Source: an optimization exercise on an open RTL-to-GDS flow (aim: small area). Production flows keep margins and buffers that such runs may drop. At most, simulation tests tie the RTL to the original design; equivalence was not proved. Not every run is shown, and edits may drop behaviour that the tests do not exercise. Function not checked in runs 2, 3 and 10 to 12: the RTL went through the layout flow alone.

--- flow/constraint.sdc ---
create_clock -name core_clock -period 10.0 [get_ports {i_clk}]
set_input_delay 2.0000 -clock core_clock [delete_from_list [all_inputs] [get_ports {i_clk}]]
set_output_delay 2.0000 -clock core_clock [all_outputs]
set_load 0.01 [all_outputs]
--- flow/run.sh ---
#!/bin/bash
# synth_recipe.tcl (not shown) runs the flow's synth.tcl, then flattens the netlist and writes it again
# the make line also repeats each setting of config.mk as NAME=value (left out here)
make -C /OpenROAD-flow-scripts/flow DESIGN_CONFIG=/design/flow/config.mk WORK_HOME=/design/flow/orfs CLKGATE_MAP_FILE= SYNTH_SCRIPT=/design/flow/synth_recipe.tcl finish
--- flow/config.mk ---
export PLATFORM = sky130hd
export DESIGN_NAME = complex_sinusoid_ddfs
export DESIGN_NICKNAME = complex_sinusoid_ddfs
export VERILOG_FILES = /design/flow/design.v
export SDC_FILE = /design/flow/constraint.sdc
export NUM_CORES = 4
export LEC_CHECK = 0
export ABC_AREA = 1
export CAP_MARGIN = 20
export CORE_MARGIN = 2
export CORE_UTILIZATION = 40
export GPL_TIMING_DRIVEN = 0
export PLACE_DENSITY = 0.6
export SLEW_MARGIN = 20
export SYNTH_HIERARCHICAL = 1
--- flow/design.v ---
`timescale 1ns / 1ps
module complex_sinusoid_ddfs#(parameter ROM_DEPTH = 2048, ROM_WIDTH = 16)
(
        input wire                           i_clk,
        input wire                           i_rst,
        input wire        [31:0]             i_freq_control,
        input wire        [1:0]              i_invert_out,
        output reg signed [ROM_WIDTH-1:0]    o_real,
        output reg signed [ROM_WIDTH-1:0]    o_imag
);
    reg  [31:0] accumulator;
    wire [18:0] acc_lo, acc_lc;
    wire [12:0] acc_h0, acc_hc0, acc_h1, acc_hc1;
    ddfs_ha u_acc0 (.a(accumulator[0]), .b(i_freq_control[0]), .s(acc_lo[0]), .co(acc_lc[0]));
    ddfs_fa u_acc1 (.a(accumulator[1]), .b(i_freq_control[1]), .c(acc_lc[0]), .s(acc_lo[1]), .co(acc_lc[1]));
    ddfs_fa u_acc2 (.a(accumulator[2]), .b(i_freq_control[2]), .c(acc_lc[1]), .s(acc_lo[2]), .co(acc_lc[2]));
    ddfs_fa u_acc3 (.a(accumulator[3]), .b(i_freq_control[3]), .c(acc_lc[2]), .s(acc_lo[3]), .co(acc_lc[3]));
    ddfs_fa u_acc4 (.a(accumulator[4]), .b(i_freq_control[4]), .c(acc_lc[3]), .s(acc_lo[4]), .co(acc_lc[4]));
    ddfs_fa u_acc5 (.a(accumulator[5]), .b(i_freq_control[5]), .c(acc_lc[4]), .s(acc_lo[5]), .co(acc_lc[5]));
    ddfs_fa u_acc6 (.a(accumulator[6]), .b(i_freq_control[6]), .c(acc_lc[5]), .s(acc_lo[6]), .co(acc_lc[6]));
    ddfs_fa u_acc7 (.a(accumulator[7]), .b(i_freq_control[7]), .c(acc_lc[6]), .s(acc_lo[7]), .co(acc_lc[7]));
    ddfs_fa u_acc8 (.a(accumulator[8]), .b(i_freq_control[8]), .c(acc_lc[7]), .s(acc_lo[8]), .co(acc_lc[8]));
    ddfs_fa u_acc9 (.a(accumulator[9]), .b(i_freq_control[9]), .c(acc_lc[8]), .s(acc_lo[9]), .co(acc_lc[9]));
    ddfs_fa u_acc10 (.a(accumulator[10]), .b(i_freq_control[10]), .c(acc_lc[9]), .s(acc_lo[10]), .co(acc_lc[10]));
    ddfs_fa u_acc11 (.a(accumulator[11]), .b(i_freq_control[11]), .c(acc_lc[10]), .s(acc_lo[11]), .co(acc_lc[11]));
    ddfs_fa u_acc12 (.a(accumulator[12]), .b(i_freq_control[12]), .c(acc_lc[11]), .s(acc_lo[12]), .co(acc_lc[12]));
    ddfs_fa u_acc13 (.a(accumulator[13]), .b(i_freq_control[13]), .c(acc_lc[12]), .s(acc_lo[13]), .co(acc_lc[13]));
    ddfs_fa u_acc14 (.a(accumulator[14]), .b(i_freq_control[14]), .c(acc_lc[13]), .s(acc_lo[14]), .co(acc_lc[14]));
    ddfs_fa u_acc15 (.a(accumulator[15]), .b(i_freq_control[15]), .c(acc_lc[14]), .s(acc_lo[15]), .co(acc_lc[15]));
    ddfs_fa u_acc16 (.a(accumulator[16]), .b(i_freq_control[16]), .c(acc_lc[15]), .s(acc_lo[16]), .co(acc_lc[16]));
    ddfs_fa u_acc17 (.a(accumulator[17]), .b(i_freq_control[17]), .c(acc_lc[16]), .s(acc_lo[17]), .co(acc_lc[17]));
    ddfs_fa u_acc18 (.a(accumulator[18]), .b(i_freq_control[18]), .c(acc_lc[17]), .s(acc_lo[18]), .co(acc_lc[18]));
    ddfs_ha u_acc0_0 (.a(accumulator[19]), .b(i_freq_control[19]), .s(acc_h0[0]), .co(acc_hc0[0]));
    ddfs_han u_acc1_0 (.a(accumulator[19]), .b(i_freq_control[19]), .s(acc_h1[0]), .co(acc_hc1[0]));
    ddfs_fa u_acc0_1 (.a(accumulator[20]), .b(i_freq_control[20]), .c(acc_hc0[0]), .s(acc_h0[1]), .co(acc_hc0[1]));
    ddfs_fa u_acc1_1 (.a(accumulator[20]), .b(i_freq_control[20]), .c(acc_hc1[0]), .s(acc_h1[1]), .co(acc_hc1[1]));
    ddfs_fa u_acc0_2 (.a(accumulator[21]), .b(i_freq_control[21]), .c(acc_hc0[1]), .s(acc_h0[2]), .co(acc_hc0[2]));
    ddfs_fa u_acc1_2 (.a(accumulator[21]), .b(i_freq_control[21]), .c(acc_hc1[1]), .s(acc_h1[2]), .co(acc_hc1[2]));
    ddfs_fa u_acc0_3 (.a(accumulator[22]), .b(i_freq_control[22]), .c(acc_hc0[2]), .s(acc_h0[3]), .co(acc_hc0[3]));
    ddfs_fa u_acc1_3 (.a(accumulator[22]), .b(i_freq_control[22]), .c(acc_hc1[2]), .s(acc_h1[3]), .co(acc_hc1[3]));
    ddfs_fa u_acc0_4 (.a(accumulator[23]), .b(i_freq_control[23]), .c(acc_hc0[3]), .s(acc_h0[4]), .co(acc_hc0[4]));
    ddfs_fa u_acc1_4 (.a(accumulator[23]), .b(i_freq_control[23]), .c(acc_hc1[3]), .s(acc_h1[4]), .co(acc_hc1[4]));
    ddfs_fa u_acc0_5 (.a(accumulator[24]), .b(i_freq_control[24]), .c(acc_hc0[4]), .s(acc_h0[5]), .co(acc_hc0[5]));
    ddfs_fa u_acc1_5 (.a(accumulator[24]), .b(i_freq_control[24]), .c(acc_hc1[4]), .s(acc_h1[5]), .co(acc_hc1[5]));
    ddfs_fa u_acc0_6 (.a(accumulator[25]), .b(i_freq_control[25]), .c(acc_hc0[5]), .s(acc_h0[6]), .co(acc_hc0[6]));
    ddfs_fa u_acc1_6 (.a(accumulator[25]), .b(i_freq_control[25]), .c(acc_hc1[5]), .s(acc_h1[6]), .co(acc_hc1[6]));
    ddfs_fa u_acc0_7 (.a(accumulator[26]), .b(i_freq_control[26]), .c(acc_hc0[6]), .s(acc_h0[7]), .co(acc_hc0[7]));
    ddfs_fa u_acc1_7 (.a(accumulator[26]), .b(i_freq_control[26]), .c(acc_hc1[6]), .s(acc_h1[7]), .co(acc_hc1[7]));
    ddfs_fa u_acc0_8 (.a(accumulator[27]), .b(i_freq_control[27]), .c(acc_hc0[7]), .s(acc_h0[8]), .co(acc_hc0[8]));
    ddfs_fa u_acc1_8 (.a(accumulator[27]), .b(i_freq_control[27]), .c(acc_hc1[7]), .s(acc_h1[8]), .co(acc_hc1[8]));
    ddfs_fa u_acc0_9 (.a(accumulator[28]), .b(i_freq_control[28]), .c(acc_hc0[8]), .s(acc_h0[9]), .co(acc_hc0[9]));
    ddfs_fa u_acc1_9 (.a(accumulator[28]), .b(i_freq_control[28]), .c(acc_hc1[8]), .s(acc_h1[9]), .co(acc_hc1[9]));
    ddfs_fa u_acc0_10 (.a(accumulator[29]), .b(i_freq_control[29]), .c(acc_hc0[9]), .s(acc_h0[10]), .co(acc_hc0[10]));
    ddfs_fa u_acc1_10 (.a(accumulator[29]), .b(i_freq_control[29]), .c(acc_hc1[9]), .s(acc_h1[10]), .co(acc_hc1[10]));
    ddfs_fa u_acc0_11 (.a(accumulator[30]), .b(i_freq_control[30]), .c(acc_hc0[10]), .s(acc_h0[11]), .co(acc_hc0[11]));
    ddfs_fa u_acc1_11 (.a(accumulator[30]), .b(i_freq_control[30]), .c(acc_hc1[10]), .s(acc_h1[11]), .co(acc_hc1[11]));
    ddfs_fa u_acc0_12 (.a(accumulator[31]), .b(i_freq_control[31]), .c(acc_hc0[11]), .s(acc_h0[12]), .co(acc_hc0[12]));
    ddfs_fa u_acc1_12 (.a(accumulator[31]), .b(i_freq_control[31]), .c(acc_hc1[11]), .s(acc_h1[12]), .co(acc_hc1[12]));
    wire [31:0] acc_sum = {acc_lc[18] ? acc_h1 : acc_h0, acc_lo};
    wire [10:0] sin_addr = accumulator[29:19] ^ {11{accumulator[30]}};
    wire [10:0] cos_addr = ~sin_addr;
    wire [7:0]  g;                        
    ddfs_g u_g (.t(sin_addr[4:0]), .g(g));
    wire sin_neg = accumulator[31] ^ i_invert_out[0];
    wire cos_neg = accumulator[31] ^ accumulator[30] ^ i_invert_out[1];
    wire [19:0] s_c0n, c_c0n;
    wire [11:0] s_c1, c_c1;
    wire [4:0]  s_c2, c_c2;
    ddfs_rom u_rom_s (.s(sin_addr[10:5]), .c0n(s_c0n), .c1(s_c1), .c2(s_c2));
    ddfs_rom u_rom_c (.s(cos_addr[10:5]), .c0n(c_c0n), .c1(c_c1), .c2(c_c2));
    wire [14:0] sin_v_n, cos_v_n;
    ddfs_poly u_poly_s (.c0n(s_c0n), .c1(s_c1), .c2(s_c2), .t(sin_addr[4:0]), .g(g), .neg(sin_neg), .v_n(sin_v_n));
    ddfs_poly u_poly_c (.c0n(c_c0n), .c1(c_c1), .c2(c_c2), .t(cos_addr[4:0]), .g(g), .neg(cos_neg), .v_n(cos_v_n));
    wire [15:0] sin_out = {sin_neg & (|sin_addr), sin_v_n ^ {15{~sin_neg}}};
    wire [15:0] cos_out = {cos_neg & (|cos_addr), cos_v_n ^ {15{~cos_neg}}};
    always @(posedge i_clk) begin
        if (i_rst) begin
            o_real <= 0;
            o_imag <= 0;
            accumulator <= 0;
        end else begin
            accumulator <= acc_sum;
            o_real <= cos_out;
            o_imag <= sin_out;
        end
    end
endmodule
module ddfs_rom(input [5:0] s, output [19:0] c0n, output [11:0] c1, output [4:0] c2);
  wire new_n44, new_n45, new_n46, new_n47, new_n48, new_n49, new_n50,
    new_n51, new_n52, new_n54, new_n55, new_n56, new_n57, new_n58, new_n59,
    new_n60, new_n61, new_n62, new_n63, new_n64, new_n65, new_n66, new_n68,
    new_n69, new_n70, new_n71, new_n72, new_n73, new_n74, new_n75, new_n76,
    new_n77, new_n78, new_n79, new_n80, new_n81, new_n82, new_n83, new_n84,
    new_n85, new_n86, new_n87, new_n88, new_n90, new_n91, new_n92, new_n93,
    new_n94, new_n95, new_n96, new_n97, new_n98, new_n99, new_n100,
    new_n101, new_n102, new_n103, new_n104, new_n105, new_n106, new_n107,
    new_n108, new_n109, new_n110, new_n111, new_n112, new_n113, new_n114,
    new_n115, new_n116, new_n117, new_n118, new_n119, new_n120, new_n121,
    new_n123, new_n124, new_n125, new_n126, new_n127, new_n128, new_n129,
    new_n130, new_n131, new_n132, new_n133, new_n134, new_n135, new_n136,
    new_n137, new_n138, new_n139, new_n140, new_n141, new_n142, new_n143,
    new_n144, new_n145, new_n146, new_n147, new_n148, new_n149, new_n150,
    new_n152, new_n153, new_n154, new_n155, new_n156, new_n157, new_n158,
    new_n159, new_n160, new_n161, new_n162, new_n163, new_n164, new_n165,
    new_n166, new_n167, new_n168, new_n169, new_n170, new_n171, new_n172,
    new_n174, new_n175, new_n176, new_n177, new_n178, new_n179, new_n180,
    new_n181, new_n182, new_n183, new_n184, new_n185, new_n186, new_n187,
    new_n188, new_n189, new_n190, new_n191, new_n192, new_n194, new_n195,
    new_n196, new_n197, new_n198, new_n199, new_n200, new_n201, new_n202,
    new_n203, new_n204, new_n205, new_n206, new_n207, new_n208, new_n209,
    new_n210, new_n211, new_n212, new_n213, new_n215, new_n216, new_n217,
    new_n218, new_n219, new_n220, new_n221, new_n222, new_n223, new_n224,
    new_n225, new_n226, new_n227, new_n228, new_n229, new_n230, new_n231,
    new_n232, new_n233, new_n235, new_n236, new_n237, new_n238, new_n239,
    new_n240, new_n241, new_n242, new_n243, new_n244, new_n245, new_n246,
    new_n247, new_n248, new_n249, new_n250, new_n251, new_n252, new_n253,
    new_n254, new_n255, new_n256, new_n257, new_n258, new_n260, new_n261,
    new_n262, new_n263, new_n264, new_n265, new_n266, new_n267, new_n268,
    new_n269, new_n270, new_n271, new_n272, new_n273, new_n274, new_n275,
    new_n276, new_n278, new_n279, new_n280, new_n281, new_n282, new_n283,
    new_n284, new_n285, new_n286, new_n287, new_n288, new_n289, new_n290,
    new_n291, new_n292, new_n293, new_n294, new_n296, new_n297, new_n298,
    new_n299, new_n300, new_n301, new_n302, new_n303, new_n304, new_n305,
    new_n306, new_n307, new_n308, new_n309, new_n310, new_n311, new_n313,
    new_n314, new_n315, new_n316, new_n317, new_n318, new_n319, new_n320,
    new_n321, new_n322, new_n323, new_n324, new_n325, new_n326, new_n327,
    new_n328, new_n329, new_n331, new_n332, new_n333, new_n334, new_n335,
    new_n336, new_n337, new_n338, new_n339, new_n340, new_n341, new_n342,
    new_n343, new_n344, new_n345, new_n346, new_n347, new_n348, new_n350,
    new_n351, new_n352, new_n353, new_n354, new_n355, new_n356, new_n357,
    new_n358, new_n359, new_n360, new_n361, new_n362, new_n363, new_n365,
    new_n366, new_n367, new_n368, new_n369, new_n370, new_n371, new_n372,
    new_n373, new_n374, new_n375, new_n376, new_n377, new_n379, new_n380,
    new_n381, new_n382, new_n383, new_n384, new_n385, new_n386, new_n387,
    new_n388, new_n389, new_n390, new_n391, new_n393, new_n394, new_n395,
    new_n396, new_n397, new_n398, new_n399, new_n400, new_n401, new_n402,
    new_n403, new_n404, new_n405, new_n406, new_n408, new_n409, new_n410,
    new_n411, new_n412, new_n413, new_n414, new_n415, new_n416, new_n417,
    new_n418, new_n419, new_n420, new_n422, new_n424, new_n426, new_n428,
    new_n429, new_n430, new_n431, new_n432, new_n433, new_n434, new_n435,
    new_n437, new_n438, new_n439, new_n440, new_n441, new_n442, new_n443,
    new_n444, new_n445, new_n446, new_n447, new_n449, new_n450, new_n451,
    new_n452, new_n453, new_n454, new_n455, new_n456, new_n457, new_n458,
    new_n459, new_n460, new_n461, new_n463, new_n464, new_n465, new_n466,
    new_n467, new_n468, new_n469, new_n470, new_n471, new_n472, new_n473,
    new_n474, new_n476, new_n477, new_n478, new_n479, new_n480, new_n481,
    new_n482, new_n483, new_n484, new_n485, new_n486, new_n487, new_n488,
    new_n489, new_n491, new_n492, new_n493, new_n494, new_n495, new_n496,
    new_n497, new_n498, new_n499, new_n500, new_n501, new_n502, new_n503,
    new_n504, new_n505, new_n507, new_n508, new_n509, new_n510, new_n511,
    new_n512, new_n513, new_n514, new_n515, new_n516, new_n518, new_n519,
    new_n520, new_n521, new_n522, new_n523, new_n524, new_n525, new_n526,
    new_n527, new_n528, new_n530, new_n531, new_n532, new_n533, new_n534,
    new_n535, new_n536, new_n537, new_n538, new_n539, new_n540, new_n541,
    new_n542, new_n543, new_n545, new_n546, new_n547, new_n548, new_n549,
    new_n550, new_n551, new_n552, new_n553, new_n554, new_n555, new_n556,
    new_n557, new_n559, new_n560, new_n561, new_n562, new_n564, new_n565,
    new_n566, new_n567, new_n568, new_n570, new_n571, new_n572, new_n573,
    new_n574, new_n575, new_n576;
  assign new_n44 = ~s[5] & ~s[4];
  assign new_n45 = ~s[3] & ~s[1];
  assign new_n46 = ~s[3] & ~s[2];
  assign new_n47 = ~new_n45 & ~new_n46;
  assign new_n48 = ~s[5] & ~new_n47;
  assign new_n49 = ~new_n44 & ~new_n48;
  assign new_n50 = ~s[2] & ~s[0];
  assign new_n51 = new_n45 & new_n50;
  assign new_n52 = ~s[4] & new_n51;
  assign c0n[19] = ~new_n49 & ~new_n52;
  assign new_n54 = ~s[2] & ~s[1];
  assign new_n55 = s[3] & ~new_n54;
  assign new_n56 = s[0] & new_n55;
  assign new_n57 = s[3] & s[2];
  assign new_n58 = ~s[0] & new_n57;
  assign new_n59 = ~s[4] & ~new_n58;
  assign new_n60 = ~new_n51 & new_n59;
  assign new_n61 = ~new_n56 & new_n60;
  assign new_n62 = ~new_n49 & ~new_n61;
  assign new_n63 = s[1] & s[0];
  assign new_n64 = new_n46 & ~new_n63;
  assign new_n65 = ~s[4] & new_n64;
  assign new_n66 = s[5] & ~new_n65;
  assign c0n[18] = ~new_n62 & ~new_n66;
  assign new_n68 = s[2] & s[1];
  assign new_n69 = ~new_n54 & ~new_n68;
  assign new_n70 = ~s[3] & new_n69;
  assign new_n71 = ~s[0] & new_n70;
  assign new_n72 = ~new_n46 & ~new_n57;
  assign new_n73 = s[0] & ~new_n72;
  assign new_n74 = ~s[4] & ~new_n73;
  assign new_n75 = ~s[5] & new_n74;
  assign new_n76 = s[3] & s[1];
  assign new_n77 = ~new_n45 & ~new_n76;
  assign new_n78 = s[0] & ~new_n77;
  assign new_n79 = ~new_n58 & ~new_n78;
  assign new_n80 = new_n75 & new_n79;
  assign new_n81 = ~new_n71 & new_n80;
  assign new_n82 = ~s[4] & ~new_n57;
  assign new_n83 = ~new_n64 & new_n82;
  assign new_n84 = s[5] & ~new_n83;
  assign new_n85 = ~new_n45 & ~new_n57;
  assign new_n86 = ~new_n46 & new_n85;
  assign new_n87 = s[4] & ~new_n86;
  assign new_n88 = ~new_n84 & ~new_n87;
  assign c0n[17] = ~new_n81 & new_n88;
  assign new_n90 = ~new_n54 & ~new_n76;
  assign new_n91 = ~s[0] & ~new_n45;
  assign new_n92 = new_n90 & new_n91;
  assign new_n93 = s[3] & ~s[1];
  assign new_n94 = ~new_n57 & ~new_n93;
  assign new_n95 = s[0] & ~new_n70;
  assign new_n96 = new_n94 & new_n95;
  assign new_n97 = new_n44 & ~new_n96;
  assign new_n98 = ~new_n92 & new_n97;
  assign new_n99 = ~s[1] & ~new_n54;
  assign new_n100 = s[3] & ~new_n99;
  assign new_n101 = new_n95 & ~new_n100;
  assign new_n102 = ~s[3] & s[1];
  assign new_n103 = ~s[0] & new_n102;
  assign new_n104 = ~s[2] & ~new_n76;
  assign new_n105 = ~new_n57 & ~new_n104;
  assign new_n106 = ~s[0] & ~new_n105;
  assign new_n107 = ~new_n103 & ~new_n106;
  assign new_n108 = ~s[5] & s[4];
  assign new_n109 = new_n107 & new_n108;
  assign new_n110 = ~new_n101 & new_n109;
  assign new_n111 = ~new_n98 & ~new_n110;
  assign new_n112 = ~s[1] & new_n46;
  assign new_n113 = s[5] & s[4];
  assign new_n114 = ~new_n112 & new_n113;
  assign new_n115 = ~new_n57 & ~new_n70;
  assign new_n116 = s[0] & ~new_n115;
  assign new_n117 = s[2] & ~s[0];
  assign new_n118 = ~s[4] & ~new_n117;
  assign new_n119 = s[5] & new_n118;
  assign new_n120 = ~new_n116 & new_n119;
  assign new_n121 = ~new_n114 & ~new_n120;
  assign c0n[16] = new_n111 & new_n121;
  assign new_n123 = s[0] & ~new_n105;
  assign new_n124 = ~s[0] & ~new_n70;
  assign new_n125 = ~new_n100 & new_n124;
  assign new_n126 = new_n108 & ~new_n125;
  assign new_n127 = ~new_n123 & new_n126;
  assign new_n128 = ~new_n70 & new_n113;
  assign new_n129 = s[1] & ~s[0];
  assign new_n130 = ~new_n57 & new_n129;
  assign new_n131 = ~s[1] & s[0];
  assign new_n132 = ~s[2] & new_n131;
  assign new_n133 = ~new_n78 & ~new_n132;
  assign new_n134 = ~new_n130 & new_n133;
  assign new_n135 = s[5] & ~s[4];
  assign new_n136 = ~new_n134 & new_n135;
  assign new_n137 = s[3] & ~new_n69;
  assign new_n138 = ~s[3] & s[2];
  assign new_n139 = s[1] & new_n138;
  assign new_n140 = ~s[0] & ~new_n139;
  assign new_n141 = ~new_n137 & new_n140;
  assign new_n142 = s[3] & new_n69;
  assign new_n143 = s[3] & s[0];
  assign new_n144 = s[2] & s[0];
  assign new_n145 = ~new_n143 & ~new_n144;
  assign new_n146 = ~new_n142 & ~new_n145;
  assign new_n147 = ~new_n141 & ~new_n146;
  assign new_n148 = new_n44 & ~new_n147;
  assign new_n149 = ~new_n136 & ~new_n148;
  assign new_n150 = ~new_n128 & new_n149;
  assign c0n[15] = ~new_n127 & new_n150;
  assign new_n152 = ~s[0] & ~new_n77;
  assign new_n153 = ~new_n117 & ~new_n152;
  assign new_n154 = s[0] & ~new_n142;
  assign new_n155 = ~new_n45 & new_n154;
  assign new_n156 = new_n153 & ~new_n155;
  assign new_n157 = new_n108 & ~new_n156;
  assign new_n158 = s[3] & ~s[0];
  assign new_n159 = ~new_n68 & new_n158;
  assign new_n160 = ~new_n54 & new_n159;
  assign new_n161 = ~s[4] & ~new_n160;
  assign new_n162 = ~new_n154 & new_n161;
  assign new_n163 = new_n50 & new_n93;
  assign new_n164 = s[4] & ~new_n102;
  assign new_n165 = ~new_n163 & new_n164;
  assign new_n166 = s[5] & ~new_n165;
  assign new_n167 = ~new_n162 & new_n166;
  assign new_n168 = ~new_n77 & ~new_n117;
  assign new_n169 = ~s[4] & ~new_n129;
  assign new_n170 = ~new_n168 & new_n169;
  assign new_n171 = ~s[5] & new_n170;
  assign new_n172 = ~new_n167 & ~new_n171;
  assign c0n[14] = new_n157 | ~new_n172;
  assign new_n174 = s[4] & ~new_n78;
  assign new_n175 = ~new_n73 & new_n174;
  assign new_n176 = ~s[4] & ~new_n76;
  assign new_n177 = ~new_n175 & ~new_n176;
  assign new_n178 = s[4] & ~new_n94;
  assign new_n179 = ~s[0] & new_n178;
  assign new_n180 = s[5] & ~new_n179;
  assign new_n181 = ~new_n177 & new_n180;
  assign new_n182 = ~new_n55 & ~new_n112;
  assign new_n183 = ~s[0] & new_n182;
  assign new_n184 = ~s[4] & ~new_n143;
  assign new_n185 = ~new_n183 & new_n184;
  assign new_n186 = ~new_n68 & ~new_n93;
  assign new_n187 = ~s[0] & new_n186;
  assign new_n188 = ~new_n46 & new_n63;
  assign new_n189 = s[4] & ~new_n188;
  assign new_n190 = ~new_n187 & new_n189;
  assign new_n191 = ~new_n185 & ~new_n190;
  assign new_n192 = ~s[5] & new_n191;
  assign c0n[13] = new_n181 | new_n192;
  assign new_n194 = ~new_n93 & new_n144;
  assign new_n195 = ~new_n117 & ~new_n158;
  assign new_n196 = ~new_n68 & ~new_n195;
  assign new_n197 = s[4] & ~new_n196;
  assign new_n198 = ~new_n194 & new_n197;
  assign new_n199 = ~s[4] & new_n138;
  assign new_n200 = ~s[1] & new_n50;
  assign new_n201 = ~s[4] & new_n200;
  assign new_n202 = ~s[5] & ~new_n201;
  assign new_n203 = ~new_n199 & new_n202;
  assign new_n204 = ~new_n198 & new_n203;
  assign new_n205 = ~new_n163 & new_n184;
  assign new_n206 = s[2] & ~new_n76;
  assign new_n207 = new_n91 & ~new_n206;
  assign new_n208 = ~new_n57 & ~new_n102;
  assign new_n209 = s[0] & ~new_n208;
  assign new_n210 = ~new_n207 & ~new_n209;
  assign new_n211 = s[4] & ~new_n210;
  assign new_n212 = s[5] & ~new_n211;
  assign new_n213 = ~new_n205 & new_n212;
  assign c0n[12] = new_n204 | new_n213;
  assign new_n215 = ~s[4] & ~new_n102;
  assign new_n216 = new_n45 & ~new_n144;
  assign new_n217 = s[4] & ~new_n216;
  assign new_n218 = ~new_n68 & new_n217;
  assign new_n219 = ~new_n215 & ~new_n218;
  assign new_n220 = new_n202 & ~new_n219;
  assign new_n221 = new_n57 & new_n129;
  assign new_n222 = ~new_n51 & ~new_n221;
  assign new_n223 = s[0] & ~new_n69;
  assign new_n224 = ~s[4] & ~new_n223;
  assign new_n225 = new_n222 & new_n224;
  assign new_n226 = ~new_n45 & ~new_n68;
  assign new_n227 = s[4] & s[0];
  assign new_n228 = ~new_n226 & new_n227;
  assign new_n229 = ~new_n102 & new_n117;
  assign new_n230 = s[4] & new_n229;
  assign new_n231 = ~new_n228 & ~new_n230;
  assign new_n232 = ~new_n225 & new_n231;
  assign new_n233 = s[5] & new_n232;
  assign c0n[11] = new_n220 | new_n233;
  assign new_n235 = ~s[4] & ~new_n56;
  assign new_n236 = ~s[1] & new_n138;
  assign new_n237 = new_n94 & ~new_n236;
  assign new_n238 = ~s[0] & new_n237;
  assign new_n239 = new_n235 & ~new_n238;
  assign new_n240 = ~s[3] & ~new_n69;
  assign new_n241 = s[0] & ~new_n57;
  assign new_n242 = ~new_n240 & new_n241;
  assign new_n243 = s[4] & ~new_n242;
  assign new_n244 = ~new_n207 & new_n243;
  assign new_n245 = ~new_n239 & ~new_n244;
  assign new_n246 = s[5] & ~new_n245;
  assign new_n247 = s[0] & new_n86;
  assign new_n248 = ~new_n46 & ~new_n55;
  assign new_n249 = ~s[0] & ~new_n248;
  assign new_n250 = s[4] & ~new_n249;
  assign new_n251 = ~new_n247 & new_n250;
  assign new_n252 = ~s[3] & new_n117;
  assign new_n253 = ~new_n129 & ~new_n252;
  assign new_n254 = ~new_n69 & new_n143;
  assign new_n255 = new_n253 & ~new_n254;
  assign new_n256 = ~s[4] & ~new_n255;
  assign new_n257 = ~new_n251 & ~new_n256;
  assign new_n258 = ~s[5] & new_n257;
  assign c0n[10] = ~new_n246 & ~new_n258;
  assign new_n260 = ~new_n71 & ~new_n221;
  assign new_n261 = ~new_n131 & ~new_n241;
  assign new_n262 = ~new_n182 & ~new_n261;
  assign new_n263 = new_n135 & ~new_n262;
  assign new_n264 = new_n260 & new_n263;
  assign new_n265 = ~new_n137 & ~new_n236;
  assign new_n266 = s[0] & ~new_n265;
  assign new_n267 = new_n113 & ~new_n152;
  assign new_n268 = ~new_n266 & new_n267;
  assign new_n269 = ~s[0] & ~new_n90;
  assign new_n270 = new_n44 & ~new_n269;
  assign new_n271 = ~s[2] & new_n102;
  assign new_n272 = ~new_n261 & ~new_n271;
  assign new_n273 = new_n108 & ~new_n140;
  assign new_n274 = ~new_n272 & new_n273;
  assign new_n275 = ~new_n270 & ~new_n274;
  assign new_n276 = ~new_n268 & new_n275;
  assign c0n[9] = new_n264 | ~new_n276;
  assign new_n278 = s[0] & ~new_n139;
  assign new_n279 = ~new_n55 & new_n278;
  assign new_n280 = ~new_n57 & ~new_n271;
  assign new_n281 = ~s[0] & new_n280;
  assign new_n282 = ~new_n279 & ~new_n281;
  assign new_n283 = new_n113 & ~new_n282;
  assign new_n284 = new_n108 & ~new_n266;
  assign new_n285 = ~new_n229 & new_n284;
  assign new_n286 = ~new_n283 & ~new_n285;
  assign new_n287 = new_n72 & new_n91;
  assign new_n288 = ~s[2] & new_n63;
  assign new_n289 = ~new_n287 & ~new_n288;
  assign new_n290 = new_n135 & ~new_n289;
  assign new_n291 = new_n154 & ~new_n240;
  assign new_n292 = ~new_n152 & ~new_n291;
  assign new_n293 = new_n44 & ~new_n292;
  assign new_n294 = ~new_n290 & ~new_n293;
  assign c0n[8] = new_n286 & new_n294;
  assign new_n296 = ~new_n68 & ~new_n102;
  assign new_n297 = ~s[0] & new_n296;
  assign new_n298 = ~new_n123 & ~new_n297;
  assign new_n299 = new_n135 & ~new_n298;
  assign new_n300 = new_n113 & new_n222;
  assign new_n301 = ~new_n56 & new_n300;
  assign new_n302 = ~new_n299 & ~new_n301;
  assign new_n303 = s[0] & new_n57;
  assign new_n304 = ~s[4] & ~new_n303;
  assign new_n305 = ~s[5] & new_n304;
  assign new_n306 = new_n107 & new_n305;
  assign new_n307 = ~new_n57 & ~new_n77;
  assign new_n308 = s[0] & ~new_n307;
  assign new_n309 = ~new_n106 & ~new_n308;
  assign new_n310 = new_n108 & ~new_n309;
  assign new_n311 = ~new_n306 & ~new_n310;
  assign c0n[7] = ~new_n302 | ~new_n311;
  assign new_n313 = ~s[0] & ~new_n76;
  assign new_n314 = ~s[4] & ~new_n313;
  assign new_n315 = new_n133 & new_n314;
  assign new_n316 = ~s[3] & new_n131;
  assign new_n317 = ~new_n144 & ~new_n316;
  assign new_n318 = ~new_n103 & ~new_n252;
  assign new_n319 = new_n317 & new_n318;
  assign new_n320 = s[4] & ~new_n319;
  assign new_n321 = ~s[5] & ~new_n320;
  assign new_n322 = ~new_n315 & new_n321;
  assign new_n323 = new_n195 & ~new_n209;
  assign new_n324 = s[4] & ~new_n323;
  assign new_n325 = ~new_n152 & new_n324;
  assign new_n326 = new_n74 & ~new_n131;
  assign new_n327 = ~new_n163 & new_n326;
  assign new_n328 = s[5] & ~new_n327;
  assign new_n329 = ~new_n325 & new_n328;
  assign c0n[6] = ~new_n322 & ~new_n329;
  assign new_n331 = s[4] & ~new_n265;
  assign new_n332 = ~s[4] & ~new_n69;
  assign new_n333 = ~s[0] & ~new_n332;
  assign new_n334 = ~new_n331 & new_n333;
  assign new_n335 = ~s[2] & new_n143;
  assign new_n336 = ~new_n199 & ~new_n335;
  assign new_n337 = ~new_n334 & new_n336;
  assign new_n338 = ~s[5] & ~new_n337;
  assign new_n339 = new_n59 & ~new_n152;
  assign new_n340 = ~new_n154 & new_n339;
  assign new_n341 = ~s[0] & ~new_n307;
  assign new_n342 = s[1] & new_n57;
  assign new_n343 = ~new_n46 & ~new_n342;
  assign new_n344 = s[0] & ~new_n343;
  assign new_n345 = s[4] & ~new_n344;
  assign new_n346 = ~new_n341 & new_n345;
  assign new_n347 = s[5] & ~new_n346;
  assign new_n348 = ~new_n340 & new_n347;
  assign c0n[5] = new_n338 | new_n348;
  assign new_n350 = ~new_n138 & new_n313;
  assign new_n351 = ~new_n194 & ~new_n350;
  assign new_n352 = new_n135 & ~new_n351;
  assign new_n353 = new_n195 & ~new_n278;
  assign new_n354 = new_n113 & new_n353;
  assign new_n355 = ~new_n352 & ~new_n354;
  assign new_n356 = s[0] & ~new_n296;
  assign new_n357 = new_n169 & ~new_n356;
  assign new_n358 = ~s[1] & new_n241;
  assign new_n359 = ~s[0] & ~new_n343;
  assign new_n360 = s[4] & ~new_n359;
  assign new_n361 = ~new_n358 & new_n360;
  assign new_n362 = ~new_n357 & ~new_n361;
  assign new_n363 = ~s[5] & new_n362;
  assign c0n[4] = new_n355 & ~new_n363;
  assign new_n365 = new_n94 & new_n124;
  assign new_n366 = ~new_n344 & ~new_n365;
  assign new_n367 = new_n135 & ~new_n366;
  assign new_n368 = ~s[5] & new_n339;
  assign new_n369 = ~new_n266 & new_n368;
  assign new_n370 = new_n108 & ~new_n303;
  assign new_n371 = ~new_n132 & new_n370;
  assign new_n372 = ~new_n141 & new_n371;
  assign new_n373 = s[2] & ~new_n129;
  assign new_n374 = new_n113 & ~new_n373;
  assign new_n375 = ~new_n102 & new_n374;
  assign new_n376 = ~new_n372 & ~new_n375;
  assign new_n377 = ~new_n369 & new_n376;
  assign c0n[3] = ~new_n367 & new_n377;
  assign new_n379 = new_n44 & ~new_n373;
  assign new_n380 = ~new_n46 & new_n379;
  assign new_n381 = ~s[0] & new_n100;
  assign new_n382 = ~new_n252 & ~new_n381;
  assign new_n383 = ~new_n116 & new_n382;
  assign new_n384 = new_n108 & ~new_n383;
  assign new_n385 = s[5] & ~new_n50;
  assign new_n386 = new_n176 & new_n385;
  assign new_n387 = ~new_n77 & new_n144;
  assign new_n388 = s[5] & new_n227;
  assign new_n389 = ~new_n387 & new_n388;
  assign new_n390 = ~new_n386 & ~new_n389;
  assign new_n391 = ~new_n384 & new_n390;
  assign c0n[2] = ~new_n380 & new_n391;
  assign new_n393 = ~new_n137 & ~new_n271;
  assign new_n394 = ~s[4] & ~new_n393;
  assign new_n395 = new_n227 & new_n240;
  assign new_n396 = ~new_n394 & ~new_n395;
  assign new_n397 = ~s[5] & ~new_n396;
  assign new_n398 = ~new_n104 & ~new_n387;
  assign new_n399 = new_n135 & ~new_n398;
  assign new_n400 = s[0] & new_n280;
  assign new_n401 = ~new_n91 & ~new_n400;
  assign new_n402 = new_n113 & ~new_n401;
  assign new_n403 = ~new_n56 & ~new_n183;
  assign new_n404 = new_n108 & ~new_n403;
  assign new_n405 = ~new_n402 & ~new_n404;
  assign new_n406 = ~new_n399 & new_n405;
  assign c0n[1] = ~new_n397 & new_n406;
  assign new_n408 = new_n96 & new_n113;
  assign new_n409 = ~new_n103 & ~new_n200;
  assign new_n410 = s[4] & ~new_n409;
  assign new_n411 = ~new_n408 & ~new_n410;
  assign new_n412 = new_n108 & new_n291;
  assign new_n413 = ~new_n93 & new_n280;
  assign new_n414 = s[0] & ~new_n413;
  assign new_n415 = new_n91 & ~new_n137;
  assign new_n416 = new_n135 & ~new_n415;
  assign new_n417 = ~new_n414 & new_n416;
  assign new_n418 = ~new_n412 & ~new_n417;
  assign new_n419 = new_n75 & ~new_n381;
  assign new_n420 = new_n418 & ~new_n419;
  assign c0n[0] = ~new_n411 | ~new_n420;
  assign new_n422 = ~s[4] & new_n46;
  assign c2[4] = s[5] & ~new_n422;
  assign new_n424 = new_n44 & ~new_n57;
  assign c2[3] = ~c2[4] & ~new_n424;
  assign new_n426 = s[4] & ~new_n64;
  assign c1[10] = ~c2[3] & ~new_n426;
  assign new_n428 = ~new_n56 & ~new_n58;
  assign new_n429 = new_n108 & ~new_n428;
  assign new_n430 = ~new_n424 & ~new_n429;
  assign new_n431 = s[4] & new_n63;
  assign new_n432 = s[5] & ~new_n431;
  assign new_n433 = ~new_n72 & new_n432;
  assign new_n434 = new_n76 & new_n113;
  assign new_n435 = ~new_n433 & ~new_n434;
  assign c1[9] = new_n430 & new_n435;
  assign new_n437 = ~s[0] & new_n68;
  assign new_n438 = new_n409 & ~new_n437;
  assign new_n439 = ~s[1] & new_n143;
  assign new_n440 = new_n438 & ~new_n439;
  assign new_n441 = ~new_n223 & new_n440;
  assign new_n442 = new_n113 & ~new_n441;
  assign new_n443 = ~new_n424 & ~new_n442;
  assign new_n444 = ~new_n146 & ~new_n287;
  assign new_n445 = new_n108 & ~new_n444;
  assign new_n446 = new_n119 & ~new_n206;
  assign new_n447 = ~new_n445 & ~new_n446;
  assign c1[8] = new_n443 & new_n447;
  assign new_n449 = ~s[0] & ~new_n413;
  assign new_n450 = new_n133 & ~new_n449;
  assign new_n451 = new_n113 & ~new_n450;
  assign new_n452 = ~new_n93 & ~new_n145;
  assign new_n453 = s[4] & ~new_n452;
  assign new_n454 = ~new_n125 & new_n453;
  assign new_n455 = ~s[5] & new_n454;
  assign new_n456 = ~s[0] & ~new_n86;
  assign new_n457 = new_n75 & ~new_n456;
  assign new_n458 = s[1] & new_n304;
  assign new_n459 = s[5] & new_n458;
  assign new_n460 = ~new_n457 & ~new_n459;
  assign new_n461 = ~new_n455 & new_n460;
  assign c1[7] = ~new_n451 & new_n461;
  assign new_n463 = s[0] & ~new_n206;
  assign new_n464 = new_n44 & ~new_n187;
  assign new_n465 = ~new_n463 & new_n464;
  assign new_n466 = new_n77 & new_n241;
  assign new_n467 = new_n108 & ~new_n466;
  assign new_n468 = new_n153 & new_n467;
  assign new_n469 = ~new_n465 & ~new_n468;
  assign new_n470 = ~new_n117 & new_n261;
  assign new_n471 = new_n314 & ~new_n470;
  assign new_n472 = s[4] & ~new_n147;
  assign new_n473 = s[5] & ~new_n472;
  assign new_n474 = ~new_n471 & new_n473;
  assign c1[6] = ~new_n469 | new_n474;
  assign new_n476 = s[4] & ~new_n123;
  assign new_n477 = ~new_n437 & new_n476;
  assign new_n478 = ~s[5] & new_n477;
  assign new_n479 = ~s[0] & new_n240;
  assign new_n480 = ~new_n76 & ~new_n316;
  assign new_n481 = ~new_n479 & new_n480;
  assign new_n482 = new_n113 & new_n481;
  assign new_n483 = new_n135 & ~new_n342;
  assign new_n484 = ~new_n482 & ~new_n483;
  assign new_n485 = s[0] & new_n237;
  assign new_n486 = new_n140 & ~new_n142;
  assign new_n487 = ~new_n485 & ~new_n486;
  assign new_n488 = new_n44 & ~new_n487;
  assign new_n489 = new_n484 & ~new_n488;
  assign c1[5] = ~new_n478 & new_n489;
  assign new_n491 = new_n227 & ~new_n265;
  assign new_n492 = ~s[1] & ~new_n72;
  assign new_n493 = ~s[0] & ~new_n492;
  assign new_n494 = new_n74 & ~new_n493;
  assign new_n495 = s[4] & ~new_n186;
  assign new_n496 = ~s[0] & new_n495;
  assign new_n497 = ~s[5] & ~new_n496;
  assign new_n498 = ~new_n494 & new_n497;
  assign new_n499 = ~new_n491 & new_n498;
  assign new_n500 = new_n138 & new_n227;
  assign new_n501 = new_n135 & new_n492;
  assign new_n502 = ~new_n45 & new_n249;
  assign new_n503 = new_n113 & ~new_n502;
  assign new_n504 = ~new_n501 & ~new_n503;
  assign new_n505 = ~new_n500 & ~new_n504;
  assign c1[4] = ~new_n499 & ~new_n505;
  assign new_n507 = new_n50 & ~new_n93;
  assign new_n508 = new_n235 & ~new_n507;
  assign new_n509 = s[5] & new_n508;
  assign new_n510 = new_n175 & ~new_n350;
  assign new_n511 = new_n224 & ~new_n341;
  assign new_n512 = ~s[5] & ~new_n511;
  assign new_n513 = ~new_n510 & new_n512;
  assign new_n514 = ~new_n356 & new_n438;
  assign new_n515 = new_n113 & ~new_n514;
  assign new_n516 = ~new_n513 & ~new_n515;
  assign c1[3] = new_n509 | ~new_n516;
  assign new_n518 = new_n161 & ~new_n316;
  assign new_n519 = ~new_n144 & new_n174;
  assign new_n520 = ~new_n341 & new_n519;
  assign new_n521 = ~new_n518 & ~new_n520;
  assign new_n522 = ~s[5] & ~new_n521;
  assign new_n523 = ~new_n138 & new_n223;
  assign new_n524 = new_n253 & ~new_n523;
  assign new_n525 = new_n113 & ~new_n524;
  assign new_n526 = new_n169 & new_n317;
  assign new_n527 = new_n385 & new_n526;
  assign new_n528 = ~new_n525 & ~new_n527;
  assign c1[2] = ~new_n522 & new_n528;
  assign new_n530 = ~s[0] & ~new_n85;
  assign new_n531 = new_n189 & ~new_n530;
  assign new_n532 = ~s[0] & new_n226;
  assign new_n533 = new_n184 & ~new_n532;
  assign new_n534 = ~new_n223 & new_n533;
  assign new_n535 = ~new_n531 & ~new_n534;
  assign new_n536 = ~s[5] & ~new_n535;
  assign new_n537 = ~new_n72 & new_n131;
  assign new_n538 = new_n113 & ~new_n159;
  assign new_n539 = ~new_n537 & new_n538;
  assign new_n540 = ~new_n76 & new_n117;
  assign new_n541 = ~new_n112 & new_n135;
  assign new_n542 = ~new_n540 & new_n541;
  assign new_n543 = ~new_n539 & ~new_n542;
  assign c1[1] = ~new_n536 & new_n543;
  assign new_n545 = ~new_n63 & new_n113;
  assign new_n546 = ~new_n144 & new_n545;
  assign new_n547 = new_n260 & new_n546;
  assign new_n548 = new_n135 & ~new_n452;
  assign new_n549 = ~new_n456 & new_n548;
  assign new_n550 = ~new_n547 & ~new_n549;
  assign new_n551 = ~new_n144 & ~new_n208;
  assign new_n552 = s[4] & ~new_n131;
  assign new_n553 = ~new_n551 & new_n552;
  assign new_n554 = s[0] & new_n296;
  assign new_n555 = new_n118 & ~new_n554;
  assign new_n556 = ~new_n553 & ~new_n555;
  assign new_n557 = ~s[5] & new_n556;
  assign c1[0] = new_n550 & ~new_n557;
  assign new_n559 = ~new_n178 & c2[4];
  assign new_n560 = ~new_n55 & new_n108;
  assign new_n561 = new_n44 & ~new_n86;
  assign new_n562 = ~new_n560 & ~new_n561;
  assign c2[2] = ~new_n559 & new_n562;
  assign new_n564 = ~s[4] & new_n236;
  assign new_n565 = ~new_n178 & ~new_n564;
  assign new_n566 = s[5] & ~new_n565;
  assign new_n567 = ~new_n495 & ~new_n564;
  assign new_n568 = ~s[5] & new_n567;
  assign c2[1] = ~new_n566 & ~new_n568;
  assign new_n570 = new_n100 & new_n135;
  assign new_n571 = ~s[4] & new_n45;
  assign new_n572 = ~s[5] & new_n57;
  assign new_n573 = ~new_n571 & ~new_n572;
  assign new_n574 = ~new_n72 & new_n113;
  assign new_n575 = ~new_n199 & ~new_n574;
  assign new_n576 = new_n573 & new_n575;
  assign c2[0] = ~new_n570 & new_n576;
  assign c1[11] = ~c2[4];
endmodule
module ddfs_g(input [4:0] t, output reg [7:0] g);
  always @* begin
    case (t)
      5'd0: g = 8'd0;
      5'd1: g = 8'd30;
      5'd2: g = 8'd58;
      5'd3: g = 8'd84;
      5'd4: g = 8'd108;
      5'd5: g = 8'd130;
      5'd6: g = 8'd150;
      5'd7: g = 8'd168;
      5'd8: g = 8'd184;
      5'd9: g = 8'd198;
      5'd10: g = 8'd210;
      5'd11: g = 8'd220;
      5'd12: g = 8'd228;
      5'd13: g = 8'd234;
      5'd14: g = 8'd238;
      5'd15: g = 8'd240;
      5'd16: g = 8'd240;
      5'd17: g = 8'd238;
      5'd18: g = 8'd234;
      5'd19: g = 8'd228;
      5'd20: g = 8'd220;
      5'd21: g = 8'd210;
      5'd22: g = 8'd198;
      5'd23: g = 8'd184;
      5'd24: g = 8'd168;
      5'd25: g = 8'd150;
      5'd26: g = 8'd130;
      5'd27: g = 8'd108;
      5'd28: g = 8'd84;
      5'd29: g = 8'd58;
      5'd30: g = 8'd30;
      5'd31: g = 8'd0;
      default: g = 8'd0;
    endcase
  end
endmodule
module ddfs_poly(input [19:0] c0n, input [11:0] c1, input [4:0] c2, input [4:0] t, input [7:0] g, input neg, output [14:0] v_n);
  wire n1;
  wire n2;
  wire n3;
  wire n4;
  wire n5;
  wire n6;
  wire n7;
  wire n8;
  wire n9;
  wire n10;
  wire n11;
  wire n12;
  wire n13;
  wire n14;
  wire n15;
  wire n16;
  wire n17;
  wire n18;
  wire n19;
  wire n20;
  wire n21;
  wire n22;
  wire n23;
  wire n24;
  wire n25;
  wire n26;
  wire n27;
  wire n28;
  wire n29;
  wire n30;
  wire n31;
  wire n32;
  wire n33;
  wire n34;
  wire n35;
  wire n36;
  wire n37;
  wire n38;
  wire n39;
  wire n40;
  wire n41;
  wire n42;
  wire n43;
  wire n44;
  wire n45;
  wire n46;
  wire n47;
  wire n48;
  wire n49;
  wire n50;
  wire n51;
  wire n52;
  wire n53;
  wire n54;
  wire n55;
  wire n56;
  wire n57;
  wire n58;
  wire n59;
  wire n60;
  wire n61;
  wire n62;
  wire n63;
  wire n64;
  wire n65;
  wire n66;
  wire n67;
  wire n68;
  wire n69;
  wire n70;
  wire n71;
  wire n72;
  wire n73;
  wire n74;
  wire n75;
  wire n76;
  wire n77;
  wire n78;
  wire n79;
  wire n80;
  wire n81;
  wire n82;
  wire n83;
  wire n84;
  wire n85;
  wire n86;
  wire n87;
  wire n88;
  wire n89;
  wire n90;
  wire n91;
  wire n92;
  wire n93;
  wire n94;
  wire n95;
  wire n96;
  wire n97;
  wire n98;
  wire n99;
  wire n100;
  wire n101;
  wire n102;
  wire n103;
  wire n104;
  wire n105;
  wire n106;
  wire n107;
  wire n108;
  wire n109;
  wire n110;
  wire n111;
  wire n112;
  wire n113;
  wire n114;
  wire n115;
  wire n116;
  wire n117;
  wire n118;
  wire n119;
  wire n120;
  wire n121;
  wire n122;
  wire n123;
  wire n124;
  wire n125;
  wire n126;
  wire n127;
  wire n128;
  wire n129;
  wire n130;
  wire n131;
  wire n132;
  wire n133;
  wire n134;
  wire n135;
  wire n136;
  wire n137;
  wire n138;
  wire n139;
  wire n140;
  wire n141;
  wire n142;
  wire n143;
  wire n144;
  wire n145;
  wire n146;
  wire n147;
  wire n148;
  wire n149;
  wire n150;
  wire n151;
  wire n152;
  wire n153;
  wire n154;
  wire n155;
  wire n156;
  wire n157;
  wire n158;
  wire n159;
  wire n160;
  wire n161;
  wire n162;
  wire n163;
  wire n164;
  wire n165;
  wire n166;
  wire n167;
  wire n168;
  wire n169;
  wire n170;
  wire n171;
  wire n172;
  wire n173;
  wire n174;
  wire n175;
  wire n176;
  wire n177;
  wire n178;
  wire n179;
  wire n180;
  wire n181;
  wire n182;
  wire n183;
  wire n184;
  wire n185;
  wire n186;
  wire n187;
  wire n188;
  wire n189;
  wire n190;
  wire n191;
  wire n192;
  wire n193;
  wire n194;
  wire n195;
  wire n196;
  wire n197;
  wire n198;
  wire n199;
  wire n200;
  wire n201;
  wire n202;
  wire n203;
  wire n204;
  wire n205;
  wire n206;
  wire n207;
  wire n208;
  wire n209;
  wire n210;
  wire n211;
  wire n212;
  wire n213;
  wire n214;
  wire n215;
  wire n216;
  wire n217;
  wire n218;
  wire n219;
  wire n220;
  wire n221;
  wire n222;
  wire n223;
  wire n224;
  wire n225;
  wire n226;
  wire n227;
  wire n228;
  wire n229;
  wire n230;
  wire n231;
  wire n232;
  wire n233;
  wire n234;
  wire n235;
  wire n236;
  wire n237;
  wire n238;
  ddfs_han nha2 (.a(c0n[1]), .b(~(c1[3]&t[0])), .s(n1), .co(n2));
  ddfs_fa nfa4 (.a(c0n[2]), .b(~(c1[4]&t[0])), .c(~(c1[3]&t[1])), .s(n3), .co(n4));
  ddfs_han nha6 (.a(c0n[3]), .b(~(c1[5]&t[0])), .s(n5), .co(n6));
  ddfs_han nha8 (.a(~(c1[1]&t[0])), .b(~(c1[0]&t[1])), .s(n7), .co(n8));
  ddfs_fa nfa10 (.a(c0n[0]), .b(~(c1[2]&t[0])), .c(~(c1[1]&t[1])), .s(n9), .co(n10));
  ddfs_fa nfa12 (.a(~(c1[0]&t[2])), .b(~(c2[4]&g[2])), .c(~(c2[3]&g[3])), .s(n11), .co(n12));
  ddfs_fa nfa14 (.a(~(c1[2]&t[1])), .b(~(c1[1]&t[2])), .c(~(c1[0]&t[3])), .s(n13), .co(n14));
  ddfs_fa nfa16 (.a(~(c2[4]&g[3])), .b(~(c2[3]&g[4])), .c(~(c2[2]&g[5])), .s(n15), .co(n16));
  ddfs_han nha18 (.a(~(c2[1]&g[6])), .b(~(c2[0]&g[7])), .s(n17), .co(n18));
  ddfs_fa nfa20 (.a(~(c1[2]&t[2])), .b(~(c1[1]&t[3])), .c(~(c1[0]&t[4])), .s(n19), .co(n20));
  ddfs_fa nfa22 (.a(~(c2[4]&g[4])), .b(~(c2[3]&g[5])), .c(~(c2[2]&g[6])), .s(n21), .co(n22));
  ddfs_fa nfa24 (.a(~(c2[1]&g[7])), .b(n2), .c(n3), .s(n23), .co(n24));
  ddfs_fa nfa26 (.a(~(c1[4]&t[1])), .b(~(c1[3]&t[2])), .c(~(c1[2]&t[3])), .s(n25), .co(n26));
  ddfs_fa nfa28 (.a(~(c1[1]&t[4])), .b(~(c2[4]&g[5])), .c(~(c2[3]&g[6])), .s(n27), .co(n28));
  ddfs_fa nfa30 (.a(~(c2[2]&g[7])), .b(n4), .c(n5), .s(n29), .co(n30));
  ddfs_fa nfa32 (.a(c0n[4]), .b(~(c1[6]&t[0])), .c(~(c1[5]&t[1])), .s(n31), .co(n32));
  ddfs_fa nfa34 (.a(~(c1[4]&t[2])), .b(~(c1[3]&t[3])), .c(~(c1[2]&t[4])), .s(n33), .co(n34));
  ddfs_fa nfa36 (.a(~(c2[4]&g[6])), .b(~(c2[3]&g[7])), .c(n6), .s(n35), .co(n36));
  ddfs_fa nfa38 (.a(c0n[5]), .b(~(c1[7]&t[0])), .c(~(c1[6]&t[1])), .s(n37), .co(n38));
  ddfs_fa nfa40 (.a(~(c1[5]&t[2])), .b(~(c1[4]&t[3])), .c(~(c1[3]&t[4])), .s(n39), .co(n40));
  ddfs_han nha42 (.a(~(c2[4]&g[7])), .b(neg), .s(n41), .co(n42));
  ddfs_fa nfa44 (.a(c0n[6]), .b(~(c1[8]&t[0])), .c(~(c1[7]&t[1])), .s(n43), .co(n44));
  ddfs_han nha46 (.a(~(c1[6]&t[2])), .b(~(c1[5]&t[3])), .s(n45), .co(n46));
  ddfs_fa nfa48 (.a(c0n[7]), .b(~(c1[9]&t[0])), .c(~(c1[8]&t[1])), .s(n47), .co(n48));
  ddfs_han nha50 (.a(c0n[8]), .b(~(c1[10]&t[0])), .s(n49), .co(n50));
  ddfs_han nha52 (.a(c0n[9]), .b(~(c1[11]&t[0])), .s(n51), .co(n52));
  ddfs_fa nfa54 (.a(~(c1[0]&t[0])), .b(~(c2[4]&g[0])), .c(~(c2[3]&g[1])), .s(n53), .co(n54));
  ddfs_fa nfa56 (.a(~(c2[4]&g[1])), .b(~(c2[3]&g[2])), .c(~(c2[2]&g[3])), .s(n55), .co(n56));
  ddfs_han nha58 (.a(~(c2[1]&g[4])), .b(~(c2[0]&g[5])), .s(n57), .co(n58));
  ddfs_fa nfa60 (.a(~(c2[2]&g[4])), .b(~(c2[1]&g[5])), .c(~(c2[0]&g[6])), .s(n59), .co(n60));
  ddfs_fa nfa62 (.a(n8), .b(n9), .c(n11), .s(n61), .co(n62));
  ddfs_fa nfa64 (.a(n1), .b(n10), .c(n12), .s(n63), .co(n64));
  ddfs_fa nfa66 (.a(n13), .b(n15), .c(n17), .s(n65), .co(n66));
  ddfs_fa nfa68 (.a(n14), .b(n16), .c(n18), .s(n67), .co(n68));
  ddfs_fa nfa70 (.a(n19), .b(n21), .c(n23), .s(n69), .co(n70));
  ddfs_fa nfa72 (.a(n20), .b(n22), .c(n24), .s(n71), .co(n72));
  ddfs_fa nfa74 (.a(n25), .b(n27), .c(n29), .s(n73), .co(n74));
  ddfs_fa nfa76 (.a(n26), .b(n28), .c(n30), .s(n75), .co(n76));
  ddfs_fa nfa78 (.a(n31), .b(n33), .c(n35), .s(n77), .co(n78));
  ddfs_fa nfa80 (.a(n32), .b(n34), .c(n36), .s(n79), .co(n80));
  ddfs_fa nfa82 (.a(n37), .b(n39), .c(n41), .s(n81), .co(n82));
  ddfs_fa nfa84 (.a(~(c1[4]&t[4])), .b(n38), .c(n40), .s(n83), .co(n84));
  ddfs_fa nfa86 (.a(n42), .b(n43), .c(n45), .s(n85), .co(n86));
  ddfs_fa nfa88 (.a(~(c1[7]&t[2])), .b(~(c1[6]&t[3])), .c(~(c1[5]&t[4])), .s(n87), .co(n88));
  ddfs_fa nfa90 (.a(n44), .b(n46), .c(n47), .s(n89), .co(n90));
  ddfs_fa nfa92 (.a(~(c1[9]&t[1])), .b(~(c1[8]&t[2])), .c(~(c1[7]&t[3])), .s(n91), .co(n92));
  ddfs_fa nfa94 (.a(~(c1[6]&t[4])), .b(n48), .c(n49), .s(n93), .co(n94));
  ddfs_fa nfa96 (.a(~(c1[10]&t[1])), .b(~(c1[9]&t[2])), .c(~(c1[8]&t[3])), .s(n95), .co(n96));
  ddfs_fa nfa98 (.a(~(c1[7]&t[4])), .b(n50), .c(n51), .s(n97), .co(n98));
  ddfs_fa nfa100 (.a(c0n[10]), .b(~(c1[11]&t[1])), .c(~(c1[10]&t[2])), .s(n99), .co(n100));
  ddfs_fa nfa102 (.a(~(c1[9]&t[3])), .b(~(c1[8]&t[4])), .c(n52), .s(n101), .co(n102));
  ddfs_fa nfa104 (.a(c0n[11]), .b(~(c1[11]&t[2])), .c(~(c1[10]&t[3])), .s(n103), .co(n104));
  ddfs_han nha106 (.a(~(c2[3]&g[0])), .b(~(c2[2]&g[1])), .s(n105), .co(n106));
  ddfs_fa nfa108 (.a(~(c2[2]&g[2])), .b(~(c2[1]&g[3])), .c(~(c2[0]&g[4])), .s(n107), .co(n108));
  ddfs_fa nfa110 (.a(n7), .b(n54), .c(n55), .s(n109), .co(n110));
  ddfs_fa nfa112 (.a(n56), .b(n58), .c(n59), .s(n111), .co(n112));
  ddfs_fa nfa114 (.a(n60), .b(n62), .c(n63), .s(n113), .co(n114));
  ddfs_fa nfa116 (.a(n64), .b(n66), .c(n67), .s(n115), .co(n116));
  ddfs_fa nfa118 (.a(n68), .b(n70), .c(n71), .s(n117), .co(n118));
  ddfs_fa nfa120 (.a(n72), .b(n74), .c(n75), .s(n119), .co(n120));
  ddfs_fa nfa122 (.a(n76), .b(n78), .c(n79), .s(n121), .co(n122));
  ddfs_fa nfa124 (.a(n80), .b(n82), .c(n83), .s(n123), .co(n124));
  ddfs_fa nfa126 (.a(n84), .b(n86), .c(n87), .s(n125), .co(n126));
  ddfs_fa nfa128 (.a(n88), .b(n90), .c(n91), .s(n127), .co(n128));
  ddfs_fa nfa130 (.a(n92), .b(n94), .c(n95), .s(n129), .co(n130));
  ddfs_fa nfa132 (.a(n96), .b(n98), .c(n99), .s(n131), .co(n132));
  ddfs_fa nfa134 (.a(~(c1[9]&t[4])), .b(n100), .c(n102), .s(n133), .co(n134));
  ddfs_fa nfa136 (.a(c0n[12]), .b(~(c1[11]&t[3])), .c(~(c1[10]&t[4])), .s(n135), .co(n136));
  ddfs_han nha138 (.a(~(c2[2]&g[0])), .b(~(c2[1]&g[1])), .s(n137), .co(n138));
  ddfs_fa nfa140 (.a(~(c2[1]&g[2])), .b(~(c2[0]&g[3])), .c(n105), .s(n139), .co(n140));
  ddfs_fa nfa142 (.a(n53), .b(n106), .c(n107), .s(n141), .co(n142));
  ddfs_fa nfa144 (.a(n57), .b(n108), .c(n109), .s(n143), .co(n144));
  ddfs_fa nfa146 (.a(n61), .b(n110), .c(n111), .s(n145), .co(n146));
  ddfs_fa nfa148 (.a(n65), .b(n112), .c(n113), .s(n147), .co(n148));
  ddfs_fa nfa150 (.a(n69), .b(n114), .c(n115), .s(n149), .co(n150));
  ddfs_fa nfa152 (.a(n73), .b(n116), .c(n117), .s(n151), .co(n152));
  ddfs_fa nfa154 (.a(n77), .b(n118), .c(n119), .s(n153), .co(n154));
  ddfs_fa nfa156 (.a(n81), .b(n120), .c(n121), .s(n155), .co(n156));
  ddfs_fa nfa158 (.a(n85), .b(n122), .c(n123), .s(n157), .co(n158));
  ddfs_fa nfa160 (.a(n89), .b(n124), .c(n125), .s(n159), .co(n160));
  ddfs_fa nfa162 (.a(n93), .b(n126), .c(n127), .s(n161), .co(n162));
  ddfs_fa nfa164 (.a(n97), .b(n128), .c(n129), .s(n163), .co(n164));
  ddfs_fa nfa166 (.a(n101), .b(n130), .c(n131), .s(n165), .co(n166));
  ddfs_fa nfa168 (.a(n103), .b(n132), .c(n133), .s(n167), .co(n168));
  ddfs_fa nfa170 (.a(n104), .b(n134), .c(n135), .s(n169), .co(n170));
  ddfs_fa nfa172 (.a(c0n[13]), .b(~(c1[11]&t[4])), .c(n136), .s(n171), .co(n172));
  assign n173 = ~(~(c2[0]&g[0]));
  assign n174 = ~(~(c2[1]&g[0]) | ~(c2[0]&g[1]));
  assign n175 = ~(~(c2[1]&g[0]) & ~(c2[0]&g[1]));
  assign n176 = ~(~(c2[0]&g[2]) | n137);
  assign n177 = ~(~(c2[0]&g[2]) & n137);
  assign n178 = ~(n138 | n139);
  assign n179 = ~(n138 & n139);
  assign n180 = ~(n140 | n141);
  assign n181 = ~(n140 & n141);
  assign n182 = ~(n142 | n143);
  assign n183 = ~(n142 & n143);
  assign n184 = ~(n144 | n145);
  assign n185 = ~(n144 & n145);
  assign n186 = ~(n146 | n147);
  assign n187 = ~(n146 & n147);
  assign n188 = ~(n148 | n149);
  assign n189 = ~(n148 & n149);
  assign n190 = ~(n150 | n151);
  assign n191 = ~(n150 & n151);
  assign n192 = ~(n152 | n153);
  assign n193 = ~(n152 & n153);
  assign n194 = n175 & n173;
  assign n195 = n178 | (n179 & n176);
  assign n196 = n179 & n177;
  assign n197 = n182 | (n183 & n180);
  assign n198 = n183 & n181;
  assign n199 = n186 | (n187 & n184);
  assign n200 = n187 & n185;
  assign n201 = n190 | (n191 & n188);
  assign n202 = n191 & n189;
  assign n203 = n195 | (n196 & n174);
  assign n204 = n196 & n194;
  assign n205 = n199 | (n200 & n197);
  assign n206 = n200 & n198;
  assign n207 = n192 | (n193 & n201);
  assign n208 = n193 & n202;
  assign n209 = n205 | (n206 & n203);
  assign n210 = n206 & n204;
  assign n211 = n207 | (n208 & n209);
  assign n212 = n208 & n210;
  assign n213 = ~(n211);
  ddfs_fa nfa215 (.a(n154), .b(n155), .c(n213), .s(n214), .co(n215));
  ddfs_fa nfa217 (.a(n156), .b(n157), .c(n215), .s(n216), .co(n217));
  ddfs_fa nfa219 (.a(n158), .b(n159), .c(n217), .s(n218), .co(n219));
  ddfs_fa nfa221 (.a(n160), .b(n161), .c(n219), .s(n220), .co(n221));
  ddfs_fa nfa223 (.a(n162), .b(n163), .c(n221), .s(n222), .co(n223));
  ddfs_fa nfa225 (.a(n164), .b(n165), .c(n223), .s(n224), .co(n225));
  ddfs_fa nfa227 (.a(n166), .b(n167), .c(n225), .s(n226), .co(n227));
  ddfs_fa nfa229 (.a(n168), .b(n169), .c(n227), .s(n228), .co(n229));
  ddfs_fa nfa231 (.a(n170), .b(n171), .c(n229), .s(n230), .co(n231));
  ddfs_fa nfa233 (.a(c0n[14]), .b(n172), .c(n231), .s(n232), .co(n233));
  assign n234 = c0n[15] ^ ~(n233);
  assign n235 = c0n[16] ^ ~(n233 | c0n[15]);
  assign n236 = c0n[17] ^ ~(n233 | c0n[15] | c0n[16]);
  assign n237 = c0n[18] ^ ~(n233 | c0n[15] | c0n[16] | c0n[17]);
  assign n238 = c0n[19] ^ ~(n233 | c0n[15] | c0n[16] | c0n[17] | c0n[18]);
  assign v_n = {n238,n237,n236,n235,n234,n232,n230,n228,n226,n224,n222,n220,n218,n216,n214};
endmodule
module ddfs_fa(input a, input b, input c, output s, output co);
  assign {co, s} = a + b + c;
endmodule
module ddfs_ha(input a, input b, output s, output co);
  assign {co, s} = a + b;
endmodule
module ddfs_han(input a, input b, output s, output co);
  assign s  = ~(a ^ b);
  assign co = a | b;
endmodule
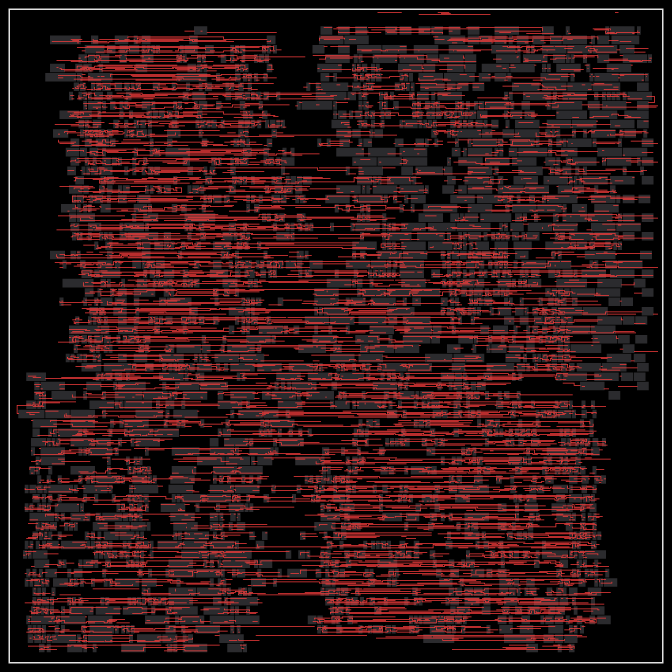
Run 1: the metal 1 layer
Cells faint in the background.
- share of all routed wire: 43%
- nets with wire on the layer: 2316
- longest straight run: 61.2 um

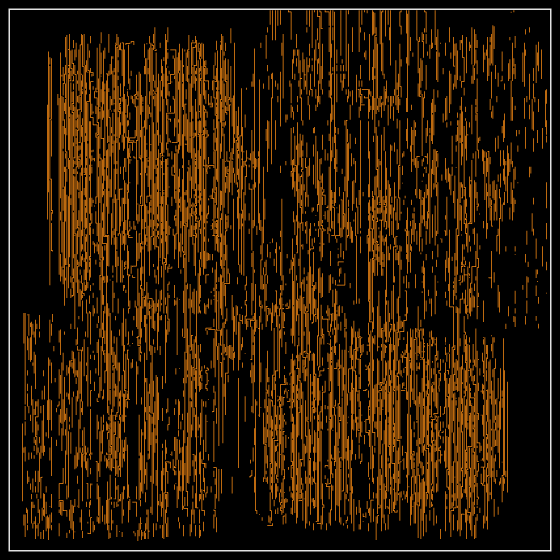
Run 1: metal 2
- share of all routed wire: 43%
- wire length on this layer: 25.2 mm
- main direction: vertical
- longest straight run: 66.3 um
- nets with wire on the layer: 2053

==> results.yml, run 1 <==
setup_path:
  critPathMostFrequentCell: "fa_2"
  critical_path.max_fanout: 12
  crit_type: "flip-flop to flip-flop"
  crit_path_start_kind: "flip-flop"
floorplan:
  fp.dieW_um: 190
  fp.dieH_um: 190
  io_pins: 68
  core.rowCount: 67
  start_util: 0.409
routing:
  routed_wl_um: 57900
  dr_total_vias: 14700
  vias_per_cell: 5.56
  first_pass_iters: 6
  drc_errors: 0
  wl_per_cell_um: 21.9
  drtIter0Drc: 1524
  ant_nets: 0
clock_tree:
  htree_levels: 3
  clk_path_buf_depth: 2
  clk_pin_slew_ns: 0.06
  cts_buffers: 9
  cts_tree: "built"
  cts_hold_buf: 0
  cts.sinks: 64
yosys:
  async_flop_share: 0
  synth_top_family_by_area: "adder cells"
  synth_compound_area_frac: 0.0869
  yosysUniqueCellTypes: 39
  ys_ff_latch: 64
  synthAdderAreaFrac: 0.370
  synth_xor_area_frac: 0.00509
  synth_edf_count: 0
  synth_mux_area_frac: 0
  synth-simple-area-share: 0.318
place:
  dp.cells: 2564
  post_dp_cell_area_mm2: 0.0150
  gp_congestion: 0.993
  post-dp-hpwl_um: 45500
worst_hold_path:
  hold_class: "flip-flop to flip-flop"
run:
  cap_viol_max_count: 0
cells_and_area:
  stdcell_area_mm2: 0.0171
  buffers_excl_clock: 248
  layout_commonest_cell: "nand2_1"
  multi_input_area_share: 0.684
  final_cell_mix: "nand2_1, inv_1, nor2_1, fa_1, nand3_1"
  dominant_cells: "multi-input gates"
  clk_share: 0.0166
  nNonClkInverters: 286
  n_antenna_cell: 0
  drive_gt1_frac: 0.187
  num-fill-cells: 3395
  regArea_mm2: 0.00129
  n_clock_buffer: 10
global_route:
  busiest_layer: "met2"
  grt_max_degree: 16
  grt_use_met3: 0.0419
sta:
  hold_slack_ns: 0.592
outcome:
  status: "no timing/DRC/antenna violations"
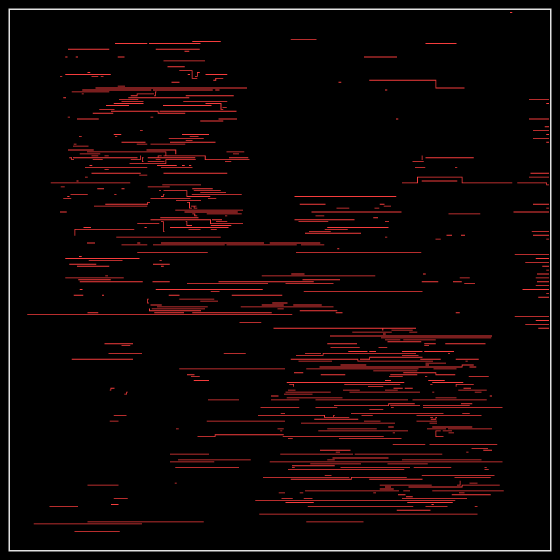
Run 1: met3 routing
- main direction: horizontal
- nets with wire on the layer: 329
- longest straight run: 92.7 um
- share of all routed wire: 9.0%
- wire length on this layer: 5180 um

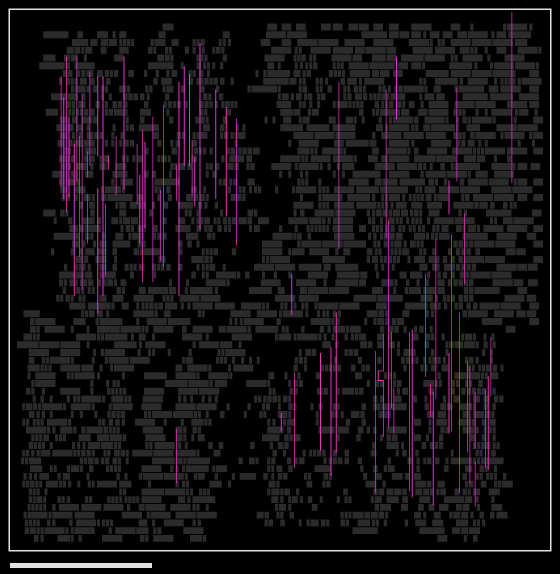
Run 1: the metal 4 layer
Bar = 50 um. Cells faint in the background.
- longest straight run: 76.8 um
- wire length on this layer: 2580 um
- main direction: vertical
- nets with wire on the layer: 64

-- run 1: modules after synthesis (local to each module, per instance) --
| module | cells | cell area (um2) |
|---|---|---|
| complex_sinusoid_ddfs | 387 | 2630 |
| ddfs_rom | 465 | 2190 |
| ddfs_poly | 171 | 778 |
| ddfs_g | 61 | 302 |
| ddfs_han | 5 | 27.5 |
| ddfs_fa | 1 | 20.0 |
| ddfs_ha | 1 | 12.5 |
-- run 1: layer usage --
metal,share of wire,routed length [um]
met5,0,0
met4,0.045,2580
met3,0.090,5180
met2,0.43,25200
met1,0.43,24900
-- run 1: path summary, 6_finish.rpt --
path | cells after the start | to | start
max | 42 | o_imag[14]$_SDFF_PP0_ | accumulator[30]$_SDFF_PP0_
min | 3 | accumulator[0]$_SDFF_PP0_ | accumulator[0]$_SDFF_PP0_
max reg2reg | 42 | o_imag[14]$_SDFF_PP0_ | accumulator[30]$_SDFF_PP0_
min reg2reg | 3 | accumulator[0]$_SDFF_PP0_ | accumulator[0]$_SDFF_PP0_
-- run 1: state kept, by name, indices dropped and copies added, names as in the netlist --
name	flops
accumulator	32
o_imag	16
o_real	16
==> inputs of run 2 (changes only) <==
--- a/flow/design.v
+++ b/flow/design.v
@@ -10,6 +10,6 @@
 );
     reg  [31:0] accumulator;
-    wire [18:0] acc_lo, acc_lc;
-    wire [12:0] acc_h0, acc_hc0, acc_h1, acc_hc1;
+    wire [15:0] acc_lo, acc_lc;
+    wire [15:0] acc_h0, acc_hc0, acc_h1, acc_hc1;
     ddfs_ha u_acc0 (.a(accumulator[0]), .b(i_freq_control[0]), .s(acc_lo[0]), .co(acc_lc[0]));
     ddfs_fa u_acc1 (.a(accumulator[1]), .b(i_freq_control[1]), .c(acc_lc[0]), .s(acc_lo[1]), .co(acc_lc[1]));
@@ -28,34 +28,37 @@
     ddfs_fa u_acc14 (.a(accumulator[14]), .b(i_freq_control[14]), .c(acc_lc[13]), .s(acc_lo[14]), .co(acc_lc[14]));
     ddfs_fa u_acc15 (.a(accumulator[15]), .b(i_freq_control[15]), .c(acc_lc[14]), .s(acc_lo[15]), .co(acc_lc[15]));
-    ddfs_fa u_acc16 (.a(accumulator[16]), .b(i_freq_control[16]), .c(acc_lc[15]), .s(acc_lo[16]), .co(acc_lc[16]));
-    ddfs_fa u_acc17 (.a(accumulator[17]), .b(i_freq_control[17]), .c(acc_lc[16]), .s(acc_lo[17]), .co(acc_lc[17]));
-    ddfs_fa u_acc18 (.a(accumulator[18]), .b(i_freq_control[18]), .c(acc_lc[17]), .s(acc_lo[18]), .co(acc_lc[18]));
-    ddfs_ha u_acc0_0 (.a(accumulator[19]), .b(i_freq_control[19]), .s(acc_h0[0]), .co(acc_hc0[0]));
-    ddfs_han u_acc1_0 (.a(accumulator[19]), .b(i_freq_control[19]), .s(acc_h1[0]), .co(acc_hc1[0]));
-    ddfs_fa u_acc0_1 (.a(accumulator[20]), .b(i_freq_control[20]), .c(acc_hc0[0]), .s(acc_h0[1]), .co(acc_hc0[1]));
-    ddfs_fa u_acc1_1 (.a(accumulator[20]), .b(i_freq_control[20]), .c(acc_hc1[0]), .s(acc_h1[1]), .co(acc_hc1[1]));
-    ddfs_fa u_acc0_2 (.a(accumulator[21]), .b(i_freq_control[21]), .c(acc_hc0[1]), .s(acc_h0[2]), .co(acc_hc0[2]));
-    ddfs_fa u_acc1_2 (.a(accumulator[21]), .b(i_freq_control[21]), .c(acc_hc1[1]), .s(acc_h1[2]), .co(acc_hc1[2]));
-    ddfs_fa u_acc0_3 (.a(accumulator[22]), .b(i_freq_control[22]), .c(acc_hc0[2]), .s(acc_h0[3]), .co(acc_hc0[3]));
-    ddfs_fa u_acc1_3 (.a(accumulator[22]), .b(i_freq_control[22]), .c(acc_hc1[2]), .s(acc_h1[3]), .co(acc_hc1[3]));
-    ddfs_fa u_acc0_4 (.a(accumulator[23]), .b(i_freq_control[23]), .c(acc_hc0[3]), .s(acc_h0[4]), .co(acc_hc0[4]));
-    ddfs_fa u_acc1_4 (.a(accumulator[23]), .b(i_freq_control[23]), .c(acc_hc1[3]), .s(acc_h1[4]), .co(acc_hc1[4]));
-    ddfs_fa u_acc0_5 (.a(accumulator[24]), .b(i_freq_control[24]), .c(acc_hc0[4]), .s(acc_h0[5]), .co(acc_hc0[5]));
-    ddfs_fa u_acc1_5 (.a(accumulator[24]), .b(i_freq_control[24]), .c(acc_hc1[4]), .s(acc_h1[5]), .co(acc_hc1[5]));
-    ddfs_fa u_acc0_6 (.a(accumulator[25]), .b(i_freq_control[25]), .c(acc_hc0[5]), .s(acc_h0[6]), .co(acc_hc0[6]));
-    ddfs_fa u_acc1_6 (.a(accumulator[25]), .b(i_freq_control[25]), .c(acc_hc1[5]), .s(acc_h1[6]), .co(acc_hc1[6]));
-    ddfs_fa u_acc0_7 (.a(accumulator[26]), .b(i_freq_control[26]), .c(acc_hc0[6]), .s(acc_h0[7]), .co(acc_hc0[7]));
-    ddfs_fa u_acc1_7 (.a(accumulator[26]), .b(i_freq_control[26]), .c(acc_hc1[6]), .s(acc_h1[7]), .co(acc_hc1[7]));
-    ddfs_fa u_acc0_8 (.a(accumulator[27]), .b(i_freq_control[27]), .c(acc_hc0[7]), .s(acc_h0[8]), .co(acc_hc0[8]));
-    ddfs_fa u_acc1_8 (.a(accumulator[27]), .b(i_freq_control[27]), .c(acc_hc1[7]), .s(acc_h1[8]), .co(acc_hc1[8]));
-    ddfs_fa u_acc0_9 (.a(accumulator[28]), .b(i_freq_control[28]), .c(acc_hc0[8]), .s(acc_h0[9]), .co(acc_hc0[9]));
-    ddfs_fa u_acc1_9 (.a(accumulator[28]), .b(i_freq_control[28]), .c(acc_hc1[8]), .s(acc_h1[9]), .co(acc_hc1[9]));
-    ddfs_fa u_acc0_10 (.a(accumulator[29]), .b(i_freq_control[29]), .c(acc_hc0[9]), .s(acc_h0[10]), .co(acc_hc0[10]));
-    ddfs_fa u_acc1_10 (.a(accumulator[29]), .b(i_freq_control[29]), .c(acc_hc1[9]), .s(acc_h1[10]), .co(acc_hc1[10]));
-    ddfs_fa u_acc0_11 (.a(accumulator[30]), .b(i_freq_control[30]), .c(acc_hc0[10]), .s(acc_h0[11]), .co(acc_hc0[11]));
-    ddfs_fa u_acc1_11 (.a(accumulator[30]), .b(i_freq_control[30]), .c(acc_hc1[10]), .s(acc_h1[11]), .co(acc_hc1[11]));
-    ddfs_fa u_acc0_12 (.a(accumulator[31]), .b(i_freq_control[31]), .c(acc_hc0[11]), .s(acc_h0[12]), .co(acc_hc0[12]));
-    ddfs_fa u_acc1_12 (.a(accumulator[31]), .b(i_freq_control[31]), .c(acc_hc1[11]), .s(acc_h1[12]), .co(acc_hc1[12]));
-    wire [31:0] acc_sum = {acc_lc[18] ? acc_h1 : acc_h0, acc_lo};
+    ddfs_ha u_acc0_0 (.a(accumulator[16]), .b(i_freq_control[16]), .s(acc_h0[0]), .co(acc_hc0[0]));
+    ddfs_han u_acc1_0 (.a(accumulator[16]), .b(i_freq_control[16]), .s(acc_h1[0]), .co(acc_hc1[0]));
+    ddfs_fa u_acc0_1 (.a(accumulator[17]), .b(i_freq_control[17]), .c(acc_hc0[0]), .s(acc_h0[1]), .co(acc_hc0[1]));
+    ddfs_fa u_acc1_1 (.a(accumulator[17]), .b(i_freq_control[17]), .c(acc_hc1[0]), .s(acc_h1[1]), .co(acc_hc1[1]));
+    ddfs_fa u_acc0_2 (.a(accumulator[18]), .b(i_freq_control[18]), .c(acc_hc0[1]), .s(acc_h0[2]), .co(acc_hc0[2]));
+    ddfs_fa u_acc1_2 (.a(accumulator[18]), .b(i_freq_control[18]), .c(acc_hc1[1]), .s(acc_h1[2]), .co(acc_hc1[2]));
+    ddfs_fa u_acc0_3 (.a(accumulator[19]), .b(i_freq_control[19]), .c(acc_hc0[2]), .s(acc_h0[3]), .co(acc_hc0[3]));
+    ddfs_fa u_acc1_3 (.a(accumulator[19]), .b(i_freq_control[19]), .c(acc_hc1[2]), .s(acc_h1[3]), .co(acc_hc1[3]));
+    ddfs_fa u_acc0_4 (.a(accumulator[20]), .b(i_freq_control[20]), .c(acc_hc0[3]), .s(acc_h0[4]), .co(acc_hc0[4]));
+    ddfs_fa u_acc1_4 (.a(accumulator[20]), .b(i_freq_control[20]), .c(acc_hc1[3]), .s(acc_h1[4]), .co(acc_hc1[4]));
+    ddfs_fa u_acc0_5 (.a(accumulator[21]), .b(i_freq_control[21]), .c(acc_hc0[4]), .s(acc_h0[5]), .co(acc_hc0[5]));
+    ddfs_fa u_acc1_5 (.a(accumulator[21]), .b(i_freq_control[21]), .c(acc_hc1[4]), .s(acc_h1[5]), .co(acc_hc1[5]));
+    ddfs_fa u_acc0_6 (.a(accumulator[22]), .b(i_freq_control[22]), .c(acc_hc0[5]), .s(acc_h0[6]), .co(acc_hc0[6]));
+    ddfs_fa u_acc1_6 (.a(accumulator[22]), .b(i_freq_control[22]), .c(acc_hc1[5]), .s(acc_h1[6]), .co(acc_hc1[6]));
+    ddfs_fa u_acc0_7 (.a(accumulator[23]), .b(i_freq_control[23]), .c(acc_hc0[6]), .s(acc_h0[7]), .co(acc_hc0[7]));
+    ddfs_fa u_acc1_7 (.a(accumulator[23]), .b(i_freq_control[23]), .c(acc_hc1[6]), .s(acc_h1[7]), .co(acc_hc1[7]));
+    ddfs_fa u_acc0_8 (.a(accumulator[24]), .b(i_freq_control[24]), .c(acc_hc0[7]), .s(acc_h0[8]), .co(acc_hc0[8]));
+    ddfs_fa u_acc1_8 (.a(accumulator[24]), .b(i_freq_control[24]), .c(acc_hc1[7]), .s(acc_h1[8]), .co(acc_hc1[8]));
+    ddfs_fa u_acc0_9 (.a(accumulator[25]), .b(i_freq_control[25]), .c(acc_hc0[8]), .s(acc_h0[9]), .co(acc_hc0[9]));
+    ddfs_fa u_acc1_9 (.a(accumulator[25]), .b(i_freq_control[25]), .c(acc_hc1[8]), .s(acc_h1[9]), .co(acc_hc1[9]));
+    ddfs_fa u_acc0_10 (.a(accumulator[26]), .b(i_freq_control[26]), .c(acc_hc0[9]), .s(acc_h0[10]), .co(acc_hc0[10]));
+    ddfs_fa u_acc1_10 (.a(accumulator[26]), .b(i_freq_control[26]), .c(acc_hc1[9]), .s(acc_h1[10]), .co(acc_hc1[10]));
+    ddfs_fa u_acc0_11 (.a(accumulator[27]), .b(i_freq_control[27]), .c(acc_hc0[10]), .s(acc_h0[11]), .co(acc_hc0[11]));
+    ddfs_fa u_acc1_11 (.a(accumulator[27]), .b(i_freq_control[27]), .c(acc_hc1[10]), .s(acc_h1[11]), .co(acc_hc1[11]));
+    ddfs_fa u_acc0_12 (.a(accumulator[28]), .b(i_freq_control[28]), .c(acc_hc0[11]), .s(acc_h0[12]), .co(acc_hc0[12]));
+    ddfs_fa u_acc1_12 (.a(accumulator[28]), .b(i_freq_control[28]), .c(acc_hc1[11]), .s(acc_h1[12]), .co(acc_hc1[12]));
+    ddfs_fa u_acc0_13 (.a(accumulator[29]), .b(i_freq_control[29]), .c(acc_hc0[12]), .s(acc_h0[13]), .co(acc_hc0[13]));
+    ddfs_fa u_acc1_13 (.a(accumulator[29]), .b(i_freq_control[29]), .c(acc_hc1[12]), .s(acc_h1[13]), .co(acc_hc1[13]));
+    ddfs_fa u_acc0_14 (.a(accumulator[30]), .b(i_freq_control[30]), .c(acc_hc0[13]), .s(acc_h0[14]), .co(acc_hc0[14]));
+    ddfs_fa u_acc1_14 (.a(accumulator[30]), .b(i_freq_control[30]), .c(acc_hc1[13]), .s(acc_h1[14]), .co(acc_hc1[14]));
+    ddfs_fa u_acc0_15 (.a(accumulator[31]), .b(i_freq_control[31]), .c(acc_hc0[14]), .s(acc_h0[15]), .co(acc_hc0[15]));
+    ddfs_fa u_acc1_15 (.a(accumulator[31]), .b(i_freq_control[31]), .c(acc_hc1[14]), .s(acc_h1[15]), .co(acc_hc1[15]));
+    wire [31:0] acc_sum = {acc_lc[15] ? acc_h1 : acc_h0, acc_lo};
     wire [10:0] sin_addr = accumulator[29:19] ^ {11{accumulator[30]}};
     wire [10:0] cos_addr = ~sin_addr;
@@ -972,4 +975,49 @@
   wire n237;
   wire n238;
+  wire n239;
+  wire n240;
+  wire n241;
+  wire n242;
+  wire n243;
+  wire n244;
+  wire n245;
+  wire n246;
+  wire n247;
+  wire n248;
+  wire n249;
+  wire n250;
+  wire n251;
+  wire n252;
+  wire n253;
+  wire n254;
+  wire n255;
+  wire n256;
+  wire n257;
+  wire n258;
+  wire n259;
+  wire n260;
+  wire n261;
+  wire n262;
+  wire n263;
+  wire n264;
+  wire n265;
+  wire n266;
+  wire n267;
+  wire n268;
+  wire n269;
+  wire n270;
+  wire n271;
+  wire n272;
+  wire n273;
+  wire n274;
+  wire n275;
+  wire n276;
+  wire n277;
+  wire n278;
+  wire n279;
+  wire n280;
+  wire n281;
+  wire n282;
+  wire n283;
   ddfs_han nha2 (.a(c0n[1]), .b(~(c1[3]&t[0])), .s(n1), .co(n2));
   ddfs_fa nfa4 (.a(c0n[2]), .b(~(c1[4]&t[0])), .c(~(c1[3]&t[1])), .s(n3), .co(n4));
@@ -1098,21 +1146,66 @@
   assign n211 = n207 | (n208 & n209);
   assign n212 = n208 & n210;
-  assign n213 = ~(n211);
-  ddfs_fa nfa215 (.a(n154), .b(n155), .c(n213), .s(n214), .co(n215));
-  ddfs_fa nfa217 (.a(n156), .b(n157), .c(n215), .s(n216), .co(n217));
-  ddfs_fa nfa219 (.a(n158), .b(n159), .c(n217), .s(n218), .co(n219));
-  ddfs_fa nfa221 (.a(n160), .b(n161), .c(n219), .s(n220), .co(n221));
-  ddfs_fa nfa223 (.a(n162), .b(n163), .c(n221), .s(n222), .co(n223));
-  ddfs_fa nfa225 (.a(n164), .b(n165), .c(n223), .s(n224), .co(n225));
-  ddfs_fa nfa227 (.a(n166), .b(n167), .c(n225), .s(n226), .co(n227));
-  ddfs_fa nfa229 (.a(n168), .b(n169), .c(n227), .s(n228), .co(n229));
-  ddfs_fa nfa231 (.a(n170), .b(n171), .c(n229), .s(n230), .co(n231));
-  ddfs_fa nfa233 (.a(c0n[14]), .b(n172), .c(n231), .s(n232), .co(n233));
-  assign n234 = c0n[15] ^ ~(n233);
-  assign n235 = c0n[16] ^ ~(n233 | c0n[15]);
-  assign n236 = c0n[17] ^ ~(n233 | c0n[15] | c0n[16]);
-  assign n237 = c0n[18] ^ ~(n233 | c0n[15] | c0n[16] | c0n[17]);
-  assign n238 = c0n[19] ^ ~(n233 | c0n[15] | c0n[16] | c0n[17] | c0n[18]);
-  assign v_n = {n238,n237,n236,n235,n234,n232,n230,n228,n226,n224,n222,n220,n218,n216,n214};
+  assign n213 = ~(n154 | n155);
+  assign n214 = ~(n154 & n155);
+  assign n215 = ~(n156 | n157);
+  assign n216 = ~(n156 & n157);
+  assign n217 = ~(n158 | n159);
+  assign n218 = ~(n158 & n159);
+  assign n219 = ~(n160 | n161);
+  assign n220 = ~(n160 & n161);
+  assign n221 = ~(n162 | n163);
+  assign n222 = ~(n162 & n163);
+  assign n223 = ~(n164 | n165);
+  assign n224 = ~(n164 & n165);
+  assign n225 = n215 | (n216 & n213);
+  assign n226 = n216 & n214;
+  assign n227 = n219 | (n220 & n217);
+  assign n228 = n220 & n218;
+  assign n229 = n223 | (n224 & n221);
+  assign n230 = n224 & n222;
+  assign n231 = n227 | (n228 & n225);
+  assign n232 = n228 & n226;
+  assign n233 = n229 | (n230 & n231);
+  assign n234 = n230 & n232;
+  assign n235 = n233 | (n234 & n211);
+  assign n236 = ~(n166 | n167);
+  assign n237 = ~(n166 & n167);
+  assign n238 = ~(n168 | n169);
+  assign n239 = ~(n168 & n169);
+  assign n240 = ~(n170 | n171);
+  assign n241 = ~(n170 & n171);
+  assign n242 = ~(c0n[14] | n172);
+  assign n243 = ~(c0n[14] & n172);
+  assign n244 = ~(c0n[15]);
+  assign n245 = ~(c0n[16]);
+  assign n246 = n238 | (n239 & n236);
+  assign n247 = n239 & n237;
+  assign n248 = n242 | (n243 & n240);
+  assign n249 = n243 & n241;
+  assign n250 = n245 & n244;
+  assign n251 = n248 | (n249 & n246);
+  assign n252 = n249 & n247;
+  assign n253 = 1'b0 | (n250 & n251);
+  assign n254 = n250 & n252;
+  assign n255 = n253 | (n254 & n235);
+  assign n256 = ~(n211);
+  ddfs_fa nfa258 (.a(n154), .b(n155), .c(n256), .s(n257), .co(n258));
+  ddfs_fa nfa260 (.a(n156), .b(n157), .c(n258), .s(n259), .co(n260));
+  ddfs_fa nfa262 (.a(n158), .b(n159), .c(n260), .s(n261), .co(n262));
+  ddfs_fa nfa264 (.a(n160), .b(n161), .c(n262), .s(n263), .co(n264));
+  ddfs_fa nfa266 (.a(n162), .b(n163), .c(n264), .s(n265), .co(n266));
+  ddfs_fa nfa268 (.a(n164), .b(n165), .c(n266), .s(n267), .co(n268));
+  assign n269 = ~(n235);
+  ddfs_fa nfa271 (.a(n166), .b(n167), .c(n269), .s(n270), .co(n271));
+  ddfs_fa nfa273 (.a(n168), .b(n169), .c(n271), .s(n272), .co(n273));
+  ddfs_fa nfa275 (.a(n170), .b(n171), .c(n273), .s(n274), .co(n275));
+  ddfs_fa nfa277 (.a(c0n[14]), .b(n172), .c(n275), .s(n276), .co(n277));
+  assign n278 = c0n[15] ^ ~(n277);
+  assign n279 = c0n[16] ^ ~(n277 | c0n[15]);
+  assign n280 = ~(n255);
+  assign n281 = c0n[17] ^ ~(n280);
+  assign n282 = c0n[18] ^ ~(n280 | c0n[17]);
+  assign n283 = c0n[19] ^ ~(n280 | c0n[17] | c0n[18]);
+  assign v_n = {n283,n282,n281,n279,n278,n276,n274,n272,n270,n267,n265,n263,n261,n259,n257};
 endmodule
 module ddfs_fa(input a, input b, input c, output s, output co);
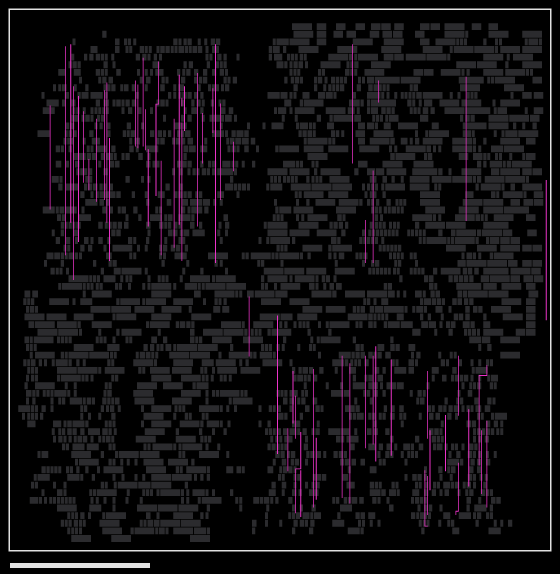
Run 2: the metal 4 layer
Bar = 50 um. Cells faint in the background.
- wire length on this layer: 2000 um
- nets with wire on the layer: 57

==> results.yml, run 2 <==
outcome:
  status: "no timing/DRC/antenna violations"
cells_and_area:
  layout_commonest_cell: "nand2_1"
  n_antenna_cell: 0
  stdcell_area_mm2: 0.0157
  final_cell_mix: "nand2_1, inv_1, nor2_1, fa_1, nand3_1"
  drive_gt1_frac: 0.0595
  top_regs: "accumulator (32), o_imag (16), o_real (16)"
  largest_reg_flops: 32
  regMostFlops: "accumulator"
  post-route-util: 0.452
routing:
  vias_per_cell: 5.55
  wl_met2_um: 23200
  first_pass_iters: 5
  dr_total_vias: 14800
  ant_nets: 0
  dr_wl_met3_um: 5340
  routed_wl_um: 54800
  dr.max_layer_used: "met4"
  drtIter0Drc: 1599
  wl_met1_um: 24200
  drc_errors: 0
  wl_per_cell_um: 20.5
run:
  cap_viol_max_count: 0
yosys:
  ys.flop_type: "dfxtp_1"
  synth_compound_area_frac: 0.0921
  synth_xor_area_frac: 0.00618
  yosysMostFrequentCell: "nand2_1"
  yosysUniqueCellTypes: 37
  synth-simple-area-share: 0.324
  synth_top_family_by_area: "adder cells"
  ys_ff_latch: 64
  synth_edf_count: 0
  async_flop_share: 0
  yosysTopAreaCell: "fa_1"
  synthAdderAreaFrac: 0.362
  synth_mux_area_frac: 0
  synthTopCellsByCount: "nand2_1, inv_1, nor2_1"
setup_path:
  endpoint_kind: "flip-flop"
  critical_path.max_fanout: 14
  crit_slowest_cell: "xnor2_1"
  cp_num_cells: 35
  r2r-end: "o_real[5]$_SDFF_PP0_"
  crit_type: "flip-flop to flip-flop"
  critPathMostFrequentCell: "fa_1"
  r2r_start: "accumulator[30]$_SDFF_PP0_"
  critPathBufInv: 8
  crit_start: "accumulator[30]$_SDFF_PP0_"
  ff2ff_path_depth: 35
  crit_path_start_kind: "flip-flop"
  worstSetupEndpoint: "o_real[5]$_SDFF_PP0_"
  cp_top_family: "adder cells"
floorplan:
  start_util: 0.408
  io_pins: 68
  fp.dieW_um: 192
  fp.dieH_um: 192
  core.rowCount: 68
clock_tree:
  cts_tree: "built"
  cts.sinks: 64
  htree_levels: 3
  cts_hold_buf: 0
  clk_pin_slew_ns: 0.06
  clk_path_buf_depth: 2
  cts_buffers: 9
worst_hold_path:
  whs_path_depth: 3
  hold_class: "flip-flop to flip-flop"
  hold_path_end: "accumulator[0]$_SDFF_PP0_"
  min_from: "accumulator[0]$_SDFF_PP0_"
sta:
  post-route-min-period_ns: 9.62
  hold_slack_ns: 0.560
  final_max_slew_viol_count: 0
  fmax_mhz: 104
  grt_setup_unrepaired: "no"
place:
  post-dp-hpwl_um: 44700
  gp_congestion: 1.06
  dp.cells: 2657
  post_dp_cell_area_mm2: 0.0154
global_route:
  busiest_layer: "met2"
  grt_util_met1: 0.431
  grt_max_degree: 16
  antenna_found_initial: 0
  grt_pass1_wl_um: 85000
  grt_use_met3: 0.0597
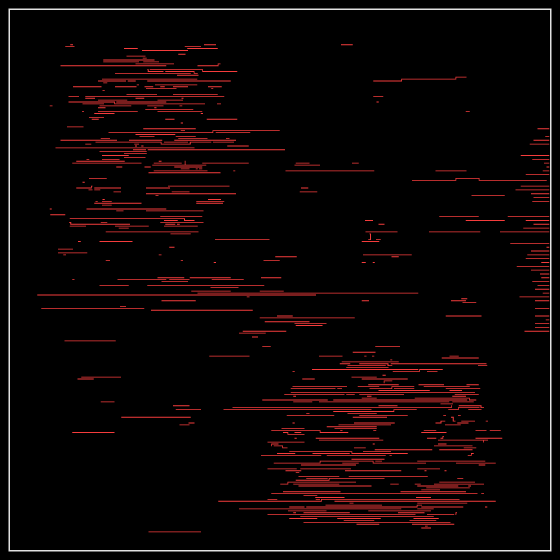
Run 2: met3 routing
- main direction: horizontal
- longest straight run: 98.9 um

run 2: cell types whose count changed after synthesis, moves of 6 or more:
cell | before | now
nor2_1 | 206 | 221
o21ai_0 | 97 | 110
nand2_1 | 659 | 686
buf_2 | 42 | 34
inv_1 | 270 | 277
clkbuf_1 | 22 | 30
o22ai_1 | 7 | 13
nand3_1 | 177 | 187
run 2: area by class of cell:
cell class                      instances  area, um2
Tap cell                              455        569
Fill cell                            3678      19000
Timing Repair Buffer                   66        661
Clock inverter                          5       38.8
Sequential cell                        64       1280
Buffer                                116        663
Multi-Input combinational cell       1662      11100
Clock buffer                           11        253
Inverter                              294       1110
run 2: per-module statistics from Yosys, one instance, submodules excluded:
module / flops+latches / copies in the design / cell area [um2] / cells
complex_sinusoid_ddfs: 64 / 1 / 2650 / 391
ddfs_fa: 0 / 215 / 20.0 / 1
ddfs_g: 0 / 1 / 302 / 61
ddfs_ha: 0 / 2 / 12.5 / 1
ddfs_han: 0 / 23 / 27.5 / 5
ddfs_poly: 0 / 2 / 937 / 211
ddfs_rom: 0 / 2 / 2190 / 465
==> inputs of run 3 (changes only) <==
--- a/flow/config.mk
+++ b/flow/config.mk
@@ -10,4 +10,5 @@
 export CORE_MARGIN = 2
 export CORE_UTILIZATION = 40
+export CTS_BUF_LIST = sky130_fd_sc_hd__clkbuf_4
 export GPL_TIMING_DRIVEN = 0
 export PLACE_DENSITY = 0.6
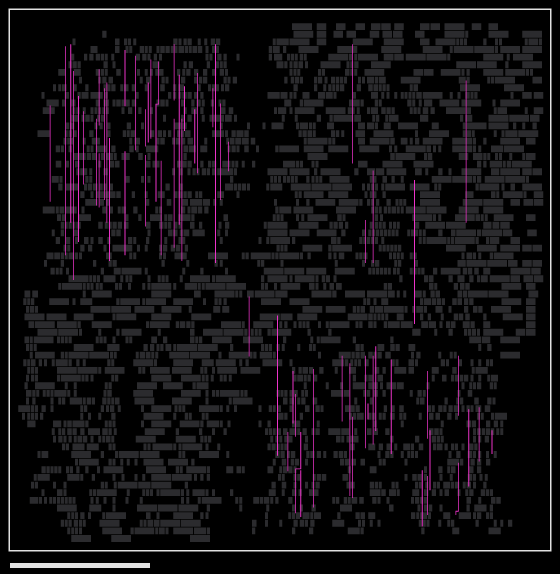
Run 3: the metal 4 layer
Bar = 50 um. Cells faint in the background.
- wire length on this layer: 1970 um
- nets with wire on the layer: 59
- share of all routed wire: 3.6%
- main direction: vertical

==> results.yml, run 3 <==
outcome:
  status: "no timing/DRC/antenna violations"
yosys:
  synth-simple-area-share: 0.324
  synthTopCellsByCount: "nand2_1, inv_1, nor2_1"
  yosysMostFrequentCell: "nand2_1"
  synth_edf_count: 0
  synth_compound_area_frac: 0.0921
  synth_mux_area_frac: 0
  ys_ff_latch: 64
  synth_xor_area_frac: 0.00618
  synth_top_family_by_area: "adder cells"
  yosysUniqueCellTypes: 37
  ys.flop_type: "dfxtp_1"
  async_flop_share: 0
  yosysTopAreaCell: "fa_1"
setup_path:
  critical_path.max_fanout: 10
  cp_top_family: "adder cells"
  critPathBufInv: 8
  crit_type: "flip-flop to flip-flop"
  crit_path_start_kind: "flip-flop"
  crit_slowest_cell: "fa_1"
  endpoint_kind: "flip-flop"
routing:
  dr_total_vias: 14800
  vias_per_cell: 5.55
  first_pass_iters: 6
  drtIter0Drc: 1662
  wl_met1_um: 23800
  dr.max_layer_used: "met4"
  drc_errors: 0
  wl_per_cell_um: 20.5
  wl_met2_um: 23100
  routed_wl_um: 54700
  ant_nets: 0
  dr_wl_met3_um: 5820
sta:
  post-route-min-period_ns: 9.62
  hold_slack_ns: 0.574
  fmax_mhz: 104
  grt_setup_unrepaired: "no"
floorplan:
  tap-cell-count: 455
  fp.dieW_um: 192
  io_pins: 68
  fp.dieH_um: 192
  start_util: 0.408
  core.rowCount: 68
cells_and_area:
  largest_reg_flops: 32
  nNonClkInverters: 294
  seq_cell_count: 64
  num-fill-cells: 3709
  multi_input_cells: 1662
  seqAreaFraction: 0.0825
  layout_commonest_cell: "nand2_1"
  top_regs: "accumulator (32), o_imag (16), o_real (16)"
  clk_share: 0.00733
  multi_input_area_mm2: 0.0111
  post-route-util: 0.447
  multi_input_area_share: 0.716
  buffer_area_frac: 0.0853
  final_cell_mix: "nand2_1, inv_1, nor2_1, fa_1, nand3_1"
  regArea_mm2: 0.00128
  n_antenna_cell: 1
  stdcell_area_mm2: 0.0155
  regMostFlops: "accumulator"
  drive_gt1_frac: 0.0586
global_route:
  grt_use_met3: 0.0592
  grt_max_degree: 16
  grt_pass1_wl_um: 85000
  busiest_layer: "met2"
  grt_util_met1: 0.430
  antenna_found_initial: 1
run:
  cap_viol_max_count: 0
place:
  post_dp_cell_area_mm2: 0.0154
  gp_congestion: 1.06
clock_tree:
  clk_path_buf_depth: 2
worst_hold_path:
  hold_class: "flip-flop to flip-flop"
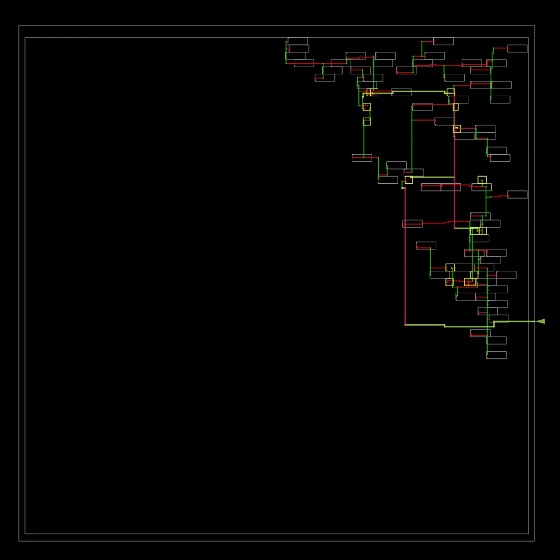
Run 3: clock wiring as the flow saved it
Worst Clk Skew: 0.0161 ns
clock buffers: 9
TritonCTS Sinks: 64
CTS Buf Count: 9

run 3: cell counts after synthesis:
No cell type changed its count.
run 3: final timing paths:
kind	end	slack, ns	depth (start not counted)	startpoint
max	o_real[5]$_SDFF_PP0_	0.38	36	accumulator[30]$_SDFF_PP0_
min	accumulator[0]$_SDFF_PP0_	0.57	3	accumulator[0]$_SDFF_PP0_
max reg2reg	o_real[5]$_SDFF_PP0_	0.38	36	accumulator[30]$_SDFF_PP0_
min reg2reg	accumulator[0]$_SDFF_PP0_	0.57	3	accumulator[0]$_SDFF_PP0_
run 3: cell families (layout without fill, tap and decap cells):
family	Yosys count	after routing
adders and majority gates	281	281
xor gates and xnor gates	10	10
DFF	64	64
other	1	2
AOI/OAI and AO/OA	236	236
and+or+nand+nor	1134	1134
buffers and inverters	410	492
run 3: repair_timing:
item                       in CTS  in global routing
hold buffers                    0                  0
setup buffers                   0                  0
gates resized for setup         0                  2
setup endpoints to repair       0                  2
==> inputs of run 4 (changes only) <==
--- a/flow/design.v
+++ b/flow/design.v
@@ -10,58 +10,49 @@
 );
     reg  [31:0] accumulator;
-    wire [15:0] acc_lo, acc_lc;
-    wire [15:0] acc_h0, acc_hc0, acc_h1, acc_hc1;
-    ddfs_ha u_acc0 (.a(accumulator[0]), .b(i_freq_control[0]), .s(acc_lo[0]), .co(acc_lc[0]));
-    ddfs_fa u_acc1 (.a(accumulator[1]), .b(i_freq_control[1]), .c(acc_lc[0]), .s(acc_lo[1]), .co(acc_lc[1]));
-    ddfs_fa u_acc2 (.a(accumulator[2]), .b(i_freq_control[2]), .c(acc_lc[1]), .s(acc_lo[2]), .co(acc_lc[2]));
-    ddfs_fa u_acc3 (.a(accumulator[3]), .b(i_freq_control[3]), .c(acc_lc[2]), .s(acc_lo[3]), .co(acc_lc[3]));
-    ddfs_fa u_acc4 (.a(accumulator[4]), .b(i_freq_control[4]), .c(acc_lc[3]), .s(acc_lo[4]), .co(acc_lc[4]));
-    ddfs_fa u_acc5 (.a(accumulator[5]), .b(i_freq_control[5]), .c(acc_lc[4]), .s(acc_lo[5]), .co(acc_lc[5]));
-    ddfs_fa u_acc6 (.a(accumulator[6]), .b(i_freq_control[6]), .c(acc_lc[5]), .s(acc_lo[6]), .co(acc_lc[6]));
-    ddfs_fa u_acc7 (.a(accumulator[7]), .b(i_freq_control[7]), .c(acc_lc[6]), .s(acc_lo[7]), .co(acc_lc[7]));
-    ddfs_fa u_acc8 (.a(accumulator[8]), .b(i_freq_control[8]), .c(acc_lc[7]), .s(acc_lo[8]), .co(acc_lc[8]));
-    ddfs_fa u_acc9 (.a(accumulator[9]), .b(i_freq_control[9]), .c(acc_lc[8]), .s(acc_lo[9]), .co(acc_lc[9]));
-    ddfs_fa u_acc10 (.a(accumulator[10]), .b(i_freq_control[10]), .c(acc_lc[9]), .s(acc_lo[10]), .co(acc_lc[10]));
-    ddfs_fa u_acc11 (.a(accumulator[11]), .b(i_freq_control[11]), .c(acc_lc[10]), .s(acc_lo[11]), .co(acc_lc[11]));
-    ddfs_fa u_acc12 (.a(accumulator[12]), .b(i_freq_control[12]), .c(acc_lc[11]), .s(acc_lo[12]), .co(acc_lc[12]));
-    ddfs_fa u_acc13 (.a(accumulator[13]), .b(i_freq_control[13]), .c(acc_lc[12]), .s(acc_lo[13]), .co(acc_lc[13]));
-    ddfs_fa u_acc14 (.a(accumulator[14]), .b(i_freq_control[14]), .c(acc_lc[13]), .s(acc_lo[14]), .co(acc_lc[14]));
-    ddfs_fa u_acc15 (.a(accumulator[15]), .b(i_freq_control[15]), .c(acc_lc[14]), .s(acc_lo[15]), .co(acc_lc[15]));
-    ddfs_ha u_acc0_0 (.a(accumulator[16]), .b(i_freq_control[16]), .s(acc_h0[0]), .co(acc_hc0[0]));
-    ddfs_han u_acc1_0 (.a(accumulator[16]), .b(i_freq_control[16]), .s(acc_h1[0]), .co(acc_hc1[0]));
-    ddfs_fa u_acc0_1 (.a(accumulator[17]), .b(i_freq_control[17]), .c(acc_hc0[0]), .s(acc_h0[1]), .co(acc_hc0[1]));
-    ddfs_fa u_acc1_1 (.a(accumulator[17]), .b(i_freq_control[17]), .c(acc_hc1[0]), .s(acc_h1[1]), .co(acc_hc1[1]));
-    ddfs_fa u_acc0_2 (.a(accumulator[18]), .b(i_freq_control[18]), .c(acc_hc0[1]), .s(acc_h0[2]), .co(acc_hc0[2]));
-    ddfs_fa u_acc1_2 (.a(accumulator[18]), .b(i_freq_control[18]), .c(acc_hc1[1]), .s(acc_h1[2]), .co(acc_hc1[2]));
-    ddfs_fa u_acc0_3 (.a(accumulator[19]), .b(i_freq_control[19]), .c(acc_hc0[2]), .s(acc_h0[3]), .co(acc_hc0[3]));
-    ddfs_fa u_acc1_3 (.a(accumulator[19]), .b(i_freq_control[19]), .c(acc_hc1[2]), .s(acc_h1[3]), .co(acc_hc1[3]));
-    ddfs_fa u_acc0_4 (.a(accumulator[20]), .b(i_freq_control[20]), .c(acc_hc0[3]), .s(acc_h0[4]), .co(acc_hc0[4]));
-    ddfs_fa u_acc1_4 (.a(accumulator[20]), .b(i_freq_control[20]), .c(acc_hc1[3]), .s(acc_h1[4]), .co(acc_hc1[4]));
-    ddfs_fa u_acc0_5 (.a(accumulator[21]), .b(i_freq_control[21]), .c(acc_hc0[4]), .s(acc_h0[5]), .co(acc_hc0[5]));
-    ddfs_fa u_acc1_5 (.a(accumulator[21]), .b(i_freq_control[21]), .c(acc_hc1[4]), .s(acc_h1[5]), .co(acc_hc1[5]));
-    ddfs_fa u_acc0_6 (.a(accumulator[22]), .b(i_freq_control[22]), .c(acc_hc0[5]), .s(acc_h0[6]), .co(acc_hc0[6]));
-    ddfs_fa u_acc1_6 (.a(accumulator[22]), .b(i_freq_control[22]), .c(acc_hc1[5]), .s(acc_h1[6]), .co(acc_hc1[6]));
-    ddfs_fa u_acc0_7 (.a(accumulator[23]), .b(i_freq_control[23]), .c(acc_hc0[6]), .s(acc_h0[7]), .co(acc_hc0[7]));
-    ddfs_fa u_acc1_7 (.a(accumulator[23]), .b(i_freq_control[23]), .c(acc_hc1[6]), .s(acc_h1[7]), .co(acc_hc1[7]));
-    ddfs_fa u_acc0_8 (.a(accumulator[24]), .b(i_freq_control[24]), .c(acc_hc0[7]), .s(acc_h0[8]), .co(acc_hc0[8]));
-    ddfs_fa u_acc1_8 (.a(accumulator[24]), .b(i_freq_control[24]), .c(acc_hc1[7]), .s(acc_h1[8]), .co(acc_hc1[8]));
-    ddfs_fa u_acc0_9 (.a(accumulator[25]), .b(i_freq_control[25]), .c(acc_hc0[8]), .s(acc_h0[9]), .co(acc_hc0[9]));
-    ddfs_fa u_acc1_9 (.a(accumulator[25]), .b(i_freq_control[25]), .c(acc_hc1[8]), .s(acc_h1[9]), .co(acc_hc1[9]));
-    ddfs_fa u_acc0_10 (.a(accumulator[26]), .b(i_freq_control[26]), .c(acc_hc0[9]), .s(acc_h0[10]), .co(acc_hc0[10]));
-    ddfs_fa u_acc1_10 (.a(accumulator[26]), .b(i_freq_control[26]), .c(acc_hc1[9]), .s(acc_h1[10]), .co(acc_hc1[10]));
-    ddfs_fa u_acc0_11 (.a(accumulator[27]), .b(i_freq_control[27]), .c(acc_hc0[10]), .s(acc_h0[11]), .co(acc_hc0[11]));
-    ddfs_fa u_acc1_11 (.a(accumulator[27]), .b(i_freq_control[27]), .c(acc_hc1[10]), .s(acc_h1[11]), .co(acc_hc1[11]));
-    ddfs_fa u_acc0_12 (.a(accumulator[28]), .b(i_freq_control[28]), .c(acc_hc0[11]), .s(acc_h0[12]), .co(acc_hc0[12]));
-    ddfs_fa u_acc1_12 (.a(accumulator[28]), .b(i_freq_control[28]), .c(acc_hc1[11]), .s(acc_h1[12]), .co(acc_hc1[12]));
-    ddfs_fa u_acc0_13 (.a(accumulator[29]), .b(i_freq_control[29]), .c(acc_hc0[12]), .s(acc_h0[13]), .co(acc_hc0[13]));
-    ddfs_fa u_acc1_13 (.a(accumulator[29]), .b(i_freq_control[29]), .c(acc_hc1[12]), .s(acc_h1[13]), .co(acc_hc1[13]));
-    ddfs_fa u_acc0_14 (.a(accumulator[30]), .b(i_freq_control[30]), .c(acc_hc0[13]), .s(acc_h0[14]), .co(acc_hc0[14]));
-    ddfs_fa u_acc1_14 (.a(accumulator[30]), .b(i_freq_control[30]), .c(acc_hc1[13]), .s(acc_h1[14]), .co(acc_hc1[14]));
-    ddfs_fa u_acc0_15 (.a(accumulator[31]), .b(i_freq_control[31]), .c(acc_hc0[14]), .s(acc_h0[15]), .co(acc_hc0[15]));
-    ddfs_fa u_acc1_15 (.a(accumulator[31]), .b(i_freq_control[31]), .c(acc_hc1[14]), .s(acc_h1[15]), .co(acc_hc1[15]));
-    wire [31:0] acc_sum = {acc_lc[15] ? acc_h1 : acc_h0, acc_lo};
+    wire [31:0] acc_s0, acc_c;
+    ddfs_ha u_acc0 (.a(accumulator[0]), .b(i_freq_control[0]), .s(acc_s0[0]), .co(acc_c[0]));
+    ddfs_fa u_acc1 (.a(accumulator[1]), .b(i_freq_control[1]), .c(acc_c[0]), .s(acc_s0[1]), .co(acc_c[1]));
+    ddfs_fa u_acc2 (.a(accumulator[2]), .b(i_freq_control[2]), .c(acc_c[1]), .s(acc_s0[2]), .co(acc_c[2]));
+    ddfs_fa u_acc3 (.a(accumulator[3]), .b(i_freq_control[3]), .c(acc_c[2]), .s(acc_s0[3]), .co(acc_c[3]));
+    ddfs_fa u_acc4 (.a(accumulator[4]), .b(i_freq_control[4]), .c(acc_c[3]), .s(acc_s0[4]), .co(acc_c[4]));
+    ddfs_fa u_acc5 (.a(accumulator[5]), .b(i_freq_control[5]), .c(acc_c[4]), .s(acc_s0[5]), .co(acc_c[5]));
+    ddfs_fa u_acc6 (.a(accumulator[6]), .b(i_freq_control[6]), .c(acc_c[5]), .s(acc_s0[6]), .co(acc_c[6]));
+    ddfs_fa u_acc7 (.a(accumulator[7]), .b(i_freq_control[7]), .c(acc_c[6]), .s(acc_s0[7]), .co(acc_c[7]));
+    ddfs_fa u_acc8 (.a(accumulator[8]), .b(i_freq_control[8]), .c(acc_c[7]), .s(acc_s0[8]), .co(acc_c[8]));
+    ddfs_fa u_acc9 (.a(accumulator[9]), .b(i_freq_control[9]), .c(acc_c[8]), .s(acc_s0[9]), .co(acc_c[9]));
+    ddfs_fa u_acc10 (.a(accumulator[10]), .b(i_freq_control[10]), .c(acc_c[9]), .s(acc_s0[10]), .co(acc_c[10]));
+    ddfs_fa u_acc11 (.a(accumulator[11]), .b(i_freq_control[11]), .c(acc_c[10]), .s(acc_s0[11]), .co(acc_c[11]));
+    ddfs_fa u_acc12 (.a(accumulator[12]), .b(i_freq_control[12]), .c(acc_c[11]), .s(acc_s0[12]), .co(acc_c[12]));
+    ddfs_fa u_acc13 (.a(accumulator[13]), .b(i_freq_control[13]), .c(acc_c[12]), .s(acc_s0[13]), .co(acc_c[13]));
+    ddfs_fa u_acc14 (.a(accumulator[14]), .b(i_freq_control[14]), .c(acc_c[13]), .s(acc_s0[14]), .co(acc_c[14]));
+    ddfs_fa u_acc15 (.a(accumulator[15]), .b(i_freq_control[15]), .c(acc_c[14]), .s(acc_s0[15]), .co(acc_c[15]));
+    ddfs_ha u_acc16 (.a(accumulator[16]), .b(i_freq_control[16]), .s(acc_s0[16]), .co(acc_c[16]));
+    ddfs_fa u_acc17 (.a(accumulator[17]), .b(i_freq_control[17]), .c(acc_c[16]), .s(acc_s0[17]), .co(acc_c[17]));
+    ddfs_fa u_acc18 (.a(accumulator[18]), .b(i_freq_control[18]), .c(acc_c[17]), .s(acc_s0[18]), .co(acc_c[18]));
+    ddfs_fa u_acc19 (.a(accumulator[19]), .b(i_freq_control[19]), .c(acc_c[18]), .s(acc_s0[19]), .co(acc_c[19]));
+    ddfs_fa u_acc20 (.a(accumulator[20]), .b(i_freq_control[20]), .c(acc_c[19]), .s(acc_s0[20]), .co(acc_c[20]));
+    ddfs_fa u_acc21 (.a(accumulator[21]), .b(i_freq_control[21]), .c(acc_c[20]), .s(acc_s0[21]), .co(acc_c[21]));
+    ddfs_fa u_acc22 (.a(accumulator[22]), .b(i_freq_control[22]), .c(acc_c[21]), .s(acc_s0[22]), .co(acc_c[22]));
+    ddfs_fa u_acc23 (.a(accumulator[23]), .b(i_freq_control[23]), .c(acc_c[22]), .s(acc_s0[23]), .co(acc_c[23]));
+    ddfs_fa u_acc24 (.a(accumulator[24]), .b(i_freq_control[24]), .c(acc_c[23]), .s(acc_s0[24]), .co(acc_c[24]));
+    ddfs_fa u_acc25 (.a(accumulator[25]), .b(i_freq_control[25]), .c(acc_c[24]), .s(acc_s0[25]), .co(acc_c[25]));
+    ddfs_fa u_acc26 (.a(accumulator[26]), .b(i_freq_control[26]), .c(acc_c[25]), .s(acc_s0[26]), .co(acc_c[26]));
+    ddfs_fa u_acc27 (.a(accumulator[27]), .b(i_freq_control[27]), .c(acc_c[26]), .s(acc_s0[27]), .co(acc_c[27]));
+    ddfs_fa u_acc28 (.a(accumulator[28]), .b(i_freq_control[28]), .c(acc_c[27]), .s(acc_s0[28]), .co(acc_c[28]));
+    ddfs_fa u_acc29 (.a(accumulator[29]), .b(i_freq_control[29]), .c(acc_c[28]), .s(acc_s0[29]), .co(acc_c[29]));
+    ddfs_fa u_acc30 (.a(accumulator[30]), .b(i_freq_control[30]), .c(acc_c[29]), .s(acc_s0[30]), .co(acc_c[30]));
+    ddfs_fa u_acc31 (.a(accumulator[31]), .b(i_freq_control[31]), .c(acc_c[30]), .s(acc_s0[31]), .co(acc_c[31]));
+    wire [31:16] acc_run;             
+    assign acc_run[16] = 1'b1;
+    genvar gi;
+    generate
+        for (gi = 16 + 1; gi < 32; gi = gi + 1) begin : g_run
+            assign acc_run[gi] = acc_run[gi-1] & acc_s0[gi-1];
+        end
+    endgenerate
+    wire [31:0] acc_sum = {acc_s0[31:16] ^ ({32-16{acc_c[15]}} & acc_run), acc_s0[15:0]};
     wire [10:0] sin_addr = accumulator[29:19] ^ {11{accumulator[30]}};
     wire [10:0] cos_addr = ~sin_addr;
-    wire [7:0]  g;                        
+    wire [7:0]  g;                     
     ddfs_g u_g (.t(sin_addr[4:0]), .g(g));
     wire sin_neg = accumulator[31] ^ i_invert_out[0];
==> flow/flow/run.sh (new file) <==
#!/bin/bash
# Layout flow: the standard flow (standard.sh, the ORFS make targets up to
# finish) unchanged, except that the port buffers buffer_ports inserts are
# sky130_fd_sc_hd__buf_1 cells. make's full output goes to flow_make.log here;
# ORFS keeps each step's log under orfs/logs.
set -euo pipefail
bash standard.sh "BUFFER_PORTS_ARGS=-buffer_cell sky130_fd_sc_hd__buf_1" finish > flow_make.log 2>&1
==> flow/standard.sh (new file) <==
#!/bin/bash
# synth_recipe.tcl (not shown) runs the flow's synth.tcl, then flattens the netlist and writes it again
# the make line also repeats each setting of config.mk as NAME=value (left out here)
make -C /OpenROAD-flow-scripts/flow DESIGN_CONFIG=/design/flow/config.mk WORK_HOME=/design/flow/orfs CLKGATE_MAP_FILE= SYNTH_SCRIPT=/design/flow/synth_recipe.tcl "${@:-finish}"
--- a/flow/config.mk
+++ b/flow/config.mk
@@ -10,5 +10,5 @@
 export CORE_MARGIN = 2
 export CORE_UTILIZATION = 40
-export CTS_BUF_LIST = sky130_fd_sc_hd__clkbuf_4
+export CTS_BUF_LIST = sky130_fd_sc_hd__clkbuf_8
 export GPL_TIMING_DRIVEN = 0
 export PLACE_DENSITY = 0.6
removed: flow/run.sh
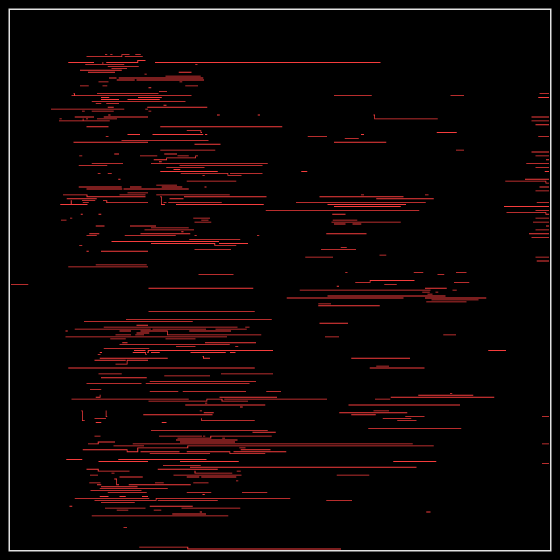
Run 4: met3 routing
- wire length on this layer: 4770 um
- main direction: horizontal

==> results.yml, run 4 <==
setup_path:
  ff2ff_path_depth: 36
  crit_slowest_cell: "xnor2_2"
  critPathMostFrequentCell: "fa_1"
  critical_path.max_fanout: 15
  crit_start: "accumulator[30]$_SDFF_PP0_"
  endpoint_kind: "flip-flop"
  crit_type: "flip-flop to flip-flop"
  critPathBufInv: 10
  cp_num_cells: 36
  crit_path_start_kind: "flip-flop"
  r2r_start: "accumulator[30]$_SDFF_PP0_"
  cp_top_family: "adder cells"
sta:
  final_max_slew_viol_count: 0
  grt_setup_unrepaired: "no"
  post-route-min-period_ns: 9.62
yosys:
  async_flop_share: 0
  synth_edf_count: 0
  ys.flop_type: "dfxtp_1"
  yosysTopAreaCell: "fa_1"
  yosysUniqueCellTypes: 39
global_route:
  grt_use_met3: 0.0570
  busiest_layer: "met2"
  grt_pass1_wl_um: 83400
worst_hold_path:
  min_from: "accumulator[0]$_SDFF_PP0_"
  hold_path_end: "accumulator[0]$_SDFF_PP0_"
  whs_path_depth: 3
  hold_class: "flip-flop to flip-flop"
routing:
  drc_errors: 0
  wl_met2_um: 23000
  dr.max_layer_used: "met4"
  wl_met1_um: 24300
floorplan:
  fp.dieH_um: 189
  core.rowCount: 67
  fp.dieW_um: 189
  start_util: 0.407
clock_tree:
  cts_hold_buf: 0
  htree_levels: 3
  cts_tree: "built"
  cts.sinks: 64
  cts_resized: 0
  clk_pin_slew_ns: 0.10
place:
  gp_congestion: 1.06
  post-dp-hpwl_um: 43400
cells_and_area:
  n_antenna_cell: 0
  regMostFlops: "accumulator"
  top_regs: "accumulator (32), o_imag (16), o_real (16)"
outcome:
  status: "no timing/DRC/antenna violations"
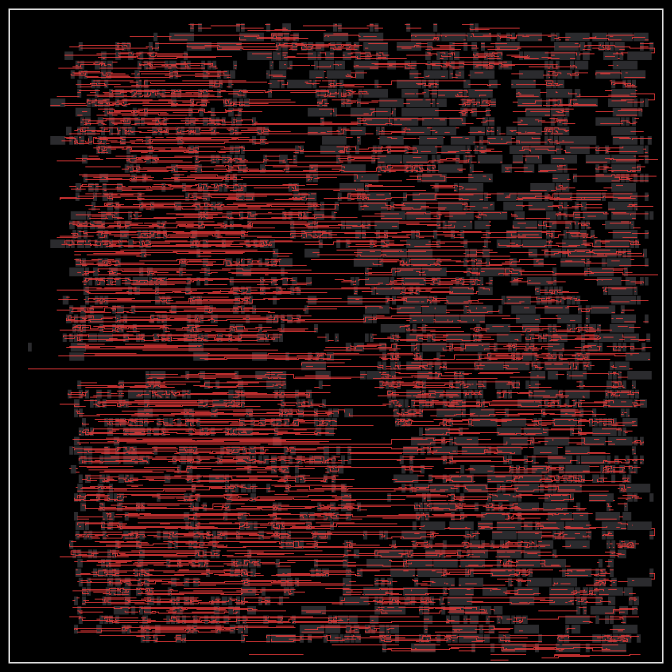
Run 4: the metal 1 layer
Cells faint in the background.
- nets with wire on the layer: 2222
- longest straight run: 86.0 um
- main direction: horizontal
- share of all routed wire: 45%
- wire length on this layer: 24.3 mm

## run 4: changes by cell type in the layout (fill, tap and decap cells not counted), sizes merged, moves of 14 or more
cell / previous run / this run
nand3: 187 / 173
fa: 215 / 200
nor2: 223 / 172
nand2: 694 / 623
a21oi: 71 / 93
buf: 85 / 142
clkdlybuf4s50: 66 / 0
## run 4: metrics by stage
stage               cells   util  cell area, um2
global route         2549  0.439           14700
global placement     2532  0.431           14500
floorplan            2017      -           13600
detailed placement   2533  0.432           14500
finish               2549  0.439           14700
CTS                  2549  0.439           14700
## run 4: final cells by class
class	count	area share
Clock buffer	9	0.00841
Buffer	109	0.0417
Inverter	287	0.0731
Timing Repair Buffer	68	0.0178
Tap cell	448	0.0381
Multi-Input combinational cell	1557	0.727
Clock inverter	7	0.00697
Sequential cell	64	0.0870
## run 4: logic make-up (layout without fill, tap and decap cells)
| family | after synthesis | count (layout) | synth area share |
|---|---|---|---|
| other cells | 1 | 1 | 0.000275 |
| buf+inv | 396 | 480 | 0.124 |
| flops | 64 | 64 | 0.0939 |
| fa+ha+maj | 266 | 266 | 0.354 |
| compound gates | 259 | 259 | 0.105 |
| simple gates | 1012 | 1012 | 0.310 |
| xor+xnor | 19 | 19 | 0.0122 |
==> inputs of run 5 (changes only) <==
==> flow/run.sh (new file) <==
#!/bin/bash
# synth_recipe.tcl (not shown) runs the flow's synth.tcl, then flattens the netlist and writes it again
# the make line also repeats each setting of config.mk as NAME=value (left out here)
make -C /OpenROAD-flow-scripts/flow DESIGN_CONFIG=/design/flow/config.mk WORK_HOME=/design/flow/orfs CLKGATE_MAP_FILE= SYNTH_SCRIPT=/design/flow/synth_recipe.tcl finish
removed: flow/flow/run.sh
removed: flow/standard.sh
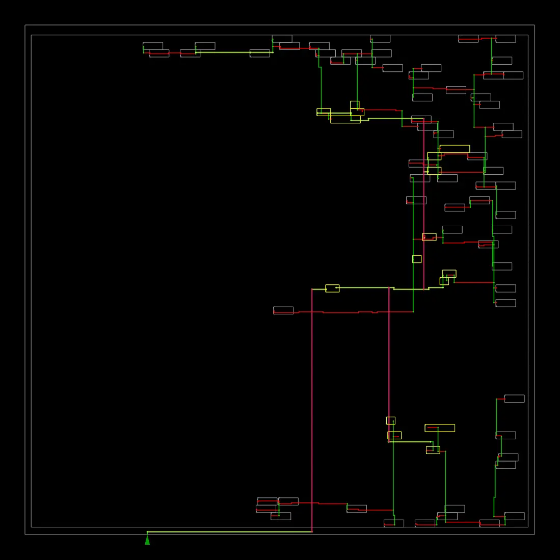
Run 5: clock wiring as the flow saved it
Worst Clk Skew: 0.0142 ns
sequential cells: 64

==> results.yml, run 5 <==
outcome:
  status: "no timing/DRC/antenna violations"
yosys:
  synth_mux_area_frac: 0
  synthTopCellsByCount: "nand2_1, inv_1, fa_1"
  synth_xor_area_frac: 0.0122
  synth_compound_area_frac: 0.105
  yosysTopAreaCell: "fa_1"
  synth_top_family_by_area: "adder cells"
  ys_ff_latch: 64
  async_flop_share: 0
  yosysUniqueCellTypes: 39
  synthAdderAreaFrac: 0.354
  synth_edf_count: 0
  synth-simple-area-share: 0.310
  yosysMostFrequentCell: "nand2_1"
  ys.flop_type: "dfxtp_1"
cells_and_area:
  top_regs: "accumulator (32), o_imag (16), o_real (16)"
  drive_gt1_frac: 0.0675
  dominant_cells: "multi-input gates"
  layout_commonest_cell: "nand2_1"
  regMostFlops: "accumulator"
  final_cell_mix: "nand2_1, inv_1, fa_1, nand3_1, nor2_1"
  post-route-util: 0.453
  clk_share: 0.0164
  layout.cells.non_filler: 2551
  largest_reg_flops: 32
  nNonClkInverters: 287
  multi_input_area_share: 0.705
  seqAreaFraction: 0.0843
  multi_input_area_mm2: 0.0107
  n_clock_buffer: 9
  buffers_excl_clock: 179
  buffer_area_frac: 0.0868
  n_antenna_cell: 0
  regArea_mm2: 0.00128
routing:
  wl_per_cell_um: 22.0
  ant_nets: 0
  routed_wl_um: 56000
  vias_per_cell: 5.58
  wl_met1_um: 24600
  dr_wl_met3_um: 5930
  wl_met2_um: 23700
  first_pass_iters: 5
  dr_total_vias: 14200
  drtIter0Drc: 1521
  drc_errors: 0
floorplan:
  fp.dieW_um: 189
  fp.dieH_um: 189
  io_pins: 68
  core.rowCount: 67
  start_util: 0.407
  tap-cell-count: 448
  core_region_area_mm2: 0.0335
worst_hold_path:
  hold_class: "flip-flop to flip-flop"
setup_path:
  crit_type: "flip-flop to flip-flop"
  critPathMostFrequentCell: "fa_1"
  endpoint_kind: "flip-flop"
  critical_path.max_fanout: 10
  critPathBufInv: 9
  cp_top_family: "adder cells"
  crit_slowest_cell: "ha_1"
  crit_path_start_kind: "flip-flop"
global_route:
  grt_max_degree: 16
  grt_use_met3: 0.0747
  grt_pass1_wl_um: 85100
  gr-usage-met2: 0.469
  busiest_layer: "met2"
  antenna_found_initial: 0
clock_tree:
  cts_buffers: 9
  cts_resized: 0
  cts_hold_buf: 0
  clk_path_buf_depth: 2
  cts_setup_buffers: 0
  clk_pin_slew_ns: 0.09
  cts_tree: "built"
place:
  dp.cells: 2535
  post-dp-hpwl_um: 44500
  numPortBuffers: 67
  gp_congestion: 1.06
sta:
  final_max_slew_viol_count: 0
  hold_viol: 0
  fmax_mhz: 103
  post-route-min-period_ns: 9.72
  grt_setup_unrepaired: "no"
run:
  cap_viol_max_count: 0
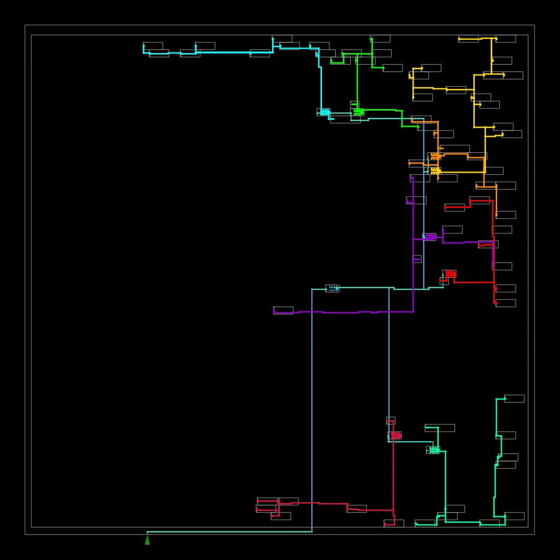
Run 5: clock tree branches
CTS root buffer: clkbuf_8
H-tree level count: 3

-- run 5: cell counts after synthesis --
No cell type changed its count.
-- run 5: worst paths after layout --
kind,slack (ns),from,end,cells past startpoint
min,0.58,accumulator[0]$_SDFF_PP0_,accumulator[0]$_SDFF_PP0_,3
max,0.28,accumulator[30]$_SDFF_PP0_,o_imag[5]$_SDFF_PP0_,35
max reg2reg,0.28,accumulator[30]$_SDFF_PP0_,o_imag[5]$_SDFF_PP0_,35
min reg2reg,0.58,accumulator[0]$_SDFF_PP0_,accumulator[0]$_SDFF_PP0_,3
-- run 5: worst register-to-register path: cells and delay by family (launching register included) --
family	cells	cell delay (ns)
AO/OA/AOI/OAI	3	0.37
XOR/XNOR	1	0.24
adder cells (fa/ha/maj)	12	5.42
buffers and inverters	9	1.96
flip-flops	1	0.44
AND/OR/NAND/NOR	10	1.16
-- run 5: per-stage QoR --
stage / hold WS (ns) / area (um2) / setup TNS [ns]
after global placement: 0.542 / 14900 / -4.05
after CTS: 0.592 / 15200 / 0
final: 0.580 / 15200 / 0
after global routing: 0.619 / 15200 / 0
after floorplan: 0.532 / 13600 / 0
after detailed placement: 0.573 / 14900 / 0
==> inputs of run 6 (changes only) <==
==> flow/flow/run.sh (new file) <==
#!/bin/bash
# Layout flow: the standard flow (standard.sh, the ORFS make targets up to
# finish) with two changes:
#  - synthesis runs flow/synth.tcl, which sources synth_recipe.tcl unchanged but
#    has ABC map with flow/abc.script;
#  - the port buffers are sky130_fd_sc_hd__buf_1 cells.
# make's full output goes to flow_make.log here; ORFS keeps each step's log
# under orfs/logs.
set -euo pipefail
export FLOW_SYNTH_TCL=$PWD/synth_recipe.tcl
export CUSTOM_ABC_SCRIPT=$PWD/flow/abc.script
bash standard.sh "SYNTH_SCRIPT=$PWD/flow/synth.tcl" "BUFFER_PORTS_ARGS=-buffer_cell sky130_fd_sc_hd__buf_1" finish > flow_make.log 2>&1
==> flow/flow/abc.script (new file) <==
strash
dch
map -a
==> flow/flow/synth.tcl (new file) <==
# The standard flow's own synthesis script (synth_recipe.tcl, sourced unchanged), except
# that ABC maps every module with flow/abc.script (area-oriented) instead of
# ORFS's abc_area.script.
proc abc {args} {
  set i [lsearch -exact $args -script]
  lset args [expr { $i + 1 }] $::env(CUSTOM_ABC_SCRIPT)
  yosys abc {*}$args
}
source $::env(FLOW_SYNTH_TCL)
==> flow/standard.sh (new file) <==
#!/bin/bash
# synth_recipe.tcl (not shown) runs the flow's synth.tcl, then flattens the netlist and writes it again
# the make line also repeats each setting of config.mk as NAME=value (left out here)
make -C /OpenROAD-flow-scripts/flow DESIGN_CONFIG=/design/flow/config.mk WORK_HOME=/design/flow/orfs CLKGATE_MAP_FILE= SYNTH_SCRIPT=/design/flow/synth_recipe.tcl "${@:-finish}"
removed: flow/run.sh
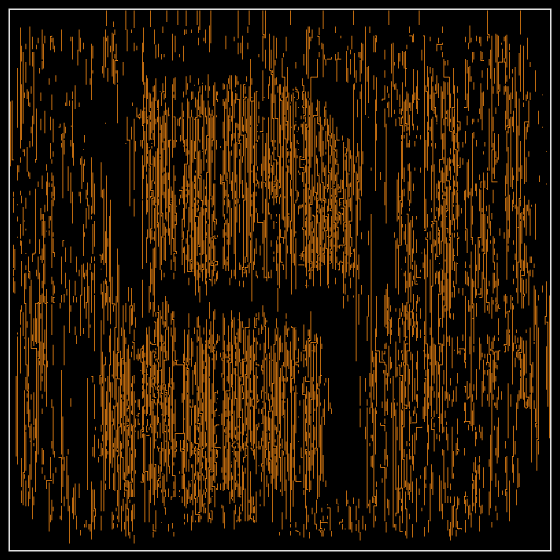
Run 6: metal 2
- main direction: vertical
- longest straight run: 64.9 um
- wire length on this layer: 20.9 mm

==> results.yml, run 6 <==
sta:
  skew_ns: 0.0319
  final_max_slew_viol_count: 0
  hold_viol: 0
  fmax_mhz: 104
routing:
  drc_errors: 0
  dr_wl_met3_um: 5060
  vias_per_cell: 5.90
  drtIter0Drc: 1702
  wl_per_cell_um: 22.4
  ant_nets: 0
  wl_met2_um: 20900
  dr.max_layer_used: "met5"
cells_and_area:
  layout_commonest_cell: "nand2_1"
  multi_input_area_mm2: 0.0103
  regArea_mm2: 0.00128
  n_antenna_cell: 0
  final_cell_mix: "nand2_1, clkinv_1, fa_1, nor2_1, a21oi_1"
  regMostFlops: "accumulator"
  post-route-util: 0.459
  drive_gt1_frac: 0.0802
setup_path:
  crit_type: "flip-flop to flip-flop"
  r2r-end: "o_imag[5]$_SDFF_PP0_"
  critical_path.max_fanout: 31
  crit_path_start_kind: "flip-flop"
  r2r_start: "accumulator[30]$_SDFF_PP0_"
  critPathBufInv: 4
  cp_top_family: "adder cells"
  ff2ff_path_depth: 25
  cp_num_cells: 25
place:
  numPortBuffers: 67
outcome:
  status: "no timing/DRC/antenna violations"
yosys:
  synth_edf_count: 0
clock_tree:
  cts_tree: "built"
  root_buffer: "clkbuf_8"
  cts.sinks: 64
  cts_hold_buf: 0
  cts_buffers: 9
floorplan:
  core_region_area_mm2: 0.0307
  fp.dieH_um: 181
  core.rowCount: 64
  io_pins: 68
worst_hold_path:
  whs_path_depth: 3
  hold_class: "flip-flop to flip-flop"
global_route:
  antenna_found_initial: 1
  gr-usage-met2: 0.451
  busiest_layer: "met2"
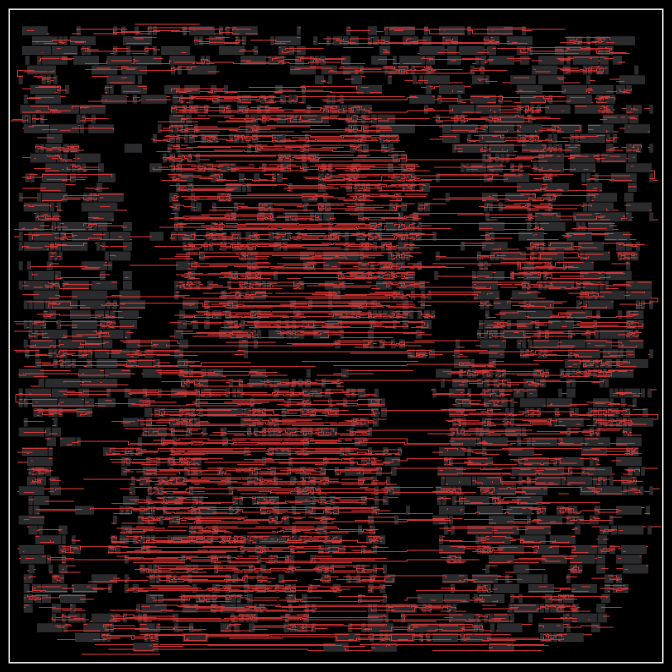
Run 6: the metal 1 layer
Cells faint in the background.
- wire length on this layer: 21.5 mm
- share of all routed wire: 44%
- main direction: horizontal
- longest straight run: 82.1 um

-- run 6: per-module statistics from Yosys (local to each module, per instance) --
module | cell area (um2) | times used | flip-flops and latches
complex_sinusoid_ddfs | 2270 | 1 | 64
ddfs_fa | 20.0 | 200 | 0
ddfs_g | 249 | 1 | 0
ddfs_ha | 12.5 | 2 | 0
ddfs_han | 27.5 | 22 | 0
ddfs_poly | 833 | 2 | 0
ddfs_rom | 1870 | 2 | 0
-- run 6: stage by stage --
step	hold WS (ns)	setup slack, ns	cell area (um2)
5_1_grt	0.667	-0.0202	14100
6_report	0.594	0.415	14100
3_5_place_dp	0.579	-0.890	13700
2_1_floorplan	0.557	0.0307	12600
3_3_place_gp	0.570	-3.50	13300
4_1_cts	0.602	0.00320	13900
-- run 6: layout make-up --
cell class                      count  share of cell area
Buffer                             32              0.0167
Clock buffer                       10             0.00974
Clock inverter                      6             0.00478
Inverter                          267              0.0738
Multi-Input combinational cell   1323               0.731
Sequential cell                    64              0.0910
Tap cell                          396              0.0351
Timing Repair Buffer               93              0.0383
-- run 6: cells by family after synthesis --
logic type	synth area share
simple gates	0.210
other cells	0.000298
buf+inv	0.0986
xor+xnor	0.0153
compound gates	0.188
flops	0.102
fa+ha+maj	0.386
==> inputs of run 7 (changes only) <==
==> flow/flow/abc.script (replaced) <==
strash
dch
map -a
topo
stime -c
buffer -c
upsize -c
dnsize -c
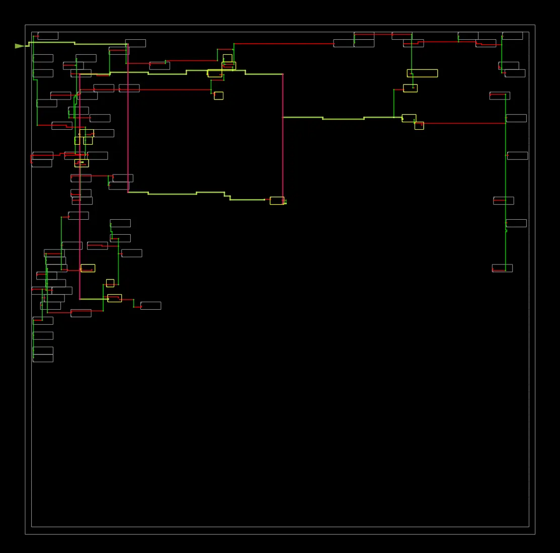
Run 7: clock wiring as the flow saved it
Worst Clk Skew: 0.0141 ns
Worst-Skew Late Latency: 0.39 ns

==> results.yml, run 7 <==
outcome:
  status: "no timing/DRC/antenna violations"
cells_and_area:
  seq_cell_count: 64
  buffers_excl_clock: 174
  dominant_cells: "multi-input gates"
  largest_reg_flops: 32
  regArea_mm2: 0.00128
  layout_commonest_cell: "nand2_1"
  top_regs: "accumulator (32), o_imag (16), o_real (16)"
  layout.cells.non_filler: 2287
  regMostFlops: "accumulator"
  final_cell_mix: "nand2_1, inv_1, fa_1, nor2_1, a21oi_1"
  clk_share: 0.0142
  n_clock_buffer: 9
  post-route-util: 0.440
  seqAreaFraction: 0.0900
  drive_gt1_frac: 0.0906
  n_antenna_cell: 1
  buffer_area_frac: 0.0609
  stdcell_area_mm2: 0.0142
  multi_input_area_share: 0.725
  multi_input_area_mm2: 0.0103
  multi_input_cells: 1323
yosys:
  yosysTopAreaCell: "fa_1"
  synthTopCellsByCount: "nand2_1, inv_1, fa_1"
  ys_ff_latch: 64
  yosysUniqueCellTypes: 59
  yosysMostFrequentCell: "nand2_1"
  async_flop_share: 0
  synth_edf_count: 0
place:
  dp.cells: 2270
  post_dp_cell_area_mm2: 0.0139
  post-dp-hpwl_um: 43800
  numPortBuffers: 66
  place_ws_ns: -0.205
floorplan:
  io_pins: 68
  fp.dieW_um: 185
  tap-cell-count: 442
  core_region_area_mm2: 0.0324
  start_util: 0.404
  core.rowCount: 66
  fp.dieH_um: 185
setup_path:
  worstSetupEndpoint: "o_imag[5]$_SDFF_PP0_"
  critical_path.max_fanout: 10
  endpoint_kind: "flip-flop"
  critPathBufInv: 6
  cp_num_cells: 31
  crit_path_start_kind: "flip-flop"
  crit_type: "flip-flop to flip-flop"
  cp_top_family: "adder cells"
  rrSetupSlack_ns: 0.43
  ff2ff_path_depth: 31
sta:
  setup_slack_ns: 0.430
  fmax_mhz: 104
  grt_setup_unrepaired: "no"
  final_max_slew_viol_count: 0
  hold_viol: 0
  hold_slack_ns: 0.568
  fin_tns_setup_ns: 0
global_route:
  busiest_layer: "met2"
  gr-usage-met2: 0.485
  grt_max_degree: 14
  grt_util_met1: 0.457
  grt_pass1_wl_um: 82300
clock_tree:
  cts_tree: "built"
  cts_buffers: 9
  clk_path_buf_depth: 2
  root_buffer: "clkbuf_8"
  htree_levels: 3
  cts_setup_buffers: 0
  cts_resized: 3
routing:
  routed_wl_um: 54100
  vias_per_cell: 5.81
  drc_errors: 0
  first_pass_iters: 6
  drtIter0Drc: 1332
  dr.max_layer_used: "met5"
  dr_total_vias: 13300
  ant_nets: 0
  wl_met1_um: 23700
  wl_met2_um: 22900
worst_hold_path:
  min_from: "accumulator[0]$_SDFF_PP0_"
  whs_path_depth: 3
  hold_class: "flip-flop to flip-flop"
run:
  cap_viol_max_count: 0
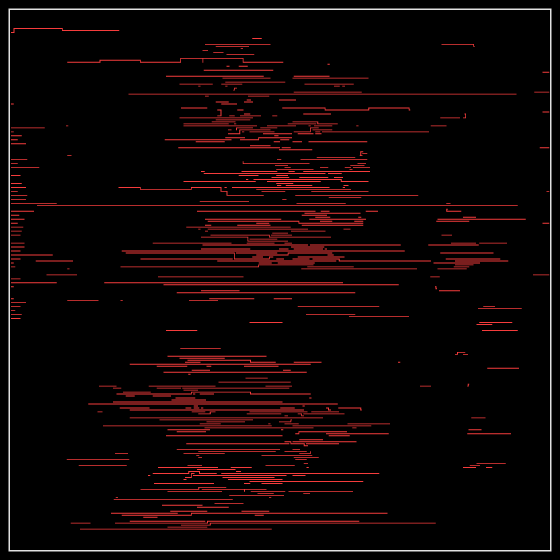
Run 7: met3 routing
- wire length on this layer: 5940 um
- nets with wire on the layer: 292
- share of all routed wire: 11%

run 7: cell types whose count changed after synthesis, moves of 6 or more:
cell / change
clkbuf_1: +35
nor2_1: -14
inv_2: +28
nor2_2: +10
clkinv_1: -265
inv_1: +237
nand2_1: -11
buf_4: +6
buf_2: +22
nand2_2: +11
run 7: cell families (layout without fill, tap and decap cells):
| kind of cell | count (synthesis) | count (layout) | synth area share |
|---|---|---|---|
| simple gates | 655 | 655 | 0.209 |
| xor+xnor | 22 | 22 | 0.0147 |
| flops | 64 | 64 | 0.0979 |
| fa+ha+maj | 268 | 268 | 0.371 |
| compound gates | 377 | 377 | 0.186 |
| other cells | 1 | 2 | 0.000287 |
| buf+inv | 371 | 457 | 0.121 |
run 7: per-module statistics from Yosys, one instance, submodules excluded:
| module | area [um2] | flip-flops and latches | copies in the design | cells inside |
|---|---|---|---|---|
| complex_sinusoid_ddfs | 2360 | 64 | 1 | 268 |
| ddfs_poly | 906 | 0 | 2 | 184 |
| ddfs_g | 249 | 0 | 1 | 40 |
| ddfs_rom | 2010 | 0 | 2 | 385 |
| ddfs_ha | 12.5 | 0 | 2 | 1 |
| ddfs_han | 27.5 | 0 | 22 | 5 |
| ddfs_fa | 20.0 | 0 | 200 | 1 |
==> inputs of run 8 (changes only) <==
==> flow/flow/run.sh (replaced) <==
#!/bin/bash
# Layout flow: the standard flow (standard.sh, the ORFS make targets up to
# finish) with two changes:
#  - synthesis runs flow/synth.tcl, which sources synth_recipe.tcl unchanged but
#    maps the coefficient tables (module ddfs_rom) with flow/rom_abc.script;
#  - the port buffers are sky130_fd_sc_hd__buf_1 cells.
# make's full output goes to flow_make.log here; ORFS keeps each step's log
# under orfs/logs.
set -euo pipefail
export FLOW_SYNTH_TCL=$PWD/synth_recipe.tcl
export ROM_ABC_SCRIPT=$PWD/flow/rom_abc.script
bash standard.sh "SYNTH_SCRIPT=$PWD/flow/synth.tcl" "BUFFER_PORTS_ARGS=-buffer_cell sky130_fd_sc_hd__buf_1" finish > flow_make.log 2>&1
==> flow/flow/rom_abc.script (new file) <==
strash
dch
map -a
topo
stime -c
buffer -c
upsize -c
dnsize -c
==> flow/flow/synth.tcl (replaced) <==
# The standard flow's own synthesis script (synth_recipe.tcl, sourced unchanged), except
# that ABC maps the coefficient tables (module ddfs_rom) with an
# area-oriented script; every other module is mapped as synth_recipe.tcl does.
proc abc {args} {
  set i [lsearch -exact $args -script]
  set rom_args $args
  lset rom_args [expr { $i + 1 }] $::env(ROM_ABC_SCRIPT)
  yosys abc {*}$rom_args ddfs_rom
  yosys abc {*}$args
}
source $::env(FLOW_SYNTH_TCL)
removed: flow/flow/abc.script
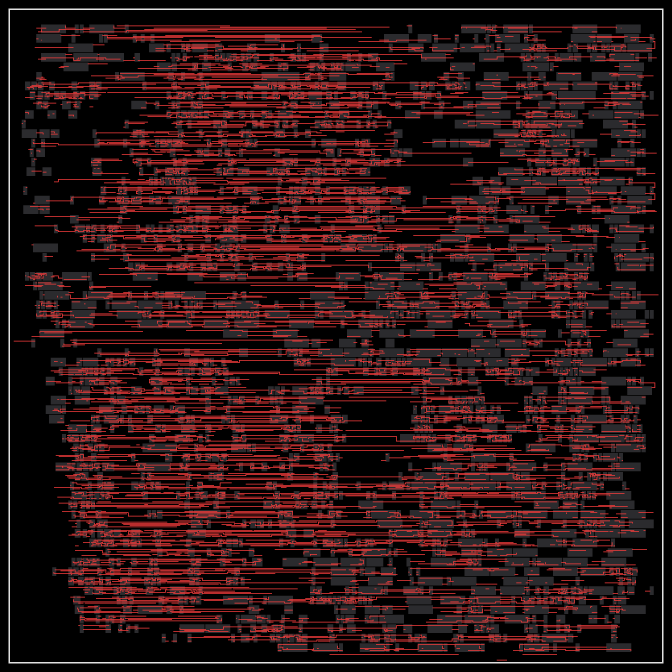
Run 8: the metal 1 layer
Cells faint in the background.
- nets with wire on the layer: 2067
- wire length on this layer: 23.9 mm
- main direction: horizontal

==> results.yml, run 8 <==
clock_tree:
  cts_tree: "built"
  cts_resized: 0
  htree_levels: 3
  root_buffer: "clkbuf_8"
  cts_setup_buffers: 0
  cts_hold_buf: 0
  cts.sinks: 64
  cts_buffers: 9
  clk_path_buf_depth: 2
  clk_pin_slew_ns: 0.08
cells_and_area:
  stdcell_area_mm2: 0.0145
  regMostFlops: "accumulator"
  layout_commonest_cell: "nand2_1"
  drive_gt1_frac: 0.0838
  layout.nets: 2242
  largest_reg_flops: 32
  final_cell_mix: "nand2_1, inv_1, nor2_1, fa_1, a21oi_1"
  post-route-util: 0.444
routing:
  dr_total_vias: 13700
  vias_per_cell: 5.74
  first_pass_iters: 6
  drc_errors: 0
  drtIter0Drc: 1563
  ant_nets: 0
  wl_per_cell_um: 22.9
  routed_wl_um: 54700
  wl_met1_um: 23900
  wl_met2_um: 22300
  dr_wl_met3_um: 6010
sta:
  grt_setup_unrepaired: "yes"
  hold_viol: 0
  setup_slack_ns: 0.284
  fin_tns_setup_ns: 0
  post-route-min-period_ns: 9.72
  fmax_mhz: 103
  final_max_slew_viol_count: 0
  hold_slack_ns: 0.568
setup_path:
  endpoint_kind: "flip-flop"
  worstSetupEndpoint: "o_imag[5]$_SDFF_PP0_"
  cp_num_cells: 32
  rrSetupSlack_ns: 0.28
  ff2ff_path_depth: 32
  critPathBufInv: 8
  crit_type: "flip-flop to flip-flop"
  r2r-end: "o_imag[5]$_SDFF_PP0_"
  crit_path_start_kind: "flip-flop"
  crit_slowest_cell: "fa_1"
  critPathMostFrequentCell: "fa_1"
  critical_path.max_fanout: 13
  cp_top_family: "adder cells"
yosys:
  synth_xor_area_frac: 0.0125
  synthTopCellsByArea: "fa_1, nand2_1, dfxtp_1"
  synth_mux_area_frac: 0
  yosysTopAreaCell: "fa_1"
  seq_area_frac_synth: 0.0964
  synth_compound_area_frac: 0.162
  synth-simple-area-share: 0.239
  yosysMostFrequentCell: "nand2_1"
  synthTopCellsByCount: "nand2_1, inv_1, nor2_1"
  yosysUniqueCellTypes: 52
  synthAdderAreaFrac: 0.363
  async_flop_share: 0
  ys.flop_type: "dfxtp_1"
  ys_ff_latch: 64
  synth_edf_count: 0
  synth_top_family_by_area: "adder cells"
run:
  cap_viol_max_count: 0
place:
  gp_congestion: 1.06
  post-dp-hpwl_um: 44500
  post_dp_cell_area_mm2: 0.0142
  dp.cells: 2371
  place_ws_ns: 0.114
global_route:
  busiest_layer: "met2"
  antenna_found_initial: 0
  gr-usage-met2: 0.465
  grt_pass1_wl_um: 82100
  grt_max_degree: 14
  grt_use_met3: 0.0864
floorplan:
  start_util: 0.407
  fp.dieH_um: 186
  core.rowCount: 66
  fp.dieW_um: 186
  io_pins: 68
worst_hold_path:
  hold_path_end: "accumulator[0]$_SDFF_PP0_"
  hold_class: "flip-flop to flip-flop"
outcome:
  status: "no timing/DRC/antenna violations"
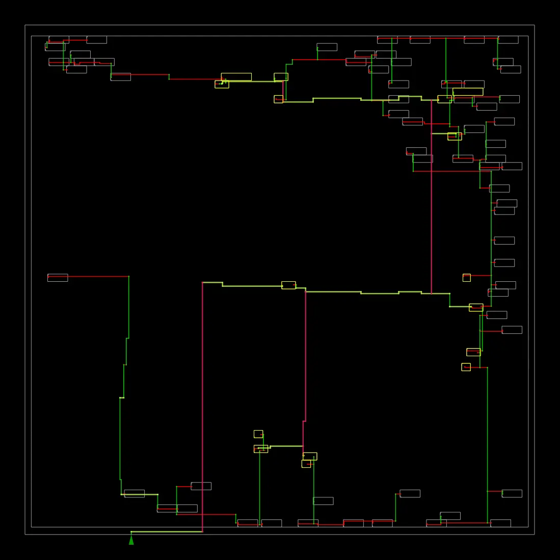
Run 8: clock wiring as the flow saved it
Worst Clk Skew: 0.0272 ns
Worst-Skew Late Latency: 0.43 ns

[run 8: cell types whose count changed after synthesis, sizes merged, moves of 3 or more]
| cell | previous run | this run |
|---|---|---|
| o22ai | 20 | 15 |
| o21bai | 15 | 0 |
| nor4 | 13 | 10 |
| o21ai | 79 | 117 |
| o21a | 17 | 0 |
| nor3 | 45 | 32 |
| nand4 | 13 | 19 |
| nand3 | 42 | 61 |
| nand2 | 342 | 409 |
| inv | 265 | 289 |
| a211oi | 9 | 6 |
| a22oi | 8 | 4 |
| nor2 | 197 | 220 |
[run 8: cell families after synthesis]
kind of cell               Yosys count
and+or+nand+nor                    754
adders and majority gates          266
DFF                                 64
buffers and inverters              394
AOI/OAI and AO/OA                  359
xor gates and xnor gates            19
other                                1
[run 8: layout make-up]
class	instances	area, um2
diodes	1	2.50
plain buffers	103	582
clock buffers	9	124
clock inverters	7	103
fillers	3452	18100
inverters	291	1100
multi-input cells	1399	10500
flip-flops and latches	64	1280
well taps	442	553
repair buffers	72	292
==> inputs of run 9 (changes only) <==
==> flow/flow/rom_abc.script (replaced) <==
strash
dch
map -a
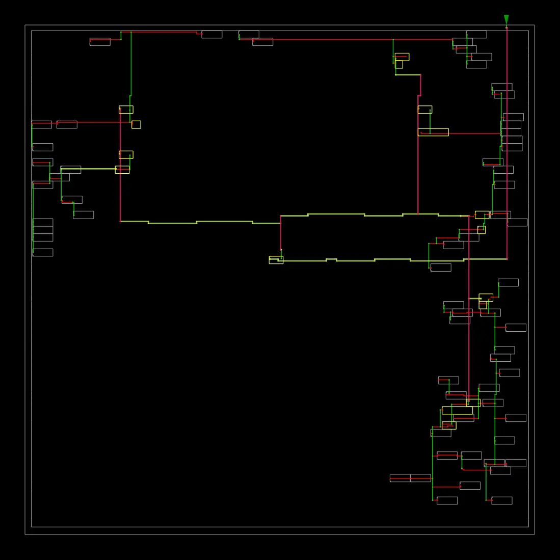
Run 9: clock wiring as the flow saved it
clock buffers: 10
Worst Clk Skew: 0.0149 ns

==> results.yml, run 9 <==
yosys:
  synth_xor_area_frac: 0.0128
  async_flop_share: 0
  seq_area_frac_synth: 0.0985
  synthAdderAreaFrac: 0.371
  synth-simple-area-share: 0.241
  synth_mux_area_frac: 0
  synthTopCellsByCount: "nand2_1, nor2_1, fa_1"
  synth_edf_count: 0
setup_path:
  critical_path.max_fanout: 15
  crit_slowest_cell: "fa_1"
  crit_path_start_kind: "flip-flop"
  worstSetupEndpoint: "o_imag[5]$_SDFF_PP0_"
  crit_start: "accumulator[30]$_SDFF_PP0_"
  crit_type: "flip-flop to flip-flop"
  r2r-end: "o_imag[5]$_SDFF_PP0_"
  r2r_start: "accumulator[30]$_SDFF_PP0_"
floorplan:
  fp.dieH_um: 184
  core.rowCount: 66
place:
  post-dp-hpwl_um: 39100
  gp_congestion: 1.06
clock_tree:
  cts_setup_buffers: 0
  htree_levels: 3
  cts_buffers: 9
  clk_path_buf_depth: 2
worst_hold_path:
  hold_class: "flip-flop to flip-flop"
  hold_path_end: "accumulator[0]$_SDFF_PP0_"
  min_from: "accumulator[0]$_SDFF_PP0_"
cells_and_area:
  multi_input_area_mm2: 0.0104
  num-fill-cells: 3358
  final_cell_mix: "nand2_1, nor2_1, fa_1, inv_1, a21oi_1"
  regMostFlops: "accumulator"
  layout.nets: 2218
  stdcell_area_mm2: 0.0144
  drive_gt1_frac: 0.0765
  largest_reg_flops: 32
  regArea_mm2: 0.00128
global_route:
  grt_max_degree: 36
  antenna_found_initial: 1
routing:
  drc_errors: 0
  routed_wl_um: 49400
  wl_met2_um: 23000
  drtIter0Drc: 1229
  vias_per_cell: 5.65
  first_pass_iters: 6
  dr_total_vias: 13400
  wl_met1_um: 18800
  ant_nets: 0
run:
  cap_viol_max_count: 0
sta:
  hold_viol: 0
  setup_slack_ns: 0.303
outcome:
  status: "no timing/DRC/antenna violations"
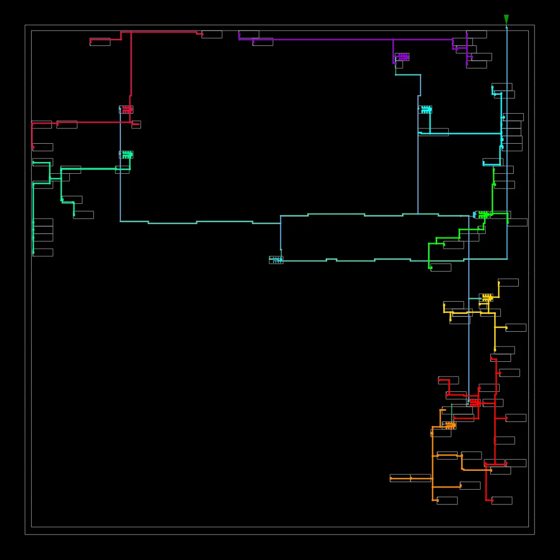
Run 9: clock tree branches

-- run 9: changes by cell type after synthesis, sizes merged --
cell,change
buf,-32
clkinv,+96
inv,-96
clkbuf,-8
-- run 9: Yosys stat by module, one instance, submodules excluded --
module                 cells inside  copies in the design  cell area [um2]
ddfs_poly                       211                     2              937
ddfs_fa                           1                   200             20.0
complex_sinusoid_ddfs           292                     1             2450
ddfs_han                          5                    22             27.5
ddfs_ha                           1                     2             12.5
ddfs_g                           61                     1              302
ddfs_rom                        365                     2             1870
-- run 9: routing by layer --
layer,GRT usage,vias to the layer above
li1,-,6078
met1,0.358,6355
met2,0.498,731
met3,0.0484,202
met4,0.197,0
met5,0,-
-- run 9: worst max-delay path: cells and delay by family, from the launching register on --
family	cells	cell delay [ns]
compound gates	4	0.72
xor+xnor	1	0.24
fa+ha+maj	12	5.11
buf+inv	9	1.96
flops	1	0.49
simple gates	7	1.02
-- run 9: area by class of cell --
class,count,share of cell area
diodes,1,0.000173
inverters,291,0.0785
clock inverters,6,0.00633
well taps,442,0.0383
flip-flops and latches,64,0.0887
clock buffers,10,0.00953
repair buffers,87,0.0314
multi-input cells,1399,0.721
plain buffers,63,0.0254
repair inverters,1,0.000347
==> inputs of run 10 (changes only) <==
--- a/flow/design.v
+++ b/flow/design.v
@@ -1011,13 +1011,13 @@
   wire n282;
   wire n283;
-  ddfs_han nha2 (.a(c0n[1]), .b(~(c1[3]&t[0])), .s(n1), .co(n2));
+  ddfs_fa nha2 (.a(c0n[1]), .b(~(c1[3]&t[0])), .c(1'b1), .s(n1), .co(n2));
   ddfs_fa nfa4 (.a(c0n[2]), .b(~(c1[4]&t[0])), .c(~(c1[3]&t[1])), .s(n3), .co(n4));
-  ddfs_han nha6 (.a(c0n[3]), .b(~(c1[5]&t[0])), .s(n5), .co(n6));
-  ddfs_han nha8 (.a(~(c1[1]&t[0])), .b(~(c1[0]&t[1])), .s(n7), .co(n8));
+  ddfs_fa nha6 (.a(c0n[3]), .b(~(c1[5]&t[0])), .c(1'b1), .s(n5), .co(n6));
+  ddfs_fa nha8 (.a(~(c1[1]&t[0])), .b(~(c1[0]&t[1])), .c(1'b1), .s(n7), .co(n8));
   ddfs_fa nfa10 (.a(c0n[0]), .b(~(c1[2]&t[0])), .c(~(c1[1]&t[1])), .s(n9), .co(n10));
   ddfs_fa nfa12 (.a(~(c1[0]&t[2])), .b(~(c2[4]&g[2])), .c(~(c2[3]&g[3])), .s(n11), .co(n12));
   ddfs_fa nfa14 (.a(~(c1[2]&t[1])), .b(~(c1[1]&t[2])), .c(~(c1[0]&t[3])), .s(n13), .co(n14));
   ddfs_fa nfa16 (.a(~(c2[4]&g[3])), .b(~(c2[3]&g[4])), .c(~(c2[2]&g[5])), .s(n15), .co(n16));
-  ddfs_han nha18 (.a(~(c2[1]&g[6])), .b(~(c2[0]&g[7])), .s(n17), .co(n18));
+  ddfs_fa nha18 (.a(~(c2[1]&g[6])), .b(~(c2[0]&g[7])), .c(1'b1), .s(n17), .co(n18));
   ddfs_fa nfa20 (.a(~(c1[2]&t[2])), .b(~(c1[1]&t[3])), .c(~(c1[0]&t[4])), .s(n19), .co(n20));
   ddfs_fa nfa22 (.a(~(c2[4]&g[4])), .b(~(c2[3]&g[5])), .c(~(c2[2]&g[6])), .s(n21), .co(n22));
@@ -1031,13 +1031,13 @@
   ddfs_fa nfa38 (.a(c0n[5]), .b(~(c1[7]&t[0])), .c(~(c1[6]&t[1])), .s(n37), .co(n38));
   ddfs_fa nfa40 (.a(~(c1[5]&t[2])), .b(~(c1[4]&t[3])), .c(~(c1[3]&t[4])), .s(n39), .co(n40));
-  ddfs_han nha42 (.a(~(c2[4]&g[7])), .b(neg), .s(n41), .co(n42));
+  ddfs_fa nha42 (.a(~(c2[4]&g[7])), .b(neg), .c(1'b1), .s(n41), .co(n42));
   ddfs_fa nfa44 (.a(c0n[6]), .b(~(c1[8]&t[0])), .c(~(c1[7]&t[1])), .s(n43), .co(n44));
-  ddfs_han nha46 (.a(~(c1[6]&t[2])), .b(~(c1[5]&t[3])), .s(n45), .co(n46));
+  ddfs_fa nha46 (.a(~(c1[6]&t[2])), .b(~(c1[5]&t[3])), .c(1'b1), .s(n45), .co(n46));
   ddfs_fa nfa48 (.a(c0n[7]), .b(~(c1[9]&t[0])), .c(~(c1[8]&t[1])), .s(n47), .co(n48));
-  ddfs_han nha50 (.a(c0n[8]), .b(~(c1[10]&t[0])), .s(n49), .co(n50));
-  ddfs_han nha52 (.a(c0n[9]), .b(~(c1[11]&t[0])), .s(n51), .co(n52));
+  ddfs_fa nha50 (.a(c0n[8]), .b(~(c1[10]&t[0])), .c(1'b1), .s(n49), .co(n50));
+  ddfs_fa nha52 (.a(c0n[9]), .b(~(c1[11]&t[0])), .c(1'b1), .s(n51), .co(n52));
   ddfs_fa nfa54 (.a(~(c1[0]&t[0])), .b(~(c2[4]&g[0])), .c(~(c2[3]&g[1])), .s(n53), .co(n54));
   ddfs_fa nfa56 (.a(~(c2[4]&g[1])), .b(~(c2[3]&g[2])), .c(~(c2[2]&g[3])), .s(n55), .co(n56));
-  ddfs_han nha58 (.a(~(c2[1]&g[4])), .b(~(c2[0]&g[5])), .s(n57), .co(n58));
+  ddfs_fa nha58 (.a(~(c2[1]&g[4])), .b(~(c2[0]&g[5])), .c(1'b1), .s(n57), .co(n58));
   ddfs_fa nfa60 (.a(~(c2[2]&g[4])), .b(~(c2[1]&g[5])), .c(~(c2[0]&g[6])), .s(n59), .co(n60));
   ddfs_fa nfa62 (.a(n8), .b(n9), .c(n11), .s(n61), .co(n62));
@@ -1063,5 +1063,5 @@
   ddfs_fa nfa102 (.a(~(c1[9]&t[3])), .b(~(c1[8]&t[4])), .c(n52), .s(n101), .co(n102));
   ddfs_fa nfa104 (.a(c0n[11]), .b(~(c1[11]&t[2])), .c(~(c1[10]&t[3])), .s(n103), .co(n104));
-  ddfs_han nha106 (.a(~(c2[3]&g[0])), .b(~(c2[2]&g[1])), .s(n105), .co(n106));
+  ddfs_fa nha106 (.a(~(c2[3]&g[0])), .b(~(c2[2]&g[1])), .c(1'b1), .s(n105), .co(n106));
   ddfs_fa nfa108 (.a(~(c2[2]&g[2])), .b(~(c2[1]&g[3])), .c(~(c2[0]&g[4])), .s(n107), .co(n108));
   ddfs_fa nfa110 (.a(n7), .b(n54), .c(n55), .s(n109), .co(n110));
@@ -1079,5 +1079,5 @@
   ddfs_fa nfa134 (.a(~(c1[9]&t[4])), .b(n100), .c(n102), .s(n133), .co(n134));
   ddfs_fa nfa136 (.a(c0n[12]), .b(~(c1[11]&t[3])), .c(~(c1[10]&t[4])), .s(n135), .co(n136));
-  ddfs_han nha138 (.a(~(c2[2]&g[0])), .b(~(c2[1]&g[1])), .s(n137), .co(n138));
+  ddfs_fa nha138 (.a(~(c2[2]&g[0])), .b(~(c2[1]&g[1])), .c(1'b1), .s(n137), .co(n138));
   ddfs_fa nfa140 (.a(~(c2[1]&g[2])), .b(~(c2[0]&g[3])), .c(n105), .s(n139), .co(n140));
   ddfs_fa nfa142 (.a(n53), .b(n106), .c(n107), .s(n141), .co(n142));
==> flow/flow/run.sh (replaced) <==
#!/bin/bash
# Layout flow: the standard flow (standard.sh, the ORFS make targets up to
# finish) with these changes:
#  - synthesis runs flow/synth.tcl, which sources synth_recipe.tcl unchanged but
#    has ABC map with flow/abc.script (area-oriented);
#  - the port buffers are sky130_fd_sc_hd__buf_1 cells;
#  - clock tree synthesis uses clkbuf_8 buffers and no dummy loads.
# make's full output goes to flow_make.log here; ORFS keeps each step's log
# under orfs/logs.
set -euo pipefail
export FLOW_SYNTH_TCL=$PWD/synth_recipe.tcl
export CUSTOM_ABC_SCRIPT=$PWD/flow/abc.script
bash standard.sh "SYNTH_SCRIPT=$PWD/flow/synth.tcl" \
  "BUFFER_PORTS_ARGS=-buffer_cell sky130_fd_sc_hd__buf_1" \
  "CTS_ARGS=-sink_clustering_enable -repair_clock_nets -buf_list sky130_fd_sc_hd__clkbuf_8 -dont_use_dummy_load" \
  finish > flow_make.log 2>&1
==> flow/flow/abc.script (new file) <==
strash
ifraig
dc2
dch -f
map -a
==> flow/flow/synth.tcl (replaced) <==
# The standard flow's own synthesis script (synth_recipe.tcl, sourced unchanged), except
# that ABC maps every module with flow/abc.script (area-oriented) instead of
# ORFS's abc_area.script.
proc abc {args} {
  set i [lsearch -exact $args -script]
  lset args [expr { $i + 1 }] $::env(CUSTOM_ABC_SCRIPT)
  yosys abc {*}$args
}
source $::env(FLOW_SYNTH_TCL)
removed: flow/flow/rom_abc.script
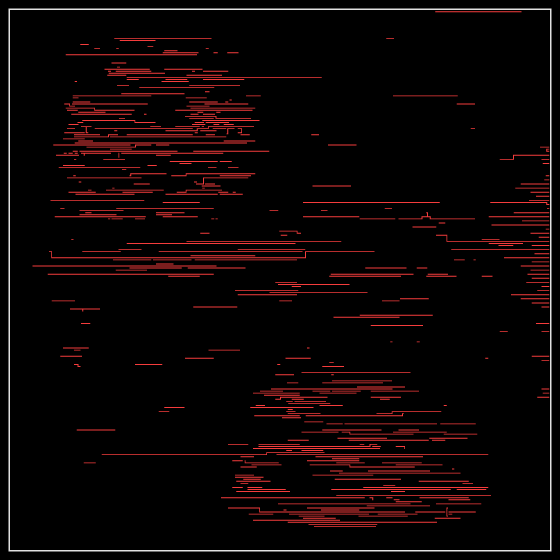
Run 10: met3 routing
- longest straight run: 84.2 um
- main direction: horizontal
- nets with wire on the layer: 275
- share of all routed wire: 11%
- wire length on this layer: 5010 um

==> results.yml, run 10 <==
outcome:
  status: "no timing/DRC/antenna violations"
yosys:
  yosysMostFrequentCell: "nand2_1"
  seq_area_frac_synth: 0.104
  yosysUniqueCellTypes: 37
  yosysWarnings: 8
  synth_edf_count: 0
  synth_compound_area_frac: 0.208
  async_flop_share: 0
  yosysTopAreaCell: "fa_1"
  synth-simple-area-share: 0.192
  synth_mux_area_frac: 0
  synthAdderAreaFrac: 0.407
  synth_xor_area_frac: 0.0143
  synthTopCellsByCount: "nand2_1, fa_1, clkinv_1"
cells_and_area:
  seq_cell_count: 64
  nNonClkInverters: 174
  final_cell_mix: "nand2_1, fa_1, nor2_1, clkinv_1, a21oi_1"
  layout.nets: 2002
  post-route-util: 0.456
  top_regs: "accumulator (32), o_imag (16), o_real (16)"
  regArea_mm2: 0.00128
  num-fill-cells: 3054
  layout_commonest_cell: "nand2_1"
  multi_input_cells: 1326
  stdcell_area_mm2: 0.0138
  drive_gt1_frac: 0.0807
  regMostFlops: "accumulator"
  n_clock_buffer: 9
  buffer_area_frac: 0.0568
  largest_reg_flops: 32
  buffers_excl_clock: 125
  n_antenna_cell: 0
setup_path:
  rrSetupSlack_ns: 0.35
  critical_path.max_fanout: 26
  endpoint_kind: "flip-flop"
  crit_type: "flip-flop to flip-flop"
  r2r-end: "o_imag[5]$_SDFF_PP0_"
  r2r_start: "accumulator[30]$_SDFF_PP0_"
  ff2ff_path_depth: 27
  cp_top_family: "adder cells"
  critPathBufInv: 5
  crit_slowest_cell: "nor2_2"
  crit_path_start_kind: "flip-flop"
worst_hold_path:
  hold_class: "flip-flop to flip-flop"
  hold_path_end: "accumulator[0]$_SDFF_PP0_"
  whs_path_depth: 3
  min_from: "accumulator[0]$_SDFF_PP0_"
global_route:
  grt_use_met3: 0.0672
  busiest_layer: "met1"
  gr-usage-met2: 0.433
  antenna_found_initial: 1
  grt_pass1_wl_um: 72600
  grt_util_met1: 0.440
clock_tree:
  clock_latency_ns: 0.35
  cts_setup_buffers: 0
  cts_resized: 17
  htree_levels: 3
  cts_tree: "built"
  clk_pin_slew_ns: 0.08
  cts.sinks: 64
  cts_hold_buf: 0
  clk_path_buf_depth: 2
sta:
  skew_ns: 0.0285
  post-route-min-period_ns: 9.65
  fmax_mhz: 104
  grt_setup_unrepaired: "yes"
  final_max_slew_viol_count: 0
  hold_viol: 0
  fin_tns_setup_ns: 0
floorplan:
  io_pins: 68
  core_region_area_mm2: 0.0303
  tap-cell-count: 396
  fp.dieW_um: 179
  fp.dieH_um: 179
  core.rowCount: 64
routing:
  vias_per_cell: 6.00
  wl_met1_um: 20800
  dr_total_vias: 12600
  first_pass_iters: 6
  wl_per_cell_um: 22.4
  dr_wl_met3_um: 5010
  drtIter0Drc: 1381
  dr.max_layer_used: "met5"
  wl_met2_um: 19600
place:
  post-dp-hpwl_um: 36800
  numPortBuffers: 67
run:
  cap_viol_max_count: 0
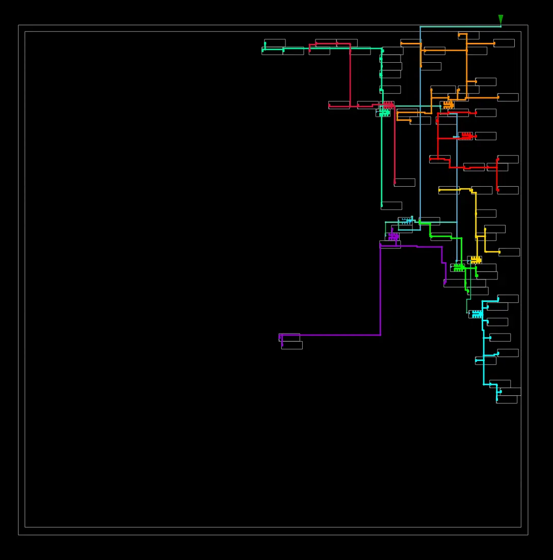
Run 10: clock tree branches

==> run 10: changes by cell type after synthesis, sizes merged, moves of 13 or more <==
cell,before,now
nor2,220,168
clkinv,98,174
fa,200,222
clkbuf,27,0
inv,193,0
ha,66,44
o22ai,15,28
nand3,61,29
o21ai,117,135
nand2,409,339
a22oi,4,18
==> run 10: stage by stage <==
stage               setup slack, ns  instances
floorplan                     0.160       1596
global placement              -3.50       2059
detailed placement            -1.13       2073
CTS                          0.0189       2082
global route                -0.0192       2094
finish                        0.349       2094
==> run 10: worst max path at each step <==
stage,start,end,slack [ns],cells past startpoint
after floorplan,i_freq_control[0],accumulator[30]$_SDFF_PP0_,0.16,42
after CTS,accumulator[30]$_SDFF_PP0_,o_real[5]$_SDFF_PP0_,0.02,27
after detailed placement,accumulator[30]$_SDFF_PP0_,o_real[5]$_SDFF_PP0_,-1.13,26
after global routing,accumulator[30]$_SDFF_PP0_,o_real[5]$_SDFF_PP0_,-0.02,27
after global placement,accumulator[30]$_SDFF_PP0_,o_real[5]$_SDFF_PP0_,-3.50,24
final,accumulator[30]$_SDFF_PP0_,o_imag[5]$_SDFF_PP0_,0.35,27
==> inputs of run 11 (changes only) <==
==> flow/flow/abc.script (replaced) <==
strash
dch
map -a
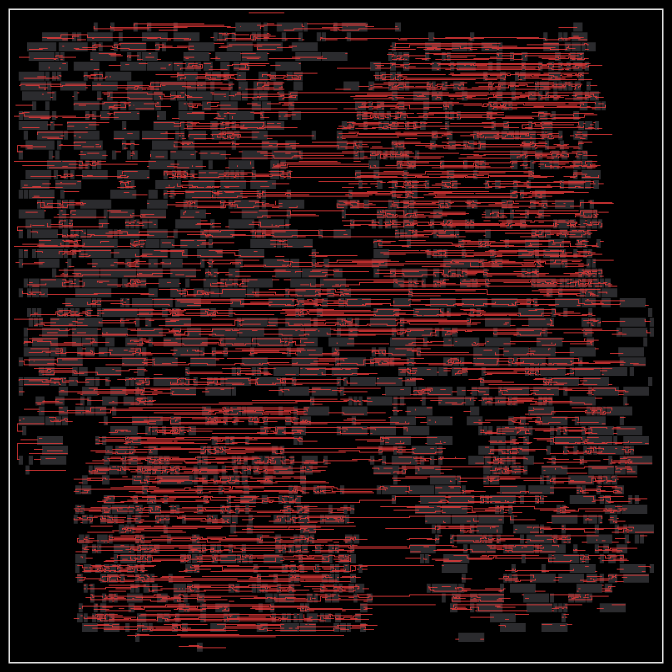
Run 11: the metal 1 layer
Cells faint in the background.
- longest straight run: 59.8 um
- share of all routed wire: 44%
- wire length on this layer: 20.9 mm
- nets with wire on the layer: 1823
- main direction: horizontal

==> results.yml, run 11 <==
outcome:
  status: "no timing/DRC/antenna violations"
cells_and_area:
  nNonClkInverters: 179
  layout_commonest_cell: "nand2_1"
  regArea_mm2: 0.00128
  regMostFlops: "accumulator"
  top_regs: "accumulator (32), o_imag (16), o_real (16)"
  buffer_area_frac: 0.0521
  drive_gt1_frac: 0.0827
  layout.cells.non_filler: 2114
  layout.nets: 2022
  num-fill-cells: 3175
  n_clock_buffer: 9
floorplan:
  tap-cell-count: 396
  core_region_area_mm2: 0.0306
  start_util: 0.406
routing:
  dr_total_vias: 12600
  routed_wl_um: 47400
clock_tree:
  htree_levels: 3
  root_buffer: "clkbuf_8"
  cts_buffers: 9
  clock_latency_ns: 0.37
  clk_path_buf_depth: 2
  clk_pin_slew_ns: 0.09
  cts_hold_buf: 0
yosys:
  async_flop_share: 0
  seq_area_frac_synth: 0.103
  yosysTopAreaCell: "fa_1"
  synth_edf_count: 0
  synthTopCellsByCount: "nand2_1, fa_1, nor2_1"
  yosysUniqueCellTypes: 42
setup_path:
  crit_type: "flip-flop to flip-flop"
  crit_slowest_cell: "nor2_2"
  critPathBufInv: 4
  cp_num_cells: 26
place:
  numPortBuffers: 67
sta:
  post-route-min-period_ns: 9.70
  fin_tns_setup_ns: 0
worst_hold_path:
  whs_path_depth: 3
  hold_class: "flip-flop to flip-flop"
run:
  cap_viol_max_count: 0
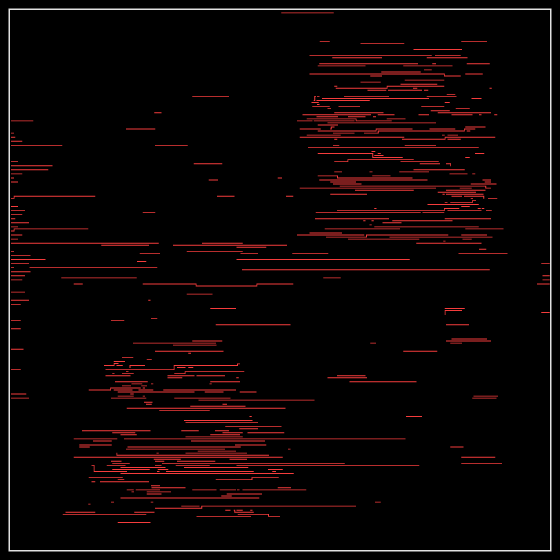
Run 11: met3 routing
- nets with wire on the layer: 257
- wire length on this layer: 4440 um
- share of all routed wire: 9.4%
- main direction: horizontal

[run 11: worst paths after layout]
path	to	slack, ns	from
worst max-delay path	o_imag[5]$_SDFF_PP0_	0.30	accumulator[30]$_SDFF_PP0_
worst max register to register	o_imag[5]$_SDFF_PP0_	0.30	accumulator[30]$_SDFF_PP0_
worst min register to register	accumulator[0]$_SDFF_PP0_	0.59	accumulator[0]$_SDFF_PP0_
worst min-delay path	accumulator[0]$_SDFF_PP0_	0.59	accumulator[0]$_SDFF_PP0_
[run 11: routing by layer]
layer | up-vias | global-route usage | wire [um] | share of wire
li1 | 5606 | - | - | -
met2 | 657 | 0.443 | 20700 | 0.44
met1 | 6225 | 0.423 | 20900 | 0.44
met5 | - | 0 | 0 | 0
met3 | 114 | 0.0618 | 4440 | 0.094
met4 | 0 | 0.0958 | 1450 | 0.031
[run 11: kinds of logic after synthesis]
group | share of synthesized area
other | 0.000907
xor gates and xnor gates | 0.0155
buffers and inverters | 0.0732
adders and majority gates | 0.404
DFF | 0.103
and+or+nand+nor | 0.213
AOI/OAI and AO/OA | 0.190
[run 11: repair_timing]
item | CTS | global route
setup buffers | 0 | 8
endpoints found under the setup margin | 20 | 15
resized for setup | 23 | 32
==> inputs of run 12 (changes only) <==
==> flow/flow/run.sh (replaced) <==
#!/bin/bash
# Layout flow: the standard flow (standard.sh, the ORFS make targets up to
# finish) with two changes:
#  - synthesis runs flow/synth.tcl, which sources synth_recipe.tcl unchanged but
#    has ABC map with flow/abc.script;
#  - the port buffers are sky130_fd_sc_hd__buf_1 cells.
# make's full output goes to flow_make.log here; ORFS keeps each step's log
# under orfs/logs.
set -euo pipefail
export FLOW_SYNTH_TCL=$PWD/synth_recipe.tcl
export CUSTOM_ABC_SCRIPT=$PWD/flow/abc.script
bash standard.sh "SYNTH_SCRIPT=$PWD/flow/synth.tcl" "BUFFER_PORTS_ARGS=-buffer_cell sky130_fd_sc_hd__buf_1" finish > flow_make.log 2>&1
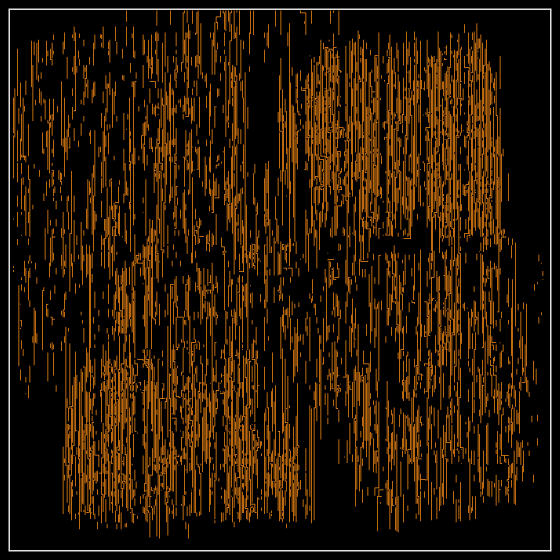
Run 12: metal 2
- main direction: vertical
- longest straight run: 80.9 um

==> results.yml, run 12 <==
sta:
  skew_ns: 0.0124
  post-route-min-period_ns: 9.72
  grt_setup_unrepaired: "no"
  fin_tns_setup_ns: 0
  hold_viol: 0
  final_max_slew_viol_count: 0
  min_period_over_period: 0.972
  fmax_mhz: 103
  setup_slack_ns: 0.283
  hold_slack_ns: 0.595
yosys:
  yosysUniqueCellTypes: 42
  seq_area_frac_synth: 0.103
  synth_compound_area_frac: 0.190
  synthAdderAreaFrac: 0.404
  synth_mux_area_frac: 0
  yosysTopAreaCell: "fa_1"
  synth_edf_count: 0
  synth_top_family_by_area: "adder cells"
  synth-simple-area-share: 0.213
  ys_ff_latch: 64
  yosysWarnings: 8
  ys.flop_type: "dfxtp_1"
  async_flop_share: 0
  synthTopCellsByArea: "fa_1, nand2_1, dfxtp_1"
  yosysMostFrequentCell: "nand2_1"
  synthTopCellsByCount: "nand2_1, fa_1, nor2_1"
  synth_xor_area_frac: 0.0155
floorplan:
  fp.dieW_um: 180
  core_region_area_mm2: 0.0306
  fp.dieH_um: 180
  start_util: 0.406
  core.rowCount: 64
setup_path:
  r2r-end: "o_imag[5]$_SDFF_PP0_"
  cp_num_cells: 26
  rrSetupSlack_ns: 0.28
  r2r_start: "accumulator[30]$_SDFF_PP0_"
  critical_path.max_fanout: 22
  critPathBufInv: 4
  critPathMostFrequentCell: "fa_1"
  worstSetupEndpoint: "o_imag[5]$_SDFF_PP0_"
  crit_start: "accumulator[30]$_SDFF_PP0_"
  crit_type: "flip-flop to flip-flop"
  cp_top_family: "adder cells"
  crit_path_start_kind: "flip-flop"
  ff2ff_path_depth: 26
  crit_slowest_cell: "nor2_2"
cells_and_area:
  regMostFlops: "accumulator"
  layout.nets: 2023
  multi_input_area_mm2: 0.0106
  final_cell_mix: "nand2_1, fa_1, nor2_1, clkinv_1, a21oi_1"
  largest_reg_flops: 32
  regArea_mm2: 0.00128
  num-fill-cells: 3158
  n_antenna_cell: 0
  stdcell_area_mm2: 0.0140
  top_regs: "accumulator (32), o_imag (16), o_real (16)"
  drive_gt1_frac: 0.0863
  layout.cells.non_filler: 2122
  layout_commonest_cell: "nand2_1"
  post-route-util: 0.459
place:
  numPortBuffers: 67
  gp_congestion: 1.02
  place_ws_ns: -1.55
  post-dp-hpwl_um: 37700
  dp.cells: 2097
  post_dp_cell_area_mm2: 0.0136
worst_hold_path:
  min_from: "accumulator[0]$_SDFF_PP0_"
  hold_class: "flip-flop to flip-flop"
  whs_path_depth: 3
  hold_path_end: "accumulator[0]$_SDFF_PP0_"
global_route:
  grt_pass1_wl_um: 74700
  grt_use_met3: 0.0614
  busiest_layer: "met2"
  grt_util_met1: 0.425
  antenna_found_initial: 0
  gr-usage-met2: 0.443
  grt_max_degree: 41
routing:
  first_pass_iters: 6
  drc_errors: 0
  dr_total_vias: 12600
  wl_per_cell_um: 22.5
  wl_met1_um: 20700
  vias_per_cell: 5.93
  routed_wl_um: 47700
  dr.max_layer_used: "met4"
  drtIter0Drc: 1313
  wl_met2_um: 20600
outcome:
  status: "no timing/DRC/antenna violations"
run:
  cap_viol_max_count: 0
clock_tree:
  cts_setup_buffers: 0
  cts_hold_buf: 0
  clock_latency_ns: 0.37
  clk_path_buf_depth: 2
  cts.sinks: 64
  cts_buffers: 9
  clk_pin_slew_ns: 0.09
  root_buffer: "clkbuf_8"
  htree_levels: 3
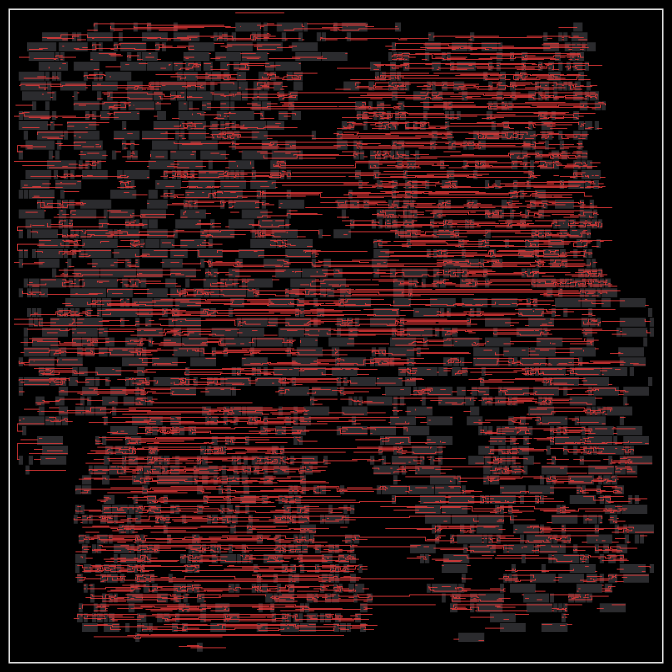
Run 12: the metal 1 layer
Cells faint in the background.
- share of all routed wire: 43%
- longest straight run: 63.5 um
- nets with wire on the layer: 1818
- wire length on this layer: 20.7 mm

[run 12: changes by cell type in the layout (fill, tap and decap cells not counted), moves of 2 or more]
cell / previous run / this run
clkinv_2: 8 / 6
inv_4: 0 / 2
clkinvlp_4: 8 / 12
inv_6: 0 / 3
[run 12: area by class of cell]
class	instances	area share
multi-input cells	1345	0.756
flip-flops and latches	64	0.0915
inverters	179	0.0513
well taps	396	0.0353
repair buffers	89	0.0349
plain buffers	32	0.0168
clock buffers	9	0.00882
clock inverters	7	0.00544
repair inverters	1	0.000356
[run 12: per-module statistics from Yosys, one instance, submodules excluded]
module,copies in the design,area (um2),cells inside,flops+latches
complex_sinusoid_ddfs,1,2270,254,64
ddfs_rom,2,1870,365,0
ddfs_poly,2,837,176,0
ddfs_g,1,249,40,0
ddfs_fa,222,20.0,1,0
ddfs_ha,2,12.5,1,0
## Run 13: large edit since run 12, in outline
flow/design.v: 1211 -> 1173 lines; modules unchanged: 6
  ddfs_poly: edited, 473 -> 435 lines
==> module ddfs_poly as of run 13 <==
module ddfs_poly(input [19:0] c0n, input [11:0] c1, input [4:0] c2, input [4:0] t, input [7:0] g, input neg, output [14:0] v_n);
  wire n1;
  wire n2;
  wire n3;
  wire n4;
  wire n5;
  wire n6;
  wire n7;
  wire n8;
  wire n9;
  wire n10;
  wire n11;
  wire n12;
  wire n13;
  wire n14;
  wire n15;
  wire n16;
  wire n17;
  wire n18;
  wire n19;
  wire n20;
  wire n21;
  wire n22;
  wire n23;
  wire n24;
  wire n25;
  wire n26;
  wire n27;
  wire n28;
  wire n29;
  wire n30;
  wire n31;
  wire n32;
  wire n33;
  wire n34;
  wire n35;
  wire n36;
  wire n37;
  wire n38;
  wire n39;
  wire n40;
  wire n41;
  wire n42;
  wire n43;
  wire n44;
  wire n45;
  wire n46;
  wire n47;
  wire n48;
  wire n49;
  wire n50;
  wire n51;
  wire n52;
  wire n53;
  wire n54;
  wire n55;
  wire n56;
  wire n57;
  wire n58;
  wire n59;
  wire n60;
  wire n61;
  wire n62;
  wire n63;
  wire n64;
  wire n65;
  wire n66;
  wire n67;
  wire n68;
  wire n69;
  wire n70;
  wire n71;
  wire n72;
  wire n73;
  wire n74;
  wire n75;
  wire n76;
  wire n77;
  wire n78;
  wire n79;
  wire n80;
  wire n81;
  wire n82;
  wire n83;
  wire n84;
  wire n85;
  wire n86;
  wire n87;
  wire n88;
  wire n89;
  wire n90;
  wire n91;
  wire n92;
  wire n93;
  wire n94;
  wire n95;
  wire n96;
  wire n97;
  wire n98;
  wire n99;
  wire n100;
  wire n101;
  wire n102;
  wire n103;
  wire n104;
  wire n105;
  wire n106;
  wire n107;
  wire n108;
  wire n109;
  wire n110;
  wire n111;
  wire n112;
  wire n113;
  wire n114;
  wire n115;
  wire n116;
  wire n117;
  wire n118;
  wire n119;
  wire n120;
  wire n121;
  wire n122;
  wire n123;
  wire n124;
  wire n125;
  wire n126;
  wire n127;
  wire n128;
  wire n129;
  wire n130;
  wire n131;
  wire n132;
  wire n133;
  wire n134;
  wire n135;
  wire n136;
  wire n137;
  wire n138;
  wire n139;
  wire n140;
  wire n141;
  wire n142;
  wire n143;
  wire n144;
  wire n145;
  wire n146;
  wire n147;
  wire n148;
  wire n149;
  wire n150;
  wire n151;
  wire n152;
  wire n153;
  wire n154;
  wire n155;
  wire n156;
  wire n157;
  wire n158;
  wire n159;
  wire n160;
  wire n161;
  wire n162;
  wire n163;
  wire n164;
  wire n165;
  wire n166;
  wire n167;
  wire n168;
  wire n169;
  wire n170;
  wire n171;
  wire n172;
  wire n173;
  wire n174;
  wire n175;
  wire n176;
  wire n177;
  wire n178;
  wire n179;
  wire n180;
  wire n181;
  wire n182;
  wire n183;
  wire n184;
  wire n185;
  wire n186;
  wire n187;
  wire n188;
  wire n189;
  wire n190;
  wire n191;
  wire n192;
  wire n193;
  wire n194;
  wire n195;
  wire n196;
  wire n197;
  wire n198;
  wire n199;
  wire n200;
  wire n201;
  wire n202;
  wire n203;
  wire n204;
  wire n205;
  wire n206;
  wire n207;
  wire n208;
  wire n209;
  wire n210;
  wire n211;
  wire n212;
  wire n213;
  wire n214;
  wire n215;
  wire n216;
  wire n217;
  wire n218;
  wire n219;
  wire n220;
  wire n221;
  wire n222;
  wire n223;
  wire n224;
  wire n225;
  wire n226;
  wire n227;
  wire n228;
  wire n229;
  wire n230;
  wire n231;
  wire n232;
  wire n233;
  wire n234;
  wire n235;
  wire n236;
  wire n237;
  wire n238;
  wire n239;
  wire n240;
  wire n241;
  wire n242;
  wire n243;
  wire n244;
  wire n245;
  wire n246;
  wire n247;
  wire n248;
  wire n249;
  wire n250;
  wire n251;
  wire n252;
  wire n253;
  wire n254;
  wire n255;
  wire n256;
  wire n257;
  wire n258;
  wire n259;
  wire n260;
  wire n261;
  wire n262;
  wire n263;
  ddfs_fa nfa2 (.a(c0n[1]), .b(~(c1[3]&t[0])), .c(~(c1[2]&t[1])), .s(n1), .co(n2));
  ddfs_fa nfa4 (.a(c0n[2]), .b(~(c1[4]&t[0])), .c(~(c1[3]&t[1])), .s(n3), .co(n4));
  ddfs_fa nfa6 (.a(c0n[3]), .b(~(c1[5]&t[0])), .c(~(c1[4]&t[1])), .s(n5), .co(n6));
  ddfs_fa nfa8 (.a(~(c1[1]&t[0])), .b(~(c1[0]&t[1])), .c(~(c2[4]&g[1])), .s(n7), .co(n8));
  ddfs_fa nfa10 (.a(c0n[0]), .b(~(c1[2]&t[0])), .c(~(c1[1]&t[1])), .s(n9), .co(n10));
  ddfs_fa nfa12 (.a(~(c1[0]&t[2])), .b(~(c2[4]&g[2])), .c(~(c2[3]&g[3])), .s(n11), .co(n12));
  ddfs_fa nfa14 (.a(~(c1[1]&t[2])), .b(~(c1[0]&t[3])), .c(~(c2[4]&g[3])), .s(n13), .co(n14));
  ddfs_fa nfa16 (.a(~(c2[3]&g[4])), .b(~(c2[2]&g[5])), .c(~(c2[1]&g[6])), .s(n15), .co(n16));
  ddfs_fa nfa18 (.a(~(c1[2]&t[2])), .b(~(c1[1]&t[3])), .c(~(c1[0]&t[4])), .s(n17), .co(n18));
  ddfs_fa nfa20 (.a(~(c2[4]&g[4])), .b(~(c2[3]&g[5])), .c(~(c2[2]&g[6])), .s(n19), .co(n20));
  ddfs_fa nfa22 (.a(~(c2[1]&g[7])), .b(n2), .c(n3), .s(n21), .co(n22));
  ddfs_fa nfa24 (.a(~(c1[3]&t[2])), .b(~(c1[2]&t[3])), .c(~(c1[1]&t[4])), .s(n23), .co(n24));
  ddfs_fa nfa26 (.a(~(c2[4]&g[5])), .b(~(c2[3]&g[6])), .c(~(c2[2]&g[7])), .s(n25), .co(n26));
  ddfs_fa nfa28 (.a(n4), .b(n5), .c(n18), .s(n27), .co(n28));
  ddfs_fa nfa30 (.a(c0n[4]), .b(~(c1[6]&t[0])), .c(~(c1[5]&t[1])), .s(n29), .co(n30));
  ddfs_fa nfa32 (.a(~(c1[4]&t[2])), .b(~(c1[3]&t[3])), .c(~(c1[2]&t[4])), .s(n31), .co(n32));
  ddfs_fa nfa34 (.a(~(c2[4]&g[6])), .b(~(c2[3]&g[7])), .c(n6), .s(n33), .co(n34));
  ddfs_fa nfa36 (.a(c0n[5]), .b(~(c1[7]&t[0])), .c(~(c1[6]&t[1])), .s(n35), .co(n36));
  ddfs_fa nfa38 (.a(~(c1[5]&t[2])), .b(~(c1[4]&t[3])), .c(~(c1[3]&t[4])), .s(n37), .co(n38));
  ddfs_fa nfa40 (.a(~(c2[4]&g[7])), .b(neg), .c(n30), .s(n39), .co(n40));
  ddfs_fa nfa42 (.a(c0n[6]), .b(~(c1[8]&t[0])), .c(~(c1[7]&t[1])), .s(n41), .co(n42));
  ddfs_fa nfa44 (.a(~(c1[6]&t[2])), .b(~(c1[5]&t[3])), .c(~(c1[4]&t[4])), .s(n43), .co(n44));
  ddfs_fa nfa46 (.a(c0n[7]), .b(~(c1[9]&t[0])), .c(~(c1[8]&t[1])), .s(n45), .co(n46));
  ddfs_fa nfa48 (.a(c0n[8]), .b(~(c1[10]&t[0])), .c(~(c1[9]&t[1])), .s(n47), .co(n48));
  ddfs_fa nfa50 (.a(c0n[9]), .b(~(c1[11]&t[0])), .c(~(c1[10]&t[1])), .s(n49), .co(n50));
  ddfs_fa nfa52 (.a(~(c1[0]&t[0])), .b(~(c2[4]&g[0])), .c(~(c2[3]&g[1])), .s(n51), .co(n52));
  ddfs_fa nfa54 (.a(~(c2[3]&g[2])), .b(~(c2[2]&g[3])), .c(~(c2[1]&g[4])), .s(n53), .co(n54));
  ddfs_fa nfa56 (.a(~(c2[2]&g[4])), .b(~(c2[1]&g[5])), .c(~(c2[0]&g[6])), .s(n55), .co(n56));
  ddfs_fa nfa58 (.a(n8), .b(n9), .c(n11), .s(n57), .co(n58));
  ddfs_fa nfa60 (.a(~(c2[0]&g[7])), .b(n1), .c(n10), .s(n59), .co(n60));
  ddfs_fa nfa62 (.a(n12), .b(n13), .c(n15), .s(n61), .co(n62));
  ddfs_fa nfa64 (.a(n14), .b(n16), .c(n17), .s(n63), .co(n64));
  ddfs_fa nfa66 (.a(n19), .b(n21), .c(n60), .s(n65), .co(n66));
  ddfs_fa nfa68 (.a(n20), .b(n22), .c(n23), .s(n67), .co(n68));
  ddfs_fa nfa70 (.a(n25), .b(n27), .c(n64), .s(n69), .co(n70));
  ddfs_fa nfa72 (.a(n24), .b(n26), .c(n28), .s(n71), .co(n72));
  ddfs_fa nfa74 (.a(n29), .b(n31), .c(n33), .s(n73), .co(n74));
  ddfs_fa nfa76 (.a(n32), .b(n34), .c(n35), .s(n75), .co(n76));
  ddfs_fa nfa78 (.a(n37), .b(n39), .c(n72), .s(n77), .co(n78));
  ddfs_fa nfa80 (.a(n36), .b(n38), .c(n40), .s(n79), .co(n80));
  ddfs_fa nfa82 (.a(n41), .b(n43), .c(n76), .s(n81), .co(n82));
  ddfs_fa nfa84 (.a(~(c1[7]&t[2])), .b(~(c1[6]&t[3])), .c(~(c1[5]&t[4])), .s(n83), .co(n84));
  ddfs_fa nfa86 (.a(n42), .b(n44), .c(n45), .s(n85), .co(n86));
  ddfs_fa nfa88 (.a(~(c1[8]&t[2])), .b(~(c1[7]&t[3])), .c(~(c1[6]&t[4])), .s(n87), .co(n88));
  ddfs_fa nfa90 (.a(n46), .b(n47), .c(n84), .s(n89), .co(n90));
  ddfs_fa nfa92 (.a(~(c1[9]&t[2])), .b(~(c1[8]&t[3])), .c(~(c1[7]&t[4])), .s(n91), .co(n92));
  ddfs_fa nfa94 (.a(n48), .b(n49), .c(n88), .s(n93), .co(n94));
  ddfs_fa nfa96 (.a(c0n[10]), .b(~(c1[11]&t[1])), .c(~(c1[10]&t[2])), .s(n95), .co(n96));
  ddfs_fa nfa98 (.a(~(c1[9]&t[3])), .b(~(c1[8]&t[4])), .c(n50), .s(n97), .co(n98));
  ddfs_fa nfa100 (.a(c0n[11]), .b(~(c1[11]&t[2])), .c(~(c1[10]&t[3])), .s(n99), .co(n100));
  ddfs_fa nfa102 (.a(~(c2[3]&g[0])), .b(~(c2[2]&g[1])), .c(~(c2[1]&g[2])), .s(n101), .co(n102));
  ddfs_fa nfa104 (.a(~(c2[2]&g[2])), .b(~(c2[1]&g[3])), .c(~(c2[0]&g[4])), .s(n103), .co(n104));
  ddfs_fa nfa106 (.a(~(c2[0]&g[5])), .b(n7), .c(n52), .s(n105), .co(n106));
  ddfs_fa nfa108 (.a(n54), .b(n55), .c(n57), .s(n107), .co(n108));
  ddfs_fa nfa110 (.a(n56), .b(n58), .c(n59), .s(n109), .co(n110));
  ddfs_fa nfa112 (.a(n62), .b(n63), .c(n65), .s(n111), .co(n112));
  ddfs_fa nfa114 (.a(n66), .b(n67), .c(n69), .s(n113), .co(n114));
  ddfs_fa nfa116 (.a(n68), .b(n70), .c(n71), .s(n115), .co(n116));
  ddfs_fa nfa118 (.a(n74), .b(n75), .c(n77), .s(n117), .co(n118));
  ddfs_fa nfa120 (.a(n78), .b(n79), .c(n81), .s(n119), .co(n120));
  ddfs_fa nfa122 (.a(n80), .b(n82), .c(n83), .s(n121), .co(n122));
  ddfs_fa nfa124 (.a(n86), .b(n87), .c(n89), .s(n123), .co(n124));
  ddfs_fa nfa126 (.a(n90), .b(n91), .c(n93), .s(n125), .co(n126));
  ddfs_fa nfa128 (.a(n92), .b(n94), .c(n95), .s(n127), .co(n128));
  ddfs_fa nfa130 (.a(~(c1[9]&t[4])), .b(n96), .c(n98), .s(n129), .co(n130));
  ddfs_fa nfa132 (.a(c0n[12]), .b(~(c1[11]&t[3])), .c(~(c1[10]&t[4])), .s(n131), .co(n132));
  ddfs_fa nfa134 (.a(~(c2[2]&g[0])), .b(~(c2[1]&g[1])), .c(~(c2[0]&g[2])), .s(n133), .co(n134));
  ddfs_fa nfa136 (.a(~(c2[0]&g[3])), .b(n101), .c(n134), .s(n135), .co(n136));
  ddfs_fa nfa138 (.a(n51), .b(n102), .c(n103), .s(n137), .co(n138));
  ddfs_fa nfa140 (.a(n53), .b(n104), .c(n105), .s(n139), .co(n140));
  ddfs_fa nfa142 (.a(n106), .b(n107), .c(n140), .s(n141), .co(n142));
  ddfs_fa nfa144 (.a(n61), .b(n108), .c(n109), .s(n143), .co(n144));
  ddfs_fa nfa146 (.a(n110), .b(n111), .c(n144), .s(n145), .co(n146));
  ddfs_fa nfa148 (.a(n112), .b(n113), .c(n146), .s(n147), .co(n148));
  ddfs_fa nfa150 (.a(n73), .b(n114), .c(n115), .s(n149), .co(n150));
  ddfs_fa nfa152 (.a(n116), .b(n117), .c(n150), .s(n151), .co(n152));
  ddfs_fa nfa154 (.a(n118), .b(n119), .c(n152), .s(n153), .co(n154));
  ddfs_fa nfa156 (.a(n85), .b(n120), .c(n121), .s(n155), .co(n156));
  ddfs_fa nfa158 (.a(n122), .b(n123), .c(n156), .s(n157), .co(n158));
  ddfs_fa nfa160 (.a(n124), .b(n125), .c(n158), .s(n159), .co(n160));
  ddfs_fa nfa162 (.a(n97), .b(n126), .c(n127), .s(n161), .co(n162));
  ddfs_fa nfa164 (.a(n99), .b(n128), .c(n129), .s(n163), .co(n164));
  ddfs_fa nfa166 (.a(n100), .b(n130), .c(n131), .s(n165), .co(n166));
  ddfs_fa nfa168 (.a(c0n[13]), .b(~(c1[11]&t[4])), .c(n132), .s(n167), .co(n168));
  assign n169 = ~(~(c2[0]&g[0]));
  assign n170 = ~(~(c2[1]&g[0]) | ~(c2[0]&g[1]));
  assign n171 = ~(~(c2[1]&g[0]) & ~(c2[0]&g[1]));
  assign n172 = ~(n133);
  assign n173 = ~(n135);
  assign n174 = ~(n136 | n137);
  assign n175 = ~(n136 & n137);
  assign n176 = ~(n138 | n139);
  assign n177 = ~(n138 & n139);
  assign n178 = ~(n141);
  assign n179 = ~(n142 | n143);
  assign n180 = ~(n142 & n143);
  assign n181 = ~(n145);
  assign n182 = ~(n147);
  assign n183 = ~(n148 | n149);
  assign n184 = ~(n148 & n149);
  assign n185 = n171 & n169;
  assign n186 = n173 & n172;
  assign n187 = n176 | (n177 & n174);
  assign n188 = n177 & n175;
  assign n189 = n180 & n178;
  assign n190 = n182 & n181;
  assign n191 = 1'b0 | (n186 & n170);
  assign n192 = n186 & n185;
  assign n193 = n179 | (n189 & n187);
  assign n194 = n189 & n188;
  assign n195 = n184 & n190;
  assign n196 = n193 | (n194 & n191);
  assign n197 = n194 & n192;
  assign n198 = n183 | (n195 & n196);
  assign n199 = n195 & n197;
  assign n200 = ~(n151);
  assign n201 = ~(n153);
  assign n202 = ~(n154 | n155);
  assign n203 = ~(n154 & n155);
  assign n204 = ~(n157);
  assign n205 = ~(n159);
  assign n206 = ~(n160 | n161);
  assign n207 = ~(n160 & n161);
  assign n208 = n201 & n200;
  assign n209 = 1'b0 | (n204 & n202);
  assign n210 = n204 & n203;
  assign n211 = n207 & n205;
  assign n212 = n210 & n208;
  assign n213 = n206 | (n211 & n209);
  assign n214 = n211 & n212;
  assign n215 = n213 | (n214 & n198);
  assign n216 = ~(n162 | n163);
  assign n217 = ~(n162 & n163);
  assign n218 = ~(n164 | n165);
  assign n219 = ~(n164 & n165);
  assign n220 = ~(n166 | n167);
  assign n221 = ~(n166 & n167);
  assign n222 = ~(c0n[14] | n168);
  assign n223 = ~(c0n[14] & n168);
  assign n224 = ~(c0n[15]);
  assign n225 = ~(c0n[16]);
  assign n226 = n218 | (n219 & n216);
  assign n227 = n219 & n217;
  assign n228 = n222 | (n223 & n220);
  assign n229 = n223 & n221;
  assign n230 = n225 & n224;
  assign n231 = n228 | (n229 & n226);
  assign n232 = n229 & n227;
  assign n233 = 1'b0 | (n230 & n231);
  assign n234 = n230 & n232;
  assign n235 = n233 | (n234 & n215);
  assign n236 = ~(n198);
  ddfs_fa nha238 (.a(n151), .b(n236), .c(1'b1), .s(n237), .co(n238));
  ddfs_fa nha240 (.a(n153), .b(n238), .c(1'b1), .s(n239), .co(n240));
  ddfs_fa nfa242 (.a(n154), .b(n155), .c(n240), .s(n241), .co(n242));
  ddfs_fa nha244 (.a(n157), .b(n242), .c(1'b1), .s(n243), .co(n244));
  ddfs_fa nha246 (.a(n159), .b(n244), .c(1'b1), .s(n245), .co(n246));
  ddfs_fa nfa248 (.a(n160), .b(n161), .c(n246), .s(n247), .co(n248));
  assign n249 = ~(n215);
  ddfs_fa nfa251 (.a(n162), .b(n163), .c(n249), .s(n250), .co(n251));
  ddfs_fa nfa253 (.a(n164), .b(n165), .c(n251), .s(n252), .co(n253));
  ddfs_fa nfa255 (.a(n166), .b(n167), .c(n253), .s(n254), .co(n255));
  ddfs_fa nfa257 (.a(c0n[14]), .b(n168), .c(n255), .s(n256), .co(n257));
  assign n258 = c0n[15] ^ ~(n257);
  assign n259 = c0n[16] ^ ~(n257 | c0n[15]);
  assign n260 = ~(n235);
  assign n261 = c0n[17] ^ ~(n260);
  assign n262 = c0n[18] ^ ~(n260 | c0n[17]);
  assign n263 = c0n[19] ^ ~(n260 | c0n[17] | c0n[18]);
  assign v_n = {n263,n262,n261,n259,n258,n256,n254,n252,n250,n247,n245,n243,n241,n239,n237};
endmodule
==> flow/flow/run.sh (replaced) <==
#!/bin/bash
# Layout flow: the standard flow (standard.sh, the ORFS make targets up to
# finish) with these changes:
#  - synthesis runs flow/synth.tcl, which sources synth_recipe.tcl unchanged but
#    has ABC map with flow/abc.script (area-oriented);
#  - the port buffers are sky130_fd_sc_hd__buf_1 cells;
#  - clock tree synthesis uses clkbuf_8 buffers and no dummy loads.
# make's full output goes to flow_make.log here; ORFS keeps each step's log
# under orfs/logs.
set -euo pipefail
export FLOW_SYNTH_TCL=$PWD/synth_recipe.tcl
export CUSTOM_ABC_SCRIPT=$PWD/flow/abc.script
bash standard.sh "SYNTH_SCRIPT=$PWD/flow/synth.tcl" \
  "BUFFER_PORTS_ARGS=-buffer_cell sky130_fd_sc_hd__buf_1" \
  "CTS_ARGS=-sink_clustering_enable -repair_clock_nets -buf_list sky130_fd_sc_hd__clkbuf_8 -dont_use_dummy_load" \
  finish > flow_make.log 2>&1
==> flow/flow/abc.script (replaced) <==
strash
ifraig
dc2
dch -f
map -a
--- a/flow/config.mk
+++ b/flow/config.mk
@@ -9,8 +9,8 @@
 export CAP_MARGIN = 20
 export CORE_MARGIN = 2
-export CORE_UTILIZATION = 40
+export CORE_UTILIZATION = 50
 export CTS_BUF_LIST = sky130_fd_sc_hd__clkbuf_8
 export GPL_TIMING_DRIVEN = 0
-export PLACE_DENSITY = 0.6
+export PLACE_DENSITY = 0.65
 export SLEW_MARGIN = 20
 export SYNTH_HIERARCHICAL = 1
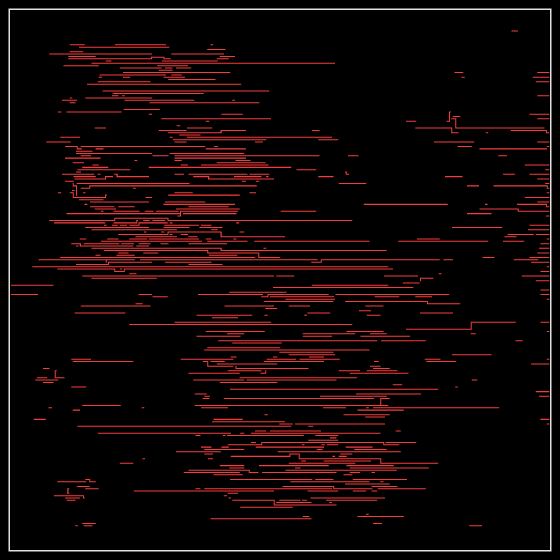
Run 13: met3 routing
- wire length on this layer: 5600 um
- nets with wire on the layer: 316

==> results.yml, run 13 <==
clock_tree:
  clock_latency_ns: 0.35
  cts_tree: "built"
  root_buffer: "clkbuf_8"
  htree_levels: 3
  cts_buffers: 9
  cts.sinks: 64
  clk_path_buf_depth: 2
  cts_hold_buf: 0
  clk_pin_slew_ns: 0.08
yosys:
  synth_xor_area_frac: 0.0146
  synthAdderAreaFrac: 0.410
  synth_mux_area_frac: 0
  ys.flop_type: "dfxtp_1"
  ys_ff_latch: 64
  synth_top_family_by_area: "adder cells"
  synthTopCellsByCount: "nand2_1, fa_1, nor2_1"
  synthTopCellsByArea: "fa_1, dfxtp_1, nand2_1"
  yosysUniqueCellTypes: 36
  yosysTopAreaCell: "fa_1"
  yosysWarnings: 8
  async_flop_share: 0
  synth_edf_count: 0
  seq_area_frac_synth: 0.107
  synth_compound_area_frac: 0.202
  synth-simple-area-share: 0.194
cells_and_area:
  regMostFlops: "accumulator"
  largest_reg_flops: 32
  multi_input_area_mm2: 0.0103
  buffer_area_frac: 0.0578
  seqAreaFraction: 0.0945
  n_antenna_cell: 0
  clk_share: 0.00911
  buffers_excl_clock: 125
  multi_input_area_share: 0.760
  nNonClkInverters: 164
  layout_commonest_cell: "nand2_1"
  num-fill-cells: 2185
  layout.cells.non_filler: 1961
  final_cell_mix: "nand2_1, fa_1, nor2_1, clkinv_1, a21oi_1"
  multi_input_cells: 1280
  post-route-util: 0.579
floorplan:
  io_pins: 68
  core_region_area_mm2: 0.0235
  core.rowCount: 56
  fp.dieH_um: 159
  start_util: 0.511
setup_path:
  critical_path.max_fanout: 3
  critPathBufInv: 12
  critPathMostFrequentCell: "nand2_1"
  crit_type: "input port to flip-flop"
  crit_slowest_cell: "fa_1"
  crit_path_start_kind: "input port"
  endpoint_kind: "flip-flop"
  slowest_delay_ns: 0.40
  cp_top_family: "adder cells"
routing:
  dr.max_layer_used: "met4"
  dr_wl_met3_um: 5600
  wl_per_cell_um: 23.9
  drtIter0Drc: 1400
  wl_met1_um: 18900
  vias_per_cell: 6.36
  ant_nets: 0
  routed_wl_um: 46800
  drc_errors: 0
sta:
  setup_slack_ns: 0.238
  hold_viol: 0
  min_period_over_period: 0.976
  skew_ns: 0.0258
  final_max_slew_viol_count: 0
  fmax_mhz: 102
  post-route-min-period_ns: 9.76
run:
  cap_viol_max_count: 0
global_route:
  busiest_layer: "met2"
  antenna_found_initial: 0
  gr-usage-all-layers: 0.369
  grt_util_met1: 0.498
  grt_max_degree: 45
  gr-usage-met2: 0.567
  grt_use_met3: 0.107
place:
  place_ws_ns: -1.37
  post_dp_cell_area_mm2: 0.0130
  numPortBuffers: 67
  dp.cells: 1937
  post-dp-hpwl_um: 35700
  gp_congestion: 1.08
worst_hold_path:
  hold_class: "flip-flop to flip-flop"
outcome:
  status: "no timing/DRC/antenna violations"
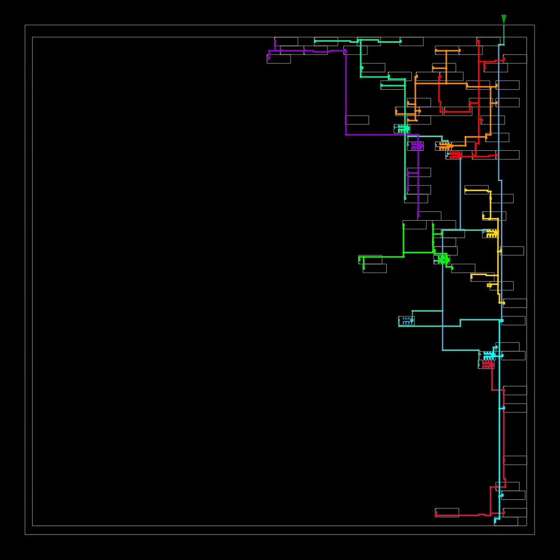
Run 13: clock tree branches

==> run 13: cell types whose count changed after synthesis, moves of 11 or more <==
| cell | delta |
|---|---|
| nor2_1 | -25 |
| clkinv_1 | -15 |
| o21ai_0 | +52 |
| nor3_1 | -19 |
| nand3_1 | -13 |
| o21bai_1 | -15 |
| o21a_1 | -15 |
| nand2_1 | -13 |
| xnor2_1 | -11 |
==> run 13: path summary, 6_finish.rpt <==
check | from | end | slack, ns | cells after the start
max | i_freq_control[0] | accumulator[31]$_SDFF_PP0_ | 0.24 | 43
min | accumulator[0]$_SDFF_PP0_ | accumulator[0]$_SDFF_PP0_ | 0.60 | 3
max reg2reg | accumulator[30]$_SDFF_PP0_ | o_real[5]$_SDFF_PP0_ | 0.32 | 26
min reg2reg | accumulator[0]$_SDFF_PP0_ | accumulator[0]$_SDFF_PP0_ | 0.60 | 3
==> run 13: metrics by stage <==
stage	hold WS, ns	TNS, ns
floorplan	0.557	0
global placement	0.574	-74.77
detailed placement	0.579	-17.35
CTS	0.597	0
global route	0.672	-0.131
finish	0.596	0
==> run 13: repair_timing <==
item                       in CTS  in global routing
gates resized for setup        36                 60
buffers inserted                4                 10
pin swaps                       1                  4
setup endpoints to repair      27                 14
==> inputs of run 14 (changes only) <==
--- a/flow/config.mk
+++ b/flow/config.mk
@@ -9,8 +9,8 @@
 export CAP_MARGIN = 20
 export CORE_MARGIN = 2
-export CORE_UTILIZATION = 50
+export CORE_UTILIZATION = 40
 export CTS_BUF_LIST = sky130_fd_sc_hd__clkbuf_8
 export GPL_TIMING_DRIVEN = 0
-export PLACE_DENSITY = 0.65
+export PLACE_DENSITY = 0.6
 export SLEW_MARGIN = 20
 export SYNTH_HIERARCHICAL = 1
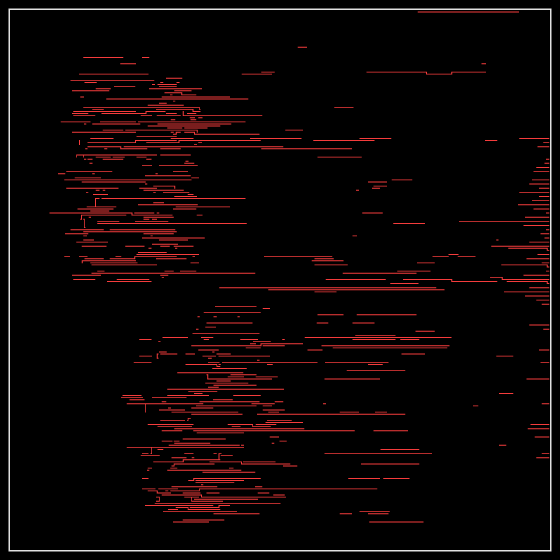
Run 14: met3 routing
- nets with wire on the layer: 285
- longest straight run: 70.8 um
- main direction: horizontal
- wire length on this layer: 4500 um
- share of all routed wire: 10%

==> results.yml, run 14 <==
outcome:
  status: "no timing/DRC/antenna violations"
setup_path:
  r2r_start: "accumulator[30]$_SDFF_PP0_"
  rrSetupSlack_ns: 0.27
  slowest_delay_ns: 0.54
  endpoint_kind: "flip-flop"
  crit_path_start_kind: "flip-flop"
  crit_slowest_cell: "fa_1"
  critPathMostFrequentCell: "fa_1"
  cp_top_family: "adder cells"
cells_and_area:
  largest_reg_flops: 32
  buffers_excl_clock: 127
  nNonClkInverters: 164
  multi_input_area_mm2: 0.0103
  clk_share: 0.00912
  final_cell_mix: "nand2_1, fa_1, nor2_1, clkinv_1, a21oi_1"
  seqAreaFraction: 0.0946
  multi_input_cells: 1280
yosys:
  synthTopCellsByCount: "nand2_1, fa_1, nor2_1"
  synthTopCellsByArea: "fa_1, dfxtp_1, nand2_1"
  yosysWarnings: 8
  ys_ff_latch: 64
  synth_xor_area_frac: 0.0146
  synthAdderAreaFrac: 0.410
  async_flop_share: 0
  synth_edf_count: 0
  synth_compound_area_frac: 0.202
place:
  post_dp_cell_area_mm2: 0.0131
  gp_congestion: 1.02
  post-dp-hpwl_um: 34600
run:
  cap_viol_max_count: 0
routing:
  vias_per_cell: 5.97
  dr_total_vias: 12100
  routed_wl_um: 44000
  ant_nets: 0
floorplan:
  fp.dieW_um: 177
  io_pins: 68
  tap-cell-count: 390
sta:
  fin_tns_setup_ns: 0
  setup_slack_ns: 0.272
clock_tree:
  htree_levels: 3
global_route:
  grt_pass1_wl_um: 68600
  antenna_found_initial: 0
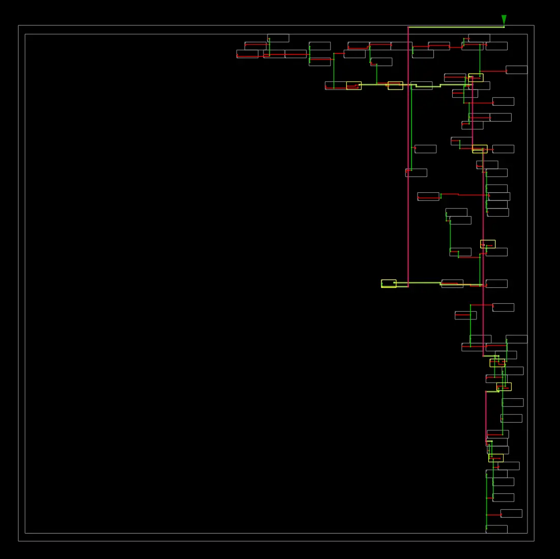
Run 14: clock wiring as the flow saved it
Worst-Skew Late Latency: 0.37 ns
clock buffers: 9

run 14: cell counts after synthesis:
No cell type changed its count.
run 14: timing repair:
item / in CTS / in global routing
pin swaps: 3 / 4
buffers inserted: 5 / 7
gates resized for setup: 34 / 49
setup endpoints to repair: 24 / 14
hold buffers: 0 / 0
gates cloned: 0 / 0
run 14: per-layer routing:
metal | vias up | global-route usage | routed length [um]
li1 | 5378 | - | -
met1 | 5875 | 0.400 | 18200
met2 | 751 | 0.437 | 19300
met3 | 141 | 0.0453 | 4500
met4 | 0 | 0.125 | 1940
met5 | - | 0 | 0
run 14: worst min-delay path, cell delays in order, from the launching register on:
cell	delay, ns
dfxtp_1	0.31
ha_1	0.13
clkinv_1	0.05
nor2_1	0.07
==> inputs of run 15 (changes only) <==
--- a/flow/config.mk
+++ b/flow/config.mk
@@ -7,5 +7,5 @@
 export LEC_CHECK = 0
 export ABC_AREA = 1
-export CAP_MARGIN = 20
+export CAP_MARGIN = 5
 export CORE_MARGIN = 2
 export CORE_UTILIZATION = 40
@@ -13,4 +13,4 @@
 export GPL_TIMING_DRIVEN = 0
 export PLACE_DENSITY = 0.6
-export SLEW_MARGIN = 20
+export SLEW_MARGIN = 5
 export SYNTH_HIERARCHICAL = 1
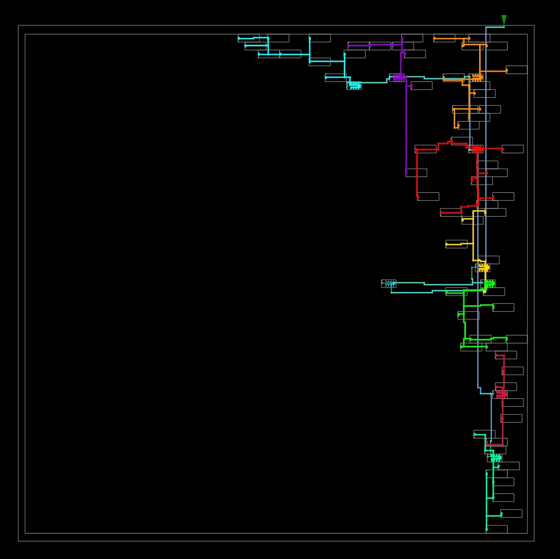
Run 15: clock tree branches

==> results.yml, run 15 <==
place:
  post-dp-hpwl_um: 34700
  post_dp_cell_area_mm2: 0.0131
cells_and_area:
  n_antenna_cell: 0
  seq_cell_count: 64
  multi_input_cells: 1280
  stdcell_area_mm2: 0.0136
  regArea_mm2: 0.00128
  nNonClkInverters: 164
  seqAreaFraction: 0.0946
  num-fill-cells: 3016
  top_regs: "accumulator (32), o_imag (16), o_real (16)"
  n_clock_buffer: 9
  multi_input_area_mm2: 0.0103
  dominant_cells: "multi-input gates"
global_route:
  grt_max_degree: 45
  grt_util_met1: 0.392
  gr-usage-met2: 0.438
  grt_use_met3: 0.0537
yosys:
  synthTopCellsByCount: "nand2_1, fa_1, nor2_1"
  synth-simple-area-share: 0.194
  ys.flop_type: "dfxtp_1"
  synth_edf_count: 0
  synthAdderAreaFrac: 0.410
  yosysTopAreaCell: "fa_1"
  seq_area_frac_synth: 0.107
  async_flop_share: 0
  synth_xor_area_frac: 0.0146
  synth_compound_area_frac: 0.202
  yosysMostFrequentCell: "nand2_1"
routing:
  drc_errors: 0
  drtIter0Drc: 1390
  ant_nets: 0
  vias_per_cell: 6.02
  routed_wl_um: 44300
  wl_met1_um: 18600
  wl_per_cell_um: 21.8
setup_path:
  critPathBufInv: 7
  slowest_delay_ns: 0.56
  critical_path.max_fanout: 38
  crit_slowest_cell: "a311oi_1"
  critPathMostFrequentCell: "fa_1"
  cp_top_family: "adder cells"
  crit_type: "flip-flop to flip-flop"
  endpoint_kind: "flip-flop"
clock_tree:
  clk_pin_slew_ns: 0.07
  cts.sinks: 64
  cts_tree: "built"
  clock_latency_ns: 0.36
  root_buffer: "clkbuf_8"
worst_hold_path:
  hold_class: "flip-flop to flip-flop"
sta:
  skew_ns: 0.0239
  min_period_over_period: 0.964
  final_max_slew_viol_count: 0
  hold_viol: 0
floorplan:
  core_region_area_mm2: 0.0296
  tap-cell-count: 390
  fp.dieH_um: 177
outcome:
  status: "no timing/DRC/antenna violations"
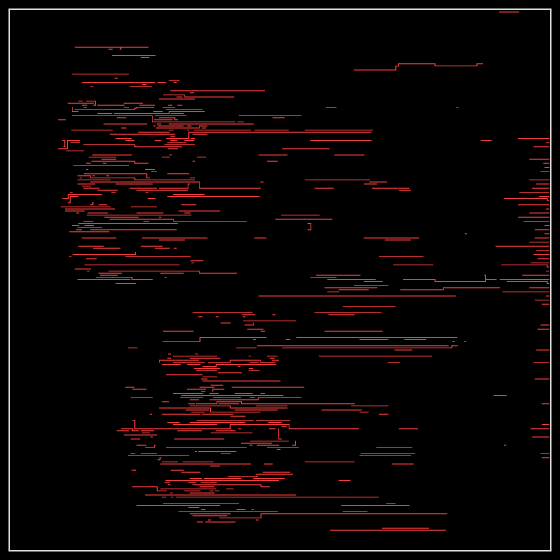
Run 15: met3 routing
- longest straight run: 66.2 um
- main direction: horizontal

run 15: cell count changes in the layout (fill, tap and decap cells not counted), moves of 2 or more:
cell / before / now
buf_2: 6 / 1
buf_4: 44 / 40
a2111oi_2: 7 / 5
a21oi_2: 4 / 2
buf_8: 4 / 8
buf_6: 3 / 1
a21oi_1: 137 / 139
run 15: through the flow:
stage               setup slack [ns]  instances
global placement               -3.99       1997
CTS                           0.0147       2018
finish                         0.364       2028
global route                -0.00756       2028
detailed placement             -1.87       2009
floorplan                     0.0519       1540
run 15: worst paths after layout:
path / endpoint / cells past startpoint / startpoint
max: o_imag[11]$_SDFF_PP0_ / 29 / accumulator[30]$_SDFF_PP0_
min reg2reg: accumulator[0]$_SDFF_PP0_ / 3 / accumulator[0]$_SDFF_PP0_
max reg2reg: o_imag[11]$_SDFF_PP0_ / 29 / accumulator[30]$_SDFF_PP0_
min: accumulator[0]$_SDFF_PP0_ / 3 / accumulator[0]$_SDFF_PP0_
run 15: repair_timing:
item                       4_1_cts  5_1_grt
buffers inserted                 0        9
setup endpoints to repair       28       14
gates resized for setup         43       50
pin swaps                        0        7
==> inputs of run 16 (changes only) <==
--- a/flow/flow/run.sh
+++ b/flow/flow/run.sh
@@ -5,5 +5,7 @@
 #    has ABC map with flow/abc.script (area-oriented);
 #  - the port buffers are sky130_fd_sc_hd__buf_1 cells;
-#  - clock tree synthesis uses clkbuf_8 buffers and no dummy loads.
+#  - clock tree synthesis uses clkbuf_8 buffers and no dummy loads;
+#  - after global routing, gates off the critical paths are downsized
+#    (RECOVER_POWER, repair_timing -recover_power).
 # make's full output goes to flow_make.log here; ORFS keeps each step's log
 # under orfs/logs.
@@ -14,3 +16,4 @@
   "BUFFER_PORTS_ARGS=-buffer_cell sky130_fd_sc_hd__buf_1" \
   "CTS_ARGS=-sink_clustering_enable -repair_clock_nets -buf_list sky130_fd_sc_hd__clkbuf_8 -dont_use_dummy_load" \
+  "RECOVER_POWER=100" \
   finish > flow_make.log 2>&1
--- a/flow/config.mk
+++ b/flow/config.mk
@@ -7,5 +7,5 @@
 export LEC_CHECK = 0
 export ABC_AREA = 1
-export CAP_MARGIN = 5
+export CAP_MARGIN = 20
 export CORE_MARGIN = 2
 export CORE_UTILIZATION = 40
@@ -13,4 +13,4 @@
 export GPL_TIMING_DRIVEN = 0
 export PLACE_DENSITY = 0.6
-export SLEW_MARGIN = 5
+export SLEW_MARGIN = 20
 export SYNTH_HIERARCHICAL = 1
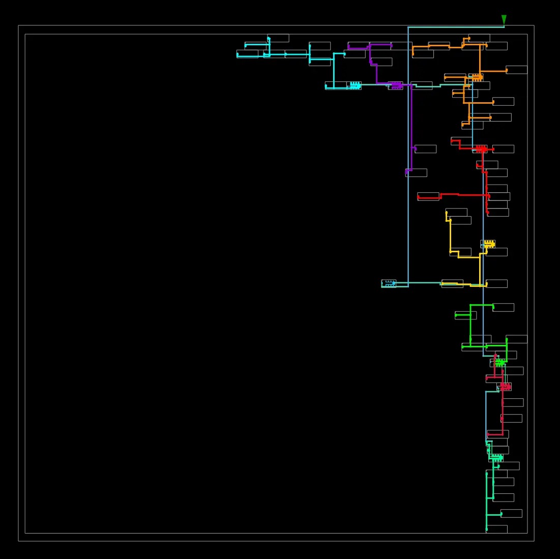
Run 16: clock tree branches

==> results.yml, run 16 <==
yosys:
  yosysTopAreaCell: "fa_1"
  synthTopCellsByCount: "nand2_1, fa_1, nor2_1"
  seq_area_frac_synth: 0.107
  synth_mux_area_frac: 0
  synth_top_family_by_area: "adder cells"
  ys_ff_latch: 64
  synth_edf_count: 0
  synth_compound_area_frac: 0.202
  yosysUniqueCellTypes: 36
  synthTopCellsByArea: "fa_1, dfxtp_1, nand2_1"
floorplan:
  core.rowCount: 63
  fp.dieH_um: 177
cells_and_area:
  dominant_cells: "multi-input gates"
  post-route-util: 0.460
  seq_cell_count: 64
  largest_reg_flops: 32
  layout.nets: 1944
  regMostFlops: "accumulator"
  drive_gt1_frac: 0.102
  top_regs: "accumulator (32), o_imag (16), o_real (16)"
  buffer_area_frac: 0.0557
  n_antenna_cell: 0
  multi_input_area_mm2: 0.0103
  layout_commonest_cell: "nand2_1"
  clk_share: 0.00912
  regArea_mm2: 0.00128
  multi_input_area_share: 0.755
sta:
  fmax_mhz: 103
  hold_viol: 0
  post-route-min-period_ns: 9.73
  hold_slack_ns: 0.590
clock_tree:
  cts_resized: 34
  cts_buffers: 9
  cts_setup_buffers: 5
  clk_pin_slew_ns: 0.08
  cts_hold_buf: 0
  clock_latency_ns: 0.37
  root_buffer: "clkbuf_8"
  htree_levels: 3
  clk_path_buf_depth: 2
setup_path:
  r2r_start: "accumulator[30]$_SDFF_PP0_"
  r2r-end: "o_imag[11]$_SDFF_PP0_"
  crit_path_start_kind: "flip-flop"
  rrSetupSlack_ns: 0.27
  critPathMostFrequentCell: "fa_1"
  ff2ff_path_depth: 30
  crit_start: "accumulator[30]$_SDFF_PP0_"
  endpoint_kind: "flip-flop"
place:
  gp_congestion: 1.02
  place_ws_ns: -1.49
  numPortBuffers: 67
global_route:
  grt_pass1_wl_um: 68600
  gr-usage-met2: 0.437
  grt_max_degree: 45
  busiest_layer: "met2"
routing:
  drtIter0Drc: 1412
  first_pass_iters: 6
  wl_per_cell_um: 21.6
  dr_wl_met3_um: 4430
  ant_nets: 0
  dr.max_layer_used: "met4"
  vias_per_cell: 5.98
outcome:
  status: "no timing/DRC/antenna violations"
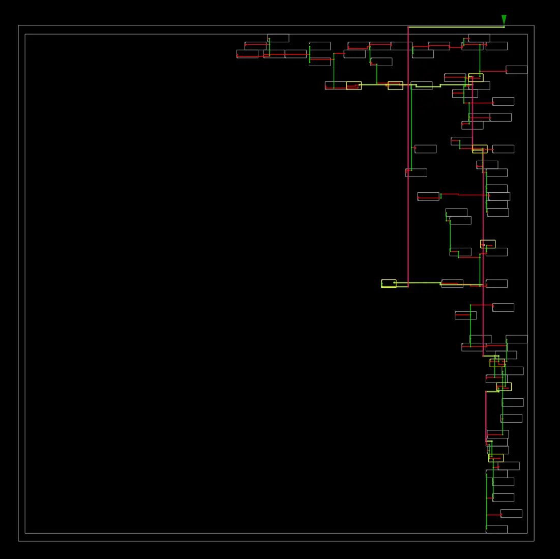
Run 16: clock wiring as the flow saved it
Worst Clk Skew: 0.0293 ns

[run 16: cell counts after synthesis]
Identical to the previous run, type by type.
[run 16: worst min-delay path by stage]
| stage | startpoint | end | slack [ns] | depth (start not counted) |
|---|---|---|---|---|
| after detailed placement | accumulator[0]$_SDFF_PP0_ | accumulator[0]$_SDFF_PP0_ | 0.58 | 3 |
| after floorplan | accumulator[0]$_SDFF_PP0_ | accumulator[0]$_SDFF_PP0_ | 0.56 | 3 |
| after CTS | accumulator[0]$_SDFF_PP0_ | accumulator[0]$_SDFF_PP0_ | 0.60 | 3 |
| after global placement | accumulator[0]$_SDFF_PP0_ | accumulator[0]$_SDFF_PP0_ | 0.58 | 3 |
| final | accumulator[0]$_SDFF_PP0_ | accumulator[0]$_SDFF_PP0_ | 0.59 | 3 |
| after global routing | accumulator[0]$_SDFF_PP0_ | accumulator[0]$_SDFF_PP0_ | 0.67 | 3 |
[run 16: worst max-delay path: cells and delay by family (launching register included)]
kind	cells	cell delay, ns
flops	1	0.49
fa+ha+maj	13	5.19
simple gates	2	0.64
compound gates	9	2.05
xor+xnor	2	0.40
buf+inv	4	0.78
==> inputs of run 17 (changes only) <==
--- a/flow/design.v
+++ b/flow/design.v
@@ -10,37 +10,38 @@
 );
     reg  [31:0] accumulator;
+    wire [31:0] phase = {accumulator[31:30], accumulator[29:19] ^ {11{accumulator[30]}}, accumulator[18:0]};
     wire [31:0] acc_s0, acc_c;
-    ddfs_ha u_acc0 (.a(accumulator[0]), .b(i_freq_control[0]), .s(acc_s0[0]), .co(acc_c[0]));
-    ddfs_fa u_acc1 (.a(accumulator[1]), .b(i_freq_control[1]), .c(acc_c[0]), .s(acc_s0[1]), .co(acc_c[1]));
-    ddfs_fa u_acc2 (.a(accumulator[2]), .b(i_freq_control[2]), .c(acc_c[1]), .s(acc_s0[2]), .co(acc_c[2]));
-    ddfs_fa u_acc3 (.a(accumulator[3]), .b(i_freq_control[3]), .c(acc_c[2]), .s(acc_s0[3]), .co(acc_c[3]));
-    ddfs_fa u_acc4 (.a(accumulator[4]), .b(i_freq_control[4]), .c(acc_c[3]), .s(acc_s0[4]), .co(acc_c[4]));
-    ddfs_fa u_acc5 (.a(accumulator[5]), .b(i_freq_control[5]), .c(acc_c[4]), .s(acc_s0[5]), .co(acc_c[5]));
-    ddfs_fa u_acc6 (.a(accumulator[6]), .b(i_freq_control[6]), .c(acc_c[5]), .s(acc_s0[6]), .co(acc_c[6]));
-    ddfs_fa u_acc7 (.a(accumulator[7]), .b(i_freq_control[7]), .c(acc_c[6]), .s(acc_s0[7]), .co(acc_c[7]));
-    ddfs_fa u_acc8 (.a(accumulator[8]), .b(i_freq_control[8]), .c(acc_c[7]), .s(acc_s0[8]), .co(acc_c[8]));
-    ddfs_fa u_acc9 (.a(accumulator[9]), .b(i_freq_control[9]), .c(acc_c[8]), .s(acc_s0[9]), .co(acc_c[9]));
-    ddfs_fa u_acc10 (.a(accumulator[10]), .b(i_freq_control[10]), .c(acc_c[9]), .s(acc_s0[10]), .co(acc_c[10]));
-    ddfs_fa u_acc11 (.a(accumulator[11]), .b(i_freq_control[11]), .c(acc_c[10]), .s(acc_s0[11]), .co(acc_c[11]));
-    ddfs_fa u_acc12 (.a(accumulator[12]), .b(i_freq_control[12]), .c(acc_c[11]), .s(acc_s0[12]), .co(acc_c[12]));
-    ddfs_fa u_acc13 (.a(accumulator[13]), .b(i_freq_control[13]), .c(acc_c[12]), .s(acc_s0[13]), .co(acc_c[13]));
-    ddfs_fa u_acc14 (.a(accumulator[14]), .b(i_freq_control[14]), .c(acc_c[13]), .s(acc_s0[14]), .co(acc_c[14]));
-    ddfs_fa u_acc15 (.a(accumulator[15]), .b(i_freq_control[15]), .c(acc_c[14]), .s(acc_s0[15]), .co(acc_c[15]));
-    ddfs_ha u_acc16 (.a(accumulator[16]), .b(i_freq_control[16]), .s(acc_s0[16]), .co(acc_c[16]));
-    ddfs_fa u_acc17 (.a(accumulator[17]), .b(i_freq_control[17]), .c(acc_c[16]), .s(acc_s0[17]), .co(acc_c[17]));
-    ddfs_fa u_acc18 (.a(accumulator[18]), .b(i_freq_control[18]), .c(acc_c[17]), .s(acc_s0[18]), .co(acc_c[18]));
-    ddfs_fa u_acc19 (.a(accumulator[19]), .b(i_freq_control[19]), .c(acc_c[18]), .s(acc_s0[19]), .co(acc_c[19]));
-    ddfs_fa u_acc20 (.a(accumulator[20]), .b(i_freq_control[20]), .c(acc_c[19]), .s(acc_s0[20]), .co(acc_c[20]));
-    ddfs_fa u_acc21 (.a(accumulator[21]), .b(i_freq_control[21]), .c(acc_c[20]), .s(acc_s0[21]), .co(acc_c[21]));
-    ddfs_fa u_acc22 (.a(accumulator[22]), .b(i_freq_control[22]), .c(acc_c[21]), .s(acc_s0[22]), .co(acc_c[22]));
-    ddfs_fa u_acc23 (.a(accumulator[23]), .b(i_freq_control[23]), .c(acc_c[22]), .s(acc_s0[23]), .co(acc_c[23]));
-    ddfs_fa u_acc24 (.a(accumulator[24]), .b(i_freq_control[24]), .c(acc_c[23]), .s(acc_s0[24]), .co(acc_c[24]));
-    ddfs_fa u_acc25 (.a(accumulator[25]), .b(i_freq_control[25]), .c(acc_c[24]), .s(acc_s0[25]), .co(acc_c[25]));
-    ddfs_fa u_acc26 (.a(accumulator[26]), .b(i_freq_control[26]), .c(acc_c[25]), .s(acc_s0[26]), .co(acc_c[26]));
-    ddfs_fa u_acc27 (.a(accumulator[27]), .b(i_freq_control[27]), .c(acc_c[26]), .s(acc_s0[27]), .co(acc_c[27]));
-    ddfs_fa u_acc28 (.a(accumulator[28]), .b(i_freq_control[28]), .c(acc_c[27]), .s(acc_s0[28]), .co(acc_c[28]));
-    ddfs_fa u_acc29 (.a(accumulator[29]), .b(i_freq_control[29]), .c(acc_c[28]), .s(acc_s0[29]), .co(acc_c[29]));
-    ddfs_fa u_acc30 (.a(accumulator[30]), .b(i_freq_control[30]), .c(acc_c[29]), .s(acc_s0[30]), .co(acc_c[30]));
-    ddfs_fa u_acc31 (.a(accumulator[31]), .b(i_freq_control[31]), .c(acc_c[30]), .s(acc_s0[31]), .co(acc_c[31]));
+    ddfs_ha u_acc0 (.a(phase[0]), .b(i_freq_control[0]), .s(acc_s0[0]), .co(acc_c[0]));
+    ddfs_fa u_acc1 (.a(phase[1]), .b(i_freq_control[1]), .c(acc_c[0]), .s(acc_s0[1]), .co(acc_c[1]));
+    ddfs_fa u_acc2 (.a(phase[2]), .b(i_freq_control[2]), .c(acc_c[1]), .s(acc_s0[2]), .co(acc_c[2]));
+    ddfs_fa u_acc3 (.a(phase[3]), .b(i_freq_control[3]), .c(acc_c[2]), .s(acc_s0[3]), .co(acc_c[3]));
+    ddfs_fa u_acc4 (.a(phase[4]), .b(i_freq_control[4]), .c(acc_c[3]), .s(acc_s0[4]), .co(acc_c[4]));
+    ddfs_fa u_acc5 (.a(phase[5]), .b(i_freq_control[5]), .c(acc_c[4]), .s(acc_s0[5]), .co(acc_c[5]));
+    ddfs_fa u_acc6 (.a(phase[6]), .b(i_freq_control[6]), .c(acc_c[5]), .s(acc_s0[6]), .co(acc_c[6]));
+    ddfs_fa u_acc7 (.a(phase[7]), .b(i_freq_control[7]), .c(acc_c[6]), .s(acc_s0[7]), .co(acc_c[7]));
+    ddfs_fa u_acc8 (.a(phase[8]), .b(i_freq_control[8]), .c(acc_c[7]), .s(acc_s0[8]), .co(acc_c[8]));
+    ddfs_fa u_acc9 (.a(phase[9]), .b(i_freq_control[9]), .c(acc_c[8]), .s(acc_s0[9]), .co(acc_c[9]));
+    ddfs_fa u_acc10 (.a(phase[10]), .b(i_freq_control[10]), .c(acc_c[9]), .s(acc_s0[10]), .co(acc_c[10]));
+    ddfs_fa u_acc11 (.a(phase[11]), .b(i_freq_control[11]), .c(acc_c[10]), .s(acc_s0[11]), .co(acc_c[11]));
+    ddfs_fa u_acc12 (.a(phase[12]), .b(i_freq_control[12]), .c(acc_c[11]), .s(acc_s0[12]), .co(acc_c[12]));
+    ddfs_fa u_acc13 (.a(phase[13]), .b(i_freq_control[13]), .c(acc_c[12]), .s(acc_s0[13]), .co(acc_c[13]));
+    ddfs_fa u_acc14 (.a(phase[14]), .b(i_freq_control[14]), .c(acc_c[13]), .s(acc_s0[14]), .co(acc_c[14]));
+    ddfs_fa u_acc15 (.a(phase[15]), .b(i_freq_control[15]), .c(acc_c[14]), .s(acc_s0[15]), .co(acc_c[15]));
+    ddfs_ha u_acc16 (.a(phase[16]), .b(i_freq_control[16]), .s(acc_s0[16]), .co(acc_c[16]));
+    ddfs_fa u_acc17 (.a(phase[17]), .b(i_freq_control[17]), .c(acc_c[16]), .s(acc_s0[17]), .co(acc_c[17]));
+    ddfs_fa u_acc18 (.a(phase[18]), .b(i_freq_control[18]), .c(acc_c[17]), .s(acc_s0[18]), .co(acc_c[18]));
+    ddfs_fa u_acc19 (.a(phase[19]), .b(i_freq_control[19]), .c(acc_c[18]), .s(acc_s0[19]), .co(acc_c[19]));
+    ddfs_fa u_acc20 (.a(phase[20]), .b(i_freq_control[20]), .c(acc_c[19]), .s(acc_s0[20]), .co(acc_c[20]));
+    ddfs_fa u_acc21 (.a(phase[21]), .b(i_freq_control[21]), .c(acc_c[20]), .s(acc_s0[21]), .co(acc_c[21]));
+    ddfs_fa u_acc22 (.a(phase[22]), .b(i_freq_control[22]), .c(acc_c[21]), .s(acc_s0[22]), .co(acc_c[22]));
+    ddfs_fa u_acc23 (.a(phase[23]), .b(i_freq_control[23]), .c(acc_c[22]), .s(acc_s0[23]), .co(acc_c[23]));
+    ddfs_fa u_acc24 (.a(phase[24]), .b(i_freq_control[24]), .c(acc_c[23]), .s(acc_s0[24]), .co(acc_c[24]));
+    ddfs_fa u_acc25 (.a(phase[25]), .b(i_freq_control[25]), .c(acc_c[24]), .s(acc_s0[25]), .co(acc_c[25]));
+    ddfs_fa u_acc26 (.a(phase[26]), .b(i_freq_control[26]), .c(acc_c[25]), .s(acc_s0[26]), .co(acc_c[26]));
+    ddfs_fa u_acc27 (.a(phase[27]), .b(i_freq_control[27]), .c(acc_c[26]), .s(acc_s0[27]), .co(acc_c[27]));
+    ddfs_fa u_acc28 (.a(phase[28]), .b(i_freq_control[28]), .c(acc_c[27]), .s(acc_s0[28]), .co(acc_c[28]));
+    ddfs_fa u_acc29 (.a(phase[29]), .b(i_freq_control[29]), .c(acc_c[28]), .s(acc_s0[29]), .co(acc_c[29]));
+    ddfs_fa u_acc30 (.a(phase[30]), .b(i_freq_control[30]), .c(acc_c[29]), .s(acc_s0[30]), .co(acc_c[30]));
+    ddfs_fa u_acc31 (.a(phase[31]), .b(i_freq_control[31]), .c(acc_c[30]), .s(acc_s0[31]), .co(acc_c[31]));
     wire [31:16] acc_run;             
     assign acc_run[16] = 1'b1;
@@ -52,5 +53,5 @@
     endgenerate
     wire [31:0] acc_sum = {acc_s0[31:16] ^ ({32-16{acc_c[15]}} & acc_run), acc_s0[15:0]};
-    wire [10:0] sin_addr = accumulator[29:19] ^ {11{accumulator[30]}};
+    wire [10:0] sin_addr = accumulator[29:19];
     wire [10:0] cos_addr = ~sin_addr;
     wire [7:0]  g;                     
@@ -74,5 +75,5 @@
             accumulator <= 0;
         end else begin
-            accumulator <= acc_sum;
+            accumulator <= {acc_sum[31:30], acc_sum[29:19] ^ {11{acc_sum[30]}}, acc_sum[18:0]};
             o_real <= cos_out;
             o_imag <= sin_out;
--- a/flow/flow/run.sh
+++ b/flow/flow/run.sh
@@ -5,7 +5,5 @@
 #    has ABC map with flow/abc.script (area-oriented);
 #  - the port buffers are sky130_fd_sc_hd__buf_1 cells;
-#  - clock tree synthesis uses clkbuf_8 buffers and no dummy loads;
-#  - after global routing, gates off the critical paths are downsized
-#    (RECOVER_POWER, repair_timing -recover_power).
+#  - clock tree synthesis uses clkbuf_8 buffers and no dummy loads.
 # make's full output goes to flow_make.log here; ORFS keeps each step's log
 # under orfs/logs.
@@ -16,4 +14,3 @@
   "BUFFER_PORTS_ARGS=-buffer_cell sky130_fd_sc_hd__buf_1" \
   "CTS_ARGS=-sink_clustering_enable -repair_clock_nets -buf_list sky130_fd_sc_hd__clkbuf_8 -dont_use_dummy_load" \
-  "RECOVER_POWER=100" \
   finish > flow_make.log 2>&1
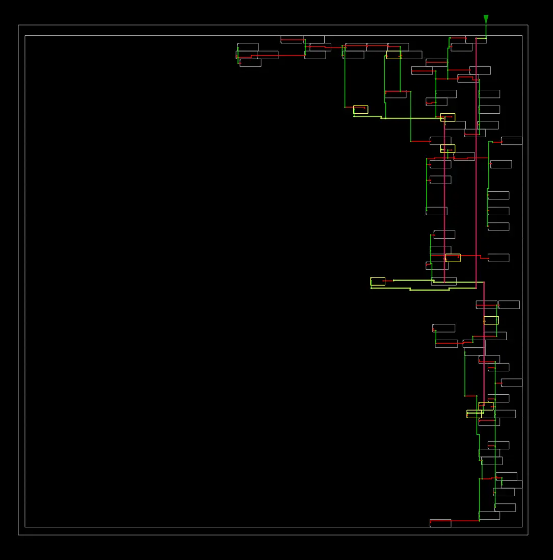
Run 17: clock wiring as the flow saved it
Worst Clk Skew: 0.0312 ns
Worst-Skew Late Latency: 0.35 ns

==> results.yml, run 17 <==
cells_and_area:
  final_cell_mix: "nand2_1, fa_1, nor2_1, a21oi_1, clkinv_1"
  clk_share: 0.00936
  regMostFlops: "accumulator"
  num-fill-cells: 3017
  post-route-util: 0.445
  multi_input_cells: 1297
  regArea_mm2: 0.00129
  stdcell_area_mm2: 0.0132
  dominant_cells: "multi-input gates"
  multi_input_area_share: 0.763
  seq_cell_count: 64
  top_regs: "accumulator (32), o_imag (16), o_real (16)"
  n_antenna_cell: 0
  seqAreaFraction: 0.0976
  drive_gt1_frac: 0.0652
  buffers_excl_clock: 108
  nNonClkInverters: 164
  largest_reg_flops: 32
  n_clock_buffer: 9
  layout.nets: 1942
  layout_commonest_cell: "nand2_1"
  multi_input_area_mm2: 0.0101
setup_path:
  worstSetupEndpoint: "o_imag[11]$_SDFF_PP0_"
  critPathMostFrequentCell: "fa_1"
  critical_path.max_fanout: 23
  crit_type: "flip-flop to flip-flop"
  rrSetupSlack_ns: 0.33
  cp_top_family: "adder cells"
  r2r_start: "accumulator[29]$_SDFF_PP0_"
  r2r-end: "o_imag[11]$_SDFF_PP0_"
  crit_slowest_cell: "dfxtp_2"
  ff2ff_path_depth: 27
  slowest_delay_ns: 0.76
  critPathBufInv: 5
  endpoint_kind: "flip-flop"
clock_tree:
  cts_tree: "built"
  cts.sinks: 64
  clk_pin_slew_ns: 0.06
  root_buffer: "clkbuf_8"
  htree_levels: 3
  cts_hold_buf: 0
  clk_path_buf_depth: 2
  cts_buffers: 9
floorplan:
  core_region_area_mm2: 0.0297
  fp.dieW_um: 178
  fp.dieH_um: 178
  core.rowCount: 63
  tap-cell-count: 390
  start_util: 0.406
worst_hold_path:
  hold_path_end: "accumulator[0]$_SDFF_PP0_"
  whs_path_depth: 3
  min_from: "accumulator[0]$_SDFF_PP0_"
place:
  gp_congestion: 1.07
  numPortBuffers: 67
  post_dp_cell_area_mm2: 0.0129
  post-dp-hpwl_um: 34000
global_route:
  grt_overflow: 0
  gr-usage-met2: 0.424
  grt_use_met3: 0.0501
  gr-usage-all-layers: 0.281
  antenna_found_initial: 1
  grt_util_met1: 0.398
  grt_pass1_wl_um: 67900
  grt_max_degree: 44
  busiest_layer: "met2"
sta:
  hold_viol: 0
  grt_setup_unrepaired: "no"
  fin_tns_setup_ns: 0
  final_max_slew_viol_count: 0
  hold_slack_ns: 0.593
  fmax_mhz: 103
  relSlewSlack: 0.193
  post-route-min-period_ns: 9.67
yosys:
  seq_area_frac_synth: 0.106
  ys.flop_type: "dfxtp_1"
  ys_ff_latch: 64
  synth_edf_count: 0
  yosysMostFrequentCell: "nand2_1"
  yosysUniqueCellTypes: 38
  synthTopCellsByCount: "nand2_1, fa_1, nor2_1"
  async_flop_share: 0
  yosysWarnings: 8
  synthTopCellsByArea: "fa_1, dfxtp_1, nand2_1"
routing:
  dr.max_layer_used: "met4"
  wl_met2_um: 19000
  drc_errors: 0
  vias_per_cell: 5.96
  wl_met1_um: 18700
  routed_wl_um: 43900
  wl_per_cell_um: 21.6
  first_pass_iters: 6
  dr_total_vias: 12100
  dr_wl_met3_um: 4480
  ant_nets: 0
run:
  cap_viol_max_count: 0
outcome:
  status: "no timing/DRC/antenna violations"
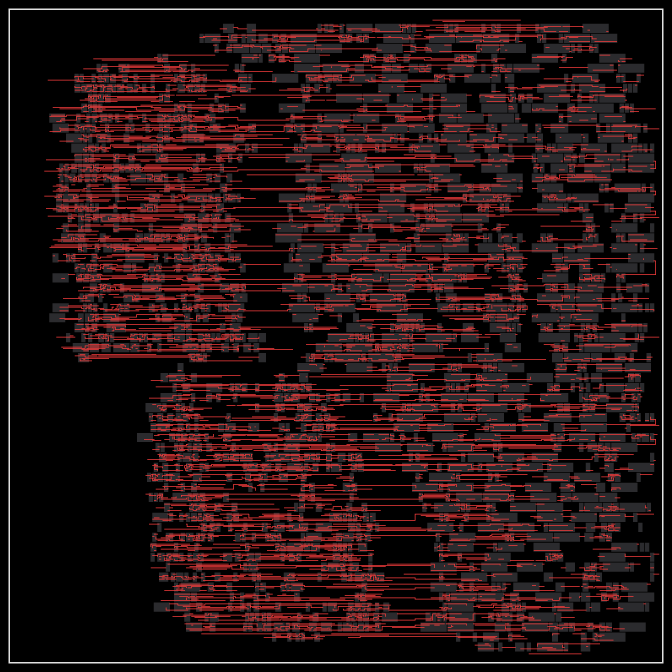
Run 17: the metal 1 layer
Cells faint in the background.
- nets with wire on the layer: 1745
- main direction: horizontal
- wire length on this layer: 18700 um
- longest straight run: 63.0 um

==> run 17: what timing repair did <==
action                                  in CTS  in global routing
cloned                                       0                  1
pin swaps                                    0                  1
endpoints found under the setup margin      21                 19
setup buffers                                0                  0
resized for setup                           16                 34
==> run 17: metrics by stage <==
step / setup WS, ns / instances
CTS: 0.0328 / 2029
global route: 0.0000551 / 2032
global placement: -2.06 / 2013
detailed placement: -0.778 / 2020
finish: 0.332 / 2032
floorplan: 0.139 / 1556
==> run 17: cell families after synthesis <==
kind of cell | after synthesis | share of synthesized area
compound gates | 417 | 0.205
xor+xnor | 22 | 0.0160
fa+ha+maj | 262 | 0.407
buf+inv | 195 | 0.0703
flops | 64 | 0.106
other cells | 3 | 0.000933
simple gates | 587 | 0.194
==> inputs of run 18 (changes only) <==
--- a/flow/design.v
+++ b/flow/design.v
@@ -52,5 +52,9 @@
         end
     endgenerate
-    wire [31:0] acc_sum = {acc_s0[31:16] ^ ({32-16{acc_c[15]}} & acc_run), acc_s0[15:0]};
+    wire        acc_cy = acc_c[15];
+    wire [31:0] acc_sum = {acc_s0[31:16] ^ ({32-16{acc_cy}} & acc_run), acc_s0[15:0]};
+    wire [10:0] enc_x = acc_s0[29:19] ^ {11{acc_s0[30]}};
+    wire [10:0] enc_r = acc_run[29:19] ^ {11{acc_run[30]}};
+    wire [31:0] acc_next = {acc_sum[31:30], enc_x ^ ({11{acc_cy}} & enc_r), acc_sum[18:0]};
     wire [10:0] sin_addr = accumulator[29:19];
     wire [10:0] cos_addr = ~sin_addr;
@@ -75,5 +79,5 @@
             accumulator <= 0;
         end else begin
-            accumulator <= {acc_sum[31:30], acc_sum[29:19] ^ {11{acc_sum[30]}}, acc_sum[18:0]};
+            accumulator <= acc_next;
             o_real <= cos_out;
             o_imag <= sin_out;
@@ -991,5 +995,4 @@
   wire n261;
   wire n262;
-  wire n263;
   ddfs_fa nfa2 (.a(c0n[1]), .b(~(c1[3]&t[0])), .c(~(c1[2]&t[1])), .s(n1), .co(n2));
   ddfs_fa nfa4 (.a(c0n[2]), .b(~(c1[4]&t[0])), .c(~(c1[3]&t[1])), .s(n3), .co(n4));
@@ -1112,54 +1115,54 @@
   assign n203 = ~(n154 & n155);
   assign n204 = ~(n157);
-  assign n205 = ~(n159);
-  assign n206 = ~(n160 | n161);
-  assign n207 = ~(n160 & n161);
-  assign n208 = n201 & n200;
-  assign n209 = 1'b0 | (n204 & n202);
-  assign n210 = n204 & n203;
-  assign n211 = n207 & n205;
-  assign n212 = n210 & n208;
-  assign n213 = n206 | (n211 & n209);
-  assign n214 = n211 & n212;
-  assign n215 = n213 | (n214 & n198);
-  assign n216 = ~(n162 | n163);
-  assign n217 = ~(n162 & n163);
-  assign n218 = ~(n164 | n165);
-  assign n219 = ~(n164 & n165);
-  assign n220 = ~(n166 | n167);
-  assign n221 = ~(n166 & n167);
-  assign n222 = ~(c0n[14] | n168);
-  assign n223 = ~(c0n[14] & n168);
-  assign n224 = ~(c0n[15]);
-  assign n225 = ~(c0n[16]);
-  assign n226 = n218 | (n219 & n216);
-  assign n227 = n219 & n217;
-  assign n228 = n222 | (n223 & n220);
-  assign n229 = n223 & n221;
-  assign n230 = n225 & n224;
-  assign n231 = n228 | (n229 & n226);
-  assign n232 = n229 & n227;
-  assign n233 = 1'b0 | (n230 & n231);
-  assign n234 = n230 & n232;
-  assign n235 = n233 | (n234 & n215);
-  assign n236 = ~(n198);
-  ddfs_fa nha238 (.a(n151), .b(n236), .c(1'b1), .s(n237), .co(n238));
-  ddfs_fa nha240 (.a(n153), .b(n238), .c(1'b1), .s(n239), .co(n240));
-  ddfs_fa nfa242 (.a(n154), .b(n155), .c(n240), .s(n241), .co(n242));
-  ddfs_fa nha244 (.a(n157), .b(n242), .c(1'b1), .s(n243), .co(n244));
-  ddfs_fa nha246 (.a(n159), .b(n244), .c(1'b1), .s(n245), .co(n246));
-  ddfs_fa nfa248 (.a(n160), .b(n161), .c(n246), .s(n247), .co(n248));
-  assign n249 = ~(n215);
-  ddfs_fa nfa251 (.a(n162), .b(n163), .c(n249), .s(n250), .co(n251));
-  ddfs_fa nfa253 (.a(n164), .b(n165), .c(n251), .s(n252), .co(n253));
-  ddfs_fa nfa255 (.a(n166), .b(n167), .c(n253), .s(n254), .co(n255));
-  ddfs_fa nfa257 (.a(c0n[14]), .b(n168), .c(n255), .s(n256), .co(n257));
-  assign n258 = c0n[15] ^ ~(n257);
-  assign n259 = c0n[16] ^ ~(n257 | c0n[15]);
-  assign n260 = ~(n235);
-  assign n261 = c0n[17] ^ ~(n260);
-  assign n262 = c0n[18] ^ ~(n260 | c0n[17]);
-  assign n263 = c0n[19] ^ ~(n260 | c0n[17] | c0n[18]);
-  assign v_n = {n263,n262,n261,n259,n258,n256,n254,n252,n250,n247,n245,n243,n241,n239,n237};
+  assign n205 = n201 & n200;
+  assign n206 = 1'b0 | (n204 & n202);
+  assign n207 = n204 & n203;
+  assign n208 = n207 & n205;
+  assign n209 = n206 | (n208 & n198);
+  assign n210 = ~(n159);
+  assign n211 = ~(n160 | n161);
+  assign n212 = ~(n160 & n161);
+  assign n213 = ~(n162 | n163);
+  assign n214 = ~(n162 & n163);
+  assign n215 = ~(n164 | n165);
+  assign n216 = ~(n164 & n165);
+  assign n217 = n212 & n210;
+  assign n218 = n215 | (n216 & n213);
+  assign n219 = n216 & n214;
+  assign n220 = n218 | (n219 & n211);
+  assign n221 = n219 & n217;
+  assign n222 = n220 | (n221 & n209);
+  assign n223 = ~(n166 | n167);
+  assign n224 = ~(n166 & n167);
+  assign n225 = ~(c0n[14] | n168);
+  assign n226 = ~(c0n[14] & n168);
+  assign n227 = ~(c0n[15]);
+  assign n228 = ~(c0n[16]);
+  assign n229 = n225 | (n226 & n223);
+  assign n230 = n226 & n224;
+  assign n231 = n228 & n227;
+  assign n232 = 1'b0 | (n231 & n229);
+  assign n233 = n231 & n230;
+  assign n234 = n232 | (n233 & n222);
+  assign n235 = ~(n198);
+  ddfs_fa nha237 (.a(n151), .b(n235), .c(1'b1), .s(n236), .co(n237));
+  ddfs_fa nha239 (.a(n153), .b(n237), .c(1'b1), .s(n238), .co(n239));
+  ddfs_fa nfa241 (.a(n154), .b(n155), .c(n239), .s(n240), .co(n241));
+  assign n242 = n157 ^ ~(n241);
+  assign n243 = ~(n209);
+  ddfs_fa nha245 (.a(n159), .b(n243), .c(1'b1), .s(n244), .co(n245));
+  ddfs_fa nfa247 (.a(n160), .b(n161), .c(n245), .s(n246), .co(n247));
+  ddfs_fa nfa249 (.a(n162), .b(n163), .c(n247), .s(n248), .co(n249));
+  ddfs_fa nfa251 (.a(n164), .b(n165), .c(n249), .s(n250), .co(n251));
+  assign n252 = ~(n222);
+  ddfs_fa nfa254 (.a(n166), .b(n167), .c(n252), .s(n253), .co(n254));
+  ddfs_fa nfa256 (.a(c0n[14]), .b(n168), .c(n254), .s(n255), .co(n256));
+  assign n257 = c0n[15] ^ ~(n256);
+  assign n258 = c0n[16] ^ ~(n256 | c0n[15]);
+  assign n259 = ~(n234);
+  assign n260 = c0n[17] ^ ~(n259);
+  assign n261 = c0n[18] ^ ~(n259 | c0n[17]);
+  assign n262 = c0n[19] ^ ~(n259 | c0n[17] | c0n[18]);
+  assign v_n = {n262,n261,n260,n258,n257,n255,n253,n250,n248,n246,n244,n242,n240,n238,n236};
 endmodule
 module ddfs_fa(input a, input b, input c, output s, output co);
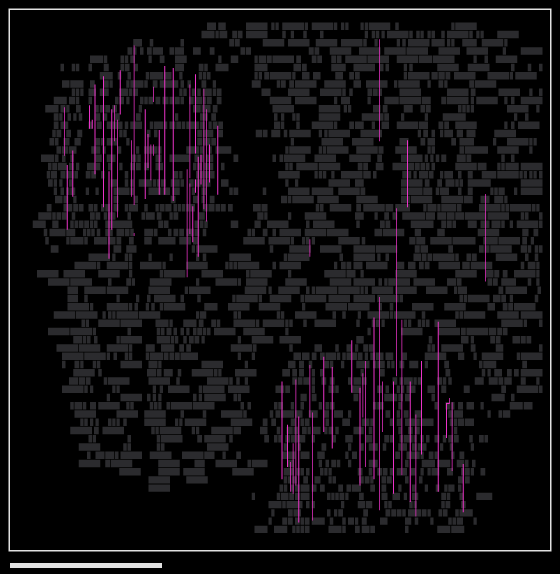
Run 18: the metal 4 layer
Bar = 50 um. Cells faint in the background.
- wire length on this layer: 1700 um
- longest straight run: 70.0 um
- share of all routed wire: 3.9%
- nets with wire on the layer: 59

==> results.yml, run 18 <==
cells_and_area:
  num-fill-cells: 3080
  multi_input_area_mm2: 0.0101
  layout_commonest_cell: "nand2_1"
  post-route-util: 0.446
  top_regs: "accumulator (32), o_imag (16), o_real (16)"
  final_cell_mix: "nand2_1, fa_1, nor2_1, clkinv_1, a21oi_1"
  n_antenna_cell: 0
  drive_gt1_frac: 0.0638
  regArea_mm2: 0.00129
  largest_reg_flops: 32
clock_tree:
  cts_buffers: 9
  cts_setup_buffers: 0
  root_buffer: "clkbuf_8"
  clk_path_buf_depth: 2
  cts.sinks: 64
  htree_levels: 3
yosys:
  synthAdderAreaFrac: 0.402
  async_flop_share: 0
  synth_edf_count: 0
  ys.flop_type: "dfxtp_1"
  yosysUniqueCellTypes: 37
  synth_compound_area_frac: 0.201
  yosysTopAreaCell: "fa_1"
  synthTopCellsByArea: "fa_1, dfxtp_1, nand2_1"
  synth_mux_area_frac: 0
  yosysMostFrequentCell: "nand2_1"
  ys_ff_latch: 64
sta:
  fmax_mhz: 105
  skew_ns: 0.0214
  post-route-min-period_ns: 9.55
  fin_tns_setup_ns: 0
  min_period_over_period: 0.955
setup_path:
  crit_path_start_kind: "flip-flop"
  critPathMostFrequentCell: "fa_1"
  crit_type: "flip-flop to flip-flop"
  crit_slowest_cell: "dfxtp_2"
  critPathBufInv: 3
  slowest_delay_ns: 0.72
  critical_path.max_fanout: 18
routing:
  drc_errors: 0
  routed_wl_um: 43500
  vias_per_cell: 6.03
  wl_met2_um: 18500
  dr_wl_met3_um: 4510
  ant_nets: 0
  wl_per_cell_um: 21.3
  dr.max_layer_used: "met5"
global_route:
  antenna_found_initial: 1
  gr-usage-met2: 0.419
  grt_max_degree: 39
  gr-usage-all-layers: 0.281
  grt_util_met1: 0.404
  grt_use_met3: 0.0573
place:
  post-dp-hpwl_um: 33500
  dp.cells: 2021
  gp_congestion: 1.05
floorplan:
  start_util: 0.408
  core_region_area_mm2: 0.0297
outcome:
  status: "no timing/DRC/antenna violations"
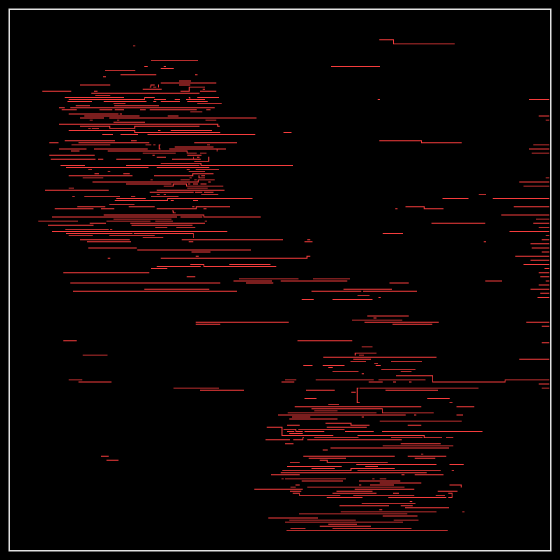
Run 18: met3 routing
- nets with wire on the layer: 254
- wire length on this layer: 4510 um
- share of all routed wire: 10%

-- run 18: cell types whose count changed after synthesis, moves of 3 or more --
cell | before | now
nor3_1 | 28 | 38
xnor2_1 | 4 | 14
a2111oi_0 | 10 | 18
o21ai_0 | 130 | 122
a21oi_1 | 154 | 148
nor2_1 | 179 | 173
a211oi_1 | 20 | 16
o22ai_1 | 12 | 8
o21a_1 | 2 | 5
-- run 18: cell type report --
cell class | instances | share of cell area
tap | 390 | 0.0368
multi-input combinational | 1298 | 0.763
sequential | 64 | 0.0973
inverter | 163 | 0.0494
clock buffer | 9 | 0.00935
timing repair buffer | 81 | 0.0266
buffer | 32 | 0.0179
-- run 18: path summary, 6_finish.rpt --
kind                                                  from                        end  slack, ns  cells after the start
worst max-delay path            accumulator[25]$_SDFF_PP0_      o_imag[14]$_SDFF_PP0_       0.45                     29
worst min-delay path             accumulator[0]$_SDFF_PP0_  accumulator[0]$_SDFF_PP0_       0.58                      3
worst max register to register  accumulator[25]$_SDFF_PP0_      o_imag[14]$_SDFF_PP0_       0.45                     29
worst min register to register   accumulator[0]$_SDFF_PP0_  accumulator[0]$_SDFF_PP0_       0.58                      3
==> inputs of run 19 (changes only) <==
==> flow/flow/abc.script (replaced) <==
strash
dch
map -a
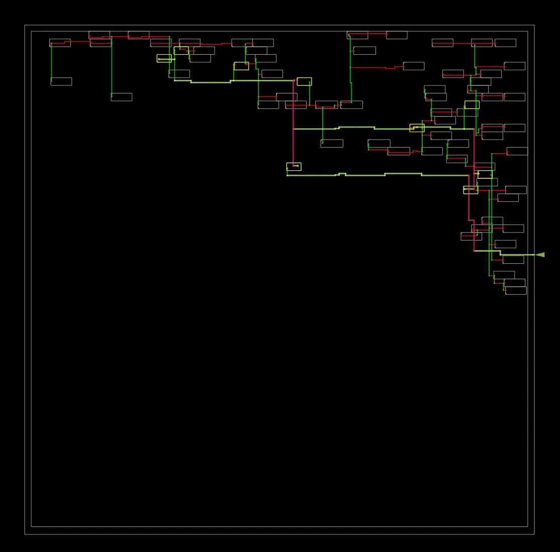
Run 19: clock wiring as the flow saved it
Worst Clk Skew: 0.0284 ns

==> results.yml, run 19 <==
routing:
  dr.max_layer_used: "met4"
  ant_nets: 0
  drtIter0Drc: 1692
  wl_met2_um: 20500
  vias_per_cell: 5.95
  first_pass_iters: 6
  drc_errors: 0
  dr_total_vias: 12300
  wl_per_cell_um: 21.2
  routed_wl_um: 43800
setup_path:
  slowest_delay_ns: 0.64
  crit_slowest_cell: "dfxtp_2"
  cp_num_cells: 28
  crit_type: "flip-flop to flip-flop"
  crit_start: "accumulator[26]$_SDFF_PP0_"
  ff2ff_path_depth: 28
  cp_top_family: "adder cells"
  critPathMostFrequentCell: "fa_1"
  crit_path_start_kind: "flip-flop"
  r2r_start: "accumulator[26]$_SDFF_PP0_"
  worstSetupEndpoint: "o_imag[7]$_SDFF_PP0_"
  critPathBufInv: 5
  endpoint_kind: "flip-flop"
  rrSetupSlack_ns: 0.37
  r2r-end: "o_imag[7]$_SDFF_PP0_"
  critical_path.max_fanout: 18
sta:
  grt_setup_unrepaired: "no"
  relSlewSlack: 0.267
  hold_slack_ns: 0.633
  post-route-min-period_ns: 9.63
  min_period_over_period: 0.963
  hold_viol: 0
  fmax_mhz: 104
  setup_violations: 0
  final_max_slew_viol_count: 0
  fin_tns_setup_ns: 0
place:
  post-dp-hpwl_um: 34000
  numPortBuffers: 67
  gp_congestion: 1.08
clock_tree:
  root_buffer: "clkbuf_8"
  clk_pin_slew_ns: 0.07
  clk_path_buf_depth: 2
  cts_buffers: 9
  clock_latency_ns: 0.35
  htree_levels: 3
yosys:
  synth_top_family_by_area: "adder cells"
  yosysWarnings: 8
  synth_edf_count: 0
  ys_ff_latch: 64
  synth_compound_area_frac: 0.192
  yosysMostFrequentCell: "nand2_1"
  ys.flop_type: "dfxtp_1"
  yosysTopAreaCell: "fa_1"
  seq_area_frac_synth: 0.105
  synthAdderAreaFrac: 0.398
  synthTopCellsByArea: "fa_1, dfxtp_1, nand2_1"
  synth_mux_area_frac: 0
  synth-simple-area-share: 0.206
  synth_xor_area_frac: 0.0265
  yosysUniqueCellTypes: 41
  synthTopCellsByCount: "nand2_1, fa_1, nor2_1"
  async_flop_share: 0
cells_and_area:
  num-fill-cells: 3074
  layout.nets: 1970
  largest_reg_flops: 32
  regMostFlops: "accumulator"
  top_regs: "accumulator (32), o_imag (16), o_real (16)"
  layout.cells.non_filler: 2068
  final_cell_mix: "nand2_1, fa_1, nor2_1, clkinv_1, a21oi_1"
  drive_gt1_frac: 0.0604
  n_antenna_cell: 0
  syn2layout_area_growth_pct: 9.62
  post-route-util: 0.442
global_route:
  antenna_found_initial: 0
  busiest_layer: "met2"
  grt_overflow: 0
  gr-usage-all-layers: 0.280
  grt_use_met3: 0.0475
  grt_util_met1: 0.369
  grt_max_degree: 38
  gr-usage-met2: 0.451
run:
  cap_viol_max_count: 0
floorplan:
  fp.dieH_um: 179
  fp.dieW_um: 179
  core_region_area_mm2: 0.0303
  start_util: 0.403
outcome:
  status: "no timing/DRC/antenna violations"
worst_hold_path:
  min_from: "accumulator[31]$_SDFF_PP0_"
  whs_path_depth: 2
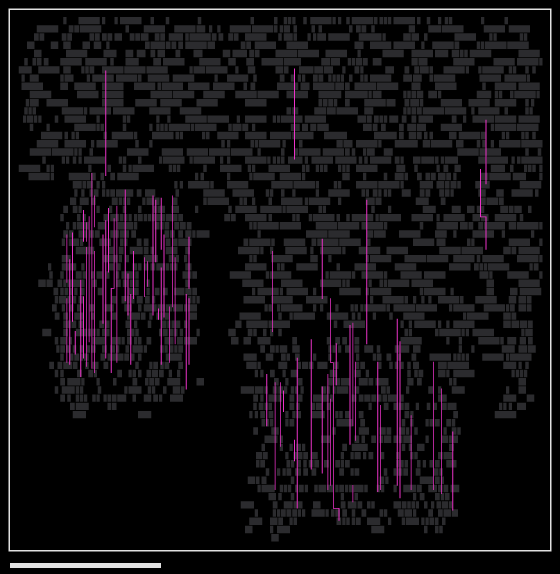
Run 19: the metal 4 layer
Bar = 50 um. Cells faint in the background.
- wire length on this layer: 1960 um
- nets with wire on the layer: 61
- longest straight run: 64.6 um

[run 19: cell type report]
cell class,instances,area (um2),share of cell area
multi-input combinational,1313,10200,0.759
sequential,64,1290,0.0960
inverter,171,688,0.0513
tap,396,495,0.0369
timing repair buffer,83,407,0.0303
buffer,32,236,0.0176
clock buffer,9,124,0.00923
[run 19: what timing repair did]
item / in CTS / in global routing
endpoints found under the hold margin: 0 / 0
gates resized for setup: 12 / 19
cloned: 0 / 0
endpoints found under the setup margin: 14 / 9
pin swaps: 0 / 0
setup buffers: 0 / 6
[run 19: tightest hold or removal path, stage by stage (launching register included)]
cell and delay, ns:
dfxtp_1 0.36, xnor2_2 0.20, a311oi_1 0.05
[run 19: stage by stage]
| step | instance area, um2 | worst slack [ns] |
|---|---|---|
| after global placement | 13000 | -2.28 |
| after global routing | 13400 | 0.0744 |
| after detailed placement | 13200 | -0.689 |
| after floorplan | 12300 | 0.792 |
| after CTS | 13300 | 0.0899 |
| final | 13400 | 0.367 |
==> inputs of run 20 (changes only) <==
==> flow/run.sh (new file) <==
#!/bin/bash
# synth_recipe.tcl (not shown) runs the flow's synth.tcl, then flattens the netlist and writes it again
# the make line also repeats each setting of config.mk as NAME=value (left out here)
make -C /OpenROAD-flow-scripts/flow DESIGN_CONFIG=/design/flow/config.mk WORK_HOME=/design/flow/orfs CLKGATE_MAP_FILE= SYNTH_SCRIPT=/design/flow/synth_recipe.tcl finish
removed: flow/flow/run.sh
removed: flow/flow/abc.script
removed: flow/flow/synth.tcl
removed: flow/standard.sh
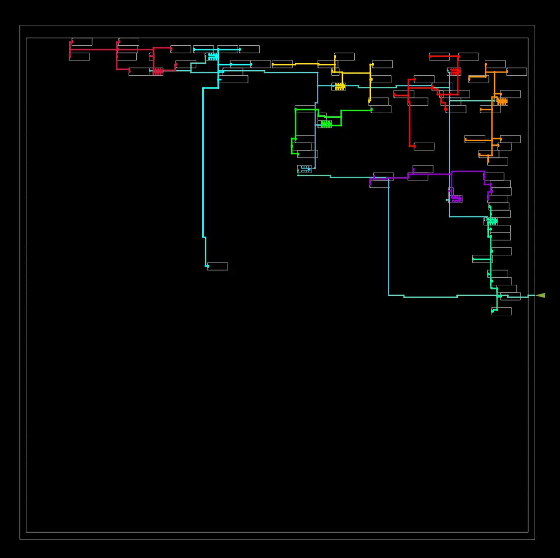
Run 20: clock tree branches

==> results.yml, run 20 <==
cells_and_area:
  n_antenna_cell: 0
  top_regs: "accumulator (32), o_imag (16), o_real (16)"
  final_cell_mix: "nand2_1, fa_1, inv_1, nand3_1, nor2_1"
  syn2layout_area_growth_pct: 10.8
  num-fill-cells: 3468
  largest_reg_flops: 32
  layout.nets: 2298
  regMostFlops: "accumulator"
  layout.cells.non_filler: 2449
  post-route-util: 0.453
global_route:
  busiest_layer: "met2"
  grt_pass1_wl_um: 84000
  grt_use_met3: 0.0497
  gr-usage-all-layers: 0.313
  grt_util_met1: 0.407
  grt_overflow: 0
  gr-usage-met2: 0.510
routing:
  routed_wl_um: 53800
  wl_met2_um: 24800
  first_pass_iters: 6
  vias_per_cell: 5.71
  dr_total_vias: 14000
  wl_met1_um: 21400
  drc_errors: 0
clock_tree:
  cts_buffers: 9
  clk_pin_slew_ns: 0.07
  root_buffer: "clkbuf_8"
  htree_levels: 3
  cts_hold_buf: 0
  clock_latency_ns: 0.37
  cts_setup_buffers: 0
  cts_resized: 0
  cts_tree: "built"
setup_path:
  crit_start: "accumulator[26]$_SDFF_PP0_"
  worstSetupEndpoint: "o_imag[7]$_SDFF_PP0_"
  crit_path_start_kind: "flip-flop"
  r2r-end: "o_imag[7]$_SDFF_PP0_"
  ff2ff_path_depth: 30
  crit_slowest_cell: "dfxtp_1"
  critical_path.max_fanout: 12
  rrSetupSlack_ns: 0.58
  crit_type: "flip-flop to flip-flop"
  r2r_start: "accumulator[26]$_SDFF_PP0_"
place:
  gp_congestion: 1.02
  numPortBuffers: 67
sta:
  final_max_slew_viol_count: 0
  post-route-min-period_ns: 9.42
  grt_setup_unrepaired: "no"
  min_period_over_period: 0.942
  setup_violations: 0
  hold_viol: 0
  fin_tns_setup_ns: 0
  skew_ns: 0.0123
  hold_slack_ns: 0.564
yosys:
  synth_mux_area_frac: 0
  yosysMostFrequentCell: "nand2_1"
  synth_compound_area_frac: 0.105
  synthTopCellsByArea: "fa_1, nand2_1, dfxtp_1"
  synthTopCellsByCount: "nand2_1, fa_1, inv_1"
  yosysUniqueCellTypes: 43
  ys.flop_type: "dfxtp_1"
  synth_xor_area_frac: 0.0203
  seq_area_frac_synth: 0.0958
  yosysWarnings: 8
  ys_ff_latch: 64
  yosysTopAreaCell: "fa_1"
  synthAdderAreaFrac: 0.364
floorplan:
  fp.dieW_um: 187
  core.rowCount: 66
  io_pins: 68
  core_region_area_mm2: 0.0327
  fp.dieH_um: 187
worst_hold_path:
  hold_path_end: "accumulator[0]$_SDFF_PP0_"
  hold_class: "flip-flop to flip-flop"
outcome:
  status: "no timing/DRC/antenna violations"
run:
  cap_viol_max_count: 0
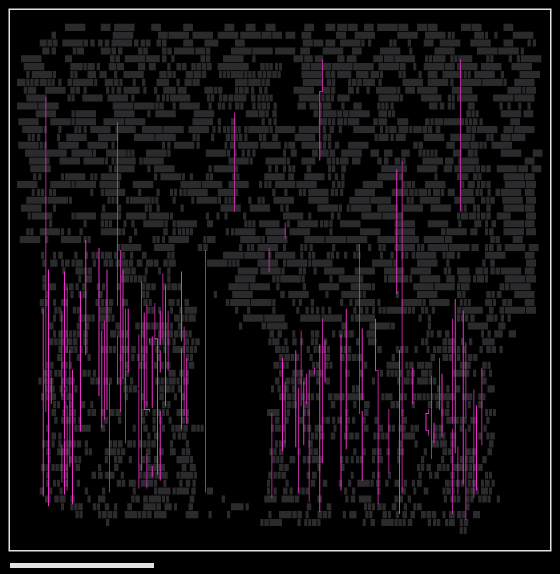
Run 20: the metal 4 layer
Bar = 50 um. Cells faint in the background.
- longest straight run: 114 um
- wire length on this layer: 3120 um
- nets with wire on the layer: 86
- main direction: vertical
- share of all routed wire: 5.8%

[run 20: layout make-up]
type | instances | area, um2 | share of cell area
buffer | 110 | 616 | 0.0415
clock buffer | 10 | 138 | 0.00928
clock inverter | 6 | 60.1 | 0.00405
inverter | 199 | 747 | 0.0504
multi-input combinational | 1550 | 10800 | 0.725
sequential | 64 | 1280 | 0.0864
tap | 442 | 553 | 0.0373
timing repair buffer | 68 | 676 | 0.0456
[run 20: metrics by stage]
step                instance area (um2)  worst slack (ns)
floorplan                         13400              1.44
global placement                  14600             0.595
detailed placement                14600             0.542
CTS                               14800             0.793
global route                      14800             0.327
finish                            14800             0.578
[run 20: worst max-delay path: cells and delay by family (launching register included)]
family	cells	cell delay, ns
adder cells (fa/ha/maj)	12	5.58
AND/OR/NAND/NOR	9	1.35
buffers and inverters	6	1.19
flip-flops	1	0.84
AO/OA/AOI/OAI	3	0.31

-- port drivers added, routing unchanged --
No port has a modelled driver above. Below, the same layouts with a new extraction and two added sets of constraints.
Step 1 sets driving cells, clkbuf_16 on the clock port and buf_2 on the other inputs (assumed; they add their load-dependent delay and slew).
Step 2 adds t to the input delays and takes it off the output delays; t is the mean of the earliest and latest rising clock arrival at the registers after step 1. Input paths then give back, and output paths get back, about the clock's delay inside the block.
a / b / c = no drivers / after step 1 / after step 2; a / b = the first two.
| run | shift t [ns] | setup slack, ns | worst setup path after step 2 | worst register clock-pin slew, ns |
|---|---|---|---|---|
| run 1 | 0.365 | 0.199 / 0.199 / -0.089 | input to register | 0.06 / 0.06 |
| run 2 | 0.361 | 0.383 / 0.383 / 0.383 | register to register | 0.06 / 0.06 |
| run 3 | 0.435 | 0.383 / 0.383 / 0.383 | register to register | 0.12 / 0.12 |
| run 4 | 0.418 | 0.384 / 0.384 / 0.384 | register to register | 0.10 / 0.10 |
| run 5 | 0.412 | 0.284 / 0.284 / 0.284 | register to register | 0.09 / 0.09 |
| run 6 | 0.447 | 0.415 / 0.415 / 0.103 | input to register | 0.12 / 0.12 |
| run 7 | 0.427 | 0.430 / 0.430 / 0.146 | input to register | 0.09 / 0.09 |
| run 8 | 0.454 | 0.284 / 0.284 / 0.284 | register to register | 0.11 / 0.11 |
| run 9 | 0.445 | 0.303 / 0.303 / 0.303 | register to register | 0.09 / 0.09 |
| run 10 | 0.367 | 0.349 / 0.349 / 0.145 | input to register | 0.08 / 0.08 |
| run 11 | 0.383 | 0.304 / 0.304 / 0.145 | input to register | 0.09 / 0.09 |
| run 12 | 0.396 | 0.283 / 0.283 / 0.142 | input to register | 0.09 / 0.09 |
| run 13 | 0.379 | 0.238 / 0.257 / -0.122 | input to register | 0.09 / 0.09 |
| run 14 | 0.391 | 0.272 / 0.272 / 0.122 | input to register | 0.08 / 0.08 |
| run 15 | 0.386 | 0.364 / 0.364 / 0.098 | input to register | 0.07 / 0.07 |
| run 16 | 0.391 | 0.268 / 0.268 / 0.121 | input to register | 0.08 / 0.08 |
| run 17 | 0.379 | 0.332 / 0.332 / 0.012 | input to register | 0.08 / 0.08 |
| run 18 | 0.379 | 0.448 / 0.448 / 0.448 | register to register | 0.08 / 0.08 |
| run 19 | 0.379 | 0.367 / 0.367 / 0.367 | register to register | 0.08 / 0.08 |
| run 20 | 0.408 | 0.578 / 0.578 / 0.532 | input to register | 0.08 / 0.08 |
With both steps, setup timing fails in run 1 and run 13, where it was met with ideal ports. The setup slack of run 13, which loses most, moves by +0.019 ns with the drivers and by -0.360 ns with both steps.
